Background: an optimization exercise with open tools, aiming at small area. Do not read the settings as production practice. RTL that was checked went through simulation tests only; none was proved equivalent to the original. Some runs may be left out. An edit can pass the tests and still lose a function that they never use. For runs 3 to 5 and 8 to 10, only the layout was checked, not whether the RTL still works.

==> flow/design.v <==
module M0_Share1(
    i_in1,
    o_out1
);
input wire [0:15] i_in1;
output wire [0:15] o_out1;
assign o_out1[ 0] = i_in1[4] ^ i_in1[ 8] ^ i_in1[12];
assign o_out1[ 1] = i_in1[1] ^ i_in1[ 9] ^ i_in1[13];
assign o_out1[ 2] = i_in1[2] ^ i_in1[ 6] ^ i_in1[14];
assign o_out1[ 3] = i_in1[3] ^ i_in1[ 7] ^ i_in1[11];
assign o_out1[ 4] = i_in1[0] ^ i_in1[ 4] ^ i_in1[ 8];
assign o_out1[ 5] = i_in1[5] ^ i_in1[ 9] ^ i_in1[13];
assign o_out1[ 6] = i_in1[2] ^ i_in1[10] ^ i_in1[14];
assign o_out1[ 7] = i_in1[3] ^ i_in1[ 7] ^ i_in1[15];
assign o_out1[ 8] = i_in1[0] ^ i_in1[ 4] ^ i_in1[12];
assign o_out1[ 9] = i_in1[1] ^ i_in1[ 5] ^ i_in1[ 9];
assign o_out1[10] = i_in1[6] ^ i_in1[10] ^ i_in1[14];
assign o_out1[11] = i_in1[3] ^ i_in1[11] ^ i_in1[15];
assign o_out1[12] = i_in1[0] ^ i_in1[ 8] ^ i_in1[12];
assign o_out1[13] = i_in1[1] ^ i_in1[ 5] ^ i_in1[13];
assign o_out1[14] = i_in1[2] ^ i_in1[ 6] ^ i_in1[10];
assign o_out1[15] = i_in1[7] ^ i_in1[11] ^ i_in1[15];
endmodule
module M1_Share1(
    i_in1,
    o_out1
);
input wire [0:15] i_in1;
output wire [0:15] o_out1;
assign o_out1[ 0] = i_in1[0] ^ i_in1[ 4] ^ i_in1[ 8];
assign o_out1[ 1] = i_in1[5] ^ i_in1[ 9] ^ i_in1[13];
assign o_out1[ 2] = i_in1[2] ^ i_in1[10] ^ i_in1[14];
assign o_out1[ 3] = i_in1[3] ^ i_in1[ 7] ^ i_in1[15];
assign o_out1[ 4] = i_in1[0] ^ i_in1[ 4] ^ i_in1[12];
assign o_out1[ 5] = i_in1[1] ^ i_in1[ 5] ^ i_in1[ 9];
assign o_out1[ 6] = i_in1[6] ^ i_in1[10] ^ i_in1[14];
assign o_out1[ 7] = i_in1[3] ^ i_in1[11] ^ i_in1[15];
assign o_out1[ 8] = i_in1[0] ^ i_in1[ 8] ^ i_in1[12];
assign o_out1[ 9] = i_in1[1] ^ i_in1[ 5] ^ i_in1[13];
assign o_out1[10] = i_in1[2] ^ i_in1[ 6] ^ i_in1[10];
assign o_out1[11] = i_in1[7] ^ i_in1[11] ^ i_in1[15];
assign o_out1[12] = i_in1[4] ^ i_in1[ 8] ^ i_in1[12];
assign o_out1[13] = i_in1[1] ^ i_in1[ 9] ^ i_in1[13];
assign o_out1[14] = i_in1[2] ^ i_in1[ 6] ^ i_in1[14];
assign o_out1[15] = i_in1[3] ^ i_in1[ 7] ^ i_in1[11];
endmodule
module Mprime_cir(
    in,
    out
);
input wire [0:63] in;
output wire [0:63] out;
M0_Share1 m00_Share1(
    .i_in1 (in[0:15]),
    .o_out1 (out[0:15])
);
M1_Share1 m10_Share1(
    .i_in1 (in[16:31]),
    .o_out1 (out[16:31])
);
M1_Share1 m11_Share1(
    .i_in1 (in[32:47]),
    .o_out1 (out[32:47])
);
M0_Share1 m01_Share1(
    .i_in1 (in[48:63]),
    .o_out1 (out[48:63])
);
endmodule
module affine_2sh(
    in1,
    in2,
    out1,
    out2
);
parameter N=64;
input wire [N - 1 : 0] in1;
input wire [N - 1 : 0] in2;
output wire [N - 1 : 0] out1;
output wire [N - 1 : 0] out2;
genvar i;
generate
for (i=0; i<16; i= i + 1) begin : SHARE1
    affine_share1 sh1(
        .i_in1 (in1[3 + i * 4  : i * 4]),
        .o_out1 (out1[3 + i * 4  : i * 4])
    );
end
endgenerate
generate
for (i=0; i<16; i= i + 1) begin : SHARE2
    affine_share2 sh2(
        .i_in2 (in2[3 + i * 4  : i * 4]),
        .o_out2 (out2[3 + i * 4  : i * 4])
    );
end
endgenerate
endmodule
module affine_share1 (
    i_in1,
    o_out1
);        
    input wire [0:3] i_in1;
    output wire [0:3] o_out1;
    wire x1, w1, v1, u1;
    assign x1 = i_in1[0];
    assign w1 = i_in1[1];
    assign v1 = i_in1[2];
    assign u1 = i_in1[3];
    assign o_out1[3] = 1 ^ v1 ;
    assign o_out1[2] = u1 ^ v1 ^ w1 ;
    assign o_out1[1] = 1 ^ x1 ;
    assign o_out1[0] = w1 ;
endmodule
module affine_share2 (
    i_in2,
    o_out2
);         
    input wire [0:3] i_in2;
    output wire [0:3] o_out2;
    wire x2, w2, v2, u2;
    assign x2 = i_in2[0];
    assign w2 = i_in2[1];
    assign v2 = i_in2[2];
    assign u2 = i_in2[3];
    assign o_out2[3] = v2 ;
    assign o_out2[2] = u2 ^ v2 ^ w2 ;
    assign o_out2[1] = x2 ;
    assign o_out2[0] = w2 ;
endmodule
module inv_sr_2sh(
    in1,
    in2,
    out1,
    out2
);
    parameter N = 64;
    input wire [N - 1 : 0] in1;
    input wire [N - 1 : 0] in2;
    output wire [N - 1 : 0] out1;
    output wire [N - 1 : 0] out2;
    inv_sr_cir sh1(
        .in   (in1),
        .out (out1)
    );
    inv_sr_cir sh2(
        .in   (in2),
        .out (out2)
    );
endmodule
module inv_sr_cir(
    in,
    out
);
input wire [0 : 63] in;
output wire [0 : 63] out;
genvar  i;
generate
  for  ( i  =  0 ;  i  <  16 ;  i  =  i + 1 )
    begin  :  mix
       assign  out[((20*i) % 64):((20*i) % 64) + 3] = in[i*4 : i*4 + 3];
    end
endgenerate
endmodule
module mprime_cir_2sh(
    in1,
    in2,
    out1,
    out2
);
    parameter N = 64;
    input wire [N - 1 : 0] in1;
    input wire [N - 1 : 0] in2;
    output wire [N - 1 : 0] out1;
    output wire [N - 1 : 0] out2;
    Mprime_cir sh1(
        .in   (in1),
        .out (out1)
    );
    Mprime_cir sh2(
        .in   (in2),
        .out (out2)
    );
endmodule
module mux_cir(
    sel,
    a,
    b,
    out
);
parameter N = 64;
input wire sel;
input wire [N - 1 : 0] a;
input wire [N - 1 : 0] b;
output wire [N - 1 : 0] out;
assign out = sel? a : b;
endmodule
module mux_cir_2sh(
    sel,
    a1,
    a2,
    b1,
    b2,
    out1,
    out2
);
    parameter N = 64;
    input wire sel;
    input wire [N - 1 : 0] a1;
    input wire [N - 1 : 0] a2;
    input wire [N - 1 : 0] b1;
    input wire [N - 1 : 0] b2;
    output wire [N - 1 : 0] out1;
    output wire [N - 1 : 0] out2;
    mux_cir sh1(
        .sel (sel),
        .a   (a1),
        .b   (b1),
        .out (out1)
    );
    mux_cir sh2(
        .sel (sel),
        .a   (a2),
        .b   (b2),
        .out (out2)
    );
endmodule
module out_key_share_flip(
    in_key,
    out_key
);
input wire [63 : 0] in_key;
output wire [63 : 0] out_key;
assign out_key = {in_key[0], in_key[63 : 2], in_key[1] ^ in_key[63]};
endmodule
module s (
  in1,
  in2,
  out1,
  out2,
  out3,
  out4
);
    input wire [3:0] in1;
    input wire [3:0] in2;
    output wire [7:0] out1;
    output wire [7:0] out2;
    output wire [7:0] out3;
    output wire [7:0] out4;
    s_bit1 sb1_inst (
      .in1 (in1),
      .in2 (in2),
      .out (out1)
    );
    s_bit2 sb2_inst (
      .in1 (in1),
      .in2 (in2),
      .out (out2)
    );
    s_bit3 sb3_inst (
      .in1 (in1),
      .in2 (in2),
      .out (out3)
    );
    s_bit4 sb4_inst (
      .in1 (in1),
      .in2 (in2),
      .out (out4)
    );
endmodule
module s_bit1 (
  in1,
  in2,
  out
);
    input wire [3:0] in1;
    input wire [3:0] in2;
    output wire [7:0] out;
    wire x1, y1, z1, w1;
    wire x2, y2, z2, w2;
    assign x1 = in1[3];
    assign x2 = in2[3];
    assign y1 = in1[2];
    assign y2 = in2[2];
    assign z1 = in1[1];
    assign z2 = in2[1];
    assign w1 = in1[0];
    assign w2 = in2[0];
    s_bit1_sh1 s_bit11_inst (
      .w1 (w1),
      .z1 (z1),
      .y1 (y1),
      .x1 (x1),
      .out1 (out[0])
    );
    s_bit1_sh2 s_bit12_inst (
      .w2 (w2),
      .z2 (z2),
      .y1 (y1),
      .x1 (x1),
      .out2 (out[1])
    );
    s_bit1_sh3 s_bit13_inst (
      .y2 (y2),
      .z1 (z1),
      .w2 (w2),
      .x1 (x1),
      .out3 (out[2])
    );
    s_bit1_sh4 s_bit14_inst (
      .y2 (y2),
      .w1 (w1),
      .z2 (z2),
      .out4 (out[3])
    );
    s_bit1_sh5 s_bit15_inst (
      .x2 (x2),
      .w2 (w2),
      .y1 (y1),
      .z1 (z1),
      .out5 (out[4])
    );
    s_bit1_sh6 s_bit16_inst (
      .x2 (x2),
      .w1 (w1),
      .y1 (y1),
      .z2 (z2),
      .out6 (out[5])
    );
    s_bit1_sh7 s_bit17_inst (
      .x2 (x2),
      .y2 (y2),
      .w1 (w1),
      .z1 (z1),
      .out7 (out[6])
    );
    s_bit1_sh8 s_bit18_inst (
      .y2 (y2),
      .w2 (w2),
      .z2 (z2),
      .out8 (out[7])
    );
endmodule
module s_bit1_sh1 (
  w1,
  z1,
  y1,
  x1,
  out1
);
    input wire w1;
    input wire z1;
    input wire y1;
    input wire x1;
    output wire out1;
    assign out1 = 1'b1 ^ y1 ^ x1 ^ z1 & w1 ^ y1 & z1 ^ x1 & w1 ^ x1 & y1 ^ y1 & z1 & w1 ;
endmodule
module s_bit1_sh2 (
  w2,
  z2,
  y1,
  x1,
  out2
);
    input wire w2;
    input wire z2;
    input wire y1;
    input wire x1;
    output wire out2;
    assign out2 = z2 & w2 ^ y1 & z2 ^ x1 & w2 ^ y1 & z2 & w2 ;
endmodule
module s_bit1_sh3 (
  y2,
  z1,
  w2,
  x1,
  out3
);
    input wire y2;
    input wire z1;
    input wire w2;
    input wire x1;
    output wire out3;
    assign out3 = y2 ^ z1 & w2 ^ y2 & z1 ^ x1 & y2 ^ y2 & z1 & w2 ;
endmodule
module s_bit1_sh4 (
  y2,
  w1,
  z2,
  out4
);
    input wire y2;
    input wire w1;
    input wire z2;
    output wire out4;
    assign out4 = z2 & w1 ^ y2 & z2 ^ y2 & z2 & w1 ;
endmodule
module s_bit1_sh5 (
  x2,
  w2,
  y1,
  z1,
  out5
);
    input wire x2;
    input wire w2;
    input wire y1;
    input wire z1;
    output wire out5;
    assign out5 = x2 ^ x2 & w2 ^ x2 & y1 ^ y1 & z1 & w2 ;
endmodule
module s_bit1_sh6 (
  x2,
  w1,
  y1,
  z2,
  out6
);
    input wire x2;
    input wire w1;
    input wire y1;
    input wire z2;
    output wire out6;
    assign out6 = x2 & w1 ^ y1 & z2 & w1 ;
endmodule
module s_bit1_sh7 (
  x2,
  y2,
  w1,
  z1,
  out7
);
    input wire x2;
    input wire y2;
    input wire w1;
    input wire z1;
    output wire out7;
    assign out7 = x2 & y2 ^ y2 & z1 & w1 ;
endmodule
module s_bit1_sh8 (
  y2,
  w2,
  z2,
  out8
);
    input wire y2;
    input wire w2;
    input wire z2;
    output wire out8;
    assign out8 = y2 & z2 & w2 ;
endmodule
module s_bit2 (
  in1,
  in2,
  out
);
    input wire [3:0] in1;
    input wire [3:0] in2;
    output wire [7:0] out;
    wire x1, y1, z1, w1;
    wire x2, y2, z2, w2;
    assign x1 = in1[3];
    assign x2 = in2[3];
    assign y1 = in1[2];
    assign y2 = in2[2];
    assign z1 = in1[1];
    assign z2 = in2[1];
    assign w1 = in1[0];
    assign w2 = in2[0];
    s_bit2_sh1 s_bit21_inst (
      .w1 (w1),
      .z1 (z1),
      .y1 (y1),
      .x1 (x1),
      .out1 (out[0])
    );
    s_bit2_sh2 s_bit22_inst (
      .w2 (w2),
      .y1 (y1),
      .z2 (z2),
      .x1 (x1),
      .out2 (out[1])
    );
    s_bit2_sh3 s_bit23_inst (
      .y2 (y2),
      .w2 (w2),
      .z1 (z1),
      .x1 (x1),
      .out3 (out[2])
    );
    s_bit2_sh4 s_bit24_inst (
      .y2 (y2),
      .w1 (w1),
      .z2 (z2),
      .x1 (x1),
      .out4 (out[3])
    );
    s_bit2_sh5 s_bit25_inst (
      .x2 (x2),
      .z1 (z1),
      .y1 (y1),
      .w2 (w2),
      .out5 (out[4])
    );
    s_bit2_sh6 s_bit26_inst (
      .x2 (x2),
      .w1 (w1),
      .z2 (z2),
      .y1 (y1),
      .out6 (out[5])
    );
    s_bit2_sh7 s_bit27_inst (
      .x2 (x2),
      .y2 (y2),
      .w1 (w1),
      .z1 (z1),
      .out7 (out[6])
    );
    s_bit2_sh8 s_bit28_inst (
      .x2 (x2),
      .y2 (y2),
      .w2 (w2),
      .z2 (z2),
      .out8 (out[7])
    );
endmodule
module s_bit2_sh1 (
  w1,
  z1,
  y1,
  x1,
  out1
);
    input wire w1;
    input wire z1;
    input wire y1;
    input wire x1;
    output wire out1;
    assign out1 = 1'b1 ^ y1 & w1 ^ y1 & z1 ^ x1 & z1 ^ y1 & z1 & w1 ^ x1 & y1 & z1 ;
endmodule
module s_bit2_sh2 (
  w2,
  y1,
  z2,
  x1,
  out2
);
    input wire w2;
    input wire y1;
    input wire z2;
    input wire x1;
    output wire out2;
    assign out2 = y1 & w2 ^ y1 & z2 ^ x1 & z2 ^ y1 & z2 & w2 ^ x1 & y1 & z2 ;
endmodule
module s_bit2_sh3 (
  y2,
  w2,
  z1,
  x1,
  out3
);
    input wire y2;
    input wire w2;
    input wire z1;
    input wire x1;
    output wire out3;
    assign out3 = y2 & w2 ^ y2 & z1 ^ y2 & z1 & w2 ^ x1 & y2 & z1 ;
endmodule
module s_bit2_sh4 (
  y2,
  w1,
  z2,
  x1,
  out4
);
    input wire y2;
    input wire w1;
    input wire z2;
    input wire x1;
    output wire out4;
    assign out4 = y2 & w1 ^ y2 & z2 ^ y2 & z2 & w1 ^ x1 & y2 & z2 ;
endmodule
module s_bit2_sh5 (
  x2,
  z1,
  y1,
  w2,
  out5
);
    input wire x2;
    input wire z1;
    input wire y1;
    input wire w2;
    output wire out5;
    assign out5 = x2 & z1 ^ y1 & z1 & w2 ^ x2 & y1 & z1 ;
endmodule
module s_bit2_sh6 (
  x2,
  w1,
  z2,
  y1,
  out6
);
    input wire x2;
    input wire w1;
    input wire z2;
    input wire y1;
    output wire out6;
    assign out6 = x2 & z2 ^ y1 & z2 & w1 ^ x2 & y1 & z2 ;
endmodule
module s_bit2_sh7 (
  x2,
  y2,
  w1,
  z1,
  out7
);
    input wire x2;
    input wire y2;
    input wire w1;
    input wire z1;
    output wire out7;
    assign out7 = y2 & z1 & w1 ^ x2 & y2 & z1 ;
endmodule
module s_bit2_sh8 (
  x2,
  y2,
  w2,
  z2,
  out8
);
    input wire x2;
    input wire y2;
    input wire w2;
    input wire z2;
    output wire out8;
    assign out8 = y2 & z2 & w2 ^ x2 & y2 & z2 ;
endmodule
module s_bit3 (
  in1,
  in2,
  out
);
    input wire [3:0] in1;
    input wire [3:0] in2;
    output wire [7:0] out;
    wire x1, y1, z1, w1;
    wire x2, y2, z2, w2;
    assign x1 = in1[3];
    assign x2 = in2[3];
    assign y1 = in1[2];
    assign y2 = in2[2];
    assign z1 = in1[1];
    assign z2 = in2[1];
    assign w1 = in1[0];
    assign w2 = in2[0];
    s_bit3_sh1 s_bit31_inst (
      .w1 (w1),
      .z1 (z1),
      .y1 (y1),
      .x1 (x1),
      .out1 (out[0])
    );
    s_bit3_sh2 s_bit32_inst (
      .w2 (w2),
      .z2 (z2),
      .y1 (y1),
      .x1 (x1),
      .out2 (out[1])
    );
    s_bit3_sh3 s_bit33_inst (
      .y2 (y2),
      .z1 (z1),
      .w2 (w2),
      .x1 (x1),
      .out3 (out[2])
    );
    s_bit3_sh4 s_bit34_inst (
      .y2 (y2),
      .w1 (w1),
      .z2 (z2),
      .x1 (x1),
      .out4 (out[3])
    );
    s_bit3_sh5 s_bit35_inst (
      .x2 (x2),
      .w2 (w2),
      .z1 (z1),
      .y1 (y1),
      .out5 (out[4])
    );
    s_bit3_sh6 s_bit36_inst (
      .x2 (x2),
      .w1 (w1),
      .z2 (z2),
      .y1 (y1),
      .out6 (out[5])
    );
    s_bit3_sh7 s_bit37_inst (
      .x2 (x2),
      .y2 (y2),
      .w1 (w1),
      .z1 (z1),
      .out7 (out[6])
    );
    s_bit3_sh8 s_bit38_inst (
      .x2 (x2),
      .y2 (y2),
      .w2 (w2),
      .z2 (z2),
      .out8 (out[7])
    );
endmodule
module s_bit3_sh1 (
  w1,
  z1,
  y1,
  x1,
  out1
);
    input wire w1;
    input wire z1;
    input wire y1;
    input wire x1;
    output wire out1;
    assign out1 = w1 ^ x1 ^ z1 & w1 ^ x1 & w1 ^ x1 & z1 ^ x1 & z1 & w1 ^ x1 & y1 & z1 ;
endmodule
module s_bit3_sh2 (
  w2,
  z2,
  y1,
  x1,
  out2
);
    input wire w2;
    input wire z2;
    input wire y1;
    input wire x1;
    output wire out2;
    assign out2 = w2 ^ z2 & w2 ^ x1 & w2 ^ x1 & z2 ^ x1 & z2 & w2 ^ x1 & y1 & z2 ;
endmodule
module s_bit3_sh3 (
  y2,
  z1,
  w2,
  x1,
  out3
);
    input wire y2;
    input wire z1;
    input wire w2;
    input wire x1;
    output wire out3;
    assign out3 = z1 & w2 ^ x1 & z1 & w2 ^ x1 & y2 & z1 ;
endmodule
module s_bit3_sh4 (
  y2,
  w1,
  z2,
  x1,
  out4
);
    input wire y2;
    input wire w1;
    input wire z2;
    input wire x1;
    output wire out4;
    assign out4 = z2 & w1 ^ x1 & z2 & w1 ^ x1 & y2 & z2 ;
endmodule
module s_bit3_sh5 (
  x2,
  w2,
  z1,
  y1,
  out5
);
    input wire x2;
    input wire w2;
    input wire z1;
    input wire y1;
    output wire out5;
    assign out5 = x2 ^ x2 & w2 ^ x2 & z1 ^ x2 & z1 & w2 ^ x2 & y1 & z1 ;
endmodule
module s_bit3_sh6 (
  x2,
  w1,
  z2,
  y1,
  out6
);
    input wire x2;
    input wire w1;
    input wire z2;
    input wire y1;
    output wire out6;
    assign out6 = x2 & w1 ^ x2 & z2 ^ x2 & z2 & w1 ^ x2 & y1 & z2 ;
endmodule
module s_bit3_sh7 (
  x2,
  y2,
  w1,
  z1,
  out7
);
    input wire x2;
    input wire y2;
    input wire w1;
    input wire z1;
    output wire out7;
    assign out7 = x2 & z1 & w1 ^ x2 & y2 & z1 ;
endmodule
module s_bit3_sh8 (
  x2,
  y2,
  w2,
  z2,
  out8
);
    input wire x2;
    input wire y2;
    input wire w2;
    input wire z2;
    output wire out8;
    assign out8 = x2 & z2 & w2 ^ x2 & y2 & z2 ;
endmodule
module s_bit4 (
  in1,
  in2,
  out
);
    input wire [3:0] in1;
    input wire [3:0] in2;
    output wire [7:0] out;
    wire x1, y1, z1, w1;
    wire x2, y2, z2, w2;
    assign x1 = in1[3];
    assign x2 = in2[3];
    assign y1 = in1[2];
    assign y2 = in2[2];
    assign z1 = in1[1];
    assign z2 = in2[1];
    assign w1 = in1[0];
    assign w2 = in2[0];
    s_bit4_sh1 s_bit41_inst (
      .w1 (w1),
      .z1 (z1),
      .y1 (y1),
      .x1 (x1),
      .out1 (out[0])
    );
    s_bit4_sh2 s_bit42_inst (
      .w2 (w2),
      .z2 (z2),
      .y1 (y1),
      .x1 (x1),
      .out2 (out[1])
    );
    s_bit4_sh3 s_bit43_inst (
      .y2 (y2),
      .z1 (z1),
      .w2 (w2),
      .x1 (x1),
      .out3 (out[2])
    );
    s_bit4_sh4 s_bit44_inst (
      .y2 (y2),
      .w1 (w1),
      .z2 (z2),
      .x1 (x1),
      .out4 (out[3])
    );
    s_bit4_sh5 s_bit45_inst (
      .x2 (x2),
      .z1 (z1),
      .y1 (y1),
      .w2 (w2),
      .out5 (out[4])
    );
    s_bit4_sh6 s_bit46_inst (
      .x2 (x2),
      .w1 (w1),
      .y1 (y1),
      .z2 (z2),
      .out6 (out[5])
    );
    s_bit4_sh7 s_bit47_inst (
      .x2 (x2),
      .y2 (y2),
      .w1 (w1),
      .z1 (z1),
      .out7 (out[6])
    );
    s_bit4_sh8 s_bit48_inst (
      .x2 (x2),
      .y2 (y2),
      .w2 (w2),
      .z2 (z2),
      .out8 (out[7])
    );
endmodule
module s_bit4_sh1 (
  w1,
  z1,
  y1,
  x1,
  out1
);
    input wire w1;
    input wire z1;
    input wire y1;
    input wire x1;
    output wire out1;
    assign out1 = 1'b1 ^ z1 ^ x1 ^ y1 & z1 ^ x1 & y1 ^ y1 & z1 & w1 ^ x1 & z1 & w1 ^ x1 & y1 & w1 ;
endmodule
module s_bit4_sh2 (
  w2,
  z2,
  y1,
  x1,
  out2
);
    input wire w2;
    input wire z2;
    input wire y1;
    input wire x1;
    output wire out2;
    assign out2 = z2 ^ y1 & z2 ^ y1 & z2 & w2 ^ x1 & z2 & w2 ^ x1 & y1 & w2 ;
endmodule
module s_bit4_sh3 (
  y2,
  z1,
  w2,
  x1,
  out3
);
    input wire y2;
    input wire z1;
    input wire w2;
    input wire x1;
    output wire out3;
    assign out3 = y2 & z1 ^ x1 & y2 ^ y2 & z1 & w2 ^ x1 & z1 & w2 ^ x1 & y2 & w2 ;
endmodule
module s_bit4_sh4 (
  y2,
  w1,
  z2,
  x1,
  out4
);
    input wire y2;
    input wire w1;
    input wire z2;
    input wire x1;
    output wire out4;
    assign out4 = y2 & z2 ^ y2 & z2 & w1 ^ x1 & z2 & w1 ^ x1 & y2 & w1 ;
endmodule
module s_bit4_sh5 (
  x2,
  z1,
  y1,
  w2,
  out5
);
    input wire x2;
    input wire z1;
    input wire y1;
    input wire w2;
    output wire out5;
    assign out5 = x2 ^ x2 & y1 ^ y1 & z1 & w2 ^ x2 & z1 & w2 ^ x2 & y1 & w2 ;
endmodule
module s_bit4_sh6 (
  x2,
  w1,
  y1,
  z2,
  out6
);
    input wire x2;
    input wire w1;
    input wire y1;
    input wire z2;
    output wire out6;
    assign out6 = y1 & z2 & w1 ^ x2 & z2 & w1 ^ x2 & y1 & w1 ;
endmodule
module s_bit4_sh7 (
  x2,
  y2,
  w1,
  z1,
  out7
);
    input wire x2;
    input wire y2;
    input wire w1;
    input wire z1;
    output wire out7;
    assign out7 = x2 & y2 ^ y2 & z1 & w1 ^ x2 & z1 & w1 ^ x2 & y2 & w1 ;
endmodule
module s_bit4_sh8 (
  x2,
  y2,
  w2,
  z2,
  out8
);
    input wire x2;
    input wire y2;
    input wire w2;
    input wire z2;
    output wire out8;
    assign out8 = y2 & z2 & w2 ^ x2 & z2 & w2 ^ x2 & y2 & w2 ;
endmodule
module sbox_rmsk (
    in1,
    in2,
    in3,
    in4,
    in_rand,
    out1,
    out2,
    out3,
    out4
);
input wire [7 : 0] in1;
input wire [7 : 0] in2;
input wire [7 : 0] in3;
input wire [7 : 0] in4;
input wire [11 : 0] in_rand;
output wire [7 : 0] out1;
output wire [7 : 0] out2;
output wire [7 : 0] out3;
output wire [7 : 0] out4;
wire [2 : 0] r1;
wire [2 : 0] r2;
wire [2 : 0] r3;
wire [2 : 0] r4;
wire [2 : 0] r1_inv;
wire [2 : 0] r2_inv;
wire [2 : 0] r3_inv;
wire [2 : 0] r4_inv;
assign r1 = in_rand[2 : 0];
assign r2 = in_rand[5 : 3];
assign r3 = in_rand[8 : 6];
assign r4 = in_rand[11 : 9];
assign r1_inv = {r1[0],r1[1],r1[2]};
assign r2_inv = {r2[0],r2[1],r2[2]};
assign r3_inv = {r3[0],r3[1],r3[2]};
assign r4_inv = {r4[0],r4[1],r4[2]};
  assign out1 = {in1[7], in1[6:4] ^ r1, in1[3:1] ^ r1_inv, in1[0]};
  assign out2 = {in2[7], in2[6:4] ^ r2, in2[3:1] ^ r2_inv, in2[0]};
  assign out3 = {in3[7], in3[6:4] ^ r3, in3[3:1] ^ r3_inv, in3[0]};
  assign out4 = {in4[7], in4[6:4] ^ r4, in4[3:1] ^ r4_inv, in4[0]};
endmodule
module share_reg(
    i_clk,
    i_d,
    o_q
);
input wire i_clk;
input wire i_d;
output wire o_q;
reg state;
always @(posedge i_clk )
begin
        state <= i_d;
end
assign o_q = state;
endmodule
module sr_2sh(
    in1,
    in2,
    out1,
    out2
);
    parameter N = 64;
    input wire [N - 1 : 0] in1;
    input wire [N - 1 : 0] in2;
    output wire [N - 1 : 0] out1;
    output wire [N - 1 : 0] out2;
    sr_cir sh1(
        .in   (in1),
        .out (out1)
    );
    sr_cir sh2(
        .in   (in2),
        .out (out2)
    );
endmodule
module sr_cir(
    in,
    out
);
input wire [0 : 63] in;
output wire [0 : 63] out;
genvar  i;
generate
  for  ( i  =  0 ;  i  <  16 ;  i  =  i + 1 )
    begin  :  mix
       assign  out[((52*i) % 64):((52*i) % 64) + 3] = in[i*4 : i*4 + 3];
    end
endgenerate
endmodule
module xor_cir(
    a,
    b,
    out
);
parameter N = 64;
input wire [N - 1 : 0] a;
input wire [N - 1 : 0] b;
output wire [N - 1 : 0] out;
assign out = a ^ b;
endmodule
module xor_cir4(
    in1,
    in2,
    in3,
    in4,
    out
);
parameter N = 1;
input wire [N - 1 : 0] in1;
input wire [N - 1 : 0] in2;
input wire [N - 1 : 0] in3;
input wire [N - 1 : 0] in4;
output wire [N - 1 : 0] out;
  assign out = in1 ^ in2 ^ in3 ^ in4;
endmodule
module xor_cir_2sh(
    a1,
    a2,
    b1,
    b2,
    out1,
    out2
);
    parameter N = 64;
    input wire [N - 1 : 0] a1;
    input wire [N - 1 : 0] a2;
    input wire [N - 1 : 0] b1;
    input wire [N - 1 : 0] b2;
    output wire [N - 1 : 0] out1;
    output wire [N - 1 : 0] out2;
    xor_cir sh1(
        .a   (a1),
        .b   (b1),
        .out (out1)
    );
    xor_cir sh2(
        .a   (a2),
        .b   (b2),
        .out (out2)
    );
endmodule
module top_module_d11(
    i_clk,
    i_reset,
    i_start,
    i_load,
    i_enc_dec,
    i_pt1,
    i_pt2,
    i_key1,
    i_key2,
    i_r,
    o_ct1,
    o_ct2,
    o_done
);
input  i_start;
input  i_clk;
input  i_reset;
input  i_enc_dec;
input  i_load;
input  [191 : 0] i_r;
input  [63 : 0] i_pt1;
input  [63 : 0] i_pt2;
input  [127 : 0] i_key1;
input  [127 : 0] i_key2;
output wire [63 : 0] o_ct1;
output wire [63 : 0] o_ct2;
output wire o_done;
parameter IDLE = 2'b0, ROUND_FW = 2'b10, ROUND_BW = 2'b11, HALT = 2'b01;
reg [3 : 0] rnd_cnt;
reg [3 : 0] rnd_next;
reg  subrnd_cnt;
reg  subrnd_next;
reg [1 : 0] state;
reg [1 : 0] next_state;
reg done_reg;
reg done_next;
reg sel1, sel2, sel3, sel4;
reg [3 : 0] rc_sel;
wire rk_sel;
wire [3 : 0] rc_in_xor;
reg enc_dec_reg;
reg enc_dec_next;
wire  [63:0] RCarray [15 : 0];
reg [63 : 0] RC_in;
assign  RCarray[0]  =  64'h0;
assign  RCarray[1]  =  64'h0;
assign  RCarray[2]  =  64'h0;
assign  RCarray[3]  =  64'h13198a2e03707344;
assign  RCarray[4]  =  64'ha4093822299f31d0;
assign  RCarray[5]  =  64'h082efa98ec4e6c89;
assign  RCarray[6]  =  64'h452821e638d01377;
assign  RCarray[7]  =  64'hbe5466cf34e90c6c;
assign  RCarray[8]  =  64'h7ef84f78fd955cb1;
assign  RCarray[9]  =  64'h85840851f1ac43aa;
assign  RCarray[10] =  64'hc882d32f25323c54;
assign  RCarray[11] =  64'h64a51195e0e3610d;
assign  RCarray[12] =  64'hd3b5a399ca0c2399;
assign  RCarray[13] =  64'hc0ac29b7c97c50dd;
assign  RCarray[14]  =  64'h0;
assign  RCarray[15]  =  64'h0;
always @(rc_sel or RCarray[12] or RCarray[13] or RCarray[2] or
         RCarray[3] or RCarray[4] or RCarray[5] or RCarray[6] or 
         RCarray[7] or RCarray[8] or RCarray[9] or RCarray[10] or 
         RCarray[11] or RCarray[0] or RCarray[1] or RCarray[14] or 
         RCarray[15])
    RC_in = RCarray[rc_sel];
wire [63 : 0] in_reg_next1;
wire [63 : 0] in_reg_next2;
wire [63 : 0] in_reg_out1;
wire [63 : 0] in_reg_out2;
wire [15 : 0] sbox_out1_b1;
wire [15 : 0] sbox_out2_b1;
wire [15 : 0] sbox_out3_b1;
wire [15 : 0] sbox_out4_b1;
wire [15 : 0] sbox_out5_b1;
wire [15 : 0] sbox_out6_b1;
wire [15 : 0] sbox_out7_b1;
wire [15 : 0] sbox_out8_b1;
wire [15 : 0] sbox_out1_b2;
wire [15 : 0] sbox_out2_b2;
wire [15 : 0] sbox_out3_b2;
wire [15 : 0] sbox_out4_b2;
wire [15 : 0] sbox_out5_b2;
wire [15 : 0] sbox_out6_b2;
wire [15 : 0] sbox_out7_b2;
wire [15 : 0] sbox_out8_b2;
wire [15 : 0] sbox_out1_b3;
wire [15 : 0] sbox_out2_b3;
wire [15 : 0] sbox_out3_b3;
wire [15 : 0] sbox_out4_b3;
wire [15 : 0] sbox_out5_b3;
wire [15 : 0] sbox_out6_b3;
wire [15 : 0] sbox_out7_b3;
wire [15 : 0] sbox_out8_b3;
wire [15 : 0] sbox_out1_b4;
wire [15 : 0] sbox_out2_b4;
wire [15 : 0] sbox_out3_b4;
wire [15 : 0] sbox_out4_b4;
wire [15 : 0] sbox_out5_b4;
wire [15 : 0] sbox_out6_b4;
wire [15 : 0] sbox_out7_b4;
wire [15 : 0] sbox_out8_b4;
wire [15 : 0] out_b1_reg_next1;
wire [15 : 0] out_b1_reg_next2;
wire [15 : 0] out_b1_reg_next3;
wire [15 : 0] out_b1_reg_next4;
wire [15 : 0] out_b1_reg_next5;
wire [15 : 0] out_b1_reg_next6;
wire [15 : 0] out_b1_reg_next7;
wire [15 : 0] out_b1_reg_next8;
wire [15 : 0] out_b2_reg_next1;
wire [15 : 0] out_b2_reg_next2;
wire [15 : 0] out_b2_reg_next3;
wire [15 : 0] out_b2_reg_next4;
wire [15 : 0] out_b2_reg_next5;
wire [15 : 0] out_b2_reg_next6;
wire [15 : 0] out_b2_reg_next7;
wire [15 : 0] out_b2_reg_next8;
wire [15 : 0] out_b3_reg_next1;
wire [15 : 0] out_b3_reg_next2;
wire [15 : 0] out_b3_reg_next3;
wire [15 : 0] out_b3_reg_next4;
wire [15 : 0] out_b3_reg_next5;
wire [15 : 0] out_b3_reg_next6;
wire [15 : 0] out_b3_reg_next7;
wire [15 : 0] out_b3_reg_next8;
wire [15 : 0] out_b4_reg_next1;
wire [15 : 0] out_b4_reg_next2;
wire [15 : 0] out_b4_reg_next3;
wire [15 : 0] out_b4_reg_next4;
wire [15 : 0] out_b4_reg_next5;
wire [15 : 0] out_b4_reg_next6;
wire [15 : 0] out_b4_reg_next7;
wire [15 : 0] out_b4_reg_next8;
wire [15 : 0] out_b1_reg_out1;
wire [15 : 0] out_b1_reg_out2;
wire [15 : 0] out_b1_reg_out3;
wire [15 : 0] out_b1_reg_out4;
wire [15 : 0] out_b1_reg_out5;
wire [15 : 0] out_b1_reg_out6;
wire [15 : 0] out_b1_reg_out7;
wire [15 : 0] out_b1_reg_out8;
wire [15 : 0] out_b2_reg_out1;
wire [15 : 0] out_b2_reg_out2;
wire [15 : 0] out_b2_reg_out3;
wire [15 : 0] out_b2_reg_out4;
wire [15 : 0] out_b2_reg_out5;
wire [15 : 0] out_b2_reg_out6;
wire [15 : 0] out_b2_reg_out7;
wire [15 : 0] out_b2_reg_out8;
wire [15 : 0] out_b3_reg_out1;
wire [15 : 0] out_b3_reg_out2;
wire [15 : 0] out_b3_reg_out3;
wire [15 : 0] out_b3_reg_out4;
wire [15 : 0] out_b3_reg_out5;
wire [15 : 0] out_b3_reg_out6;
wire [15 : 0] out_b3_reg_out7;
wire [15 : 0] out_b3_reg_out8;
wire [15 : 0] out_b4_reg_out1;
wire [15 : 0] out_b4_reg_out2;
wire [15 : 0] out_b4_reg_out3;
wire [15 : 0] out_b4_reg_out4;
wire [15 : 0] out_b4_reg_out5;
wire [15 : 0] out_b4_reg_out6;
wire [15 : 0] out_b4_reg_out7;
wire [15 : 0] out_b4_reg_out8;
reg [63 : 0] key0_next1;
reg [63 : 0] key0_next2;
wire [63 : 0] key0_reg_out1;
wire [63 : 0] key0_reg_out2;
reg [63 : 0] key1_next1;
reg [63 : 0] key1_next2;
wire [63 : 0] key1_reg_out1;
wire [63 : 0] key1_reg_out2;
wire [63 : 0] comp_sh1;
wire [63 : 0] comp_sh2;
wire [63 : 0] fwd_rnd_mux1_in1;
wire [63 : 0] fwd_rnd_mux1_in2;
wire [63 : 0] outaff_out1;
wire [63 : 0] outaff_out2;
wire [63 : 0] rk_out1;
wire [63 : 0] rk_out2;
wire [63 : 0] k1_out1;
wire [63 : 0] k1_out2;
wire [63 : 0] invkeyadd_out1;
wire [63 : 0] invkeyadd_out2;
wire [63 : 0] inv_sr_out1;
wire [63 : 0] inv_sr_out2;
wire [63 : 0] bkwd_rnd_mux1_in1;
wire [63 : 0] bkwd_rnd_mux1_in2;
wire [63 : 0] mux1_out1;
wire [63 : 0] mux1_out2;
wire [63 : 0] mprime_out1;
wire [63 : 0] mprime_out2;
wire [63 : 0] mux2_in1 [1 : 0];
wire [63 : 0] mux2_in2 [1 : 0];
wire [63 : 0] in_key1;
wire [63 : 0] in_key2;
wire [63 : 0] in_wkey1;
wire [63 : 0] in_wkey2;
wire [63 : 0] in_wkey_out1;
wire [63 : 0] in_wkey_out2;
wire [63 : 0] wkey_inv_out1;
wire [63 : 0] wkey_inv_out2;
wire [63 : 0] mux2_out1;
wire [63 : 0] mux2_out2;
wire [63 : 0] srows_out1;
wire [63 : 0] srows_out2;
wire [63 : 0] fwdkey_out1;
wire [63 : 0] fwdkey_out2;
wire [63 : 0] inaff_out1;
wire [63 : 0] inaff_out2;
wire [63 : 0] mux3_in1 [1 : 0];
wire [63 : 0] mux3_in2 [1 : 0];
wire [63 : 0] mux3_out1;
wire [63 : 0] mux3_out2;
wire [63 : 0] mux4_in1 [1 : 0];
wire [63 : 0] mux4_in2 [1 : 0];
wire [63 : 0] mux4_out1;
wire [63 : 0] mux4_out2;
wire [63 : 0] key0_out1;
wire [63 : 0] key0_out2;
wire [63 : 0] out_wkey1;
wire [63 : 0] out_wkey2;
genvar i;
generate
for(i=0; i<64; i = i + 1) begin: KEY0_REG_INST1
    share_reg in_reg1(
        .i_clk (i_clk),
        .i_d   (key0_next1[i]),
        .o_q   (key0_reg_out1[i])
    );
end
endgenerate
generate
for(i=0; i<64; i = i + 1) begin: KEY0_REG_INST2
    share_reg in_reg2(
        .i_clk (i_clk),
        .i_d   (key0_next2[i]),
        .o_q   (key0_reg_out2[i])
    );
end
endgenerate
generate
for(i=0; i<64; i = i + 1) begin: KEY1_REG_INST1
    share_reg in_reg1(
        .i_clk (i_clk),
        .i_d   (key1_next1[i]),
        .o_q   (key1_reg_out1[i])
    );
end
endgenerate
generate
for(i=0; i<64; i = i + 1) begin: KEY1_REG_INST2
    share_reg in_reg2(
        .i_clk (i_clk),
        .i_d   (key1_next2[i]),
        .o_q   (key1_reg_out2[i])
    );
end
endgenerate
generate
for(i=0; i<64; i = i + 1) begin: IN_REG_INST1
    share_reg in_reg1(
        .i_clk (i_clk),
        .i_d   (in_reg_next1[i]),
        .o_q   (in_reg_out1[i])
    );
end
endgenerate
generate
for(i=0; i<64; i = i + 1) begin: IN_REG_INST2
    share_reg in_reg2(
        .i_clk (i_clk),
        .i_d   (in_reg_next2[i]),
        .o_q   (in_reg_out2[i])
    );
end
endgenerate
generate
for(i=0; i<16; i = i + 1) begin: OUT_REG_INST_B1_S1
    share_reg out_reg_b1_s1(
        .i_clk (i_clk),
        .i_d   (out_b1_reg_next1[i]),
        .o_q   (out_b1_reg_out1[i])
    );
end
endgenerate
generate
for(i=0; i<16; i = i + 1) begin: OUT_REG_INST_B1_S2
    share_reg out_reg_b1_s2(
        .i_clk (i_clk),
        .i_d   (out_b1_reg_next2[i]),
        .o_q   (out_b1_reg_out2[i])
    );
end
endgenerate
generate
for(i=0; i<16; i = i + 1) begin: OUT_REG_INST_B1_S3
    share_reg out_reg_b1_s3(
        .i_clk (i_clk),
        .i_d   (out_b1_reg_next3[i]),
        .o_q   (out_b1_reg_out3[i])
    );
end
endgenerate
generate
for(i=0; i<16; i = i + 1) begin: OUT_REG_INST_B1_S4
    share_reg out_reg_b1_s4(
        .i_clk (i_clk),
        .i_d   (out_b1_reg_next4[i]),
        .o_q   (out_b1_reg_out4[i])
    );
end
endgenerate
generate
for(i=0; i<16; i = i + 1) begin: OUT_REG_INST_B1_S5
    share_reg out_reg_b1_s5(
        .i_clk (i_clk),
        .i_d   (out_b1_reg_next5[i]),
        .o_q   (out_b1_reg_out5[i])
    );
end
endgenerate
generate
for(i=0; i<16; i = i + 1) begin: OUT_REG_INST_B1_S6
    share_reg out_reg_b1_s6(
        .i_clk (i_clk),
        .i_d   (out_b1_reg_next6[i]),
        .o_q   (out_b1_reg_out6[i])
    );
end
endgenerate
generate
for(i=0; i<16; i = i + 1) begin: OUT_REG_INST_B1_S7
    share_reg out_reg_b1_s7(
        .i_clk (i_clk),
        .i_d   (out_b1_reg_next7[i]),
        .o_q   (out_b1_reg_out7[i])
    );
end
endgenerate
generate
for(i=0; i<16; i = i + 1) begin: OUT_REG_INST_B1_S8
    share_reg out_reg_b1_s8(
        .i_clk (i_clk),
        .i_d   (out_b1_reg_next8[i]),
        .o_q   (out_b1_reg_out8[i])
    );
end
endgenerate
generate
for(i=0; i<16; i = i + 1) begin: OUT_REG_INST_B2_S1
    share_reg out_reg_b2_s1(
        .i_clk (i_clk),
        .i_d   (out_b2_reg_next1[i]),
        .o_q   (out_b2_reg_out1[i])
    );
end
endgenerate
generate
for(i=0; i<16; i = i + 1) begin: OUT_REG_INST_B2_S2
    share_reg out_reg_b2_s2(
        .i_clk (i_clk),
        .i_d   (out_b2_reg_next2[i]),
        .o_q   (out_b2_reg_out2[i])
    );
end
endgenerate
generate
for(i=0; i<16; i = i + 1) begin: OUT_REG_INST_B2_S3
    share_reg out_reg_b2_s3(
        .i_clk (i_clk),
        .i_d   (out_b2_reg_next3[i]),
        .o_q   (out_b2_reg_out3[i])
    );
end
endgenerate
generate
for(i=0; i<16; i = i + 1) begin: OUT_REG_INST_B2_S4
    share_reg out_reg_b2_s4(
        .i_clk (i_clk),
        .i_d   (out_b2_reg_next4[i]),
        .o_q   (out_b2_reg_out4[i])
    );
end
endgenerate
generate
for(i=0; i<16; i = i + 1) begin: OUT_REG_INST_B2_S5
    share_reg out_reg_b2_s5(
        .i_clk (i_clk),
        .i_d   (out_b2_reg_next5[i]),
        .o_q   (out_b2_reg_out5[i])
    );
end
endgenerate
generate
for(i=0; i<16; i = i + 1) begin: OUT_REG_INST_B2_S6
    share_reg out_reg_b2_s6(
        .i_clk (i_clk),
        .i_d   (out_b2_reg_next6[i]),
        .o_q   (out_b2_reg_out6[i])
    );
end
endgenerate
generate
for(i=0; i<16; i = i + 1) begin: OUT_REG_INST_B2_S7
    share_reg out_reg_b2_s7(
        .i_clk (i_clk),
        .i_d   (out_b2_reg_next7[i]),
        .o_q   (out_b2_reg_out7[i])
    );
end
endgenerate
generate
for(i=0; i<16; i = i + 1) begin: OUT_REG_INST_B2_S8
    share_reg out_reg_b2_s8(
        .i_clk (i_clk),
        .i_d   (out_b2_reg_next8[i]),
        .o_q   (out_b2_reg_out8[i])
    );
end
endgenerate
generate
for(i=0; i<16; i = i + 1) begin: OUT_REG_INST_B3_S1
    share_reg out_reg_b3_s1(
        .i_clk (i_clk),
        .i_d   (out_b3_reg_next1[i]),
        .o_q   (out_b3_reg_out1[i])
    );
end
endgenerate
generate
for(i=0; i<16; i = i + 1) begin: OUT_REG_INST_B3_S2
    share_reg out_reg_b3_s2(
        .i_clk (i_clk),
        .i_d   (out_b3_reg_next2[i]),
        .o_q   (out_b3_reg_out2[i])
    );
end
endgenerate
generate
for(i=0; i<16; i = i + 1) begin: OUT_REG_INST_B3_S3
    share_reg out_reg_b3_s3(
        .i_clk (i_clk),
        .i_d   (out_b3_reg_next3[i]),
        .o_q   (out_b3_reg_out3[i])
    );
end
endgenerate
generate
for(i=0; i<16; i = i + 1) begin: OUT_REG_INST_B3_S4
    share_reg out_reg_b3_s4(
        .i_clk (i_clk),
        .i_d   (out_b3_reg_next4[i]),
        .o_q   (out_b3_reg_out4[i])
    );
end
endgenerate
generate
for(i=0; i<16; i = i + 1) begin: OUT_REG_INST_B3_S5
    share_reg out_reg_b3_s5(
        .i_clk (i_clk),
        .i_d   (out_b3_reg_next5[i]),
        .o_q   (out_b3_reg_out5[i])
    );
end
endgenerate
generate
for(i=0; i<16; i = i + 1) begin: OUT_REG_INST_B3_S6
    share_reg out_reg_b3_s6(
        .i_clk (i_clk),
        .i_d   (out_b3_reg_next6[i]),
        .o_q   (out_b3_reg_out6[i])
    );
end
endgenerate
generate
for(i=0; i<16; i = i + 1) begin: OUT_REG_INST_B3_S7
    share_reg out_reg_b3_s7(
        .i_clk (i_clk),
        .i_d   (out_b3_reg_next7[i]),
        .o_q   (out_b3_reg_out7[i])
    );
end
endgenerate
generate
for(i=0; i<16; i = i + 1) begin: OUT_REG_INST_B3_S8
    share_reg out_reg_b3_s8(
        .i_clk (i_clk),
        .i_d   (out_b3_reg_next8[i]),
        .o_q   (out_b3_reg_out8[i])
    );
end
endgenerate
generate
for(i=0; i<16; i = i + 1) begin: OUT_REG_INST_B4_S1
    share_reg out_reg_b4_s1(
        .i_clk (i_clk),
        .i_d   (out_b4_reg_next1[i]),
        .o_q   (out_b4_reg_out1[i])
    );
end
endgenerate
generate
for(i=0; i<16; i = i + 1) begin: OUT_REG_INST_B4_S2
    share_reg out_reg_b4_s2(
        .i_clk (i_clk),
        .i_d   (out_b4_reg_next2[i]),
        .o_q   (out_b4_reg_out2[i])
    );
end
endgenerate
generate
for(i=0; i<16; i = i + 1) begin: OUT_REG_INST_B4_S3
    share_reg out_reg_b4_s3(
        .i_clk (i_clk),
        .i_d   (out_b4_reg_next3[i]),
        .o_q   (out_b4_reg_out3[i])
    );
end
endgenerate
generate
for(i=0; i<16; i = i + 1) begin: OUT_REG_INST_B4_S4
    share_reg out_reg_b4_s4(
        .i_clk (i_clk),
        .i_d   (out_b4_reg_next4[i]),
        .o_q   (out_b4_reg_out4[i])
    );
end
endgenerate
generate
for(i=0; i<16; i = i + 1) begin: OUT_REG_INST_B4_S5
    share_reg out_reg_b4_s5(
        .i_clk (i_clk),
        .i_d   (out_b4_reg_next5[i]),
        .o_q   (out_b4_reg_out5[i])
    );
end
endgenerate
generate
for(i=0; i<16; i = i + 1) begin: OUT_REG_INST_B4_S6
    share_reg out_reg_b4_s6(
        .i_clk (i_clk),
        .i_d   (out_b4_reg_next6[i]),
        .o_q   (out_b4_reg_out6[i])
    );
end
endgenerate
generate
for(i=0; i<16; i = i + 1) begin: OUT_REG_INST_B4_S7
    share_reg out_reg_b4_s7(
        .i_clk (i_clk),
        .i_d   (out_b4_reg_next7[i]),
        .o_q   (out_b4_reg_out7[i])
    );
end
endgenerate
generate
for(i=0; i<16; i = i + 1) begin: OUT_REG_INST_B4_S8
    share_reg out_reg_b4_s8(
        .i_clk (i_clk),
        .i_d   (out_b4_reg_next8[i]),
        .o_q   (out_b4_reg_out8[i])
    );
end
endgenerate
assign rk_sel = (rnd_cnt == 4'h2)? 1'b1 : 1'b0;
mux_cir_2sh rk_mux(
    .sel (rk_sel),
    .a1  (i_key1[63 : 0]),
    .a2  (i_key2[63 : 0]),
    .b1  (key1_reg_out1),
    .b2  (key1_reg_out2),
    .out1 (k1_out1),
    .out2 (k1_out2)
);
xor_cir rc_add(
    .a (k1_out1),
    .b (RC_in),
    .out (rk_out1)
);
assign rk_out2 = k1_out2;
assign rc_in_xor = (rnd_cnt == 4'h2)? {i_enc_dec, i_enc_dec, i_enc_dec, i_enc_dec} : {enc_dec_reg, enc_dec_reg, enc_dec_reg, enc_dec_reg};
always @(rnd_cnt or rc_in_xor) begin
    rc_sel = rnd_cnt ^ rc_in_xor;
end
generate 
for (i=0; i<16; i = i+1)begin : COMPRESS11
    xor_cir4 #(.N(1)) comp_b1_s1(
        .in1 (out_b1_reg_out1[i]),
        .in2 (out_b1_reg_out2[i]),
        .in3 (out_b1_reg_out3[i]),
        .in4 (out_b1_reg_out4[i]),
        .out (comp_sh1[0 + 4*i])
    );
end
endgenerate
generate 
for (i=0; i<16; i = i+1)begin : COMPRESS12
    xor_cir4 #(.N(1)) comp_b1_s2(
        .in1 (out_b1_reg_out5[i]),
        .in2 (out_b1_reg_out6[i]),
        .in3 (out_b1_reg_out7[i]),
        .in4 (out_b1_reg_out8[i]),
        .out (comp_sh2[0 + 4*i])
    );
end
endgenerate
generate 
for (i=0; i<16; i = i+1)begin : COMPRESS2
    xor_cir4 #(.N(1)) comp_b2_s1(
        .in1 (out_b2_reg_out1[i]),
        .in2 (out_b2_reg_out2[i]),
        .in3 (out_b2_reg_out3[i]),
        .in4 (out_b2_reg_out4[i]),
        .out (comp_sh1[1 + 4*i])
    );
    xor_cir4 #(.N(1)) comp_b2_s2(
        .in1 (out_b2_reg_out5[i]),
        .in2 (out_b2_reg_out6[i]),
        .in3 (out_b2_reg_out7[i]),
        .in4 (out_b2_reg_out8[i]),
        .out (comp_sh2[1 + 4*i])
    );
end
endgenerate
generate 
for (i=0; i<16; i = i+1)begin : COMPRESS3
    xor_cir4 #(.N(1)) comp_b3_s1(
        .in1 (out_b3_reg_out1[i]),
        .in2 (out_b3_reg_out2[i]),
        .in3 (out_b3_reg_out3[i]),
        .in4 (out_b3_reg_out4[i]),
        .out (comp_sh1[2 + 4*i])
    );
    xor_cir4 #(.N(1)) comp_b3_s2(
        .in1 (out_b3_reg_out5[i]),
        .in2 (out_b3_reg_out6[i]),
        .in3 (out_b3_reg_out7[i]),
        .in4 (out_b3_reg_out8[i]),
        .out (comp_sh2[2 + 4*i])
    );
end
endgenerate
generate 
for (i=0; i<16; i = i+1)begin : COMPRESS4
    xor_cir4 #(.N(1)) comp_b4_s1(
        .in1 (out_b4_reg_out1[i]),
        .in2 (out_b4_reg_out2[i]),
        .in3 (out_b4_reg_out3[i]),
        .in4 (out_b4_reg_out4[i]),
        .out (comp_sh1[3 + 4*i])
    );
    xor_cir4 #(.N(1)) comp_b4_s2(
        .in1 (out_b4_reg_out5[i]),
        .in2 (out_b4_reg_out6[i]),
        .in3 (out_b4_reg_out7[i]),
        .in4 (out_b4_reg_out8[i]),
        .out (comp_sh2[3 + 4*i])
    );
end
endgenerate
assign fwd_rnd_mux1_in1 = comp_sh1;
assign fwd_rnd_mux1_in2 = comp_sh2;
affine_2sh outaff(
    .in1  (comp_sh1),
    .in2  (comp_sh2),
    .out1 (outaff_out1),
    .out2 (outaff_out2)
);
xor_cir_2sh inv_keyadd(
    .a1   (outaff_out1),
    .a2   (outaff_out2),
    .b1   (rk_out1),
    .b2   (rk_out2),
    .out1 (invkeyadd_out1),
    .out2 (invkeyadd_out2)
);
inv_sr_2sh invsr(
    .in1  (invkeyadd_out1),
    .in2  (invkeyadd_out2),
    .out1 (inv_sr_out1),
    .out2 (inv_sr_out2)
);
assign bkwd_rnd_mux1_in1 = inv_sr_out1;
assign bkwd_rnd_mux1_in2 = inv_sr_out2;
mux_cir_2sh mux1(
    .sel (sel1),
    .a1 (fwd_rnd_mux1_in1),
    .a2 (fwd_rnd_mux1_in2),
    .b1 (bkwd_rnd_mux1_in1),
    .b2 (bkwd_rnd_mux1_in2),
    .out1 (mux1_out1),
    .out2 (mux1_out2)
);
mprime_cir_2sh mprime(
    .in1 (mux1_out1),
    .in2 (mux1_out2),
    .out1 (mprime_out1),
    .out2 (mprime_out2)
);
assign mux2_in1[1] = mprime_out1;
assign mux2_in2[1] = mprime_out2;
out_key_share_flip in_ok1(
    .in_key (i_key1[127 : 64]),
    .out_key (in_key1)
);
out_key_share_flip in_ok2(
    .in_key (i_key2[127 : 64]),
    .out_key (in_key2)
);
mux_cir_2sh in_key(
    .sel (i_enc_dec),
    .a1  (in_key1),
    .a2  (in_key2),
    .b1  (i_key1[127 : 64]),
    .b2  (i_key2[127 : 64]),
    .out1 (in_wkey1),
    .out2 (in_wkey2)
);
xor_cir_2sh inwkey_add(
    .a1   (i_pt1),
    .a2   (i_pt2),
    .b1   (in_wkey1),
    .b2   (in_wkey2),
    .out1 (in_wkey_out1),
    .out2 (in_wkey_out2)
);
inv_sr_2sh wkey_invsr(
    .in1  (in_wkey_out1),
    .in2  (in_wkey_out2),
    .out1 (wkey_inv_out1),
    .out2 (wkey_inv_out2)
);
assign mux2_in1[0] = wkey_inv_out1;
assign mux2_in2[0] = wkey_inv_out2;
mux_cir_2sh mux2(
    .sel (sel2),
    .a1 (mux2_in1[1]),
    .a2 (mux2_in2[1]),
    .b1 (mux2_in1[0]),
    .b2 (mux2_in2[0]),
    .out1 (mux2_out1),
    .out2 (mux2_out2)
);
sr_2sh srows(
    .in1  (mux2_out1),
    .in2  (mux2_out2),
    .out1 (srows_out1),
    .out2 (srows_out2)
);
xor_cir_2sh fwdkey_add(
    .a1   (srows_out1),
    .a2   (srows_out2),
    .b1   (rk_out1),
    .b2   (rk_out2),
    .out1 (fwdkey_out1),
    .out2 (fwdkey_out2)
);
affine_2sh inaff(
    .in1  (mux2_out1),
    .in2  (mux2_out2),
    .out1 (inaff_out1),
    .out2 (inaff_out2)
);
assign mux3_in1[1] = fwdkey_out1;
assign mux3_in2[1] = fwdkey_out2;
assign mux3_in1[0] = inaff_out1;
assign mux3_in2[0] = inaff_out2;
mux_cir_2sh mux3(
    .sel (sel3),
    .a1 (mux3_in1[1]),
    .a2 (mux3_in2[1]),
    .b1 (mux3_in1[0]),
    .b2 (mux3_in2[0]),
    .out1 (mux3_out1),
    .out2 (mux3_out2)
);
assign mux4_in1[1] = mux3_out1;
assign mux4_in2[1] = mux3_out2;
assign mux4_in1[0] = in_reg_out1;
assign mux4_in2[0] = in_reg_out2;
mux_cir_2sh mux4(
    .sel (sel4),
    .a1 (mux4_in1[1]),
    .a2 (mux4_in2[1]),
    .b1 (mux4_in1[0]),
    .b2 (mux4_in2[0]),
    .out1 (mux4_out1),
    .out2 (mux4_out2)
);
assign in_reg_next1 = mux4_out1;
assign in_reg_next2 = mux4_out2;
generate
for (i=0; i<16; i= i+1) begin: SBOX_INST
    s SBOX_ITK(
        .in1 (in_reg_out1[4*i + 3: 4*i]),
        .in2 (in_reg_out2[4*i + 3: 4*i]),
        .out1({sbox_out8_b1[i],sbox_out7_b1[i],sbox_out6_b1[i],sbox_out5_b1[i],sbox_out4_b1[i],sbox_out3_b1[i],sbox_out2_b1[i],sbox_out1_b1[i]}),
        .out2({sbox_out8_b2[i],sbox_out7_b2[i],sbox_out6_b2[i],sbox_out5_b2[i],sbox_out4_b2[i],sbox_out3_b2[i],sbox_out2_b2[i],sbox_out1_b2[i]}),
        .out3({sbox_out8_b3[i],sbox_out7_b3[i],sbox_out6_b3[i],sbox_out5_b3[i],sbox_out4_b3[i],sbox_out3_b3[i],sbox_out2_b3[i],sbox_out1_b3[i]}),
        .out4({sbox_out8_b4[i],sbox_out7_b4[i],sbox_out6_b4[i],sbox_out5_b4[i],sbox_out4_b4[i],sbox_out3_b4[i],sbox_out2_b4[i],sbox_out1_b4[i]})
    );
end
endgenerate
generate
for (i=0; i<16; i= i+1) begin: REMASKING
    sbox_rmsk srmsk(
        .in1({sbox_out8_b1[i],sbox_out7_b1[i],sbox_out6_b1[i],sbox_out5_b1[i],sbox_out4_b1[i],sbox_out3_b1[i],sbox_out2_b1[i],sbox_out1_b1[i]}),
        .in2({sbox_out8_b2[i],sbox_out7_b2[i],sbox_out6_b2[i],sbox_out5_b2[i],sbox_out4_b2[i],sbox_out3_b2[i],sbox_out2_b2[i],sbox_out1_b2[i]}),
        .in3({sbox_out8_b3[i],sbox_out7_b3[i],sbox_out6_b3[i],sbox_out5_b3[i],sbox_out4_b3[i],sbox_out3_b3[i],sbox_out2_b3[i],sbox_out1_b3[i]}),
        .in4({sbox_out8_b4[i],sbox_out7_b4[i],sbox_out6_b4[i],sbox_out5_b4[i],sbox_out4_b4[i],sbox_out3_b4[i],sbox_out2_b4[i],sbox_out1_b4[i]}),
        .in_rand (i_r[(11 + 12*i): (12*i)]),
        .out1({out_b1_reg_next8[i],out_b1_reg_next7[i],out_b1_reg_next6[i],out_b1_reg_next5[i],out_b1_reg_next4[i],out_b1_reg_next3[i],out_b1_reg_next2[i],out_b1_reg_next1[i]}),
        .out2({out_b2_reg_next8[i],out_b2_reg_next7[i],out_b2_reg_next6[i],out_b2_reg_next5[i],out_b2_reg_next4[i],out_b2_reg_next3[i],out_b2_reg_next2[i],out_b2_reg_next1[i]}),
        .out3({out_b3_reg_next8[i],out_b3_reg_next7[i],out_b3_reg_next6[i],out_b3_reg_next5[i],out_b3_reg_next4[i],out_b3_reg_next3[i],out_b3_reg_next2[i],out_b3_reg_next1[i]}),
        .out4({out_b4_reg_next8[i],out_b4_reg_next7[i],out_b4_reg_next6[i],out_b4_reg_next5[i],out_b4_reg_next4[i],out_b4_reg_next3[i],out_b4_reg_next2[i],out_b4_reg_next1[i]})
    );
end
endgenerate
out_key_share_flip ok1(
    .in_key (key0_reg_out1),
    .out_key (key0_out1)
);
out_key_share_flip ok2(
    .in_key (key0_reg_out2),
    .out_key (key0_out2)
);
mux_cir_2sh mux_out(
    .sel (enc_dec_reg),
    .a1 (key0_reg_out1),
    .a2 (key0_reg_out2),
    .b1 (key0_out1),
    .b2 (key0_out2),
    .out1 (out_wkey1),
    .out2 (out_wkey2)
);
xor_cir_2sh outkey_add(
    .a1 (out_wkey1),
    .a2 (out_wkey2),
    .b1 (invkeyadd_out1),
    .b2 (invkeyadd_out2),
    .out1 (o_ct1),
    .out2 (o_ct2)
);
assign o_done = done_reg;
always @(i_start or i_load or state or i_pt1 or i_pt2 or i_key1 or i_key2 or rnd_cnt or subrnd_cnt or key0_reg_out1 or key0_reg_out2 or key1_reg_out1 or key1_reg_out2 or in_reg_out1 or in_reg_out2 or out_b1_reg_out1 or out_b1_reg_out2 or out_b1_reg_out3 or out_b1_reg_out4 or out_b1_reg_out5 or out_b1_reg_out6 or out_b1_reg_out7 or out_b1_reg_out8 or out_b2_reg_out1 or out_b2_reg_out2 or out_b2_reg_out3 or out_b2_reg_out4 or out_b2_reg_out5 or out_b2_reg_out6 or out_b2_reg_out7 or out_b2_reg_out8 or out_b3_reg_out1 or out_b3_reg_out2 or out_b3_reg_out3 or out_b3_reg_out4 or out_b3_reg_out5 or out_b3_reg_out6 or out_b3_reg_out7 or out_b3_reg_out8 or out_b4_reg_out1 or out_b4_reg_out2 or out_b4_reg_out3 or out_b4_reg_out4 or out_b4_reg_out5 or out_b4_reg_out6 or out_b4_reg_out7 or out_b4_reg_out8)
begin
    next_state = state;
    sel1 = 1'b1;
    sel2 = 2'b1;
    sel3 = 1'b1;
    sel4 = 2'b1;
    key0_next1 = key0_reg_out1;
    key0_next2 = key0_reg_out2;
    key1_next1 = key1_reg_out1;
    key1_next2 = key1_reg_out2;
    rnd_next = rnd_cnt;
    subrnd_next = subrnd_cnt + 1'b1;
    enc_dec_next = enc_dec_reg;
    done_next = 1'b0;
    case(state) 
        IDLE :  begin
        if (i_load == 1'b1) begin
            key0_next1 = i_key1[127 : 64];
            key0_next2 = i_key2[127 : 64];
            key1_next1 = i_key1[63 : 0];
            key1_next2 = i_key2[63 : 0];
            next_state = IDLE;
            enc_dec_next = i_enc_dec;
            sel2  = 1'b0;
            sel3 = 1'b1;
            sel4 = 1'b1;
        end else if (i_start == 1'b1) begin
            next_state = ROUND_FW;
            rnd_next = 4'h2;
            subrnd_next = 1'b1;
            sel4 = 1'b0;
        end else begin
            sel4 = 1'b0;
            next_state = IDLE;
        end
    end
        ROUND_FW: begin
            sel1 = 1'b1;
            sel2 = 1'b1;
            sel3 = 1'b1;
            sel4 = 1'b1;
            next_state = ROUND_FW;
            subrnd_next = subrnd_cnt + 1'b1;
            rnd_next = rnd_cnt;
            if (subrnd_cnt == 1'b1) begin
                sel4 = 1'b0;
                if (rnd_cnt == 4'h7 ) begin
                    rnd_next = rnd_cnt;
                    next_state = ROUND_BW;
                end else begin
                    rnd_next = rnd_cnt + 4'h1;
                    sel3 = 1'b0;
                end
            end else begin
                sel4 = 1'b1;
                if (rnd_cnt == 4'h7) begin
                end
            end
        end
        ROUND_BW: begin
            sel1 = 1'b0;
            sel2 = 1'b1;
            sel3 = 1'b0;
            sel4 = 1'b1;
            subrnd_next = subrnd_cnt + 1'b1;
            rnd_next = rnd_cnt;
            next_state = ROUND_BW;
            if (rnd_cnt == 4'h7) begin
                sel1 = 1'b1;
                sel2 = 1'b1;
                sel3 = 1'b0;
                sel4 = 1'b1;
            end
            if (subrnd_cnt == 1'b1) begin
                sel4 = 1'b0;
                rnd_next = rnd_cnt + 4'h1;
                if (rnd_cnt == 4'hC) begin
                    next_state = HALT;
                    done_next = 1'b1;
                end
            end else begin
                sel4 = 1'b1;
            end
        end
        HALT: begin
            next_state = HALT;
            done_next = 1'b0;
            if (i_start == 0) begin
                next_state = IDLE;
                done_next = 1'b0;
                rnd_next = 4'h2;
                subrnd_next = 2'h0;
            end
        end
        default: begin
            next_state = IDLE;
        end
    endcase
end
always @(posedge i_clk or posedge i_reset)
begin
    if (i_reset == 1'b1) begin
        state <= IDLE;
        rnd_cnt <= 4'h2;
        subrnd_cnt <= 2'h0;
        done_reg <= 1'h0;
        enc_dec_reg <= 1'h0;
    end else begin
        state <= next_state;
        rnd_cnt <= rnd_next;
        subrnd_cnt <= subrnd_next;
        done_reg <= done_next;
        enc_dec_reg <= enc_dec_next;
    end
end
endmodule
==> flow/run.sh <==
#!/bin/bash
# synth_recipe.tcl (not shown) runs the flow's synth.tcl, then flattens the netlist and writes it again
# the make line also repeats each setting of config.mk as NAME=value (left out here)
make -C /OpenROAD-flow-scripts/flow DESIGN_CONFIG=/design/flow/config.mk WORK_HOME=/design/flow/orfs CLKGATE_MAP_FILE= SYNTH_SCRIPT=/design/flow/synth_recipe.tcl finish
==> flow/config.mk <==
export PLATFORM = sky130hd
export DESIGN_NAME = top_module_d11
export DESIGN_NICKNAME = top_module_d11
export VERILOG_FILES = /design/flow/design.v
export SDC_FILE = /design/flow/constraint.sdc
export NUM_CORES = 4
export LEC_CHECK = 0
export CAP_MARGIN = 20
export CORE_MARGIN = 2
export CORE_UTILIZATION = 40
export SETUP_SLACK_MARGIN = 0.1
export SLEW_MARGIN = 20
==> flow/constraint.sdc <==
create_clock -name core_clock -period 6.0 [get_ports {i_clk}]
set_input_delay 1.2000 -clock core_clock [delete_from_list [all_inputs] [get_ports {i_clk}]]
set_output_delay 1.2000 -clock core_clock [all_outputs]
set_load 0.01 [all_outputs]
Run 1, I/O nets highlighted:
Scale bar: 100 microns.
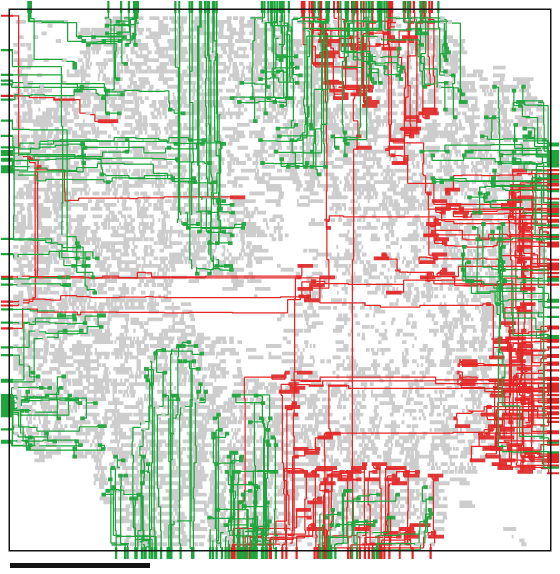
legend:
  red:
    port: `i_key1`
    bits: 128
    direction: input
    end_cells: 257
    buffers: 128
    wire: 13,100 microns
  green:
    port: `i_r`
    bits: 192
    direction: input
    end_cells: 384
    buffers: 192
    wire: 18,400 microns
Top Ports: 710
IO buf count: 709

Run 1, congestion heat map:
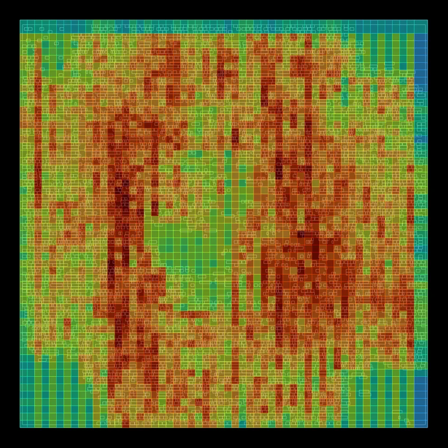
Overall Global Routing Usage: 0.330
met1 usage: 0.434

Run 1, a small window of the routed layout:
Scale bar: 10 microns. Region (269, 76) to (309, 116) microns. Cells in grey, sequential cells in the stronger grey; small squares are vias.
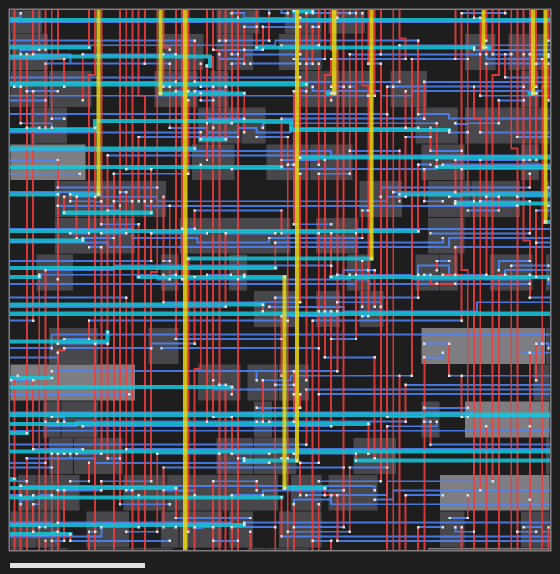
legend:
  cyan:
    layer: met3
  yellow:
    layer: met4
  blue:
    layer: met1
  red:
    layer: met2
netlist names of flops here include: `rnd_cnt` (3), `IN_REG_INST1.in_reg1.state` (2)
cells with their middle in the window: 84
most frequent: xnor2_1 (17), xor2_1 (7), buf_4 (7)
sequential cells in the window: 5

==> metrics.cfg, run 1 <==
[run_status]
status=finished clean

[logic_synthesis]
yosysMostFrequentCell=xnor2_1
netlist.area_leader.share=0.198
synth_top_family_by_area=XOR/XNOR gates
ys_top_cells_by_area=edfxtp_1, xnor2_1, dfxtp_1
avgSynthCellArea_sq_um=9.78
synth_mux_area_frac=0.0895
synth_cells=5945
synth-main-ff-cell=dfxtp_1
yosysUniqueCellTypes=106
synthXorXnorAreaFrac=0.297
syn-num-nets=6564

[detailed_routing]
wl_met1_microns=105000
drt-total-wl_microns=254000
drc=0
vias_per_cell=5.49
wl_met3_microns=21300
wl_met2_microns=113000
ant_nets=0

[timing]
fin_crit_sh=0.968
drv_slew=0
setup_viol=0
fin_ws_ps=190
clock_skew_ps=29.4

[worst_setup_path]
worst-path-buf-inv=3
cp.depth=10
rrSetupSlack_ps=980
worstSetupEndpoint=o_ct1[33]
critPathKind=reg2out

[finish]
clock_cell_area_share=0.0515
regArea_sq_mm=0.0220
synthToLayoutAreaGrowth_pct=22.2
multi_input_area_share=0.483
clock_buffers=169
final_common_cell=xnor2_1
final_area_sq_mm=0.0710
multi_input_gates=4598

[die]
core-area_sq_mm=0.144
die_area_sq_mm=0.148
initial_utilization=0.404

[cts]
htree_levels=3
cts_made_buffers=108
clk_pin_slew_ps=60
cts_root_buffer=clkbuf_16
cts_num_sinks=905

[placed_design]
pre_cts_slack_ps=343
place_hpwl_microns=203000
gp_congestion=1.04
dp_cells=8319

[min_path]
holdPathStages=1
hold_end=subrnd_cnt

[global_route]
use_met2=0.520
grt_overflow_total=0

Run 1, M3 wires:
Scale bar: 100 microns. Cells faint in the background.
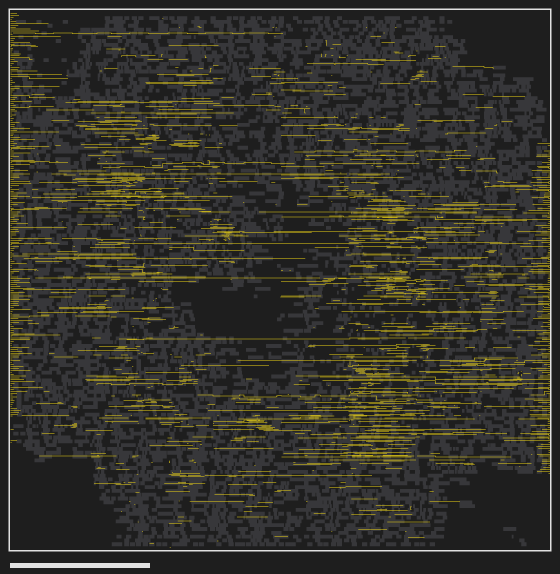

==> run 2: a larger rewrite; changed files in full <==
==> flow/design.v <==
module M0_Share1(
    i_in1,
    o_out1
);
input wire [0:15] i_in1;
output wire [0:15] o_out1;
assign o_out1[ 0] = i_in1[4] ^ i_in1[ 8] ^ i_in1[12];
assign o_out1[ 1] = i_in1[1] ^ i_in1[ 9] ^ i_in1[13];
assign o_out1[ 2] = i_in1[2] ^ i_in1[ 6] ^ i_in1[14];
assign o_out1[ 3] = i_in1[3] ^ i_in1[ 7] ^ i_in1[11];
assign o_out1[ 4] = i_in1[0] ^ i_in1[ 4] ^ i_in1[ 8];
assign o_out1[ 5] = i_in1[5] ^ i_in1[ 9] ^ i_in1[13];
assign o_out1[ 6] = i_in1[2] ^ i_in1[10] ^ i_in1[14];
assign o_out1[ 7] = i_in1[3] ^ i_in1[ 7] ^ i_in1[15];
assign o_out1[ 8] = i_in1[0] ^ i_in1[ 4] ^ i_in1[12];
assign o_out1[ 9] = i_in1[1] ^ i_in1[ 5] ^ i_in1[ 9];
assign o_out1[10] = i_in1[6] ^ i_in1[10] ^ i_in1[14];
assign o_out1[11] = i_in1[3] ^ i_in1[11] ^ i_in1[15];
assign o_out1[12] = i_in1[0] ^ i_in1[ 8] ^ i_in1[12];
assign o_out1[13] = i_in1[1] ^ i_in1[ 5] ^ i_in1[13];
assign o_out1[14] = i_in1[2] ^ i_in1[ 6] ^ i_in1[10];
assign o_out1[15] = i_in1[7] ^ i_in1[11] ^ i_in1[15];
endmodule
module M1_Share1(
    i_in1,
    o_out1
);
input wire [0:15] i_in1;
output wire [0:15] o_out1;
assign o_out1[ 0] = i_in1[0] ^ i_in1[ 4] ^ i_in1[ 8];
assign o_out1[ 1] = i_in1[5] ^ i_in1[ 9] ^ i_in1[13];
assign o_out1[ 2] = i_in1[2] ^ i_in1[10] ^ i_in1[14];
assign o_out1[ 3] = i_in1[3] ^ i_in1[ 7] ^ i_in1[15];
assign o_out1[ 4] = i_in1[0] ^ i_in1[ 4] ^ i_in1[12];
assign o_out1[ 5] = i_in1[1] ^ i_in1[ 5] ^ i_in1[ 9];
assign o_out1[ 6] = i_in1[6] ^ i_in1[10] ^ i_in1[14];
assign o_out1[ 7] = i_in1[3] ^ i_in1[11] ^ i_in1[15];
assign o_out1[ 8] = i_in1[0] ^ i_in1[ 8] ^ i_in1[12];
assign o_out1[ 9] = i_in1[1] ^ i_in1[ 5] ^ i_in1[13];
assign o_out1[10] = i_in1[2] ^ i_in1[ 6] ^ i_in1[10];
assign o_out1[11] = i_in1[7] ^ i_in1[11] ^ i_in1[15];
assign o_out1[12] = i_in1[4] ^ i_in1[ 8] ^ i_in1[12];
assign o_out1[13] = i_in1[1] ^ i_in1[ 9] ^ i_in1[13];
assign o_out1[14] = i_in1[2] ^ i_in1[ 6] ^ i_in1[14];
assign o_out1[15] = i_in1[3] ^ i_in1[ 7] ^ i_in1[11];
endmodule
module Mprime_cir(
    in,
    out
);
input wire [0:63] in;
output wire [0:63] out;
M0_Share1 m00_Share1(
    .i_in1 (in[0:15]),
    .o_out1 (out[0:15])
);
M1_Share1 m10_Share1(
    .i_in1 (in[16:31]),
    .o_out1 (out[16:31])
);
M1_Share1 m11_Share1(
    .i_in1 (in[32:47]),
    .o_out1 (out[32:47])
);
M0_Share1 m01_Share1(
    .i_in1 (in[48:63]),
    .o_out1 (out[48:63])
);
endmodule
module affine_2sh(
    in1,
    in2,
    out1,
    out2
);
parameter N=64;
input wire [N - 1 : 0] in1;
input wire [N - 1 : 0] in2;
output wire [N - 1 : 0] out1;
output wire [N - 1 : 0] out2;
genvar i;
generate
for (i=0; i<16; i= i + 1) begin : SHARE1
    affine_share1 sh1(
        .i_in1 (in1[3 + i * 4  : i * 4]),
        .o_out1 (out1[3 + i * 4  : i * 4])
    );
end
endgenerate
generate
for (i=0; i<16; i= i + 1) begin : SHARE2
    affine_share2 sh2(
        .i_in2 (in2[3 + i * 4  : i * 4]),
        .o_out2 (out2[3 + i * 4  : i * 4])
    );
end
endgenerate
endmodule
module affine_share1 (
    i_in1,
    o_out1
);        
    input wire [0:3] i_in1;
    output wire [0:3] o_out1;
    wire x1, w1, v1, u1;
    assign x1 = i_in1[0];
    assign w1 = i_in1[1];
    assign v1 = i_in1[2];
    assign u1 = i_in1[3];
    assign o_out1[3] = 1 ^ v1 ;
    assign o_out1[2] = u1 ^ v1 ^ w1 ;
    assign o_out1[1] = 1 ^ x1 ;
    assign o_out1[0] = w1 ;
endmodule
module affine_share2 (
    i_in2,
    o_out2
);         
    input wire [0:3] i_in2;
    output wire [0:3] o_out2;
    wire x2, w2, v2, u2;
    assign x2 = i_in2[0];
    assign w2 = i_in2[1];
    assign v2 = i_in2[2];
    assign u2 = i_in2[3];
    assign o_out2[3] = v2 ;
    assign o_out2[2] = u2 ^ v2 ^ w2 ;
    assign o_out2[1] = x2 ;
    assign o_out2[0] = w2 ;
endmodule
module inv_sr_2sh(
    in1,
    in2,
    out1,
    out2
);
    parameter N = 64;
    input wire [N - 1 : 0] in1;
    input wire [N - 1 : 0] in2;
    output wire [N - 1 : 0] out1;
    output wire [N - 1 : 0] out2;
    inv_sr_cir sh1(
        .in   (in1),
        .out (out1)
    );
    inv_sr_cir sh2(
        .in   (in2),
        .out (out2)
    );
endmodule
module inv_sr_cir(
    in,
    out
);
input wire [0 : 63] in;
output wire [0 : 63] out;
genvar  i;
generate
  for  ( i  =  0 ;  i  <  16 ;  i  =  i + 1 )
    begin  :  mix
       assign  out[((20*i) % 64):((20*i) % 64) + 3] = in[i*4 : i*4 + 3];
    end
endgenerate
endmodule
module mprime_cir_2sh(
    in1,
    in2,
    out1,
    out2
);
    parameter N = 64;
    input wire [N - 1 : 0] in1;
    input wire [N - 1 : 0] in2;
    output wire [N - 1 : 0] out1;
    output wire [N - 1 : 0] out2;
    Mprime_cir sh1(
        .in   (in1),
        .out (out1)
    );
    Mprime_cir sh2(
        .in   (in2),
        .out (out2)
    );
endmodule
module mux_cir(
    sel,
    a,
    b,
    out
);
parameter N = 64;
input wire sel;
input wire [N - 1 : 0] a;
input wire [N - 1 : 0] b;
output wire [N - 1 : 0] out;
assign out = sel? a : b;
endmodule
module mux_cir_2sh(
    sel,
    a1,
    a2,
    b1,
    b2,
    out1,
    out2
);
    parameter N = 64;
    input wire sel;
    input wire [N - 1 : 0] a1;
    input wire [N - 1 : 0] a2;
    input wire [N - 1 : 0] b1;
    input wire [N - 1 : 0] b2;
    output wire [N - 1 : 0] out1;
    output wire [N - 1 : 0] out2;
    mux_cir sh1(
        .sel (sel),
        .a   (a1),
        .b   (b1),
        .out (out1)
    );
    mux_cir sh2(
        .sel (sel),
        .a   (a2),
        .b   (b2),
        .out (out2)
    );
endmodule
module out_key_share_flip(
    in_key,
    out_key
);
input wire [63 : 0] in_key;
output wire [63 : 0] out_key;
assign out_key = {in_key[0], in_key[63 : 2], in_key[1] ^ in_key[63]};
endmodule
module s (
  in1,
  in2,
  out1,
  out2,
  out3,
  out4
);
    input wire [3:0] in1;
    input wire [3:0] in2;
    output wire [7:0] out1;
    output wire [7:0] out2;
    output wire [7:0] out3;
    output wire [7:0] out4;
    s_bit1 sb1_inst (
      .in1 (in1),
      .in2 (in2),
      .out (out1)
    );
    s_bit2 sb2_inst (
      .in1 (in1),
      .in2 (in2),
      .out (out2)
    );
    s_bit3 sb3_inst (
      .in1 (in1),
      .in2 (in2),
      .out (out3)
    );
    s_bit4 sb4_inst (
      .in1 (in1),
      .in2 (in2),
      .out (out4)
    );
endmodule
module s_bit1 (
  in1,
  in2,
  out
);
    input wire [3:0] in1;
    input wire [3:0] in2;
    output wire [7:0] out;
    wire x1, y1, z1, w1;
    wire x2, y2, z2, w2;
    assign x1 = in1[3];
    assign x2 = in2[3];
    assign y1 = in1[2];
    assign y2 = in2[2];
    assign z1 = in1[1];
    assign z2 = in2[1];
    assign w1 = in1[0];
    assign w2 = in2[0];
    s_bit1_sh1 s_bit11_inst (
      .w1 (w1),
      .z1 (z1),
      .y1 (y1),
      .x1 (x1),
      .out1 (out[0])
    );
    s_bit1_sh2 s_bit12_inst (
      .w2 (w2),
      .z2 (z2),
      .y1 (y1),
      .x1 (x1),
      .out2 (out[1])
    );
    s_bit1_sh3 s_bit13_inst (
      .y2 (y2),
      .z1 (z1),
      .w2 (w2),
      .x1 (x1),
      .out3 (out[2])
    );
    s_bit1_sh4 s_bit14_inst (
      .y2 (y2),
      .w1 (w1),
      .z2 (z2),
      .out4 (out[3])
    );
    s_bit1_sh5 s_bit15_inst (
      .x2 (x2),
      .w2 (w2),
      .y1 (y1),
      .z1 (z1),
      .out5 (out[4])
    );
    s_bit1_sh6 s_bit16_inst (
      .x2 (x2),
      .w1 (w1),
      .y1 (y1),
      .z2 (z2),
      .out6 (out[5])
    );
    s_bit1_sh7 s_bit17_inst (
      .x2 (x2),
      .y2 (y2),
      .w1 (w1),
      .z1 (z1),
      .out7 (out[6])
    );
    s_bit1_sh8 s_bit18_inst (
      .y2 (y2),
      .w2 (w2),
      .z2 (z2),
      .out8 (out[7])
    );
endmodule
module s_bit1_sh1 (
  w1,
  z1,
  y1,
  x1,
  out1
);
    input wire w1;
    input wire z1;
    input wire y1;
    input wire x1;
    output wire out1;
    assign out1 = 1'b1 ^ y1 ^ x1 ^ z1 & w1 ^ y1 & z1 ^ x1 & w1 ^ x1 & y1 ^ y1 & z1 & w1 ;
endmodule
module s_bit1_sh2 (
  w2,
  z2,
  y1,
  x1,
  out2
);
    input wire w2;
    input wire z2;
    input wire y1;
    input wire x1;
    output wire out2;
    assign out2 = z2 & w2 ^ y1 & z2 ^ x1 & w2 ^ y1 & z2 & w2 ;
endmodule
module s_bit1_sh3 (
  y2,
  z1,
  w2,
  x1,
  out3
);
    input wire y2;
    input wire z1;
    input wire w2;
    input wire x1;
    output wire out3;
    assign out3 = y2 ^ z1 & w2 ^ y2 & z1 ^ x1 & y2 ^ y2 & z1 & w2 ;
endmodule
module s_bit1_sh4 (
  y2,
  w1,
  z2,
  out4
);
    input wire y2;
    input wire w1;
    input wire z2;
    output wire out4;
    assign out4 = z2 & w1 ^ y2 & z2 ^ y2 & z2 & w1 ;
endmodule
module s_bit1_sh5 (
  x2,
  w2,
  y1,
  z1,
  out5
);
    input wire x2;
    input wire w2;
    input wire y1;
    input wire z1;
    output wire out5;
    assign out5 = x2 ^ x2 & w2 ^ x2 & y1 ^ y1 & z1 & w2 ;
endmodule
module s_bit1_sh6 (
  x2,
  w1,
  y1,
  z2,
  out6
);
    input wire x2;
    input wire w1;
    input wire y1;
    input wire z2;
    output wire out6;
    assign out6 = x2 & w1 ^ y1 & z2 & w1 ;
endmodule
module s_bit1_sh7 (
  x2,
  y2,
  w1,
  z1,
  out7
);
    input wire x2;
    input wire y2;
    input wire w1;
    input wire z1;
    output wire out7;
    assign out7 = x2 & y2 ^ y2 & z1 & w1 ;
endmodule
module s_bit1_sh8 (
  y2,
  w2,
  z2,
  out8
);
    input wire y2;
    input wire w2;
    input wire z2;
    output wire out8;
    assign out8 = y2 & z2 & w2 ;
endmodule
module s_bit2 (
  in1,
  in2,
  out
);
    input wire [3:0] in1;
    input wire [3:0] in2;
    output wire [7:0] out;
    wire x1, y1, z1, w1;
    wire x2, y2, z2, w2;
    assign x1 = in1[3];
    assign x2 = in2[3];
    assign y1 = in1[2];
    assign y2 = in2[2];
    assign z1 = in1[1];
    assign z2 = in2[1];
    assign w1 = in1[0];
    assign w2 = in2[0];
    s_bit2_sh1 s_bit21_inst (
      .w1 (w1),
      .z1 (z1),
      .y1 (y1),
      .x1 (x1),
      .out1 (out[0])
    );
    s_bit2_sh2 s_bit22_inst (
      .w2 (w2),
      .y1 (y1),
      .z2 (z2),
      .x1 (x1),
      .out2 (out[1])
    );
    s_bit2_sh3 s_bit23_inst (
      .y2 (y2),
      .w2 (w2),
      .z1 (z1),
      .x1 (x1),
      .out3 (out[2])
    );
    s_bit2_sh4 s_bit24_inst (
      .y2 (y2),
      .w1 (w1),
      .z2 (z2),
      .x1 (x1),
      .out4 (out[3])
    );
    s_bit2_sh5 s_bit25_inst (
      .x2 (x2),
      .z1 (z1),
      .y1 (y1),
      .w2 (w2),
      .out5 (out[4])
    );
    s_bit2_sh6 s_bit26_inst (
      .x2 (x2),
      .w1 (w1),
      .z2 (z2),
      .y1 (y1),
      .out6 (out[5])
    );
    s_bit2_sh7 s_bit27_inst (
      .x2 (x2),
      .y2 (y2),
      .w1 (w1),
      .z1 (z1),
      .out7 (out[6])
    );
    s_bit2_sh8 s_bit28_inst (
      .x2 (x2),
      .y2 (y2),
      .w2 (w2),
      .z2 (z2),
      .out8 (out[7])
    );
endmodule
module s_bit2_sh1 (
  w1,
  z1,
  y1,
  x1,
  out1
);
    input wire w1;
    input wire z1;
    input wire y1;
    input wire x1;
    output wire out1;
    assign out1 = 1'b1 ^ y1 & w1 ^ y1 & z1 ^ x1 & z1 ^ y1 & z1 & w1 ^ x1 & y1 & z1 ;
endmodule
module s_bit2_sh2 (
  w2,
  y1,
  z2,
  x1,
  out2
);
    input wire w2;
    input wire y1;
    input wire z2;
    input wire x1;
    output wire out2;
    assign out2 = y1 & w2 ^ y1 & z2 ^ x1 & z2 ^ y1 & z2 & w2 ^ x1 & y1 & z2 ;
endmodule
module s_bit2_sh3 (
  y2,
  w2,
  z1,
  x1,
  out3
);
    input wire y2;
    input wire w2;
    input wire z1;
    input wire x1;
    output wire out3;
    assign out3 = y2 & w2 ^ y2 & z1 ^ y2 & z1 & w2 ^ x1 & y2 & z1 ;
endmodule
module s_bit2_sh4 (
  y2,
  w1,
  z2,
  x1,
  out4
);
    input wire y2;
    input wire w1;
    input wire z2;
    input wire x1;
    output wire out4;
    assign out4 = y2 & w1 ^ y2 & z2 ^ y2 & z2 & w1 ^ x1 & y2 & z2 ;
endmodule
module s_bit2_sh5 (
  x2,
  z1,
  y1,
  w2,
  out5
);
    input wire x2;
    input wire z1;
    input wire y1;
    input wire w2;
    output wire out5;
    assign out5 = x2 & z1 ^ y1 & z1 & w2 ^ x2 & y1 & z1 ;
endmodule
module s_bit2_sh6 (
  x2,
  w1,
  z2,
  y1,
  out6
);
    input wire x2;
    input wire w1;
    input wire z2;
    input wire y1;
    output wire out6;
    assign out6 = x2 & z2 ^ y1 & z2 & w1 ^ x2 & y1 & z2 ;
endmodule
module s_bit2_sh7 (
  x2,
  y2,
  w1,
  z1,
  out7
);
    input wire x2;
    input wire y2;
    input wire w1;
    input wire z1;
    output wire out7;
    assign out7 = y2 & z1 & w1 ^ x2 & y2 & z1 ;
endmodule
module s_bit2_sh8 (
  x2,
  y2,
  w2,
  z2,
  out8
);
    input wire x2;
    input wire y2;
    input wire w2;
    input wire z2;
    output wire out8;
    assign out8 = y2 & z2 & w2 ^ x2 & y2 & z2 ;
endmodule
module s_bit3 (
  in1,
  in2,
  out
);
    input wire [3:0] in1;
    input wire [3:0] in2;
    output wire [7:0] out;
    wire x1, y1, z1, w1;
    wire x2, y2, z2, w2;
    assign x1 = in1[3];
    assign x2 = in2[3];
    assign y1 = in1[2];
    assign y2 = in2[2];
    assign z1 = in1[1];
    assign z2 = in2[1];
    assign w1 = in1[0];
    assign w2 = in2[0];
    s_bit3_sh1 s_bit31_inst (
      .w1 (w1),
      .z1 (z1),
      .y1 (y1),
      .x1 (x1),
      .out1 (out[0])
    );
    s_bit3_sh2 s_bit32_inst (
      .w2 (w2),
      .z2 (z2),
      .y1 (y1),
      .x1 (x1),
      .out2 (out[1])
    );
    s_bit3_sh3 s_bit33_inst (
      .y2 (y2),
      .z1 (z1),
      .w2 (w2),
      .x1 (x1),
      .out3 (out[2])
    );
    s_bit3_sh4 s_bit34_inst (
      .y2 (y2),
      .w1 (w1),
      .z2 (z2),
      .x1 (x1),
      .out4 (out[3])
    );
    s_bit3_sh5 s_bit35_inst (
      .x2 (x2),
      .w2 (w2),
      .z1 (z1),
      .y1 (y1),
      .out5 (out[4])
    );
    s_bit3_sh6 s_bit36_inst (
      .x2 (x2),
      .w1 (w1),
      .z2 (z2),
      .y1 (y1),
      .out6 (out[5])
    );
    s_bit3_sh7 s_bit37_inst (
      .x2 (x2),
      .y2 (y2),
      .w1 (w1),
      .z1 (z1),
      .out7 (out[6])
    );
    s_bit3_sh8 s_bit38_inst (
      .x2 (x2),
      .y2 (y2),
      .w2 (w2),
      .z2 (z2),
      .out8 (out[7])
    );
endmodule
module s_bit3_sh1 (
  w1,
  z1,
  y1,
  x1,
  out1
);
    input wire w1;
    input wire z1;
    input wire y1;
    input wire x1;
    output wire out1;
    assign out1 = w1 ^ x1 ^ z1 & w1 ^ x1 & w1 ^ x1 & z1 ^ x1 & z1 & w1 ^ x1 & y1 & z1 ;
endmodule
module s_bit3_sh2 (
  w2,
  z2,
  y1,
  x1,
  out2
);
    input wire w2;
    input wire z2;
    input wire y1;
    input wire x1;
    output wire out2;
    assign out2 = w2 ^ z2 & w2 ^ x1 & w2 ^ x1 & z2 ^ x1 & z2 & w2 ^ x1 & y1 & z2 ;
endmodule
module s_bit3_sh3 (
  y2,
  z1,
  w2,
  x1,
  out3
);
    input wire y2;
    input wire z1;
    input wire w2;
    input wire x1;
    output wire out3;
    assign out3 = z1 & w2 ^ x1 & z1 & w2 ^ x1 & y2 & z1 ;
endmodule
module s_bit3_sh4 (
  y2,
  w1,
  z2,
  x1,
  out4
);
    input wire y2;
    input wire w1;
    input wire z2;
    input wire x1;
    output wire out4;
    assign out4 = z2 & w1 ^ x1 & z2 & w1 ^ x1 & y2 & z2 ;
endmodule
module s_bit3_sh5 (
  x2,
  w2,
  z1,
  y1,
  out5
);
    input wire x2;
    input wire w2;
    input wire z1;
    input wire y1;
    output wire out5;
    assign out5 = x2 ^ x2 & w2 ^ x2 & z1 ^ x2 & z1 & w2 ^ x2 & y1 & z1 ;
endmodule
module s_bit3_sh6 (
  x2,
  w1,
  z2,
  y1,
  out6
);
    input wire x2;
    input wire w1;
    input wire z2;
    input wire y1;
    output wire out6;
    assign out6 = x2 & w1 ^ x2 & z2 ^ x2 & z2 & w1 ^ x2 & y1 & z2 ;
endmodule
module s_bit3_sh7 (
  x2,
  y2,
  w1,
  z1,
  out7
);
    input wire x2;
    input wire y2;
    input wire w1;
    input wire z1;
    output wire out7;
    assign out7 = x2 & z1 & w1 ^ x2 & y2 & z1 ;
endmodule
module s_bit3_sh8 (
  x2,
  y2,
  w2,
  z2,
  out8
);
    input wire x2;
    input wire y2;
    input wire w2;
    input wire z2;
    output wire out8;
    assign out8 = x2 & z2 & w2 ^ x2 & y2 & z2 ;
endmodule
module s_bit4 (
  in1,
  in2,
  out
);
    input wire [3:0] in1;
    input wire [3:0] in2;
    output wire [7:0] out;
    wire x1, y1, z1, w1;
    wire x2, y2, z2, w2;
    assign x1 = in1[3];
    assign x2 = in2[3];
    assign y1 = in1[2];
    assign y2 = in2[2];
    assign z1 = in1[1];
    assign z2 = in2[1];
    assign w1 = in1[0];
    assign w2 = in2[0];
    s_bit4_sh1 s_bit41_inst (
      .w1 (w1),
      .z1 (z1),
      .y1 (y1),
      .x1 (x1),
      .out1 (out[0])
    );
    s_bit4_sh2 s_bit42_inst (
      .w2 (w2),
      .z2 (z2),
      .y1 (y1),
      .x1 (x1),
      .out2 (out[1])
    );
    s_bit4_sh3 s_bit43_inst (
      .y2 (y2),
      .z1 (z1),
      .w2 (w2),
      .x1 (x1),
      .out3 (out[2])
    );
    s_bit4_sh4 s_bit44_inst (
      .y2 (y2),
      .w1 (w1),
      .z2 (z2),
      .x1 (x1),
      .out4 (out[3])
    );
    s_bit4_sh5 s_bit45_inst (
      .x2 (x2),
      .z1 (z1),
      .y1 (y1),
      .w2 (w2),
      .out5 (out[4])
    );
    s_bit4_sh6 s_bit46_inst (
      .x2 (x2),
      .w1 (w1),
      .y1 (y1),
      .z2 (z2),
      .out6 (out[5])
    );
    s_bit4_sh7 s_bit47_inst (
      .x2 (x2),
      .y2 (y2),
      .w1 (w1),
      .z1 (z1),
      .out7 (out[6])
    );
    s_bit4_sh8 s_bit48_inst (
      .x2 (x2),
      .y2 (y2),
      .w2 (w2),
      .z2 (z2),
      .out8 (out[7])
    );
endmodule
module s_bit4_sh1 (
  w1,
  z1,
  y1,
  x1,
  out1
);
    input wire w1;
    input wire z1;
    input wire y1;
    input wire x1;
    output wire out1;
    assign out1 = 1'b1 ^ z1 ^ x1 ^ y1 & z1 ^ x1 & y1 ^ y1 & z1 & w1 ^ x1 & z1 & w1 ^ x1 & y1 & w1 ;
endmodule
module s_bit4_sh2 (
  w2,
  z2,
  y1,
  x1,
  out2
);
    input wire w2;
    input wire z2;
    input wire y1;
    input wire x1;
    output wire out2;
    assign out2 = z2 ^ y1 & z2 ^ y1 & z2 & w2 ^ x1 & z2 & w2 ^ x1 & y1 & w2 ;
endmodule
module s_bit4_sh3 (
  y2,
  z1,
  w2,
  x1,
  out3
);
    input wire y2;
    input wire z1;
    input wire w2;
    input wire x1;
    output wire out3;
    assign out3 = y2 & z1 ^ x1 & y2 ^ y2 & z1 & w2 ^ x1 & z1 & w2 ^ x1 & y2 & w2 ;
endmodule
module s_bit4_sh4 (
  y2,
  w1,
  z2,
  x1,
  out4
);
    input wire y2;
    input wire w1;
    input wire z2;
    input wire x1;
    output wire out4;
    assign out4 = y2 & z2 ^ y2 & z2 & w1 ^ x1 & z2 & w1 ^ x1 & y2 & w1 ;
endmodule
module s_bit4_sh5 (
  x2,
  z1,
  y1,
  w2,
  out5
);
    input wire x2;
    input wire z1;
    input wire y1;
    input wire w2;
    output wire out5;
    assign out5 = x2 ^ x2 & y1 ^ y1 & z1 & w2 ^ x2 & z1 & w2 ^ x2 & y1 & w2 ;
endmodule
module s_bit4_sh6 (
  x2,
  w1,
  y1,
  z2,
  out6
);
    input wire x2;
    input wire w1;
    input wire y1;
    input wire z2;
    output wire out6;
    assign out6 = y1 & z2 & w1 ^ x2 & z2 & w1 ^ x2 & y1 & w1 ;
endmodule
module s_bit4_sh7 (
  x2,
  y2,
  w1,
  z1,
  out7
);
    input wire x2;
    input wire y2;
    input wire w1;
    input wire z1;
    output wire out7;
    assign out7 = x2 & y2 ^ y2 & z1 & w1 ^ x2 & z1 & w1 ^ x2 & y2 & w1 ;
endmodule
module s_bit4_sh8 (
  x2,
  y2,
  w2,
  z2,
  out8
);
    input wire x2;
    input wire y2;
    input wire w2;
    input wire z2;
    output wire out8;
    assign out8 = y2 & z2 & w2 ^ x2 & z2 & w2 ^ x2 & y2 & w2 ;
endmodule
module sbox_rmsk (
    in1,
    in2,
    in3,
    in4,
    in_rand,
    out1,
    out2,
    out3,
    out4
);
input wire [7 : 0] in1;
input wire [7 : 0] in2;
input wire [7 : 0] in3;
input wire [7 : 0] in4;
input wire [11 : 0] in_rand;
output wire [7 : 0] out1;
output wire [7 : 0] out2;
output wire [7 : 0] out3;
output wire [7 : 0] out4;
wire [2 : 0] r1;
wire [2 : 0] r2;
wire [2 : 0] r3;
wire [2 : 0] r4;
wire [2 : 0] r1_inv;
wire [2 : 0] r2_inv;
wire [2 : 0] r3_inv;
wire [2 : 0] r4_inv;
assign r1 = in_rand[2 : 0];
assign r2 = in_rand[5 : 3];
assign r3 = in_rand[8 : 6];
assign r4 = in_rand[11 : 9];
assign r1_inv = {r1[0],r1[1],r1[2]};
assign r2_inv = {r2[0],r2[1],r2[2]};
assign r3_inv = {r3[0],r3[1],r3[2]};
assign r4_inv = {r4[0],r4[1],r4[2]};
  assign out1 = {in1[7], in1[6:4] ^ r1, in1[3:1] ^ r1_inv, in1[0]};
  assign out2 = {in2[7], in2[6:4] ^ r2, in2[3:1] ^ r2_inv, in2[0]};
  assign out3 = {in3[7], in3[6:4] ^ r3, in3[3:1] ^ r3_inv, in3[0]};
  assign out4 = {in4[7], in4[6:4] ^ r4, in4[3:1] ^ r4_inv, in4[0]};
endmodule
module share_reg(
    i_clk,
    i_d,
    o_q
);
input wire i_clk;
input wire i_d;
output wire o_q;
reg state;
always @(posedge i_clk )
begin
        state <= i_d;
end
assign o_q = state;
endmodule
module sr_2sh(
    in1,
    in2,
    out1,
    out2
);
    parameter N = 64;
    input wire [N - 1 : 0] in1;
    input wire [N - 1 : 0] in2;
    output wire [N - 1 : 0] out1;
    output wire [N - 1 : 0] out2;
    sr_cir sh1(
        .in   (in1),
        .out (out1)
    );
    sr_cir sh2(
        .in   (in2),
        .out (out2)
    );
endmodule
module sr_cir(
    in,
    out
);
input wire [0 : 63] in;
output wire [0 : 63] out;
genvar  i;
generate
  for  ( i  =  0 ;  i  <  16 ;  i  =  i + 1 )
    begin  :  mix
       assign  out[((52*i) % 64):((52*i) % 64) + 3] = in[i*4 : i*4 + 3];
    end
endgenerate
endmodule
module xor_cir(
    a,
    b,
    out
);
parameter N = 64;
input wire [N - 1 : 0] a;
input wire [N - 1 : 0] b;
output wire [N - 1 : 0] out;
assign out = a ^ b;
endmodule
module xor_cir4(
    in1,
    in2,
    in3,
    in4,
    out
);
parameter N = 1;
input wire [N - 1 : 0] in1;
input wire [N - 1 : 0] in2;
input wire [N - 1 : 0] in3;
input wire [N - 1 : 0] in4;
output wire [N - 1 : 0] out;
  assign out = in1 ^ in2 ^ in3 ^ in4;
endmodule
module xor_cir_2sh(
    a1,
    a2,
    b1,
    b2,
    out1,
    out2
);
    parameter N = 64;
    input wire [N - 1 : 0] a1;
    input wire [N - 1 : 0] a2;
    input wire [N - 1 : 0] b1;
    input wire [N - 1 : 0] b2;
    output wire [N - 1 : 0] out1;
    output wire [N - 1 : 0] out2;
    xor_cir sh1(
        .a   (a1),
        .b   (b1),
        .out (out1)
    );
    xor_cir sh2(
        .a   (a2),
        .b   (b2),
        .out (out2)
    );
endmodule
module top_module_d11(
    i_clk,
    i_reset,
    i_start,
    i_load,
    i_enc_dec,
    i_pt1,
    i_pt2,
    i_key1,
    i_key2,
    i_r,
    o_ct1,
    o_ct2,
    o_done
);
input  i_start;
input  i_clk;
input  i_reset;
input  i_enc_dec;
input  i_load;
input  [191 : 0] i_r;
input  [63 : 0] i_pt1;
input  [63 : 0] i_pt2;
input  [127 : 0] i_key1;
input  [127 : 0] i_key2;
output wire [63 : 0] o_ct1;
output wire [63 : 0] o_ct2;
output wire o_done;
localparam [2:0] P_IDLE = 3'd0, P_W0 = 3'd1, P_SP = 3'd2, P_MX = 3'd3,
                 P_SRF = 3'd4, P_SRB = 3'd5, P_WT = 3'd6, P_BP = 3'd7;
reg [2:0] phase;
reg [3:0] rnd;
reg [4:0] cnt;
reg [3:0] c16;
reg [4:0] c17;
reg       dec;
reg       done_reg;
reg [3:0] s1 [0:15];    
reg [3:0] s2 [0:15];
reg [3:0] ka1 [0:15];   
reg [3:0] ka2 [0:15];
reg [3:0] kb1 [0:16];   
reg [3:0] kb2 [0:16];
wire idle  = (phase == P_IDLE);
wire ld    = idle & i_load;
wire st_sp = (phase == P_SP);
wire st_bp = (phase == P_BP);
wire st_mx = (phase == P_MX);
wire st_sr = (phase == P_SRF) | (phase == P_SRB);
reg sr_big;
always @(*) begin
    case (cnt[3:0])
        4'd1, 4'd2, 4'd3: sr_big = 1'b1;
        4'd6:             sr_big = 1'b1;
        4'd7, 4'd11:      sr_big = (phase == P_SRF);
        4'd5, 4'd9:       sr_big = (phase == P_SRB);
        default:          sr_big = 1'b0;
    endcase
end
wire mx_h   = st_mx & (cnt[2:0] == 3'd0);
wire mx_big = st_mx & (cnt[2:0] != 3'd0) & (cnt[2:0] <= 3'd4);
wire mh_off = cnt[4] ^ cnt[3];
wire big    = st_sp | st_bp | mx_big | (st_sr & sr_big);
wire hi_rnd = (rnd > 4'd5);
wire a_en   = hi_rnd & (st_sp | st_bp);
wire key_en = (st_sp & ~hi_rnd) | st_bp;
wire w_en   = ((rnd == 4'd0) & st_sp) | ((rnd == 4'd11) & st_bp);
wire use_kp = dec ^ (rnd == 4'd11);
wire align  = (c17 == 5'd16);
wire align16 = (c16 == 4'd15);
wire [2:0] rc_m = hi_rnd ? (4'd11 - rnd) : rnd[2:0];
wire       rc_flip = hi_rnd ^ dec;
reg  [63:0] rc_row;
always @(*) begin
    case (rc_m)
        3'd1: rc_row = 64'h13198a2e03707344;
        3'd2: rc_row = 64'ha4093822299f31d0;
        3'd3: rc_row = 64'h082efa98ec4e6c89;
        3'd4: rc_row = 64'h452821e638d01377;
        3'd5: rc_row = 64'hbe5466cf34e90c6c;
        default: rc_row = 64'h0;
    endcase
end
wire [63:0] rc_full = rc_row ^ (rc_flip ? 64'hc0ac29b7c97c50dd : 64'h0);
wire [3:0]  rc_nib  = rc_full[63 - 4*c17[3:0] -: 4];
function [3:0] aff;    
    input [3:0] n;
    aff = {n[2], n[3], n[0] ^ n[1] ^ n[2], n[1]};
endfunction
wire [3:0] x1 = s1[0];
wire [3:0] x2 = s2[0];
wire [3:0] xa1 = a_en ? (aff(x1) ^ 4'b0101) : x1;
wire [3:0] xa2 = a_en ? aff(x2) : x2;
wire [3:0] kp1 = {ka1[15][0], ka1[0][3:1]} ^ {3'b0, (c17[3:0] == 4'd15) & ka1[1][3]};
wire [3:0] kp2 = {ka2[15][0], ka2[0][3:1]} ^ {3'b0, (c17[3:0] == 4'd15) & ka2[1][3]};
wire [3:0] w1 = use_kp ? kp1 : ka1[0];
wire [3:0] w2 = use_kp ? kp2 : ka2[0];
wire [3:0] xk1 = xa1 ^ (key_en ? (kb1[0] ^ rc_nib) : 4'b0) ^ (w_en ? w1 : 4'b0);
wire [3:0] xk2 = xa2 ^ (key_en ? kb2[0] : 4'b0) ^ (w_en ? w2 : 4'b0);
wire [7:0] so1, so2, so3, so4;
wire [7:0] sm1, sm2, sm3, sm4;
s SBOX (
    .in1 (xk1),
    .in2 (xk2),
    .out1 (so1),
    .out2 (so2),
    .out3 (so3),
    .out4 (so4)
);
sbox_rmsk RMSK (
    .in1 (so1),
    .in2 (so2),
    .in3 (so3),
    .in4 (so4),
    .in_rand (i_r[11 : 0]),
    .out1 (sm1),
    .out2 (sm2),
    .out3 (sm3),
    .out4 (sm4)
);
reg [7:0] p1, p2, p3, p4;
always @(posedge i_clk) begin
    p1 <= sm1;
    p2 <= sm2;
    p3 <= sm3;
    p4 <= sm4;
end
wire [3:0] c1 = {^p4[3:0], ^p3[3:0], ^p2[3:0], ^p1[3:0]};
wire [3:0] c2 = {^p4[7:4], ^p3[7:4], ^p2[7:4], ^p1[7:4]};
wire [3:0] lk1 = st_sp ? c1 : xk1;
wire [3:0] lk2 = st_sp ? c2 : xk2;
function [15:0] mhat;    
    input [15:0] x;
    input        off;
    reg [3:0] col [0:3];
    reg [3:0] t, y;
    integer r, b;
    begin
        col[0] = x[15:12]; col[1] = x[11:8]; col[2] = x[7:4]; col[3] = x[3:0];
        t = col[0] ^ col[1] ^ col[2] ^ col[3];
        for (r = 0; r < 4; r = r + 1) begin
            for (b = 0; b < 4; b = b + 1)
                y[3 - b] = t[3 - b] ^ col[(b - r - off) & 3][3 - b];
            mhat[15 - 4*r -: 4] = y;
        end
    end
endfunction
wire [15:0] my1 = mhat({s1[0], s1[1], s1[2], s1[3]}, mh_off);
wire [15:0] my2 = mhat({s2[0], s2[1], s2[2], s2[3]}, mh_off);
integer q;
always @(posedge i_clk) begin
    for (q = 0; q < 16; q = q + 1) begin
        if (ld) begin
            s1[q] <= i_pt1[63 - 4*q -: 4];
            s2[q] <= i_pt2[63 - 4*q -: 4];
        end else if (mx_h && q < 4) begin
            s1[q] <= my1[15 - 4*((q + 1) & 3) -: 4];
            s2[q] <= my2[15 - 4*((q + 1) & 3) -: 4];
        end else if ((q & 3) != 3) begin
            s1[q] <= s1[q + 1];
            s2[q] <= s2[q + 1];
        end else if (!big) begin
            s1[q] <= s1[q - 3];
            s2[q] <= s2[q - 3];
        end else if (q != 15) begin
            s1[q] <= s1[q + 1];
            s2[q] <= s2[q + 1];
        end else begin
            s1[q] <= lk1;
            s2[q] <= lk2;
        end
    end
end
always @(posedge i_clk) begin
    for (q = 0; q < 16; q = q + 1) begin
        if (ld) begin
            ka1[q] <= i_key1[127 - 4*q -: 4];
            ka2[q] <= i_key2[127 - 4*q -: 4];
            kb1[q] <= i_key1[63 - 4*q -: 4];
            kb2[q] <= i_key2[63 - 4*q -: 4];
        end else begin
            ka1[q] <= ka1[(q + 1) & 15];
            ka2[q] <= ka2[(q + 1) & 15];
            kb1[q] <= kb1[q + 1];
            kb2[q] <= kb2[q + 1];
        end
    end
    kb1[16] <= kb1[0];
    kb2[16] <= kb2[0];
end
always @(posedge i_clk) begin
    if (ld) begin
        c16 <= 4'd0;
        c17 <= 5'd0;
        dec <= i_enc_dec;
    end else begin
        c16 <= c16 + 4'd1;
        c17 <= align ? 5'd0 : c17 + 5'd1;
    end
end
always @(posedge i_clk or posedge i_reset) begin
    if (i_reset) begin
        phase <= P_IDLE;
        done_reg <= 1'b0;
    end else begin
        done_reg <= 1'b0;
        case (phase)
            P_IDLE: if (!i_load && i_start) phase <= P_W0;
            P_W0:   if (align && align16) phase <= P_SP;
            P_SP:   if (cnt == 5'd16) begin
                        if (!hi_rnd) phase <= P_MX;
                        else if (align) phase <= P_BP;
                        else phase <= P_WT;
                    end
            P_MX:   if (cnt == 5'd31) begin
                        if (rnd < 4'd5) phase <= P_SRF;
                        else phase <= P_SP;
                    end
            P_SRF:  if (cnt == 5'd15) begin
                        if (align) phase <= P_SP;
                        else phase <= P_WT;
                    end
            P_SRB:  if (cnt == 5'd15) phase <= P_MX;
            P_WT:   if (cnt[1:0] == 2'd3 && align && (rnd != 4'd11 || align16))
                        phase <= hi_rnd ? P_BP : P_SP;
            P_BP:   if (cnt == 5'd15) begin
                        if (rnd == 4'd11) begin
                            phase <= P_IDLE;
                            done_reg <= 1'b1;
                        end else
                            phase <= P_SRB;
                    end
        endcase
    end
end
wire phase_end = (st_sp & (cnt == 5'd16)) | (st_mx & (cnt == 5'd31)) |
                 ((st_sr | st_bp) & (cnt == 5'd15)) |
                 ((phase == P_WT) & (cnt[1:0] == 2'd3) & align & (rnd != 4'd11 || align16)) |
                 ((phase == P_W0) & align & align16);
always @(posedge i_clk) begin
    if (idle) begin
        cnt <= 5'd0;
        rnd <= 4'd0;
    end else begin
        cnt <= phase_end ? 5'd0 : cnt + 5'd1;
        if ((st_mx & (cnt == 5'd31) & (rnd == 4'd5)) |
            ((phase == P_SRF) & (cnt == 5'd15)) |
            (st_bp & (cnt == 5'd15)))
            rnd <= rnd + 4'd1;
    end
end
genvar g;
generate
for (g = 0; g < 16; g = g + 1) begin : OUT
    assign o_ct1[63 - 4*g -: 4] = s1[g];
    assign o_ct2[63 - 4*g -: 4] = s2[g];
end
endgenerate
assign o_done = done_reg;
endmodule
Run 2, M3 wires:
Scale bar: 50 microns. Cells faint in the background.
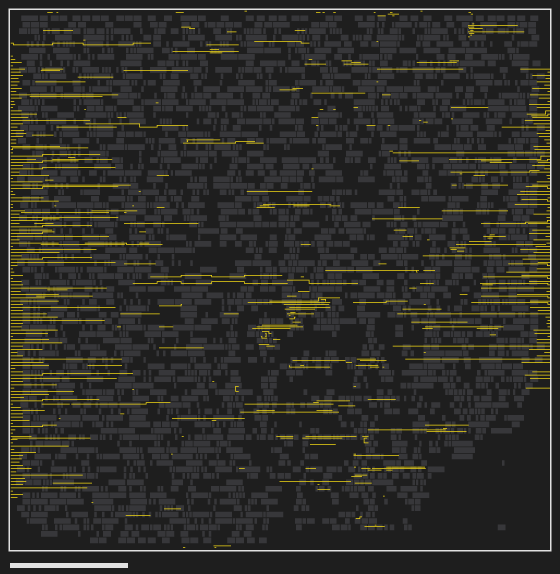
main direction: horizontal
share of all routed wire: 7.5%
longest straight run: 66.0 microns
nets with wire on the layer: 373
wire length on this layer: 5,270 microns
via count: 19,100
WL final: 69,900 microns
grt met3 use: 0.0690

==> metrics.cfg, run 2 <==
[detailed_routing]
wl_met3_microns=5270
drc=0
vias_per_cell=5.01
wl_met1_microns=29800
ant_nets=0

[finish]
regArea_sq_mm=0.00898
final_area_sq_mm=0.0274
multi_input_area_share=0.375
synthToLayoutAreaGrowth_pct=36.8
drive_above_1_share=0.0470
multi_input_gates=1998

[logic_synthesis]
netlist.area_leader.share=0.441
ys_top_cells_by_area=dfxtp_1, nand2_1, xnor2_1
yosysUniqueCellTypes=96
avgSynthCellArea_sq_um=7.58
synth-main-ff-cell=dfxtp_1
yosysMostFrequentCell=nand2_1
synth_cells=2646
syn-num-nets=3242
synthXorXnorAreaFrac=0.0716
synth_mux_area_frac=0.0273

[timing]
drv_slew=0
fin_ws_ps=738
setup_viol=0
clock_skew_ps=30.6

[placed_design]
dp_cells=3705
pre_cts_slack_ps=797
gp_congestion=0.918
io_buffers=529
place_hpwl_microns=51400

[worst_setup_path]
worst-path-buf-inv=4
worstSetupEndpoint=p2[1]
critPathKind=reg2reg
cp.depth=17

[die]
core-area_sq_mm=0.0499
initial_utilization=0.402
ioPinCount=710
die_area_sq_mm=0.0519

[global_route]
use_met2=0.427
grt.total_usage=0.260
met1_usage=0.333

[run_status]
status=finished clean

[min_path]
holdPathStages=0
hold_end=kb2[16][1]

[cts]
cts_num_sinks=447
cts_root_buffer=clkbuf_16
clkLatencyLatePin_ps=600

Run 2, I/O nets highlighted:
Scale bar: 50 microns.
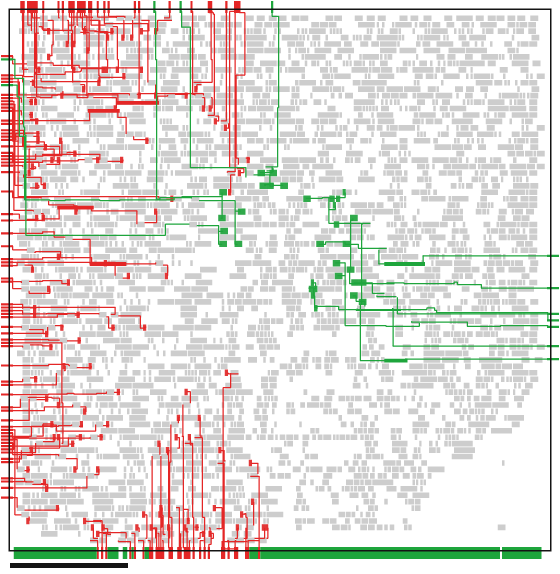
legend:
  red:
    port: `i_key1`
    bits: 128
    direction: input
    end_cells: 128
    buffers: 128
    wire: 4,160 microns
  green:
    port: `i_r`
    bits: 192
    direction: input
    end_cells: 32
    buffers: 12
    wire: 1,550 microns

==> inputs of run 3 (changes only) <==
--- a/flow/design.v
+++ b/flow/design.v
@@ -1226,15 +1226,104 @@
 wire       rc_flip = hi_rnd ^ dec;
-reg  [63:0] rc_row;
+reg [3:0] rc_tab;
 always @(*) begin
-    case (rc_m)
-        3'd1: rc_row = 64'h13198a2e03707344;
-        3'd2: rc_row = 64'ha4093822299f31d0;
-        3'd3: rc_row = 64'h082efa98ec4e6c89;
-        3'd4: rc_row = 64'h452821e638d01377;
-        3'd5: rc_row = 64'hbe5466cf34e90c6c;
-        default: rc_row = 64'h0;
+    case ({rc_m, c17[3:0]})
+        7'd16: rc_tab = 4'h1;
+        7'd17: rc_tab = 4'h3;
+        7'd18: rc_tab = 4'h1;
+        7'd19: rc_tab = 4'h9;
+        7'd20: rc_tab = 4'h8;
+        7'd21: rc_tab = 4'ha;
+        7'd22: rc_tab = 4'h2;
+        7'd23: rc_tab = 4'he;
+        7'd25: rc_tab = 4'h3;
+        7'd26: rc_tab = 4'h7;
+        7'd28: rc_tab = 4'h7;
+        7'd29: rc_tab = 4'h3;
+        7'd30: rc_tab = 4'h4;
+        7'd31: rc_tab = 4'h4;
+        7'd32: rc_tab = 4'ha;
+        7'd33: rc_tab = 4'h4;
+        7'd35: rc_tab = 4'h9;
+        7'd36: rc_tab = 4'h3;
+        7'd37: rc_tab = 4'h8;
+        7'd38: rc_tab = 4'h2;
+        7'd39: rc_tab = 4'h2;
+        7'd40: rc_tab = 4'h2;
+        7'd41: rc_tab = 4'h9;
+        7'd42: rc_tab = 4'h9;
+        7'd43: rc_tab = 4'hf;
+        7'd44: rc_tab = 4'h3;
+        7'd45: rc_tab = 4'h1;
+        7'd46: rc_tab = 4'hd;
+        7'd49: rc_tab = 4'h8;
+        7'd50: rc_tab = 4'h2;
+        7'd51: rc_tab = 4'he;
+        7'd52: rc_tab = 4'hf;
+        7'd53: rc_tab = 4'ha;
+        7'd54: rc_tab = 4'h9;
+        7'd55: rc_tab = 4'h8;
+        7'd56: rc_tab = 4'he;
+        7'd57: rc_tab = 4'hc;
+        7'd58: rc_tab = 4'h4;
+        7'd59: rc_tab = 4'he;
+        7'd60: rc_tab = 4'h6;
+        7'd61: rc_tab = 4'hc;
+        7'd62: rc_tab = 4'h8;
+        7'd63: rc_tab = 4'h9;
+        7'd64: rc_tab = 4'h4;
+        7'd65: rc_tab = 4'h5;
+        7'd66: rc_tab = 4'h2;
+        7'd67: rc_tab = 4'h8;
+        7'd68: rc_tab = 4'h2;
+        7'd69: rc_tab = 4'h1;
+        7'd70: rc_tab = 4'he;
+        7'd71: rc_tab = 4'h6;
+        7'd72: rc_tab = 4'h3;
+        7'd73: rc_tab = 4'h8;
+        7'd74: rc_tab = 4'hd;
+        7'd76: rc_tab = 4'h1;
+        7'd77: rc_tab = 4'h3;
+        7'd78: rc_tab = 4'h7;
+        7'd79: rc_tab = 4'h7;
+        7'd80: rc_tab = 4'hb;
+        7'd81: rc_tab = 4'he;
+        7'd82: rc_tab = 4'h5;
+        7'd83: rc_tab = 4'h4;
+        7'd84: rc_tab = 4'h6;
+        7'd85: rc_tab = 4'h6;
+        7'd86: rc_tab = 4'hc;
+        7'd87: rc_tab = 4'hf;
+        7'd88: rc_tab = 4'h3;
+        7'd89: rc_tab = 4'h4;
+        7'd90: rc_tab = 4'he;
+        7'd91: rc_tab = 4'h9;
+        7'd93: rc_tab = 4'hc;
+        7'd94: rc_tab = 4'h6;
+        7'd95: rc_tab = 4'hc;
+        default: rc_tab = 4'h0;
     endcase
 end
-wire [63:0] rc_full = rc_row ^ (rc_flip ? 64'hc0ac29b7c97c50dd : 64'h0);
-wire [3:0]  rc_nib  = rc_full[63 - 4*c17[3:0] -: 4];
+reg [3:0] rc_alpha;
+always @(*) begin
+    case (c17[3:0])
+        4'd0: rc_alpha = 4'hc;
+        4'd1: rc_alpha = 4'h0;
+        4'd2: rc_alpha = 4'ha;
+        4'd3: rc_alpha = 4'hc;
+        4'd4: rc_alpha = 4'h2;
+        4'd5: rc_alpha = 4'h9;
+        4'd6: rc_alpha = 4'hb;
+        4'd7: rc_alpha = 4'h7;
+        4'd8: rc_alpha = 4'hc;
+        4'd9: rc_alpha = 4'h9;
+        4'd10: rc_alpha = 4'h7;
+        4'd11: rc_alpha = 4'hc;
+        4'd12: rc_alpha = 4'h5;
+        4'd13: rc_alpha = 4'h0;
+        4'd14: rc_alpha = 4'hd;
+        4'd15: rc_alpha = 4'hd;
+        default: rc_alpha = 4'h0;
+    endcase
+end
+wire [3:0] rc_nib = rc_tab ^ (rc_flip ? rc_alpha : 4'h0);
 function [3:0] aff;    
@@ -1307,19 +1396,19 @@
         if (ld) begin
-            s1[q] <= i_pt1[63 - 4*q -: 4];
-            s2[q] <= i_pt2[63 - 4*q -: 4];
+            s1[q] <= ~(i_pt1[63 - 4*q -: 4]);
+            s2[q] <= ~(i_pt2[63 - 4*q -: 4]);
         end else if (mx_h && q < 4) begin
-            s1[q] <= my1[15 - 4*((q + 1) & 3) -: 4];
-            s2[q] <= my2[15 - 4*((q + 1) & 3) -: 4];
+            s1[q] <= ~(my1[15 - 4*((q + 1) & 3) -: 4]);
+            s2[q] <= ~(my2[15 - 4*((q + 1) & 3) -: 4]);
         end else if ((q & 3) != 3) begin
-            s1[q] <= s1[q + 1];
-            s2[q] <= s2[q + 1];
+            s1[q] <= ~(s1[q + 1]);
+            s2[q] <= ~(s2[q + 1]);
         end else if (!big) begin
-            s1[q] <= s1[q - 3];
-            s2[q] <= s2[q - 3];
+            s1[q] <= ~(s1[q - 3]);
+            s2[q] <= ~(s2[q - 3]);
         end else if (q != 15) begin
-            s1[q] <= s1[q + 1];
-            s2[q] <= s2[q + 1];
+            s1[q] <= ~(s1[q + 1]);
+            s2[q] <= ~(s2[q + 1]);
         end else begin
-            s1[q] <= lk1;
-            s2[q] <= lk2;
+            s1[q] <= ~(lk1);
+            s2[q] <= ~(lk2);
         end
@@ -1330,15 +1419,15 @@
         if (ld) begin
-            ka1[q] <= i_key1[127 - 4*q -: 4];
-            ka2[q] <= i_key2[127 - 4*q -: 4];
-            kb1[q] <= i_key1[63 - 4*q -: 4];
-            kb2[q] <= i_key2[63 - 4*q -: 4];
+            ka1[q] <= ~(i_key1[127 - 4*q -: 4]);
+            ka2[q] <= ~(i_key2[127 - 4*q -: 4]);
+            kb1[q] <= ~(i_key1[63 - 4*q -: 4]);
+            kb2[q] <= ~(i_key2[63 - 4*q -: 4]);
         end else begin
-            ka1[q] <= ka1[(q + 1) & 15];
-            ka2[q] <= ka2[(q + 1) & 15];
-            kb1[q] <= kb1[q + 1];
-            kb2[q] <= kb2[q + 1];
+            ka1[q] <= ~(ka1[(q + 1) & 15]);
+            ka2[q] <= ~(ka2[(q + 1) & 15]);
+            kb1[q] <= ~(kb1[q + 1]);
+            kb2[q] <= ~(kb2[q + 1]);
         end
     end
-    kb1[16] <= kb1[0];
-    kb2[16] <= kb2[0];
+    kb1[16] <= ~(kb1[0]);
+    kb2[16] <= ~(kb2[0]);
 end
==> flow/flow/run.sh (new file) <==
#!/bin/bash
set -euo pipefail
export BUFFER_PORTS_ARGS="-buffer_cell sky130_fd_sc_hd__buf_1"
bash standard.sh > standard.log 2>&1
==> flow/standard.sh (new file) <==
#!/bin/bash
# synth_recipe.tcl (not shown) runs the flow's synth.tcl, then flattens the netlist and writes it again
# the make line also repeats each setting of config.mk as NAME=value (left out here)
make -C /OpenROAD-flow-scripts/flow DESIGN_CONFIG=/design/flow/config.mk WORK_HOME=/design/flow/orfs CLKGATE_MAP_FILE= SYNTH_SCRIPT=/design/flow/synth_recipe.tcl "${@:-finish}"
--- a/flow/config.mk
+++ b/flow/config.mk
@@ -7,5 +7,6 @@
 export LEC_CHECK = 0
+export ABC_AREA = 1
 export CAP_MARGIN = 20
 export CORE_MARGIN = 2
-export CORE_UTILIZATION = 40
+export CORE_UTILIZATION = 60
 export SETUP_SLACK_MARGIN = 0.1
removed: flow/run.sh
==> metrics.cfg, run 3 <==
[logic_synthesis]
synth-seq-area-share=0.497
netlist.area_leader.share=0.490
synth.largest_area_cell=dfxtp_1
synthSimpleGateAreaFrac=0.121
ys_top_cells_by_area=dfxtp_1, mux2i_1, nand2_1
synth_edf_count=1
synth-main-ff-cell=dfxtp_1
ys_async_sr_fraction=0.00887
yosysMostFrequentCell=dfxtp_1
synth-seq-cells=451
synth-compound-area-share=0.0822
syn-num-nets=2511
synthTopCellsByCount=dfxtp_1, mux2i_1, nand2_1
synth_mux_area_frac=0.177
yosysUniqueCellTypes=52
synth_cells=1903
synthAdderAreaFrac=0.0185
yosys_warnings=9
synth.cell_area_sq_mm=0.0182
synth_top_family_by_area=multiplexers
avgSynthCellArea_sq_um=9.58
synthXorXnorAreaFrac=0.0573

[die]
std_cell_rows=63
die_x_microns=178
die_h_microns=178
initial_utilization=0.612

[run_status]
flow.stopped_at=I/O pin placement (3_2_place_iop)
error=[ERROR PPL-0024] Number of IO pins (710) exceeds maximum number of available positions (638). Increase the die perimeter from 713.12um to 965.60um.
status=stopped before the end

==> inputs of run 4 (changes only) <==
--- a/flow/config.mk
+++ b/flow/config.mk
@@ -11,2 +11,4 @@
 export CORE_UTILIZATION = 60
+export CTS_BUF_LIST = sky130_fd_sc_hd__clkbuf_2
+export CTS_CLUSTER_SIZE = 30
 export SETUP_SLACK_MARGIN = 0.1
==> metrics.cfg, run 4 <==
[run_status]
status=stopped before the end
flow.stopped_at=I/O pin placement (3_2_place_iop)
error=[ERROR PPL-0024] Number of IO pins (710) exceeds maximum number of available positions (638). Increase the die perimeter from 713.12um to 965.60um.

[logic_synthesis]
netlist.area_leader.share=0.490
ys_top_cells_by_area=dfxtp_1, mux2i_1, nand2_1
synth.cell_area_sq_mm=0.0182
synth_top_family_by_area=multiplexers
syn-num-nets=2511
synthXorXnorAreaFrac=0.0573
yosysMostFrequentCell=dfxtp_1
synth_mux_area_frac=0.177
avgSynthCellArea_sq_um=9.58
synth-compound-area-share=0.0822
synth.largest_area_cell=dfxtp_1
synthSimpleGateAreaFrac=0.121
synth-main-ff-cell=dfxtp_1
synth-seq-cells=451
ys_async_sr_fraction=0.00887
synth-seq-area-share=0.497
synth_edf_count=1
synth_cells=1903
yosys_warnings=9
yosysUniqueCellTypes=52
synthTopCellsByCount=dfxtp_1, mux2i_1, nand2_1
synthAdderAreaFrac=0.0185

[die]
die_x_microns=178
die_h_microns=178
std_cell_rows=63
initial_utilization=0.612

==> inputs of run 5 (changes only) <==
--- a/flow/config.mk
+++ b/flow/config.mk
@@ -10,5 +10,3 @@
 export CORE_MARGIN = 2
-export CORE_UTILIZATION = 60
-export CTS_BUF_LIST = sky130_fd_sc_hd__clkbuf_2
-export CTS_CLUSTER_SIZE = 30
+export CORE_UTILIZATION = 40
 export SETUP_SLACK_MARGIN = 0.1
Run 5, congestion heat map:
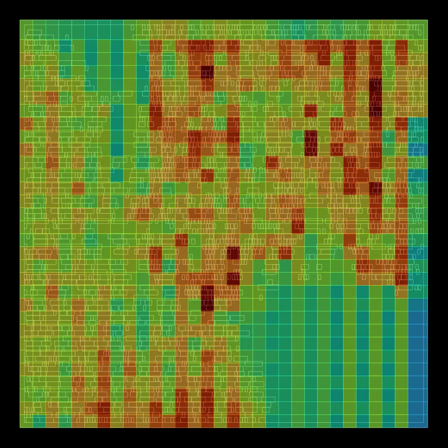
grt met3 use: 0.0715
Overall Global Routing Usage: 0.220
share of the core filled with cells: 0.493
DR WL/cell: 17.8 microns

==> metrics.cfg, run 5 <==
[run_status]
status=finished clean

[worst_setup_path]
cp.depth=17
worstSetupEndpoint=p4[1]
worst-path-buf-inv=2
rrSetupSlack_ps=2400

[finish]
final_common_cell=buf_1
clock_cell_area_share=0.0711
clock_buffers=69
multi_input_gates=1242
multi_input_area_share=0.373
drive_above_1_share=0.0584
synthToLayoutAreaGrowth_pct=22.3
regArea_sq_mm=0.00906

[logic_synthesis]
syn-num-nets=2511
netlist.area_leader.share=0.490
synthAdderAreaFrac=0.0185
synth.largest_area_cell=dfxtp_1
synth_mux_area_frac=0.177
synth-main-ff-cell=dfxtp_1
synth-compound-area-share=0.0822
yosysUniqueCellTypes=52
synthTopCellsByCount=dfxtp_1, mux2i_1, nand2_1
synthSimpleGateAreaFrac=0.121
yosys_warnings=9
synth.cell_area_sq_mm=0.0182
synth_top_family_by_area=multiplexers
synth_cells=1903
ys_top_cells_by_area=dfxtp_1, mux2i_1, nand2_1

[cts]
clk_pin_slew_ps=60
cts_num_sinks=451
cts_made_buffers=48
htree_levels=2

[global_route]
grt_overflow_total=0
met1_usage=0.267
use_met2=0.361

[die]
core-area_sq_mm=0.0452
die_area_sq_mm=0.0473
ioPinCount=710
die_h_microns=217

[timing]
setup_viol=0
clock_skew_ps=17.9

[min_path]
hold_end=kb2[4][1]

[detailed_routing]
vias=14900
wl_met2_microns=25200
drt-total-wl_microns=54300
drc=0
wl_met3_microns=4850
vias_per_cell=4.89

[placed_design]
dp_cells=2962
gp_congestion=0.874
io_buffers=529
place_hpwl_microns=41800

Run 5, M3 wires:
Scale bar: 50 microns. Cells faint in the background.
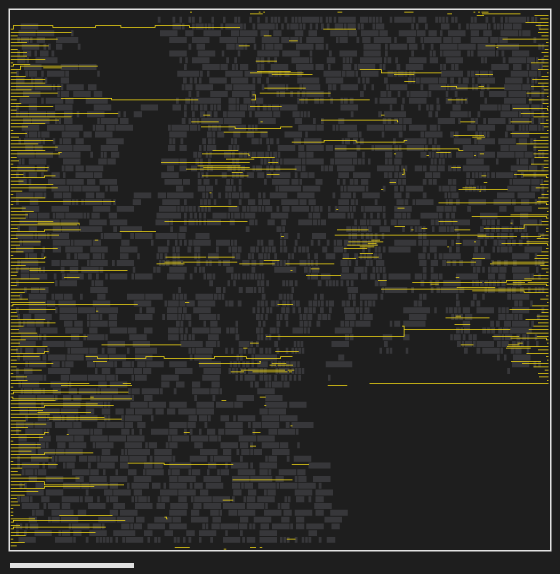
nets with wire on the layer: 366
longest straight run: 71.8 microns
main direction: horizontal
wire length on this layer: 4,850 microns
share of all routed wire: 8.9%

Run 5, register map, names as in the netlist:
Scale bar: 50 microns. Other sequential cells in the stronger grey, the rest of the logic in the fainter grey.
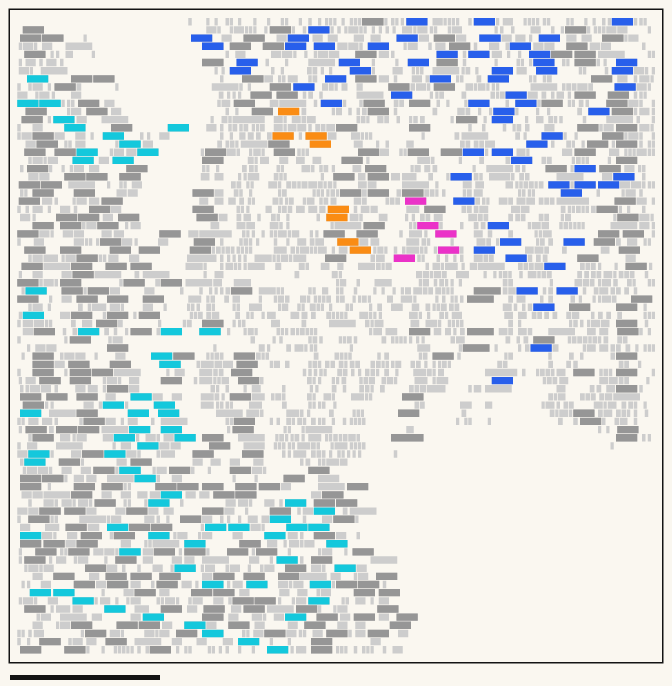

==> inputs of run 6 (changes only) <==
--- a/flow/design.v
+++ b/flow/design.v
@@ -1199,2 +1199,4 @@
 wire ld    = idle & i_load;
+reg  busy;              
+wire sh    = ~(i_load & ~busy);
 wire st_sp = (phase == P_SP);
@@ -1392,23 +1394,24 @@
 wire [15:0] my2 = mhat({s2[0], s2[1], s2[2], s2[3]}, mh_off);
+wire [3:0] ld4 = {4{ld}};
+wire [3:0] sh4 = {4{sh}};
+reg  [3:0] n1 [0:15];
+reg  [3:0] n2 [0:15];
 integer q;
-always @(posedge i_clk) begin
+always @(*) begin
     for (q = 0; q < 16; q = q + 1) begin
-        if (ld) begin
-            s1[q] <= ~(i_pt1[63 - 4*q -: 4]);
-            s2[q] <= ~(i_pt2[63 - 4*q -: 4]);
-        end else if (mx_h && q < 4) begin
-            s1[q] <= ~(my1[15 - 4*((q + 1) & 3) -: 4]);
-            s2[q] <= ~(my2[15 - 4*((q + 1) & 3) -: 4]);
+        if (mx_h && q < 4) begin
+            n1[q] = my1[15 - 4*((q + 1) & 3) -: 4];
+            n2[q] = my2[15 - 4*((q + 1) & 3) -: 4];
         end else if ((q & 3) != 3) begin
-            s1[q] <= ~(s1[q + 1]);
-            s2[q] <= ~(s2[q + 1]);
+            n1[q] = s1[q + 1];
+            n2[q] = s2[q + 1];
         end else if (!big) begin
-            s1[q] <= ~(s1[q - 3]);
-            s2[q] <= ~(s2[q - 3]);
+            n1[q] = s1[q - 3];
+            n2[q] = s2[q - 3];
         end else if (q != 15) begin
-            s1[q] <= ~(s1[q + 1]);
-            s2[q] <= ~(s2[q + 1]);
+            n1[q] = s1[q + 1];
+            n2[q] = s2[q + 1];
         end else begin
-            s1[q] <= ~(lk1);
-            s2[q] <= ~(lk2);
+            n1[q] = lk1;
+            n2[q] = lk2;
         end
@@ -1418,16 +1421,15 @@
     for (q = 0; q < 16; q = q + 1) begin
-        if (ld) begin
-            ka1[q] <= ~(i_key1[127 - 4*q -: 4]);
-            ka2[q] <= ~(i_key2[127 - 4*q -: 4]);
-            kb1[q] <= ~(i_key1[63 - 4*q -: 4]);
-            kb2[q] <= ~(i_key2[63 - 4*q -: 4]);
-        end else begin
-            ka1[q] <= ~(ka1[(q + 1) & 15]);
-            ka2[q] <= ~(ka2[(q + 1) & 15]);
-            kb1[q] <= ~(kb1[q + 1]);
-            kb2[q] <= ~(kb2[q + 1]);
-        end
+        s1[q] <= ~((sh4 | i_pt1[63 - 4*q -: 4]) & (ld4 | n1[q]));
+        s2[q] <= ~((sh4 | i_pt2[63 - 4*q -: 4]) & (ld4 | n2[q]));
+    end
+end
+always @(posedge i_clk) begin
+    for (q = 0; q < 16; q = q + 1) begin
+        ka1[q] <= ~((sh4 | i_key1[127 - 4*q -: 4]) & (ld4 | ka1[(q + 1) & 15]));
+        ka2[q] <= ~((sh4 | i_key2[127 - 4*q -: 4]) & (ld4 | ka2[(q + 1) & 15]));
+        kb1[q] <= ~((sh4 | i_key1[63 - 4*q -: 4]) & (ld4 | kb1[q + 1]));
+        kb2[q] <= ~((sh4 | i_key2[63 - 4*q -: 4]) & (ld4 | kb2[q + 1]));
     end
-    kb1[16] <= ~(kb1[0]);
-    kb2[16] <= ~(kb2[0]);
+    kb1[16] <= ~kb1[0];
+    kb2[16] <= ~kb2[0];
 end
@@ -1478,2 +1480,10 @@
 end
+always @(posedge i_clk or posedge i_reset) begin
+    if (i_reset)
+        busy <= 1'b0;
+    else if (!busy)
+        busy <= i_start & ~i_load;
+    else
+        busy <= ~(st_bp & (cnt == 5'd15) & (rnd == 4'd11));
+end
 wire phase_end = (st_sp & (cnt == 5'd16)) | (st_mx & (cnt == 5'd31)) |
--- a/flow/config.mk
+++ b/flow/config.mk
@@ -11,2 +11,3 @@
 export CORE_UTILIZATION = 40
+export CTS_BUF_LIST = sky130_fd_sc_hd__clkbuf_4
 export SETUP_SLACK_MARGIN = 0.1
Run 6, register map, names as in the netlist:
Scale bar: 50 microns. Other sequential cells in the stronger grey, the rest of the logic in the fainter grey.
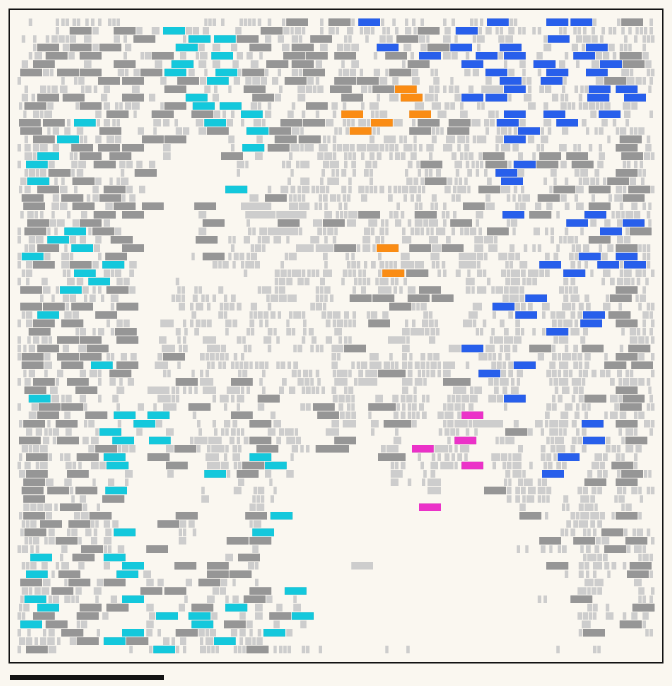
legend:
  cyan:
    netlist_name: `kb1`
    placed_flops: 68
  orange:
    netlist_name: `p2`
    placed_flops: 8
    where: top centre
  blue:
    netlist_name: `s2`
    placed_flops: 64
  magenta:
    netlist_name: `cnt`
    placed_flops: 5
not coloured: 307

==> metrics.cfg, run 6 <==
[detailed_routing]
vias=16500
wl_per_cell_microns=20.0
drc=0
drt-total-wl_microns=63900
wl_met1_microns=24000

[logic_synthesis]
yosys_warnings=11
synth.largest_area_cell=dfxtp_1
synth-seq-area-share=0.524
yosysMostFrequentCell=dfxtp_1
avgSynthCellArea_sq_um=8.82
ys_async_sr_fraction=0.0111
synthTopCellsByCount=dfxtp_1, o22ai_1, nand2_1
synth-seq-cells=452
ys_top_cells_by_area=dfxtp_1, o22ai_1, nand2_1
synth-compound-area-share=0.213
synth-main-ff-cell=dfxtp_1
synth_edf_count=1
synth.cell_area_sq_mm=0.0173

[run_status]
status=finished clean

[placed_design]
place_hpwl_microns=46900
gp_congestion=0.917
dp_cells=2971
pre_cts_slack_ps=2390
io_buffers=529

[finish]
final_area_sq_mm=0.0212
multi_input_gates=1229
multi_input_area_share=0.338
synthToLayoutAreaGrowth_pct=22.1
regArea_sq_mm=0.00908
final_common_cell=buf_1
clock_buffers=157

[timing]
drv_slew=0
setup_viol=0
fin_crit_sh=0.593
fin_ws_ps=2440

[global_route]
use_met2=0.453
met1_usage=0.301
grtUsageMet3=0.0942
grt.total_usage=0.276
grt_overflow_total=0

[worst_setup_path]
worst-path-buf-inv=3
critPathKind=reg2reg
cp.depth=17
rrSetupSlack_ps=2440

[die]
std_cell_rows=76
die_x_microns=212
die_area_sq_mm=0.0450
core-area_sq_mm=0.0429
die_h_microns=212
ioPinCount=710

[cts]
cts_root_buffer=clkbuf_4
clkLatencyLatePin_ps=890
cts_num_sinks=452
htree_levels=3

Run 6, I/O nets highlighted:
Scale bar: 50 microns.
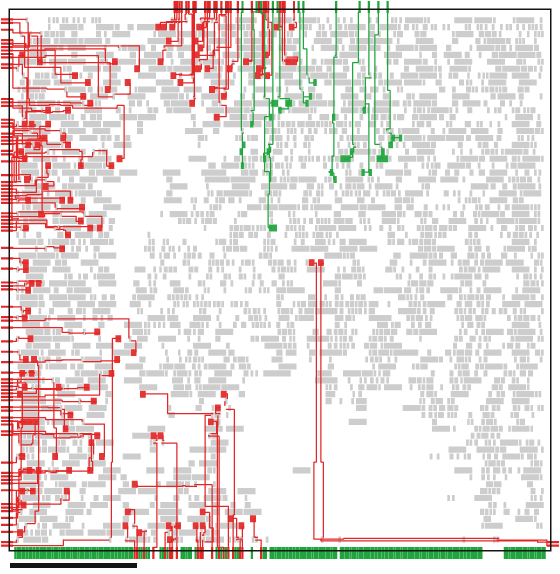
legend:
  green:
    port: `i_r`
    bits: 192
    direction: input
    end_cells: 30
    buffers: 12
    wire: 733 microns
  red:
    port: `i_key1`
    bits: 128
    direction: input
    end_cells: 128
    buffers: 128
    wire: 4,050 microns

Run 6, M3 wires:
Scale bar: 50 microns. Cells faint in the background.
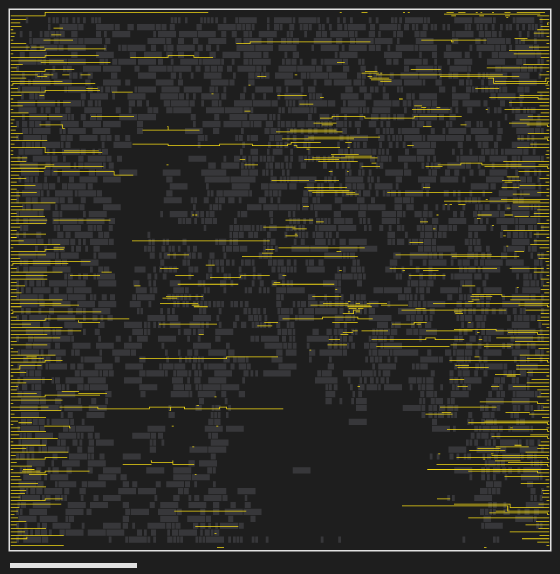

==> inputs of run 7 (changes only) <==
--- a/flow/config.mk
+++ b/flow/config.mk
@@ -11,3 +11,2 @@
 export CORE_UTILIZATION = 40
-export CTS_BUF_LIST = sky130_fd_sc_hd__clkbuf_4
 export SETUP_SLACK_MARGIN = 0.1
Run 7, M3 wires:
Scale bar: 50 microns. Cells faint in the background.
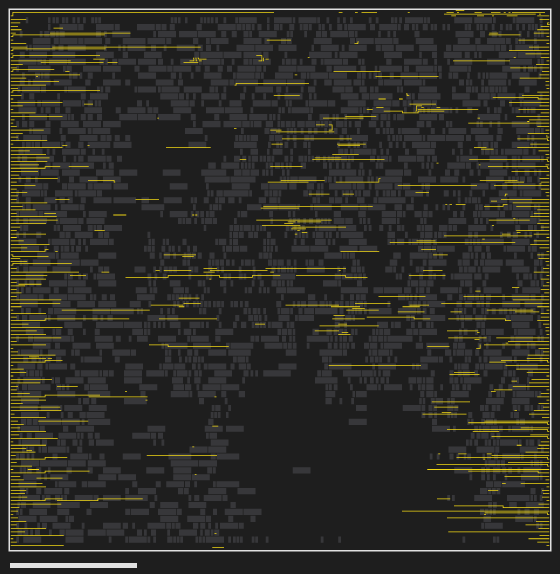
longest straight run: 102 microns
wire length on this layer: 5,140 microns
main direction: horizontal
share of all routed wire: 8.2%

==> metrics.cfg, run 7 <==
[run_status]
status=finished clean

[logic_synthesis]
synthSimpleGateAreaFrac=0.123
synth.cell_area_sq_mm=0.0173
synth_top_family_by_area=compound AO/OA/AOI/OAI gates
synthAdderAreaFrac=0.0195
ys_async_sr_fraction=0.0111
avgSynthCellArea_sq_um=8.82
synth-compound-area-share=0.213
syn-num-nets=2571
synth_cells=1963

[die]
die_x_microns=212
core-area_sq_mm=0.0429
std_cell_rows=76

[global_route]
met1_usage=0.302

[detailed_routing]
drt-total-wl_microns=62900
wl_met1_microns=23800
ant_nets=0

[finish]
multi_input_gates=1229
synthToLayoutAreaGrowth_pct=23.8

[placed_design]
pre_cts_slack_ps=2390
place_hpwl_microns=46900

[timing]
drv_slew=0
setup_viol=0
fin_crit_sh=0.595

[cts]
clkLatencyLatePin_ps=580

Run 7, I/O nets highlighted:
Scale bar: 50 microns.
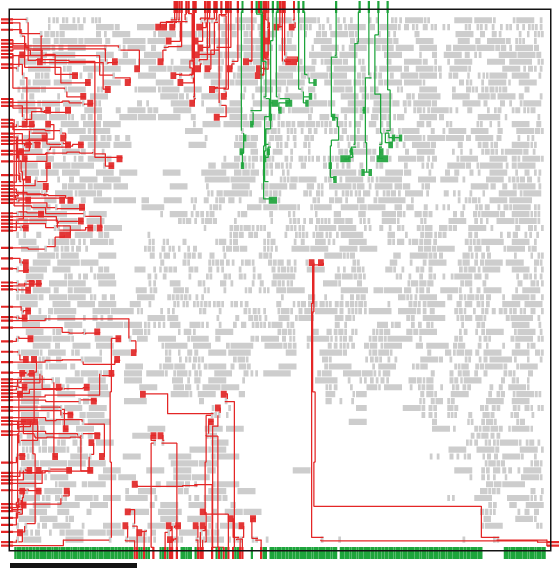
legend:
  red:
    port: `i_key1`
    bits: 128
    direction: input
    end_cells: 128
    buffers: 128
    wire: 4,000 microns
  green:
    port: `i_r`
    bits: 192
    direction: input
    end_cells: 30
    buffers: 12
    wire: 737 microns

Run 7, clock network drawn from the DEF:
Scale bar: 50 microns.
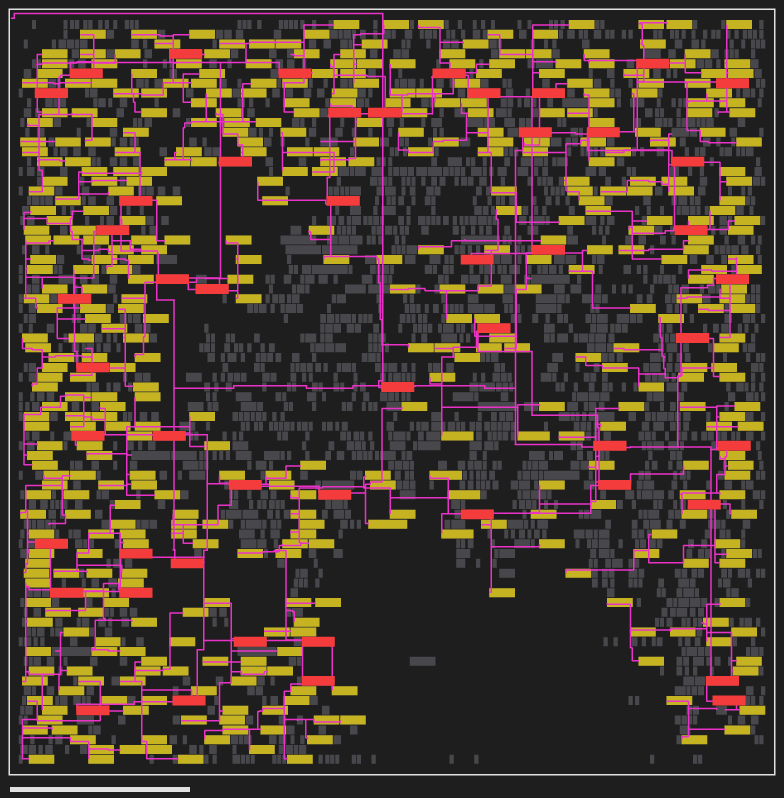

==> inputs of run 8 (changes only) <==
--- a/flow/design.v
+++ b/flow/design.v
@@ -1185,3 +1185,4 @@
 reg [2:0] phase;
-reg [3:0] rnd;
+reg       hi;      
+reg [2:0] rm;      
 reg [4:0] cnt;
@@ -1219,10 +1220,13 @@
 wire big    = st_sp | st_bp | mx_big | (st_sr & sr_big);
-wire hi_rnd = (rnd > 4'd5);
+wire hi_rnd = hi;
+wire r_first = ~hi & (rm == 3'd0);
+wire r_last  = hi & (rm == 3'd0);
+wire r_mid   = ~hi & (rm == 3'd5);
 wire a_en   = hi_rnd & (st_sp | st_bp);
 wire key_en = (st_sp & ~hi_rnd) | st_bp;
-wire w_en   = ((rnd == 4'd0) & st_sp) | ((rnd == 4'd11) & st_bp);
-wire use_kp = dec ^ (rnd == 4'd11);
+wire w_en   = (r_first & st_sp) | (r_last & st_bp);
+wire use_kp = dec ^ hi;
 wire align  = (c17 == 5'd16);
 wire align16 = (c16 == 4'd15);
-wire [2:0] rc_m = hi_rnd ? (4'd11 - rnd) : rnd[2:0];
+wire [2:0] rc_m = rm;
 wire       rc_flip = hi_rnd ^ dec;
@@ -1432,4 +1436,4 @@
     end
-    kb1[16] <= ~kb1[0];
-    kb2[16] <= ~kb2[0];
+    kb1[16] <= kb1[0];
+    kb2[16] <= kb2[0];
 end
@@ -1460,3 +1464,3 @@
             P_MX:   if (cnt == 5'd31) begin
-                        if (rnd < 4'd5) phase <= P_SRF;
+                        if (!hi && !r_mid) phase <= P_SRF;
                         else phase <= P_SP;
@@ -1468,6 +1472,6 @@
             P_SRB:  if (cnt == 5'd15) phase <= P_MX;
-            P_WT:   if (cnt[1:0] == 2'd3 && align && (rnd != 4'd11 || align16))
+            P_WT:   if (cnt[1:0] == 2'd3 && align && (!r_last || align16))
                         phase <= hi_rnd ? P_BP : P_SP;
             P_BP:   if (cnt == 5'd15) begin
-                        if (rnd == 4'd11) begin
+                        if (r_last) begin
                             phase <= P_IDLE;
@@ -1486,3 +1490,3 @@
     else
-        busy <= ~(st_bp & (cnt == 5'd15) & (rnd == 4'd11));
+        busy <= ~(st_bp & (cnt == 5'd15) & r_last);
 end
@@ -1490,3 +1494,3 @@
                  ((st_sr | st_bp) & (cnt == 5'd15)) |
-                 ((phase == P_WT) & (cnt[1:0] == 2'd3) & align & (rnd != 4'd11 || align16)) |
+                 ((phase == P_WT) & (cnt[1:0] == 2'd3) & align & (!r_last || align16)) |
                  ((phase == P_W0) & align & align16);
@@ -1495,9 +1499,12 @@
         cnt <= 5'd0;
-        rnd <= 4'd0;
+        hi <= 1'b0;
+        rm <= 3'd0;
     end else begin
         cnt <= phase_end ? 5'd0 : cnt + 5'd1;
-        if ((st_mx & (cnt == 5'd31) & (rnd == 4'd5)) |
-            ((phase == P_SRF) & (cnt == 5'd15)) |
-            (st_bp & (cnt == 5'd15)))
-            rnd <= rnd + 4'd1;
+        if (st_mx & (cnt == 5'd31) & r_mid)
+            hi <= 1'b1;
+        else if ((phase == P_SRF) & (cnt == 5'd15))
+            rm <= rm + 3'd1;
+        else if (st_bp & (cnt == 5'd15))
+            rm <= rm - 3'd1;
     end
--- a/flow/config.mk
+++ b/flow/config.mk
@@ -11,2 +11,5 @@
 export CORE_UTILIZATION = 40
+export CTS_BUF_LIST = sky130_fd_sc_hd__clkbuf_8
+export CTS_CLUSTER_DIAMETER = 60
+export CTS_CLUSTER_SIZE = 20
 export SETUP_SLACK_MARGIN = 0.1
Run 8, clock network drawn from the DEF:
Scale bar: 50 microns.
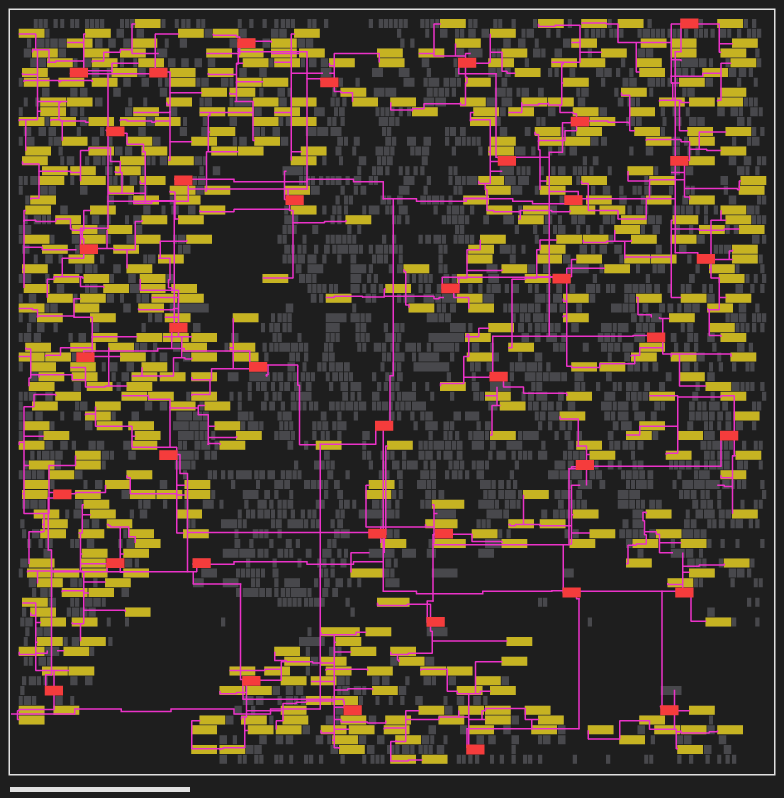
legend:
  red:
    item: cells driving clock nets
    count: 39
  yellow:
    item: flip-flops
    count: 452
  magenta:
    item: clock wires
    length: 5,410 microns
routed clock nets: 40

==> metrics.cfg, run 8 <==
[logic_synthesis]
avgSynthCellArea_sq_um=8.63
synth-seq-area-share=0.526
synth-compound-area-share=0.210
synth_cells=2003
netlist.area_leader.share=0.517
synth-main-ff-cell=dfxtp_1
synth.cell_area_sq_mm=0.0173
synthAdderAreaFrac=0.0193
yosysUniqueCellTypes=47
synthXorXnorAreaFrac=0.0477
ys_top_cells_by_area=dfxtp_1, o22ai_1, nand2_1
synth_top_family_by_area=compound AO/OA/AOI/OAI gates
synth-seq-cells=452
synth_edf_count=1
ys_async_sr_fraction=0.0111

[global_route]
use_met2=0.465
met1_usage=0.318
grt.total_usage=0.280
grtUsageMet3=0.0868

[detailed_routing]
vias_per_cell=5.26
wl_per_cell_microns=21.1
drc=0
wl_met3_microns=5590
wl_met2_microns=30300
ant_nets=0

[placed_design]
gp_congestion=0.931
io_buffers=529
pre_cts_slack_ps=2140
place_hpwl_microns=49400

[cts]
clk_pin_slew_ps=110
htree_levels=2
cts_num_sinks=452
cts_root_buffer=clkbuf_8
cts_made_buffers=39

[timing]
fin_ws_ps=2090

[die]
initial_utilization=0.403
die_h_microns=212
die_area_sq_mm=0.0449
die_x_microns=212
ioPinCount=710

[min_path]
holdPathStages=0
hold_end=kb2[16][2]

[finish]
multi_input_area_share=0.344
synthToLayoutAreaGrowth_pct=18.4
multi_input_gates=1262
clock_buffers=41
regArea_sq_mm=0.00908

[worst_setup_path]
worst-path-buf-inv=2
rrSetupSlack_ps=2090
critPathKind=reg2reg

[run_status]
status=finished clean

Run 8, I/O nets highlighted:
Scale bar: 50 microns.
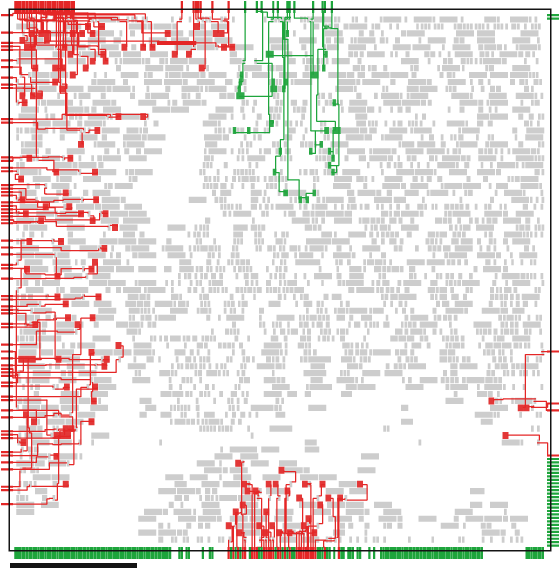
legend:
  green:
    port: `i_r`
    bits: 192
    direction: input
    end_cells: 31
    buffers: 12
    wire: 670 microns
  red:
    port: `i_key1`
    bits: 128
    direction: input
    end_cells: 128
    buffers: 128
    wire: 3,630 microns

Run 8, congestion heat map:
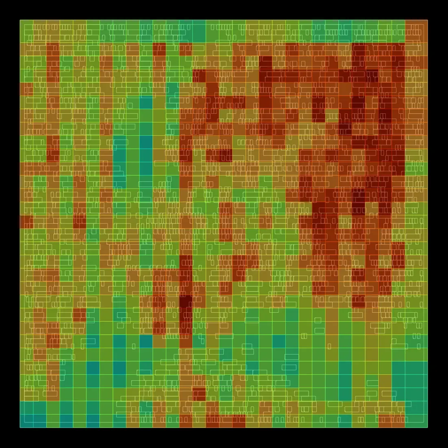

==> inputs of run 9 (changes only) <==
--- a/flow/config.mk
+++ b/flow/config.mk
@@ -11,5 +11,5 @@
 export CORE_UTILIZATION = 40
-export CTS_BUF_LIST = sky130_fd_sc_hd__clkbuf_8
-export CTS_CLUSTER_DIAMETER = 60
-export CTS_CLUSTER_SIZE = 20
+export CTS_BUF_LIST = sky130_fd_sc_hd__clkbuf_4
+export CTS_CLUSTER_DIAMETER = 45
+export CTS_CLUSTER_SIZE = 10
 export SETUP_SLACK_MARGIN = 0.1
Run 9, congestion heat map:
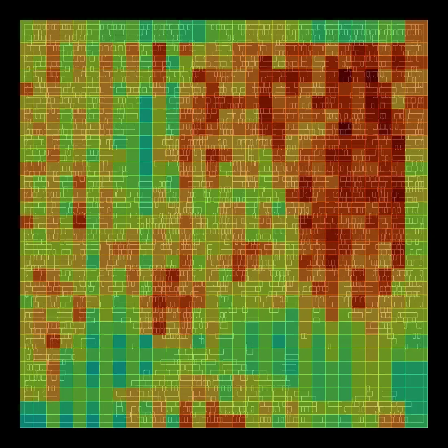
Overall Global Routing Usage: 0.280
share of the core filled with cells: 0.474

==> metrics.cfg, run 9 <==
[logic_synthesis]
synth_edf_count=1
synth-main-ff-cell=dfxtp_1
synth_cells=2003
synth_top_family_by_area=compound AO/OA/AOI/OAI gates
synth-compound-area-share=0.210
synthAdderAreaFrac=0.0193
synth.largest_area_cell=dfxtp_1
netlist.area_leader.share=0.517
synthSimpleGateAreaFrac=0.130

[global_route]
grtUsageMet3=0.0884

[detailed_routing]
drc=0
wl_met3_microns=5700
ant_nets=0

[finish]
clock_cell_area_share=0.0370
final_area_sq_mm=0.0203
synthToLayoutAreaGrowth_pct=17.7
clock_buffers=68
drive_above_1_share=0.0569
multi_input_area_share=0.346

[timing]
fin_crit_sh=0.647
fin_ws_ps=2120
setup_viol=0

[die]
die_h_microns=212
die_x_microns=212
die_area_sq_mm=0.0449
initial_utilization=0.403

[placed_design]
dp_cells=3005
pre_cts_slack_ps=2140
gp_congestion=0.931
place_hpwl_microns=49400

[cts]
clk_pin_slew_ps=110
cts_made_buffers=60

[run_status]
status=finished clean

Run 9, register map, names as in the netlist:
Scale bar: 50 microns. Other sequential cells in the stronger grey, the rest of the logic in the fainter grey.
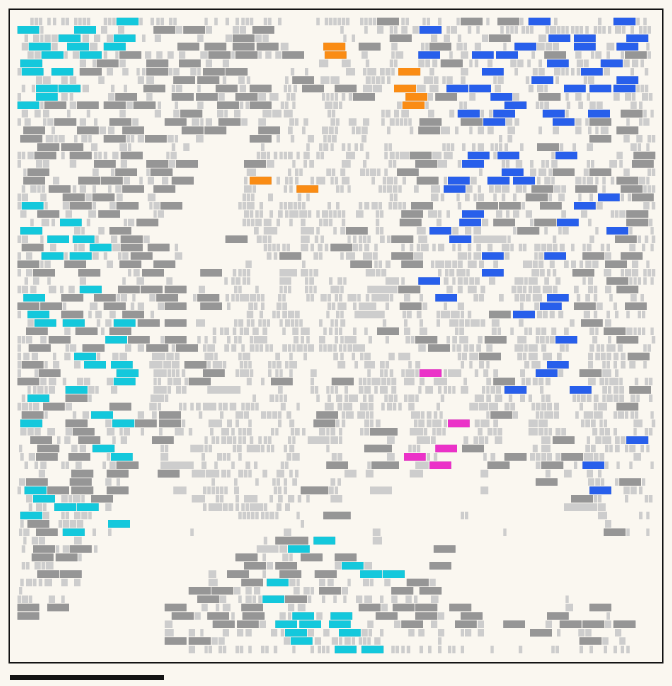
legend:
  orange:
    netlist_name: `p2`
    placed_flops: 8
    where: top centre
  magenta:
    netlist_name: `cnt`
    placed_flops: 5
  blue:
    netlist_name: `s2`
    placed_flops: 64
  cyan:
    netlist_name: `kb1`
    placed_flops: 68
not coloured: 307

Run 9, M3 wires:
Scale bar: 50 microns. Cells faint in the background.
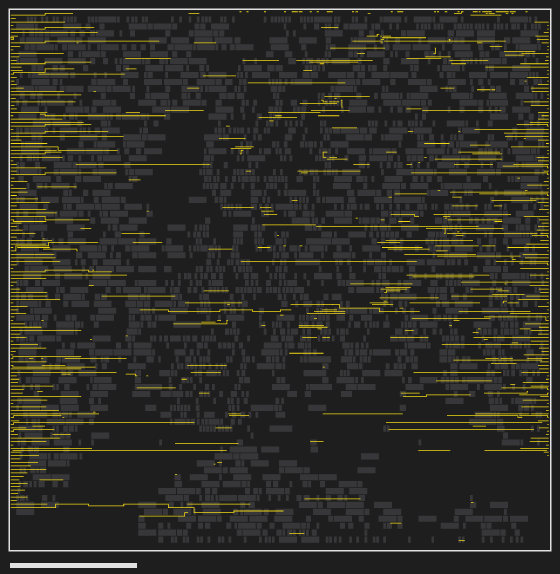

==> inputs of run 10 (changes only) <==
--- a/flow/config.mk
+++ b/flow/config.mk
@@ -11,5 +11,5 @@
 export CORE_UTILIZATION = 40
-export CTS_BUF_LIST = sky130_fd_sc_hd__clkbuf_4
-export CTS_CLUSTER_DIAMETER = 45
-export CTS_CLUSTER_SIZE = 10
+export CTS_BUF_LIST = sky130_fd_sc_hd__clkbuf_4 sky130_fd_sc_hd__clkbuf_8
+export CTS_CLUSTER_DIAMETER = 40
+export CTS_CLUSTER_SIZE = 12
 export SETUP_SLACK_MARGIN = 0.1
Run 10, M3 wires:
Scale bar: 50 microns. Cells faint in the background.
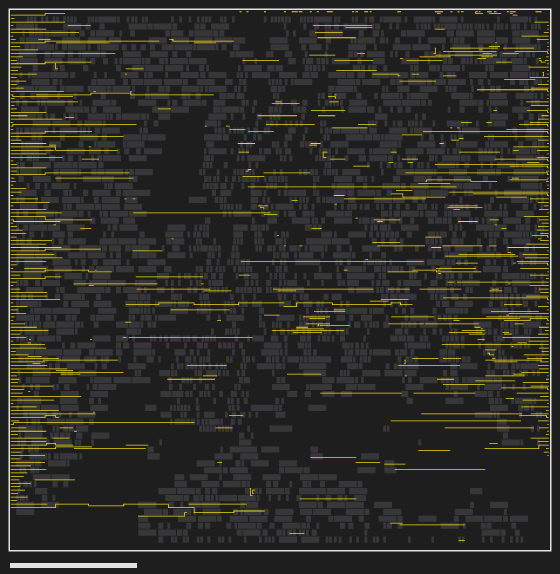
wire length on this layer: 5,610 microns
longest straight run: 81.7 microns
main direction: horizontal
via count: 16,500
grt met3 use: 0.0844
WL final: 65,600 microns

Run 10, I/O nets highlighted:
Scale bar: 50 microns.
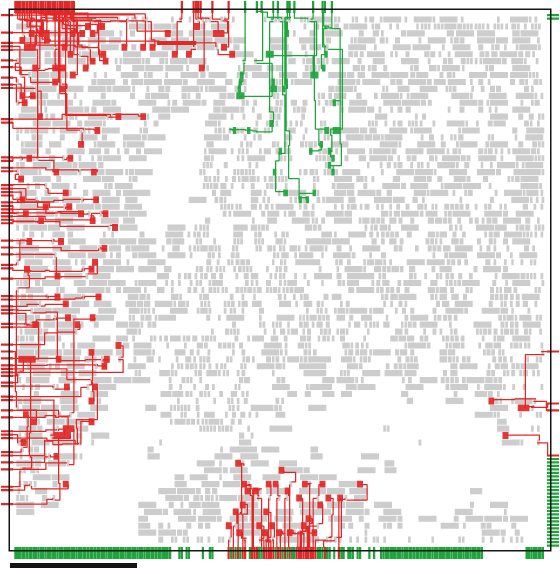
legend:
  red:
    port: `i_key1`
    bits: 128
    direction: input
    end_cells: 128
    buffers: 128
    wire: 3,650 microns
  green:
    port: `i_r`
    bits: 192
    direction: input
    end_cells: 31
    buffers: 12
    wire: 681 microns

==> metrics.cfg, run 10 <==
[placed_design]
pre_cts_slack_ps=2140
io_buffers=529
dp_cells=3005
gp_congestion=0.931
place_hpwl_microns=49400

[finish]
final_common_cell=buf_1
final_area_sq_mm=0.0211
multi_input_gates=1262
drive_above_1_share=0.0693
clock_buffers=82
multi_input_area_share=0.333
synthToLayoutAreaGrowth_pct=22.4

[global_route]
met1_usage=0.319
grt.total_usage=0.283
use_met2=0.468
grt_overflow_total=0

[detailed_routing]
ant_nets=0
wl_met2_microns=30500
wl_per_cell_microns=21.0
vias_per_cell=5.28
wl_met1_microns=24900
drc=0

[logic_synthesis]
synthTopCellsByCount=dfxtp_1, o22ai_1, nand2_1
yosysMostFrequentCell=dfxtp_1
avgSynthCellArea_sq_um=8.63
ys_top_cells_by_area=dfxtp_1, o22ai_1, nand2_1
synth.cell_area_sq_mm=0.0173
synth_top_family_by_area=compound AO/OA/AOI/OAI gates
synth-seq-cells=452
synth-seq-area-share=0.526
yosysUniqueCellTypes=47
ys_async_sr_fraction=0.0111
yosys_warnings=11
synthAdderAreaFrac=0.0193
synth_mux_area_frac=0

[min_path]
hold_end=kb2[16][2]
holdPathStages=0

[run_status]
status=finished clean

[cts]
htree_levels=3
cts_root_buffer=clkbuf_8
cts_made_buffers=68

[worst_setup_path]
cp.depth=17
worst-path-buf-inv=2
rrSetupSlack_ps=2100
worstSetupEndpoint=p1[0]

[die]
die_x_microns=212
ioPinCount=710
die_area_sq_mm=0.0449
die_h_microns=212

[timing]
setup_viol=0
fin_ws_ps=2100
clock_skew_ps=40.7
drv_slew=0

Run 10, clock network drawn from the DEF:
Scale bar: 50 microns.
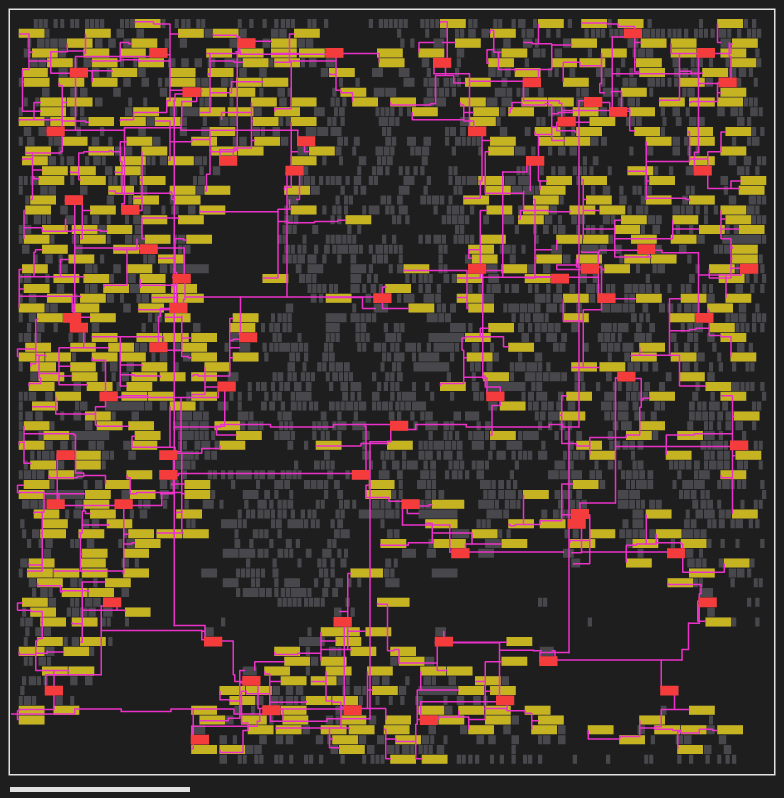

==> inputs of run 11 (changes only) <==
--- a/flow/design.v
+++ b/flow/design.v
@@ -1384,3 +1384,5 @@
     reg [3:0] col [0:3];
-    reg [3:0] t, y;
+    reg [3:0] p01, p23;
+    reg [3:0] ex [0:3];     
+    reg [3:0] y;
     integer r, b;
@@ -1388,6 +1390,11 @@
         col[0] = x[15:12]; col[1] = x[11:8]; col[2] = x[7:4]; col[3] = x[3:0];
-        t = col[0] ^ col[1] ^ col[2] ^ col[3];
+        p01 = col[0] ^ col[1];
+        p23 = col[2] ^ col[3];
+        ex[0] = col[1] ^ p23;
+        ex[1] = col[0] ^ p23;
+        ex[2] = col[3] ^ p01;
+        ex[3] = col[2] ^ p01;
         for (r = 0; r < 4; r = r + 1) begin
             for (b = 0; b < 4; b = b + 1)
-                y[3 - b] = t[3 - b] ^ col[(b - r - off) & 3][3 - b];
+                y[3 - b] = off ? ex[(b - r - 1) & 3][3 - b] : ex[(b - r) & 3][3 - b];
             mhat[15 - 4*r -: 4] = y;
--- a/flow/config.mk
+++ b/flow/config.mk
@@ -11,5 +11,5 @@
 export CORE_UTILIZATION = 40
-export CTS_BUF_LIST = sky130_fd_sc_hd__clkbuf_4 sky130_fd_sc_hd__clkbuf_8
-export CTS_CLUSTER_DIAMETER = 40
-export CTS_CLUSTER_SIZE = 12
+export CTS_BUF_LIST = sky130_fd_sc_hd__clkbuf_4
+export CTS_CLUSTER_DIAMETER = 45
+export CTS_CLUSTER_SIZE = 10
 export SETUP_SLACK_MARGIN = 0.1
Run 11, clock network drawn from the DEF:
Scale bar: 50 microns.
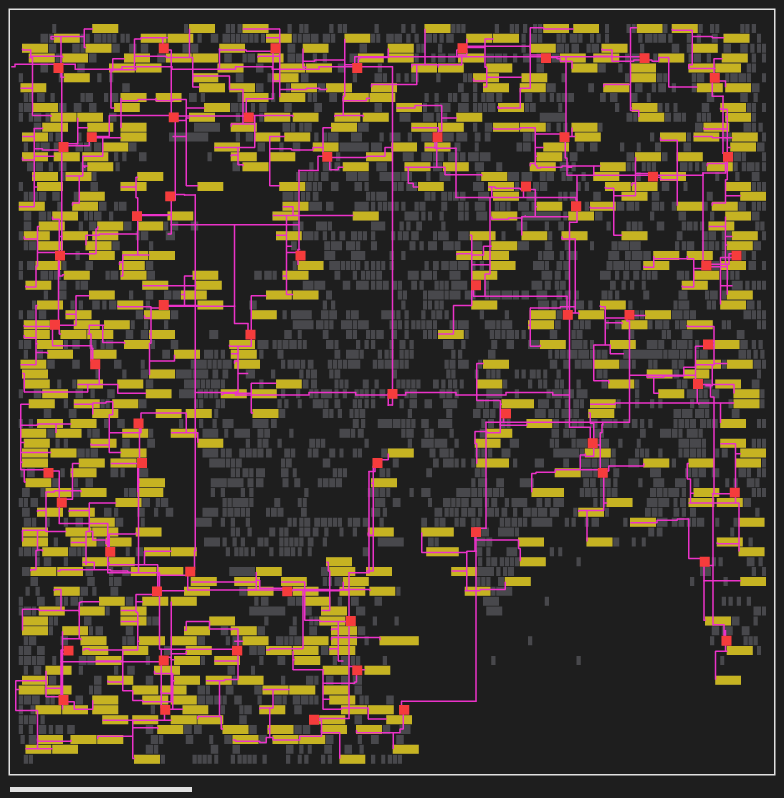
legend:
  magenta:
    item: clock wires
    length: 5,490 microns
  red:
    item: cells driving clock nets
    count: 60
  yellow:
    item: flip-flops
    count: 452
routed clock nets: 61

Run 11, I/O nets highlighted:
Scale bar: 50 microns.
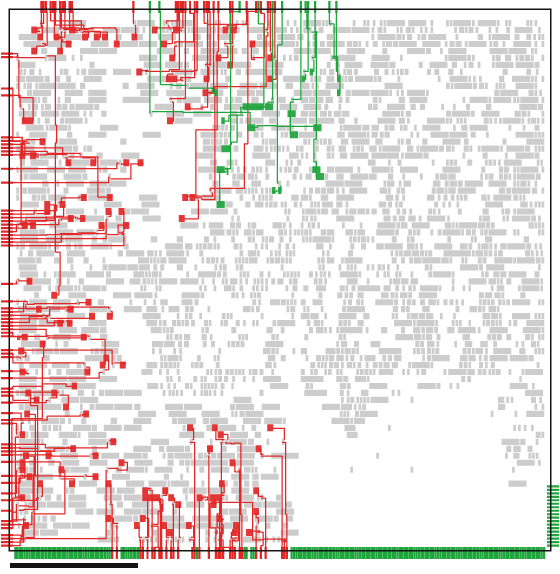
legend:
  green:
    port: `i_r`
    bits: 192
    direction: input
    end_cells: 19
    buffers: 12
    wire: 692 microns
  red:
    port: `i_key1`
    bits: 128
    direction: input
    end_cells: 128
    buffers: 128
    wire: 3,980 microns

==> metrics.cfg, run 11 <==
[run_status]
status=finished clean

[worst_setup_path]
cp.depth=22
worst-path-buf-inv=2

[logic_synthesis]
synth_mux_area_frac=0.00117
yosys_warnings=13
synth_top_family_by_area=compound AO/OA/AOI/OAI gates
ys_async_sr_fraction=0.0111
synth-main-ff-cell=dfxtp_1
synth-seq-cells=452
synthSimpleGateAreaFrac=0.123
syn-num-nets=2515
ys_top_cells_by_area=dfxtp_1, o22ai_1, nand2_1
synthTopCellsByCount=dfxtp_1, o22ai_1, nand2_1
synth.cell_area_sq_mm=0.0170
synth.largest_area_cell=dfxtp_1
synthXorXnorAreaFrac=0.0622
synth-seq-area-share=0.533
yosysUniqueCellTypes=45
synth-compound-area-share=0.202

[detailed_routing]
vias=15900
wl_met3_microns=4780
drt-total-wl_microns=62200
vias_per_cell=5.37
ant_nets=0
wl_met2_microns=29100

[die]
std_cell_rows=75
core-area_sq_mm=0.0420
die_x_microns=210

[cts]
cts_num_sinks=452
clkLatencyLatePin_ps=850
htree_levels=2
cts_root_buffer=clkbuf_4
clk_pin_slew_ps=110

[finish]
final_area_sq_mm=0.0201
multi_input_gates=1203
final_common_cell=buf_1
multi_input_area_share=0.347
clock_buffers=69

[timing]
fin_crit_sh=0.645
drv_slew=0
setup_viol=0

[placed_design]
pre_cts_slack_ps=2170
io_buffers=529
gp_congestion=0.919
dp_cells=2871

[global_route]
grtUsageMet3=0.0703
grt.total_usage=0.270
met1_usage=0.323

Run 11, register map, names as in the netlist:
Scale bar: 50 microns. Other sequential cells in the stronger grey, the rest of the logic in the fainter grey.
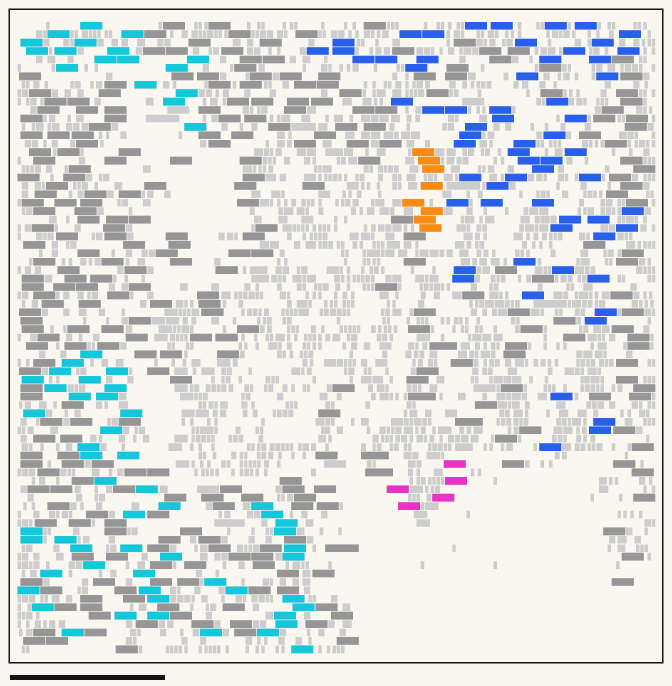

==> inputs of run 12 (changes only) <==
--- a/flow/design.v
+++ b/flow/design.v
@@ -1182,3 +1182,3 @@
 output wire o_done;
-localparam [2:0] P_IDLE = 3'd0, P_W0 = 3'd1, P_SP = 3'd2, P_MX = 3'd3,
+localparam [2:0] P_IDLE = 3'd0, P_SP = 3'd2, P_MX = 3'd3,
                  P_SRF = 3'd4, P_SRB = 3'd5, P_WT = 3'd6, P_BP = 3'd7;
@@ -1230,2 +1230,4 @@
 wire align16 = (c16 == 4'd15);
+wire need16 = r_first | r_last;
+wire wt_end = (phase == P_WT) & align & (need16 ? align16 : (cnt[1:0] == 2'd3));
 wire [2:0] rc_m = rm;
@@ -1463,9 +1465,4 @@
         case (phase)
-            P_IDLE: if (!i_load && i_start) phase <= P_W0;
-            P_W0:   if (align && align16) phase <= P_SP;
-            P_SP:   if (cnt == 5'd16) begin
-                        if (!hi_rnd) phase <= P_MX;
-                        else if (align) phase <= P_BP;
-                        else phase <= P_WT;
-                    end
+            P_IDLE: if (!i_load && i_start) phase <= P_WT;
+            P_SP:   if (cnt == 5'd16) phase <= hi_rnd ? P_WT : P_MX;
             P_MX:   if (cnt == 5'd31) begin
@@ -1474,9 +1471,5 @@
                     end
-            P_SRF:  if (cnt == 5'd15) begin
-                        if (align) phase <= P_SP;
-                        else phase <= P_WT;
-                    end
+            P_SRF:  if (cnt == 5'd15) phase <= P_WT;
             P_SRB:  if (cnt == 5'd15) phase <= P_MX;
-            P_WT:   if (cnt[1:0] == 2'd3 && align && (!r_last || align16))
-                        phase <= hi_rnd ? P_BP : P_SP;
+            P_WT:   if (wt_end) phase <= hi_rnd ? P_BP : P_SP;
             P_BP:   if (cnt == 5'd15) begin
@@ -1501,4 +1494,3 @@
                  ((st_sr | st_bp) & (cnt == 5'd15)) |
-                 ((phase == P_WT) & (cnt[1:0] == 2'd3) & align & (!r_last || align16)) |
-                 ((phase == P_W0) & align & align16);
+                 wt_end;
 always @(posedge i_clk) begin
--- a/flow/config.mk
+++ b/flow/config.mk
@@ -8,3 +8,3 @@
 export ABC_AREA = 1
-export CAP_MARGIN = 20
+export CAP_MARGIN = 0
 export CORE_MARGIN = 2
@@ -15,2 +15,2 @@
 export SETUP_SLACK_MARGIN = 0.1
-export SLEW_MARGIN = 20
+export SLEW_MARGIN = 0
Run 12, register map, names as in the netlist:
Scale bar: 50 microns. Other sequential cells in the stronger grey, the rest of the logic in the fainter grey.
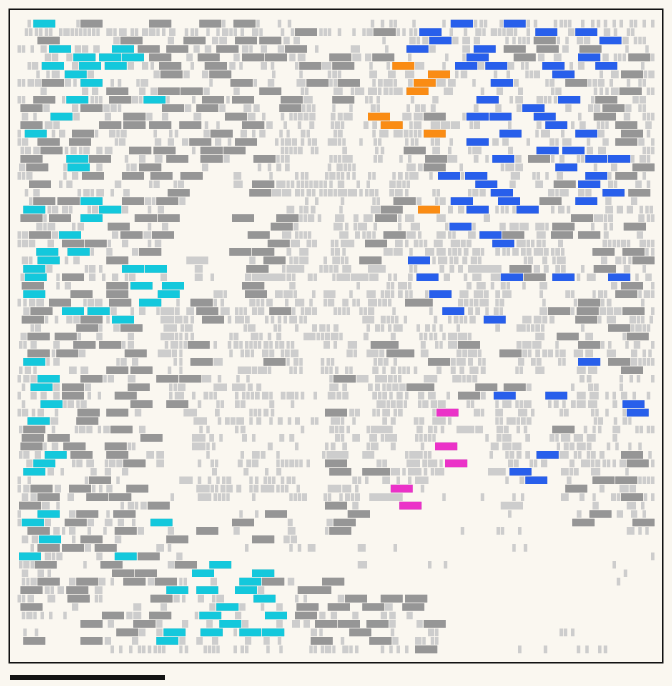
legend:
  magenta:
    netlist_name: `cnt`
    placed_flops: 5
  orange:
    netlist_name: `p2`
    placed_flops: 8
  blue:
    netlist_name: `s2`
    placed_flops: 64
  cyan:
    netlist_name: `kb1`
    placed_flops: 68

==> metrics.cfg, run 12 <==
[cts]
cts_root_buffer=clkbuf_4
cts_num_sinks=452
cts_made_buffers=59

[die]
die_h_microns=210
std_cell_rows=75
core-area_sq_mm=0.0419
die_area_sq_mm=0.0440

[finish]
regArea_sq_mm=0.00908
final_common_cell=buf_1
final_area_sq_mm=0.0200
clock_buffers=64
multi_input_gates=1218

[detailed_routing]
drc=0
vias_per_cell=5.36
wl_met1_microns=25000
drt-total-wl_microns=65400
vias=15900
ant_nets=0

[placed_design]
dp_cells=2868
pre_cts_slack_ps=1960
gp_congestion=0.938

[logic_synthesis]
synth_mux_area_frac=0
syn-num-nets=2511
synth.largest_area_cell=dfxtp_1
synthTopCellsByCount=dfxtp_1, o22ai_1, nand2_1
synthSimpleGateAreaFrac=0.131
yosys_warnings=13
ys_async_sr_fraction=0.0111
synth-seq-cells=452
synth_edf_count=1
yosysMostFrequentCell=dfxtp_1
synthXorXnorAreaFrac=0.0598

[timing]
clock_skew_ps=75.5
fin_ws_ps=2080

[run_status]
status=finished clean

[worst_setup_path]
rrSetupSlack_ps=2080
worstSetupEndpoint=p1[0]
worst-path-buf-inv=1

Run 12, congestion heat map:
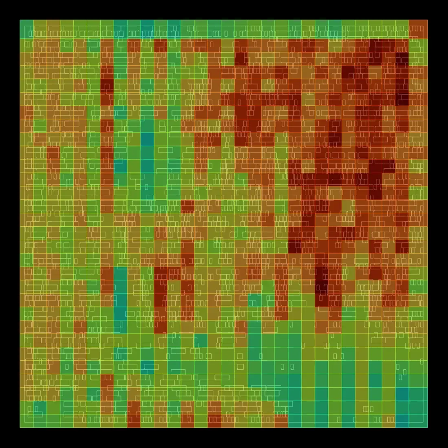
DR WL/cell: 22.1 microns
Overall Global Routing Usage: 0.286
GRT busiest layer: met2
met1 usage: 0.319

Run 12, M3 wires:
Scale bar: 50 microns. Cells faint in the background.
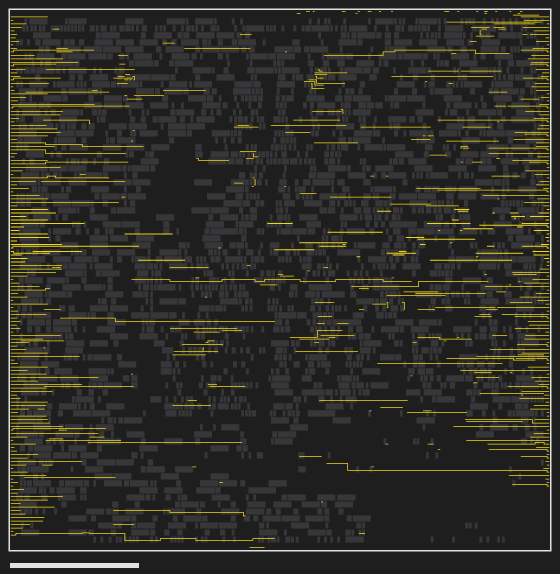

==> inputs of run 13 (changes only) <==
--- a/flow/config.mk
+++ b/flow/config.mk
@@ -8,3 +8,3 @@
 export ABC_AREA = 1
-export CAP_MARGIN = 0
+export CAP_MARGIN = 20
 export CORE_MARGIN = 2
@@ -15,2 +15,2 @@
 export SETUP_SLACK_MARGIN = 0.1
-export SLEW_MARGIN = 0
+export SLEW_MARGIN = 20
Run 13, M3 wires:
Scale bar: 50 microns. Cells faint in the background.
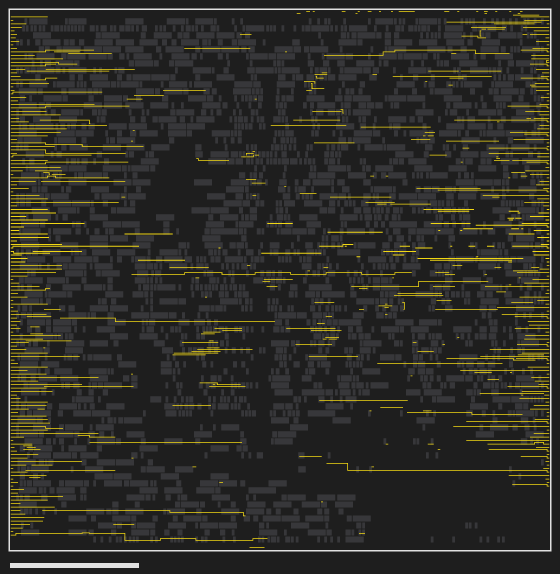
nets with wire on the layer: 420
longest straight run: 77.5 microns
share of all routed wire: 8.3%
wire length on this layer: 5,400 microns

==> metrics.cfg, run 13 <==
[run_status]
status=finished clean

[placed_design]
pre_cts_slack_ps=1960
io_buffers=529
gp_congestion=0.938

[timing]
fin_ws_ps=2100

[global_route]
grt_overflow_total=0
grtUsageMet3=0.0835
top_usage_layer=met2

[die]
initial_utilization=0.405
die_h_microns=210
die_x_microns=210
die_area_sq_mm=0.0440
ioPinCount=710

[logic_synthesis]
synth-main-ff-cell=dfxtp_1
synthXorXnorAreaFrac=0.0598
synth-seq-cells=452
synth_cells=1904
synth_mux_area_frac=0
synth-compound-area-share=0.200
synth_top_family_by_area=compound AO/OA/AOI/OAI gates
ys_async_sr_fraction=0.0111
yosysUniqueCellTypes=47
synthSimpleGateAreaFrac=0.131
synthAdderAreaFrac=0.0197
synth_edf_count=1
syn-num-nets=2511
synth.cell_area_sq_mm=0.0169

[finish]
synthToLayoutAreaGrowth_pct=18.1
final_area_sq_mm=0.0200
clock_cell_area_share=0.0353
clock_buffers=64
multi_input_gates=1218

[detailed_routing]
wl_met1_microns=24900
wl_met3_microns=5400
vias_per_cell=5.36
drt-total-wl_microns=65300
wl_per_cell_microns=22.0
wl_met2_microns=30700

[cts]
htree_levels=2
cts_root_buffer=clkbuf_4
clkLatencyLatePin_ps=890

[worst_setup_path]
worstSetupEndpoint=p1[0]
worst-path-buf-inv=1

Run 13, I/O nets highlighted:
Scale bar: 50 microns.
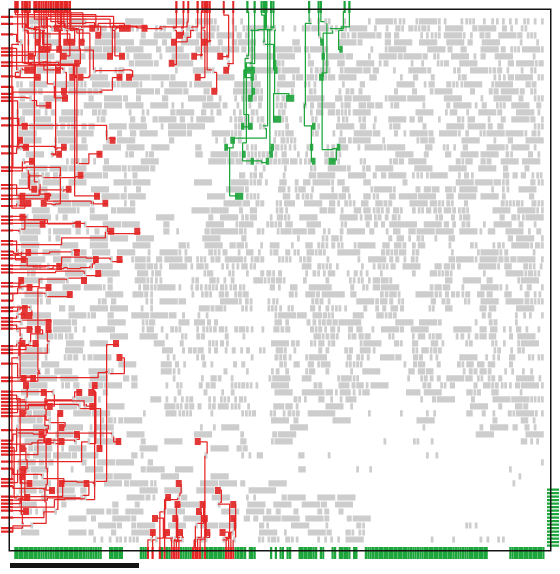
legend:
  red:
    port: `i_key1`
    bits: 128
    direction: input
    end_cells: 128
    buffers: 128
    wire: 3,740 microns
  green:
    port: `i_r`
    bits: 192
    direction: input
    end_cells: 27
    buffers: 12
    wire: 607 microns

Run 13, register map, names as in the netlist:
Scale bar: 50 microns. Other sequential cells in the stronger grey, the rest of the logic in the fainter grey.
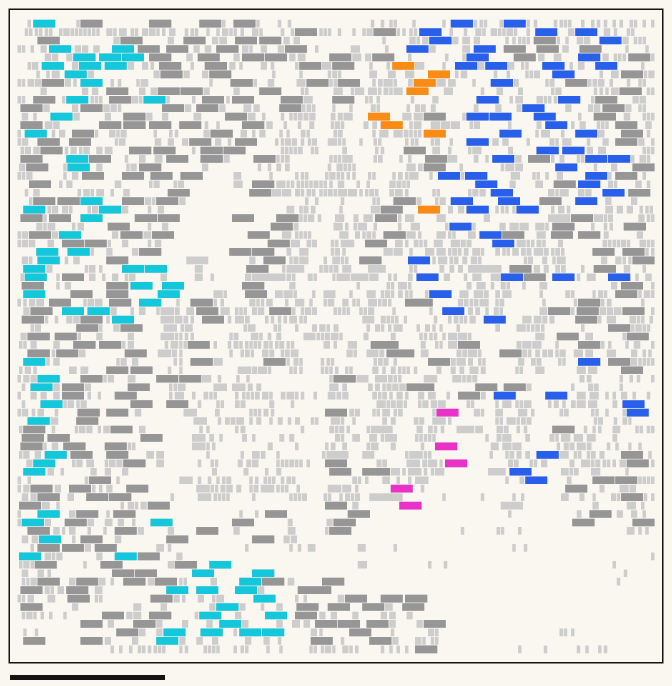

==> inputs of run 14 (changes only) <==
--- a/flow/config.mk
+++ b/flow/config.mk
@@ -8,3 +8,3 @@
 export ABC_AREA = 1
-export CAP_MARGIN = 20
+export CAP_MARGIN = 10
 export CORE_MARGIN = 2
@@ -13,4 +13,4 @@
 export CTS_CLUSTER_DIAMETER = 45
-export CTS_CLUSTER_SIZE = 10
+export CTS_CLUSTER_SIZE = 11
 export SETUP_SLACK_MARGIN = 0.1
-export SLEW_MARGIN = 20
+export SLEW_MARGIN = 10
Run 14, register map, names as in the netlist:
Scale bar: 50 microns. Other sequential cells in the stronger grey, the rest of the logic in the fainter grey.
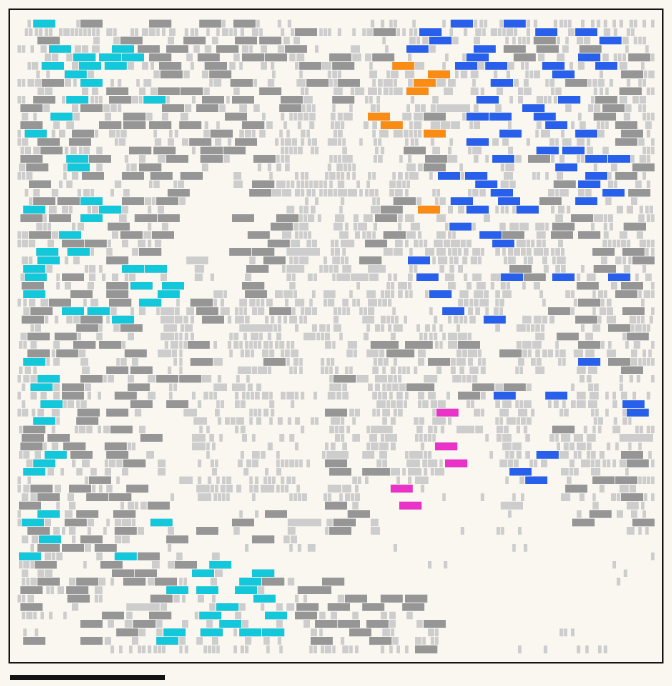
legend:
  cyan:
    netlist_name: `kb1`
    placed_flops: 68
  magenta:
    netlist_name: `cnt`
    placed_flops: 5
  blue:
    netlist_name: `s2`
    placed_flops: 64
  orange:
    netlist_name: `p2`
    placed_flops: 8
FF/Latch Area: 0.00908 sq mm

==> metrics.cfg, run 14 <==
[logic_synthesis]
synth_cells=1904
netlist.area_leader.share=0.527
yosysMostFrequentCell=dfxtp_1
syn-num-nets=2511
synthAdderAreaFrac=0.0197
synth-seq-area-share=0.536
ys_top_cells_by_area=dfxtp_1, o22ai_1, nand2_1
synth_top_family_by_area=compound AO/OA/AOI/OAI gates
synth.cell_area_sq_mm=0.0169
synthSimpleGateAreaFrac=0.131
synth_mux_area_frac=0
yosys_warnings=13
synth_edf_count=1
synthTopCellsByCount=dfxtp_1, o22ai_1, nand2_1
synth-seq-cells=452
synthXorXnorAreaFrac=0.0598

[placed_design]
pre_cts_slack_ps=1960
place_hpwl_microns=49300
dp_cells=2868
io_buffers=529
gp_congestion=0.938

[finish]
drive_above_1_share=0.0559
final_area_sq_mm=0.0201
synthToLayoutAreaGrowth_pct=18.5
multi_input_gates=1218
clock_buffers=62
post-route-util=0.480

[detailed_routing]
drt-total-wl_microns=65500
wl_met2_microns=30900
vias_per_cell=5.36
wl_met1_microns=24800
vias=15900
drc=0

[timing]
setup_viol=0
clock_skew_ps=84.0
fin_ws_ps=2140
drv_slew=0

[global_route]
use_met2=0.484
grtUsageMet3=0.0804
met1_usage=0.319

[die]
initial_utilization=0.405
std_cell_rows=75
core-area_sq_mm=0.0419

[cts]
cts_root_buffer=clkbuf_4
clk_pin_slew_ps=120
htree_levels=2
cts_num_sinks=452
cts_made_buffers=57

[min_path]
holdPathStages=0
hold_end=kb2[16][2]

[worst_setup_path]
cp.depth=12

[run_status]
status=finished clean

Run 14, I/O nets highlighted:
Scale bar: 50 microns.
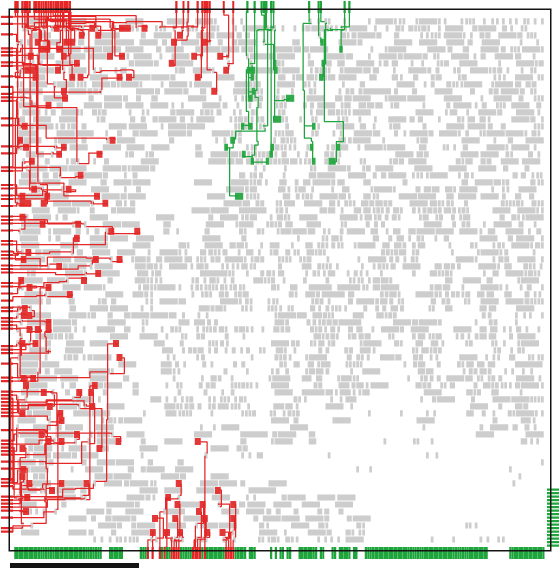
legend:
  green:
    port: `i_r`
    bits: 192
    direction: input
    end_cells: 27
    buffers: 12
    wire: 606 microns
  red:
    port: `i_key1`
    bits: 128
    direction: input
    end_cells: 128
    buffers: 128
    wire: 3,730 microns

Run 14, M3 wires:
Scale bar: 50 microns. Cells faint in the background.
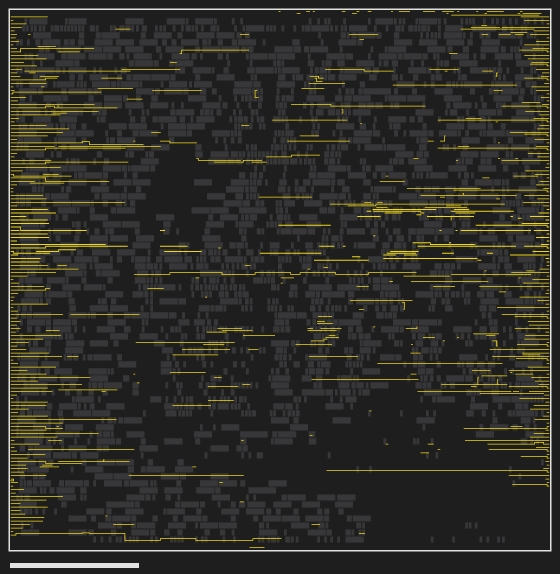

==> inputs of run 15 (changes only) <==
--- a/flow/config.mk
+++ b/flow/config.mk
@@ -8,3 +8,3 @@
 export ABC_AREA = 1
-export CAP_MARGIN = 10
+export CAP_MARGIN = 20
 export CORE_MARGIN = 2
@@ -12,5 +12,5 @@
 export CTS_BUF_LIST = sky130_fd_sc_hd__clkbuf_4
-export CTS_CLUSTER_DIAMETER = 45
-export CTS_CLUSTER_SIZE = 11
+export CTS_CLUSTER_DIAMETER = 30
+export CTS_CLUSTER_SIZE = 12
 export SETUP_SLACK_MARGIN = 0.1
-export SLEW_MARGIN = 10
+export SLEW_MARGIN = 20
Run 15, M3 wires:
Scale bar: 50 microns. Cells faint in the background.
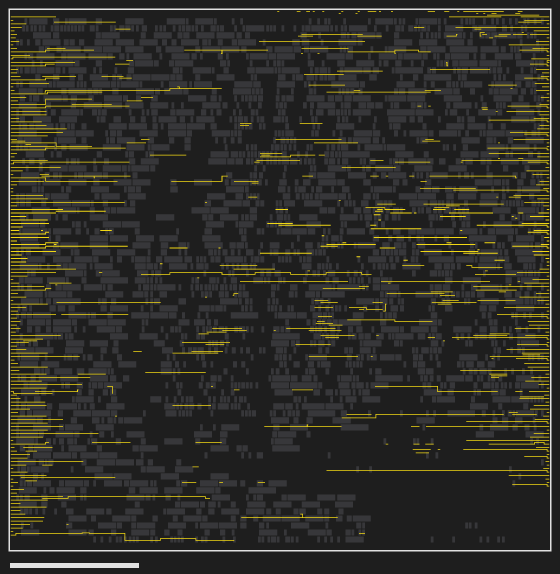
main direction: horizontal
share of all routed wire: 8.6%
longest straight run: 85.6 microns
nets with wire on the layer: 429

==> metrics.cfg, run 15 <==
[logic_synthesis]
yosysUniqueCellTypes=47
synth_top_family_by_area=compound AO/OA/AOI/OAI gates
avgSynthCellArea_sq_um=8.89
synth.cell_area_sq_mm=0.0169
ys_async_sr_fraction=0.0111
syn-num-nets=2511
synthXorXnorAreaFrac=0.0598
synth-main-ff-cell=dfxtp_1
synth_mux_area_frac=0
synth-seq-area-share=0.536
synth_cells=1904
synth-compound-area-share=0.200
synthTopCellsByCount=dfxtp_1, o22ai_1, nand2_1
synth.largest_area_cell=dfxtp_1
netlist.area_leader.share=0.527
synthSimpleGateAreaFrac=0.131

[die]
core-area_sq_mm=0.0419
die_h_microns=210
die_x_microns=210
die_area_sq_mm=0.0440
ioPinCount=710
std_cell_rows=75

[worst_setup_path]
worstSetupEndpoint=p1[0]
critPathKind=reg2reg
worst-path-buf-inv=1
rrSetupSlack_ps=2040

[placed_design]
dp_cells=2868
place_hpwl_microns=49300
pre_cts_slack_ps=1960
io_buffers=529

[finish]
final_area_sq_mm=0.0209
regArea_sq_mm=0.00908
synthToLayoutAreaGrowth_pct=23.7
final_common_cell=buf_1
multi_input_gates=1218
clock_cell_area_share=0.0784
multi_input_area_share=0.332

[timing]
setup_viol=0
drv_slew=0
fin_ws_ps=2040

[detailed_routing]
vias=16100
wl_met3_microns=5630
ant_nets=0
wl_met2_microns=30700
wl_per_cell_microns=21.5
drt-total-wl_microns=65500

[min_path]
holdPathStages=0
hold_end=kb2[16][2]

[global_route]
top_usage_layer=met2

[cts]
clk_pin_slew_ps=90
cts_num_sinks=452
cts_root_buffer=clkbuf_4
cts_made_buffers=94
clkLatencyLatePin_ps=830

[run_status]
status=finished clean

Run 15, congestion heat map:
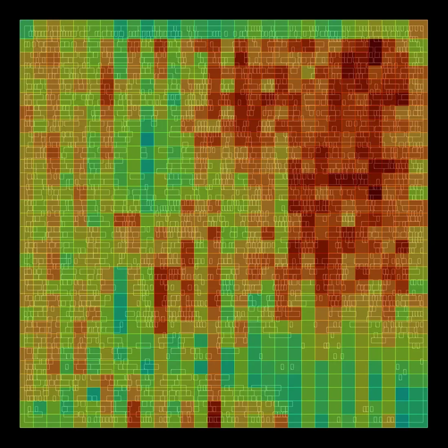
grt met3 use: 0.0925
Overall Global Routing Usage: 0.289
met2 usage in global routing: 0.482
met1 usage: 0.314
share of the core filled with cells: 0.500

Run 15, I/O nets highlighted:
Scale bar: 50 microns.
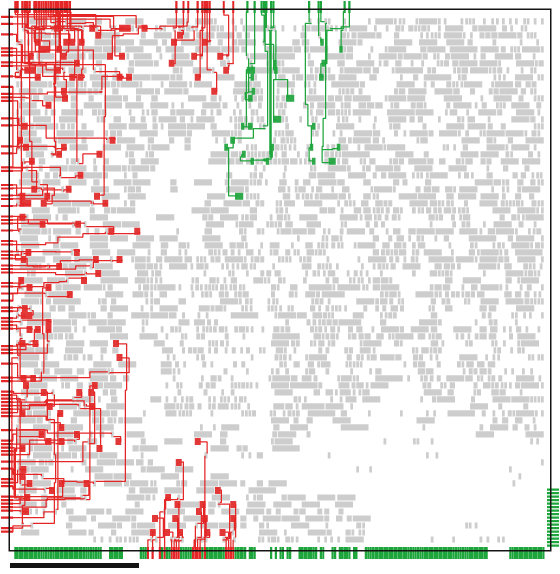

==> inputs of run 16 (changes only) <==
--- a/flow/design.v
+++ b/flow/design.v
@@ -1182,4 +1182,4 @@
 output wire o_done;
-localparam [2:0] P_IDLE = 3'd0, P_SP = 3'd2, P_MX = 3'd3,
-                 P_SRF = 3'd4, P_SRB = 3'd5, P_WT = 3'd6, P_BP = 3'd7;
+localparam [2:0] P_IDLE = 3'd0, P_W0 = 3'd1, P_SP = 3'd2, P_MX = 3'd3,
+                 P_SRF = 3'd4, P_SRB = 3'd5, P_BP = 3'd7;
 reg [2:0] phase;
@@ -1187,13 +1187,13 @@
 reg [2:0] rm;      
-reg [4:0] cnt;
-reg [3:0] c16;
-reg [4:0] c17;
+reg [3:0] c16;     
+reg       half;    
 reg       dec;
 reg       done_reg;
-reg [3:0] s1 [0:15];    
-reg [3:0] s2 [0:15];
+reg [3:0] s1 [0:14];    
+reg [3:0] s2 [0:14];    
 reg [3:0] ka1 [0:15];   
 reg [3:0] ka2 [0:15];
-reg [3:0] kb1 [0:16];   
-reg [3:0] kb2 [0:16];
+reg [3:0] kb1 [0:15];   
+reg [3:0] kb2 [0:15];
+reg [7:0] p1, p2, p3, p4;   
 wire idle  = (phase == P_IDLE);
@@ -1206,5 +1206,6 @@
 wire st_sr = (phase == P_SRF) | (phase == P_SRB);
+wire last  = (c16 == 4'd15);
 reg sr_big;
 always @(*) begin
-    case (cnt[3:0])
+    case (c16)
         4'd1, 4'd2, 4'd3: sr_big = 1'b1;
@@ -1216,5 +1217,5 @@
 end
-wire mx_h   = st_mx & (cnt[2:0] == 3'd0);
-wire mx_big = st_mx & (cnt[2:0] != 3'd0) & (cnt[2:0] <= 3'd4);
-wire mh_off = cnt[4] ^ cnt[3];
+wire mx_h   = st_mx & (c16[2:0] == 3'd0);
+wire mx_big = st_mx & (c16[2:0] != 3'd0) & (c16[2:0] <= 3'd4);
+wire mh_off = half ^ c16[3];
 wire big    = st_sp | st_bp | mx_big | (st_sr & sr_big);
@@ -1228,6 +1229,2 @@
 wire use_kp = dec ^ hi;
-wire align  = (c17 == 5'd16);
-wire align16 = (c16 == 4'd15);
-wire need16 = r_first | r_last;
-wire wt_end = (phase == P_WT) & align & (need16 ? align16 : (cnt[1:0] == 2'd3));
 wire [2:0] rc_m = rm;
@@ -1236,3 +1233,3 @@
 always @(*) begin
-    case ({rc_m, c17[3:0]})
+    case ({rc_m, c16})
         7'd16: rc_tab = 4'h1;
@@ -1315,3 +1312,3 @@
 always @(*) begin
-    case (c17[3:0])
+    case (c16)
         4'd0: rc_alpha = 4'hc;
@@ -1344,4 +1341,4 @@
 wire [3:0] xa2 = a_en ? aff(x2) : x2;
-wire [3:0] kp1 = {ka1[15][0], ka1[0][3:1]} ^ {3'b0, (c17[3:0] == 4'd15) & ka1[1][3]};
-wire [3:0] kp2 = {ka2[15][0], ka2[0][3:1]} ^ {3'b0, (c17[3:0] == 4'd15) & ka2[1][3]};
+wire [3:0] kp1 = {ka1[15][0], ka1[0][3:1]} ^ {3'b0, last & ka1[1][3]};
+wire [3:0] kp2 = {ka2[15][0], ka2[0][3:1]} ^ {3'b0, last & ka2[1][3]};
 wire [3:0] w1 = use_kp ? kp1 : ka1[0];
@@ -1350,2 +1347,8 @@
 wire [3:0] xk2 = xa2 ^ (key_en ? kb2[0] : 4'b0) ^ (w_en ? w2 : 4'b0);
+wire [3:0] ld4 = {4{ld}};
+wire [3:0] sh4 = {4{sh}};
+wire [3:0] u1 = big ? xk1 : s1[12];
+wire [3:0] u2 = big ? xk2 : s2[12];
+wire [3:0] v1 = ~((sh4 | i_pt1[3:0]) & (ld4 | ~u1));
+wire [3:0] v2 = ~((sh4 | i_pt2[3:0]) & (ld4 | ~u2));
 wire [7:0] so1, so2, so3, so4;
@@ -1353,4 +1356,4 @@
 s SBOX (
-    .in1 (xk1),
-    .in2 (xk2),
+    .in1 (v1),
+    .in2 (v2),
     .out1 (so1),
@@ -1360,7 +1363,11 @@
 );
+wire [7:0] sb1 = st_sp ? so1 : {v2[0], 6'b0, v1[0]};
+wire [7:0] sb2 = st_sp ? so2 : {v2[1], 6'b0, v1[1]};
+wire [7:0] sb3 = st_sp ? so3 : {v2[2], 6'b0, v1[2]};
+wire [7:0] sb4 = st_sp ? so4 : {v2[3], 6'b0, v1[3]};
 sbox_rmsk RMSK (
-    .in1 (so1),
-    .in2 (so2),
-    .in3 (so3),
-    .in4 (so4),
+    .in1 (sb1),
+    .in2 (sb2),
+    .in3 (sb3),
+    .in4 (sb4),
     .in_rand (i_r[11 : 0]),
@@ -1371,3 +1378,2 @@
 );
-reg [7:0] p1, p2, p3, p4;
 always @(posedge i_clk) begin
@@ -1380,4 +1386,2 @@
 wire [3:0] c2 = {^p4[7:4], ^p3[7:4], ^p2[7:4], ^p1[7:4]};
-wire [3:0] lk1 = st_sp ? c1 : xk1;
-wire [3:0] lk2 = st_sp ? c2 : xk2;
 function [15:0] mhat;    
@@ -1407,9 +1411,7 @@
 wire [15:0] my2 = mhat({s2[0], s2[1], s2[2], s2[3]}, mh_off);
-wire [3:0] ld4 = {4{ld}};
-wire [3:0] sh4 = {4{sh}};
-reg  [3:0] n1 [0:15];
-reg  [3:0] n2 [0:15];
+reg  [3:0] n1 [0:14];
+reg  [3:0] n2 [0:14];
 integer q;
 always @(*) begin
-    for (q = 0; q < 16; q = q + 1) begin
+    for (q = 0; q < 15; q = q + 1) begin
         if (mx_h && q < 4) begin
@@ -1417,2 +1419,5 @@
             n2[q] = my2[15 - 4*((q + 1) & 3) -: 4];
+        end else if (q == 14) begin
+            n1[q] = c1;
+            n2[q] = c2;
         end else if ((q & 3) != 3) begin
@@ -1423,8 +1428,5 @@
             n2[q] = s2[q - 3];
-        end else if (q != 15) begin
+        end else begin
             n1[q] = s1[q + 1];
             n2[q] = s2[q + 1];
-        end else begin
-            n1[q] = lk1;
-            n2[q] = lk2;
         end
@@ -1433,3 +1435,3 @@
 always @(posedge i_clk) begin
-    for (q = 0; q < 16; q = q + 1) begin
+    for (q = 0; q < 15; q = q + 1) begin
         s1[q] <= ~((sh4 | i_pt1[63 - 4*q -: 4]) & (ld4 | n1[q]));
@@ -1442,7 +1444,5 @@
         ka2[q] <= ~((sh4 | i_key2[127 - 4*q -: 4]) & (ld4 | ka2[(q + 1) & 15]));
-        kb1[q] <= ~((sh4 | i_key1[63 - 4*q -: 4]) & (ld4 | kb1[q + 1]));
-        kb2[q] <= ~((sh4 | i_key2[63 - 4*q -: 4]) & (ld4 | kb2[q + 1]));
+        kb1[q] <= ~((sh4 | i_key1[63 - 4*q -: 4]) & (ld4 | kb1[(q + 1) & 15]));
+        kb2[q] <= ~((sh4 | i_key2[63 - 4*q -: 4]) & (ld4 | kb2[(q + 1) & 15]));
     end
-    kb1[16] <= kb1[0];
-    kb2[16] <= kb2[0];
 end
@@ -1451,8 +1451,5 @@
         c16 <= 4'd0;
-        c17 <= 5'd0;
         dec <= i_enc_dec;
-    end else begin
+    end else
         c16 <= c16 + 4'd1;
-        c17 <= align ? 5'd0 : c17 + 5'd1;
-    end
 end
@@ -1465,5 +1462,6 @@
         case (phase)
-            P_IDLE: if (!i_load && i_start) phase <= P_WT;
-            P_SP:   if (cnt == 5'd16) phase <= hi_rnd ? P_WT : P_MX;
-            P_MX:   if (cnt == 5'd31) begin
+            P_IDLE: if (!i_load && i_start) phase <= P_W0;
+            P_W0:   if (last) phase <= P_SP;
+            P_SP:   if (last) phase <= hi_rnd ? P_BP : P_MX;
+            P_MX:   if (last && half) begin
                         if (!hi && !r_mid) phase <= P_SRF;
@@ -1471,6 +1469,5 @@
                     end
-            P_SRF:  if (cnt == 5'd15) phase <= P_WT;
-            P_SRB:  if (cnt == 5'd15) phase <= P_MX;
-            P_WT:   if (wt_end) phase <= hi_rnd ? P_BP : P_SP;
-            P_BP:   if (cnt == 5'd15) begin
+            P_SRF:  if (last) phase <= P_SP;
+            P_SRB:  if (last) phase <= P_MX;
+            P_BP:   if (last) begin
                         if (r_last) begin
@@ -1481,2 +1478,3 @@
                     end
+            default: phase <= P_IDLE;
         endcase
@@ -1490,10 +1488,7 @@
     else
-        busy <= ~(st_bp & (cnt == 5'd15) & r_last);
+        busy <= ~(st_bp & last & r_last);
 end
-wire phase_end = (st_sp & (cnt == 5'd16)) | (st_mx & (cnt == 5'd31)) |
-                 ((st_sr | st_bp) & (cnt == 5'd15)) |
-                 wt_end;
 always @(posedge i_clk) begin
     if (idle) begin
-        cnt <= 5'd0;
+        half <= 1'b0;
         hi <= 1'b0;
@@ -1501,8 +1496,9 @@
     end else begin
-        cnt <= phase_end ? 5'd0 : cnt + 5'd1;
-        if (st_mx & (cnt == 5'd31) & r_mid)
+        if (st_mx & last)
+            half <= ~half;
+        if (st_mx & last & half & r_mid)
             hi <= 1'b1;
-        else if ((phase == P_SRF) & (cnt == 5'd15))
+        else if ((phase == P_SRF) & last)
             rm <= rm + 3'd1;
-        else if (st_bp & (cnt == 5'd15))
+        else if (st_bp & last)
             rm <= rm - 3'd1;
@@ -1512,3 +1508,3 @@
 generate
-for (g = 0; g < 16; g = g + 1) begin : OUT
+for (g = 0; g < 15; g = g + 1) begin : OUT
     assign o_ct1[63 - 4*g -: 4] = s1[g];
@@ -1517,2 +1513,4 @@
 endgenerate
+assign o_ct1[3:0] = c1;
+assign o_ct2[3:0] = c2;
 assign o_done = done_reg;
--- a/flow/config.mk
+++ b/flow/config.mk
@@ -11,5 +11,5 @@
 export CORE_UTILIZATION = 40
-export CTS_BUF_LIST = sky130_fd_sc_hd__clkbuf_4
-export CTS_CLUSTER_DIAMETER = 30
-export CTS_CLUSTER_SIZE = 12
+export CTS_BUF_LIST = sky130_fd_sc_hd__clkbuf_2 sky130_fd_sc_hd__clkbuf_4
+export CTS_CLUSTER_DIAMETER = 45
+export CTS_CLUSTER_SIZE = 10
 export SETUP_SLACK_MARGIN = 0.1
Run 16, I/O nets highlighted:
Scale bar: 50 microns.
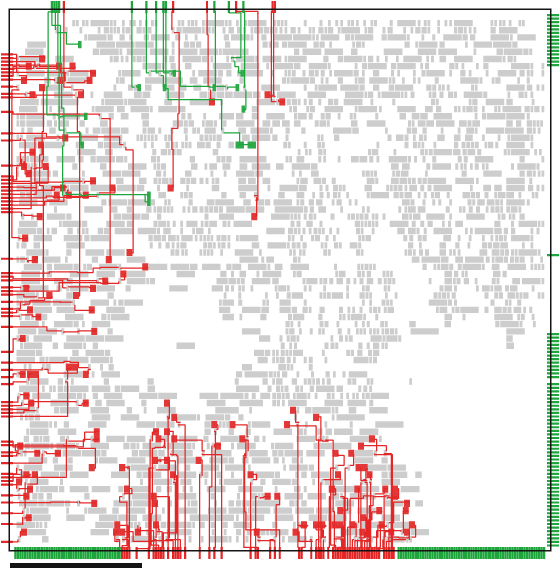
legend:
  green:
    port: `i_r`
    bits: 192
    direction: input
    end_cells: 14
    buffers: 12
    wire: 582 microns
  red:
    port: `i_key1`
    bits: 128
    direction: input
    end_cells: 128
    buffers: 128
    wire: 3,930 microns
IO buf count: 529

==> metrics.cfg, run 16 <==
[run_status]
status=finished clean

[logic_synthesis]
netlist.area_leader.share=0.522
yosys_warnings=13
synth_cells=1814
ys_top_cells_by_area=dfxtp_1, o22ai_1, nand2_1
synth_top_family_by_area=compound AO/OA/AOI/OAI gates
synth-main-ff-cell=dfxtp_1
synth.cell_area_sq_mm=0.0161
synth_mux_area_frac=0
synth-seq-cells=427
syn-num-nets=2413
synth-seq-area-share=0.532
synthTopCellsByCount=dfxtp_1, o22ai_1, nand2_1
yosysMostFrequentCell=dfxtp_1
synth_edf_count=1
synth.largest_area_cell=dfxtp_1
ys_async_sr_fraction=0.0117

[global_route]
top_usage_layer=met2
grtUsageMet3=0.0630
grt.total_usage=0.262

[cts]
htree_levels=2
cts_made_buffers=56
cts_root_buffer=clkbuf_4
clkLatencyLatePin_ps=820

[worst_setup_path]
critPathKind=reg2reg
worstSetupEndpoint=p4[0]
rrSetupSlack_ps=1660
cp.depth=14

[detailed_routing]
vias=15100
ant_nets=0
drc=0
wl_met2_microns=26800
drt-total-wl_microns=57500
vias_per_cell=5.33
wl_met1_microns=23900

[timing]
drv_slew=0
setup_viol=0

[placed_design]
pre_cts_slack_ps=1750
dp_cells=2756
place_hpwl_microns=42300

[die]
initial_utilization=0.405
die_area_sq_mm=0.0420
die_x_microns=205
ioPinCount=710
std_cell_rows=73
core-area_sq_mm=0.0398

[finish]
synthToLayoutAreaGrowth_pct=18.0
clock_buffers=61
final_common_cell=buf_1
post-route-util=0.479
multi_input_gates=1139
drive_above_1_share=0.0589

Run 16, congestion heat map:
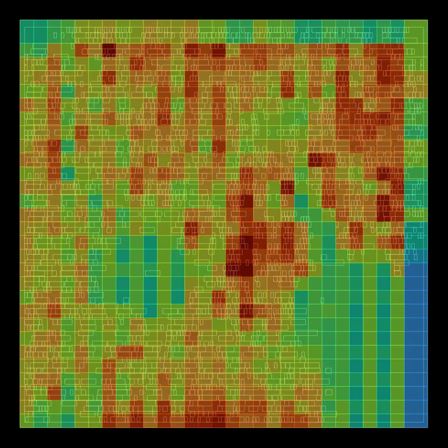
met1 usage: 0.329
DR WL/cell: 20.3 microns
met2 usage in global routing: 0.419

==> inputs of run 17 (changes only) <==
--- a/flow/config.mk
+++ b/flow/config.mk
@@ -11,3 +11,3 @@
 export CORE_UTILIZATION = 40
-export CTS_BUF_LIST = sky130_fd_sc_hd__clkbuf_2 sky130_fd_sc_hd__clkbuf_4
+export CTS_BUF_LIST = sky130_fd_sc_hd__clkbuf_4
 export CTS_CLUSTER_DIAMETER = 45
Run 17, register map, names as in the netlist:
Scale bar: 50 microns. Other sequential cells in the stronger grey, the rest of the logic in the fainter grey.
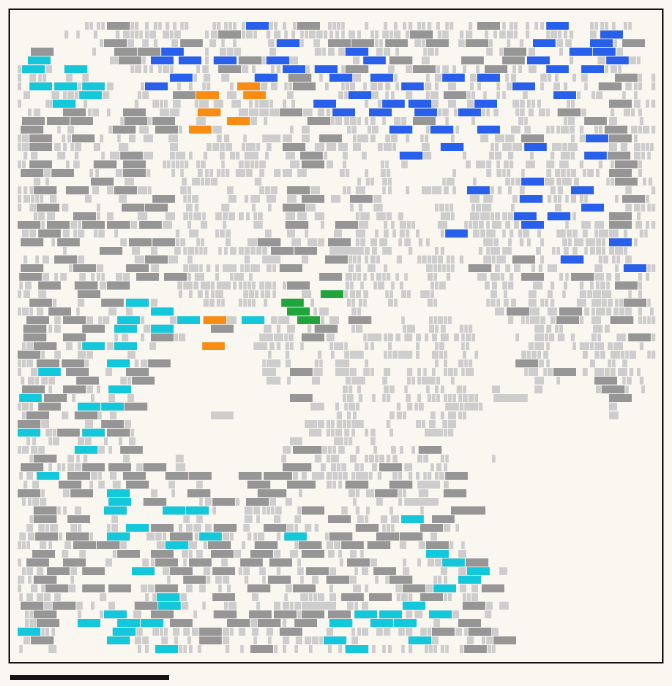
legend:
  cyan:
    netlist_name: `kb1`
    placed_flops: 64
  blue:
    netlist_name: `s2`
    placed_flops: 60
  orange:
    netlist_name: `p2`
    placed_flops: 8
  green:
    netlist_name: `rc_alpha`
    placed_flops: 4
    where: centre
not coloured: 291

Run 17, clock network drawn from the DEF:
Scale bar: 50 microns.
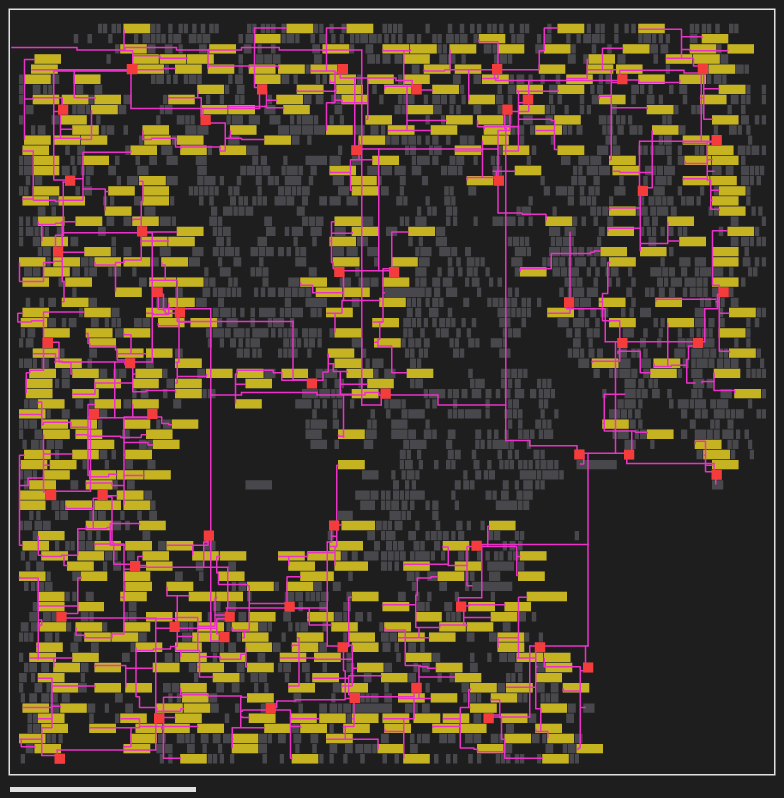
legend:
  red:
    item: cells driving clock nets
    count: 56
  yellow:
    item: flip-flops
    count: 427
  magenta:
    item: clock wires
    length: 5,130 microns
flops lie: spread over the die
routed clock nets: 57

==> metrics.cfg, run 17 <==
[run_status]
status=finished clean

[logic_synthesis]
ys_async_sr_fraction=0.0117
ys_top_cells_by_area=dfxtp_1, o22ai_1, nand2_1
synth-seq-cells=427
yosysUniqueCellTypes=48
synth-seq-area-share=0.532
synthXorXnorAreaFrac=0.0646
syn-num-nets=2413
synth_edf_count=1

[timing]
fin_ws_ps=1660
fin_crit_sh=0.723
setup_viol=0

[global_route]
use_met2=0.419
grtUsageMet3=0.0630
grt_overflow_total=0

[finish]
final_common_cell=buf_1
drive_above_1_share=0.0589
synthToLayoutAreaGrowth_pct=18.0
post-route-util=0.479

[detailed_routing]
drc=0

[worst_setup_path]
worstSetupEndpoint=p4[0]
critPathKind=reg2reg
cp.depth=14

[die]
std_cell_rows=73
die_area_sq_mm=0.0420
die_h_microns=205

[cts]
clk_pin_slew_ps=110
htree_levels=2

[placed_design]
dp_cells=2756

==> inputs of run 18 (changes only) <==
--- a/flow/design.v
+++ b/flow/design.v
@@ -1190,3 +1190,2 @@
 reg       dec;
-reg       done_reg;
 reg [3:0] s1 [0:14];    
@@ -1199,4 +1198,4 @@
 wire idle  = (phase == P_IDLE);
-wire ld    = idle & i_load;
 reg  busy;              
+wire ld    = idle & i_load & ~busy;
 wire sh    = ~(i_load & ~busy);
@@ -1458,7 +1457,5 @@
         phase <= P_IDLE;
-        done_reg <= 1'b0;
     end else begin
-        done_reg <= 1'b0;
         case (phase)
-            P_IDLE: if (!i_load && i_start) phase <= P_W0;
+            P_IDLE: if (!i_load && i_start && !busy) phase <= P_W0;
             P_W0:   if (last) phase <= P_SP;
@@ -1472,7 +1469,4 @@
             P_BP:   if (last) begin
-                        if (r_last) begin
-                            phase <= P_IDLE;
-                            done_reg <= 1'b1;
-                        end else
-                            phase <= P_SRB;
+                        if (r_last) phase <= P_IDLE;
+                        else phase <= P_SRB;
                     end
@@ -1488,3 +1482,3 @@
     else
-        busy <= ~(st_bp & last & r_last);
+        busy <= ~idle;
 end
@@ -1515,3 +1509,3 @@
 assign o_ct2[3:0] = c2;
-assign o_done = done_reg;
+assign o_done = idle & busy;    
 endmodule
--- a/flow/config.mk
+++ b/flow/config.mk
@@ -10,3 +10,3 @@
 export CORE_MARGIN = 2
-export CORE_UTILIZATION = 40
+export CORE_UTILIZATION = 50
 export CTS_BUF_LIST = sky130_fd_sc_hd__clkbuf_4
==> metrics.cfg, run 18 <==
[run_status]
status=stopped before the end
flow.stopped_at=I/O pin placement (3_2_place_iop)
error=[ERROR PPL-0024] Number of IO pins (710) exceeds maximum number of available positions (656). Increase the die perimeter from 731.44um to 965.60um.

[logic_synthesis]
ys_top_cells_by_area=dfxtp_1, o22ai_1, nand2_1
yosysUniqueCellTypes=42
synth_cells=1801
synth-main-ff-cell=dfxtp_1
synthXorXnorAreaFrac=0.0657
synth-seq-cells=426
synth_mux_area_frac=0
synth_top_family_by_area=compound AO/OA/AOI/OAI gates
yosysMostFrequentCell=dfxtp_1
synthAdderAreaFrac=0.0145
synth.largest_area_cell=dfxtp_1
synthTopCellsByCount=dfxtp_1, o22ai_1, nand2_1
synth_edf_count=1
syn-num-nets=2400
synthSimpleGateAreaFrac=0.109
synth-seq-area-share=0.535
yosys_warnings=13
ys_async_sr_fraction=0.00939
synth-compound-area-share=0.215
avgSynthCellArea_sq_um=8.88
netlist.area_leader.share=0.527

[die]
initial_utilization=0.507
die_h_microns=183
std_cell_rows=65

==> inputs of run 19 (changes only) <==
--- a/flow/config.mk
+++ b/flow/config.mk
@@ -10,3 +10,3 @@
 export CORE_MARGIN = 2
-export CORE_UTILIZATION = 50
+export CORE_UTILIZATION = 45
 export CTS_BUF_LIST = sky130_fd_sc_hd__clkbuf_4
==> metrics.cfg, run 19 <==
[logic_synthesis]
synth.cell_area_sq_mm=0.0160
avgSynthCellArea_sq_um=8.88
synthAdderAreaFrac=0.0145
netlist.area_leader.share=0.527
synth-compound-area-share=0.215
yosysUniqueCellTypes=42
synth-seq-cells=426
synth-seq-area-share=0.535
ys_async_sr_fraction=0.00939
synth_mux_area_frac=0
synthSimpleGateAreaFrac=0.109
synthTopCellsByCount=dfxtp_1, o22ai_1, nand2_1
yosys_warnings=13
syn-num-nets=2400
ys_top_cells_by_area=dfxtp_1, o22ai_1, nand2_1
synth_edf_count=1
synthXorXnorAreaFrac=0.0657
synth.largest_area_cell=dfxtp_1
synth_cells=1801
synth-main-ff-cell=dfxtp_1
yosysMostFrequentCell=dfxtp_1
synth_top_family_by_area=compound AO/OA/AOI/OAI gates

[run_status]
flow.stopped_at=I/O pin placement (3_2_place_iop)
error=[ERROR PPL-0024] Number of IO pins (710) exceeds maximum number of available positions (690). Increase the die perimeter from 770.14um to 965.60um.
status=stopped before the end

[die]
die_x_microns=193
initial_utilization=0.453
die_h_microns=193
std_cell_rows=69

==> inputs of run 20 (changes only) <==
--- a/flow/config.mk
+++ b/flow/config.mk
@@ -10,3 +10,3 @@
 export CORE_MARGIN = 2
-export CORE_UTILIZATION = 45
+export CORE_UTILIZATION = 40
 export CTS_BUF_LIST = sky130_fd_sc_hd__clkbuf_4
Run 20, register map, names as in the netlist:
Scale bar: 50 microns. Other sequential cells in the stronger grey, the rest of the logic in the fainter grey.
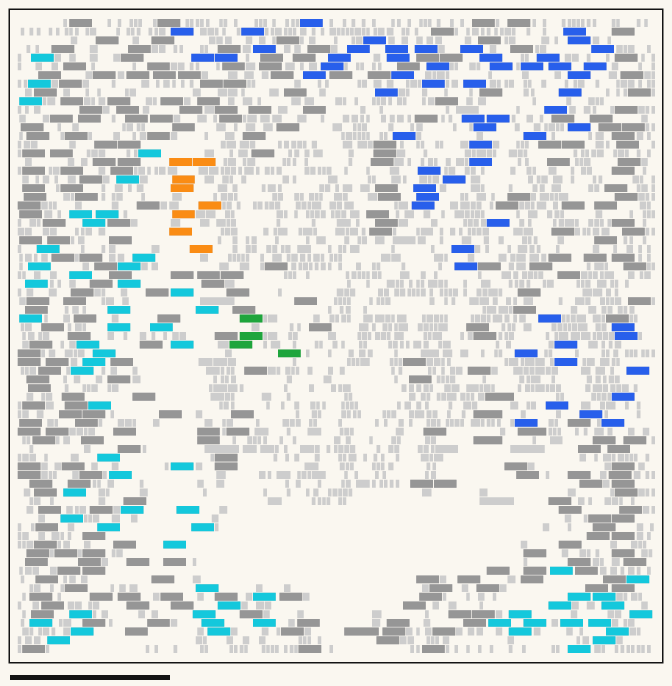
legend:
  blue:
    netlist_name: `s2`
    placed_flops: 60
  orange:
    netlist_name: `p2`
    placed_flops: 8
  cyan:
    netlist_name: `kb1`
    placed_flops: 64
    where: spread over the die
  green:
    netlist_name: `rc_alpha`
    placed_flops: 4
not coloured: 290
fraction of area in registers: 0.453
share of the core filled with cells: 0.477
FF/Latch Area: 0.00856 sq mm

==> metrics.cfg, run 20 <==
[logic_synthesis]
ys_async_sr_fraction=0.00939
syn-num-nets=2400
synth-seq-area-share=0.535
yosysMostFrequentCell=dfxtp_1
synthXorXnorAreaFrac=0.0657
synth_edf_count=1
synth.largest_area_cell=dfxtp_1
yosys_warnings=13
yosysUniqueCellTypes=42
synthTopCellsByCount=dfxtp_1, o22ai_1, nand2_1
synth-seq-cells=426
ys_top_cells_by_area=dfxtp_1, o22ai_1, nand2_1
synth_mux_area_frac=0
netlist.area_leader.share=0.527
synth-compound-area-share=0.215
avgSynthCellArea_sq_um=8.88

[cts]
clk_pin_slew_ps=100
clkLatencyLatePin_ps=840
cts_root_buffer=clkbuf_4
cts_num_sinks=426
cts_made_buffers=55

[finish]
final_common_cell=buf_1
multi_input_area_share=0.343
clock_buffers=59
final_area_sq_mm=0.0189
clock_cell_area_share=0.0344
multi_input_gates=1131

[die]
ioPinCount=710
std_cell_rows=73
die_area_sq_mm=0.0416
core-area_sq_mm=0.0396
die_x_microns=204

[worst_setup_path]
rrSetupSlack_ps=1800
cp.depth=15
worst-path-buf-inv=4

[global_route]
top_usage_layer=met2
grt.total_usage=0.267
met1_usage=0.333

[detailed_routing]
vias_per_cell=5.32
wl_met1_microns=24200
vias=15000
wl_met3_microns=4670
drt-total-wl_microns=58200
wl_met2_microns=26700
wl_per_cell_microns=20.6
ant_nets=0

[placed_design]
io_buffers=529
place_hpwl_microns=43000
dp_cells=2741
pre_cts_slack_ps=1300

[run_status]
status=finished clean

[timing]
fin_crit_sh=0.700
fin_ws_ps=1800
clock_skew_ps=74.3

Run 20, I/O nets highlighted:
Scale bar: 50 microns.
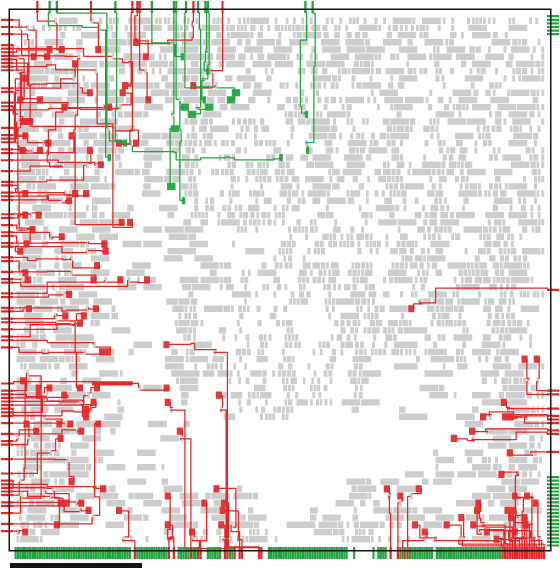
legend:
  red:
    port: `i_key1`
    bits: 128
    direction: input
    end_cells: 128
    buffers: 128
    wire: 4,020 microns
  green:
    port: `i_r`
    bits: 192
    direction: input
    end_cells: 16
    buffers: 12
    wire: 708 microns

[re-timing with driven ports]
Ports are ideal in the flow. The routed layouts listed here were re-timed in OpenROAD. Step 1 (the two cells are an assumption about what drives the block):
set clk [get_ports {i_clk}]
set_driving_cell -lib_cell sky130_fd_sc_hd__clkbuf_16 $clk
set_driving_cell -lib_cell sky130_fd_sc_hd__buf_2 [delete_from_list [all_inputs] $clk]
Step 2 adds t to the input delays and takes it off the output delays; t is the mean of the earliest and latest rising clock arrival at the registers after step 1. Input paths then give back, and output paths get back, about the clock's delay inside the block. Three values: ideal, step 1, step 2; two values: the first two.
| run | t, ns | setup WS [ns] | slew at the worst register clock pin (ns) |
|---|---|---|---|
| run 1 | 0.808 | 0.190 / 0.105 / 0.409 | 0.07 / 0.07 |
| run 2 | 0.649 | 0.738 / 0.738 / 0.738 | 0.06 / 0.06 |
| run 5 | 0.645 | 2.401 / 2.401 / 2.333 | 0.06 / 0.06 |
| run 6 | 0.905 | 2.445 / 2.445 / 2.386 | 0.07 / 0.07 |
| run 7 | 0.633 | 2.429 / 2.429 / 2.376 | 0.06 / 0.06 |
| run 8 | 0.694 | 2.090 / 2.090 / 2.090 | 0.12 / 0.12 |
| run 9 | 0.871 | 2.121 / 2.121 / 2.121 | 0.12 / 0.12 |
| run 10 | 0.698 | 2.099 / 2.099 / 2.099 | 0.08 / 0.08 |
| run 11 | 0.879 | 2.131 / 2.131 / 2.131 | 0.11 / 0.11 |
| run 12 | 0.891 | 2.084 / 2.084 / 1.919 | 0.11 / 0.11 |
| run 13 | 0.894 | 2.098 / 2.098 / 1.965 | 0.11 / 0.11 |
| run 14 | 0.880 | 2.138 / 2.138 / 1.918 | 0.12 / 0.12 |
| run 15 | 0.846 | 2.044 / 2.044 / 1.960 | 0.11 / 0.11 |
| run 16 | 0.841 | 1.659 / 1.659 / 1.659 | 0.11 / 0.11 |
| run 17 | 0.841 | 1.659 / 1.659 / 1.659 | 0.11 / 0.11 |
| run 20 | 0.857 | 1.801 / 1.801 / 1.177 | 0.12 / 0.12 |
After both steps setup and hold are still met in every run listed. The setup slack of run 20, which loses most, moves by 0.000 ns with the drivers and by -0.624 ns with both steps.
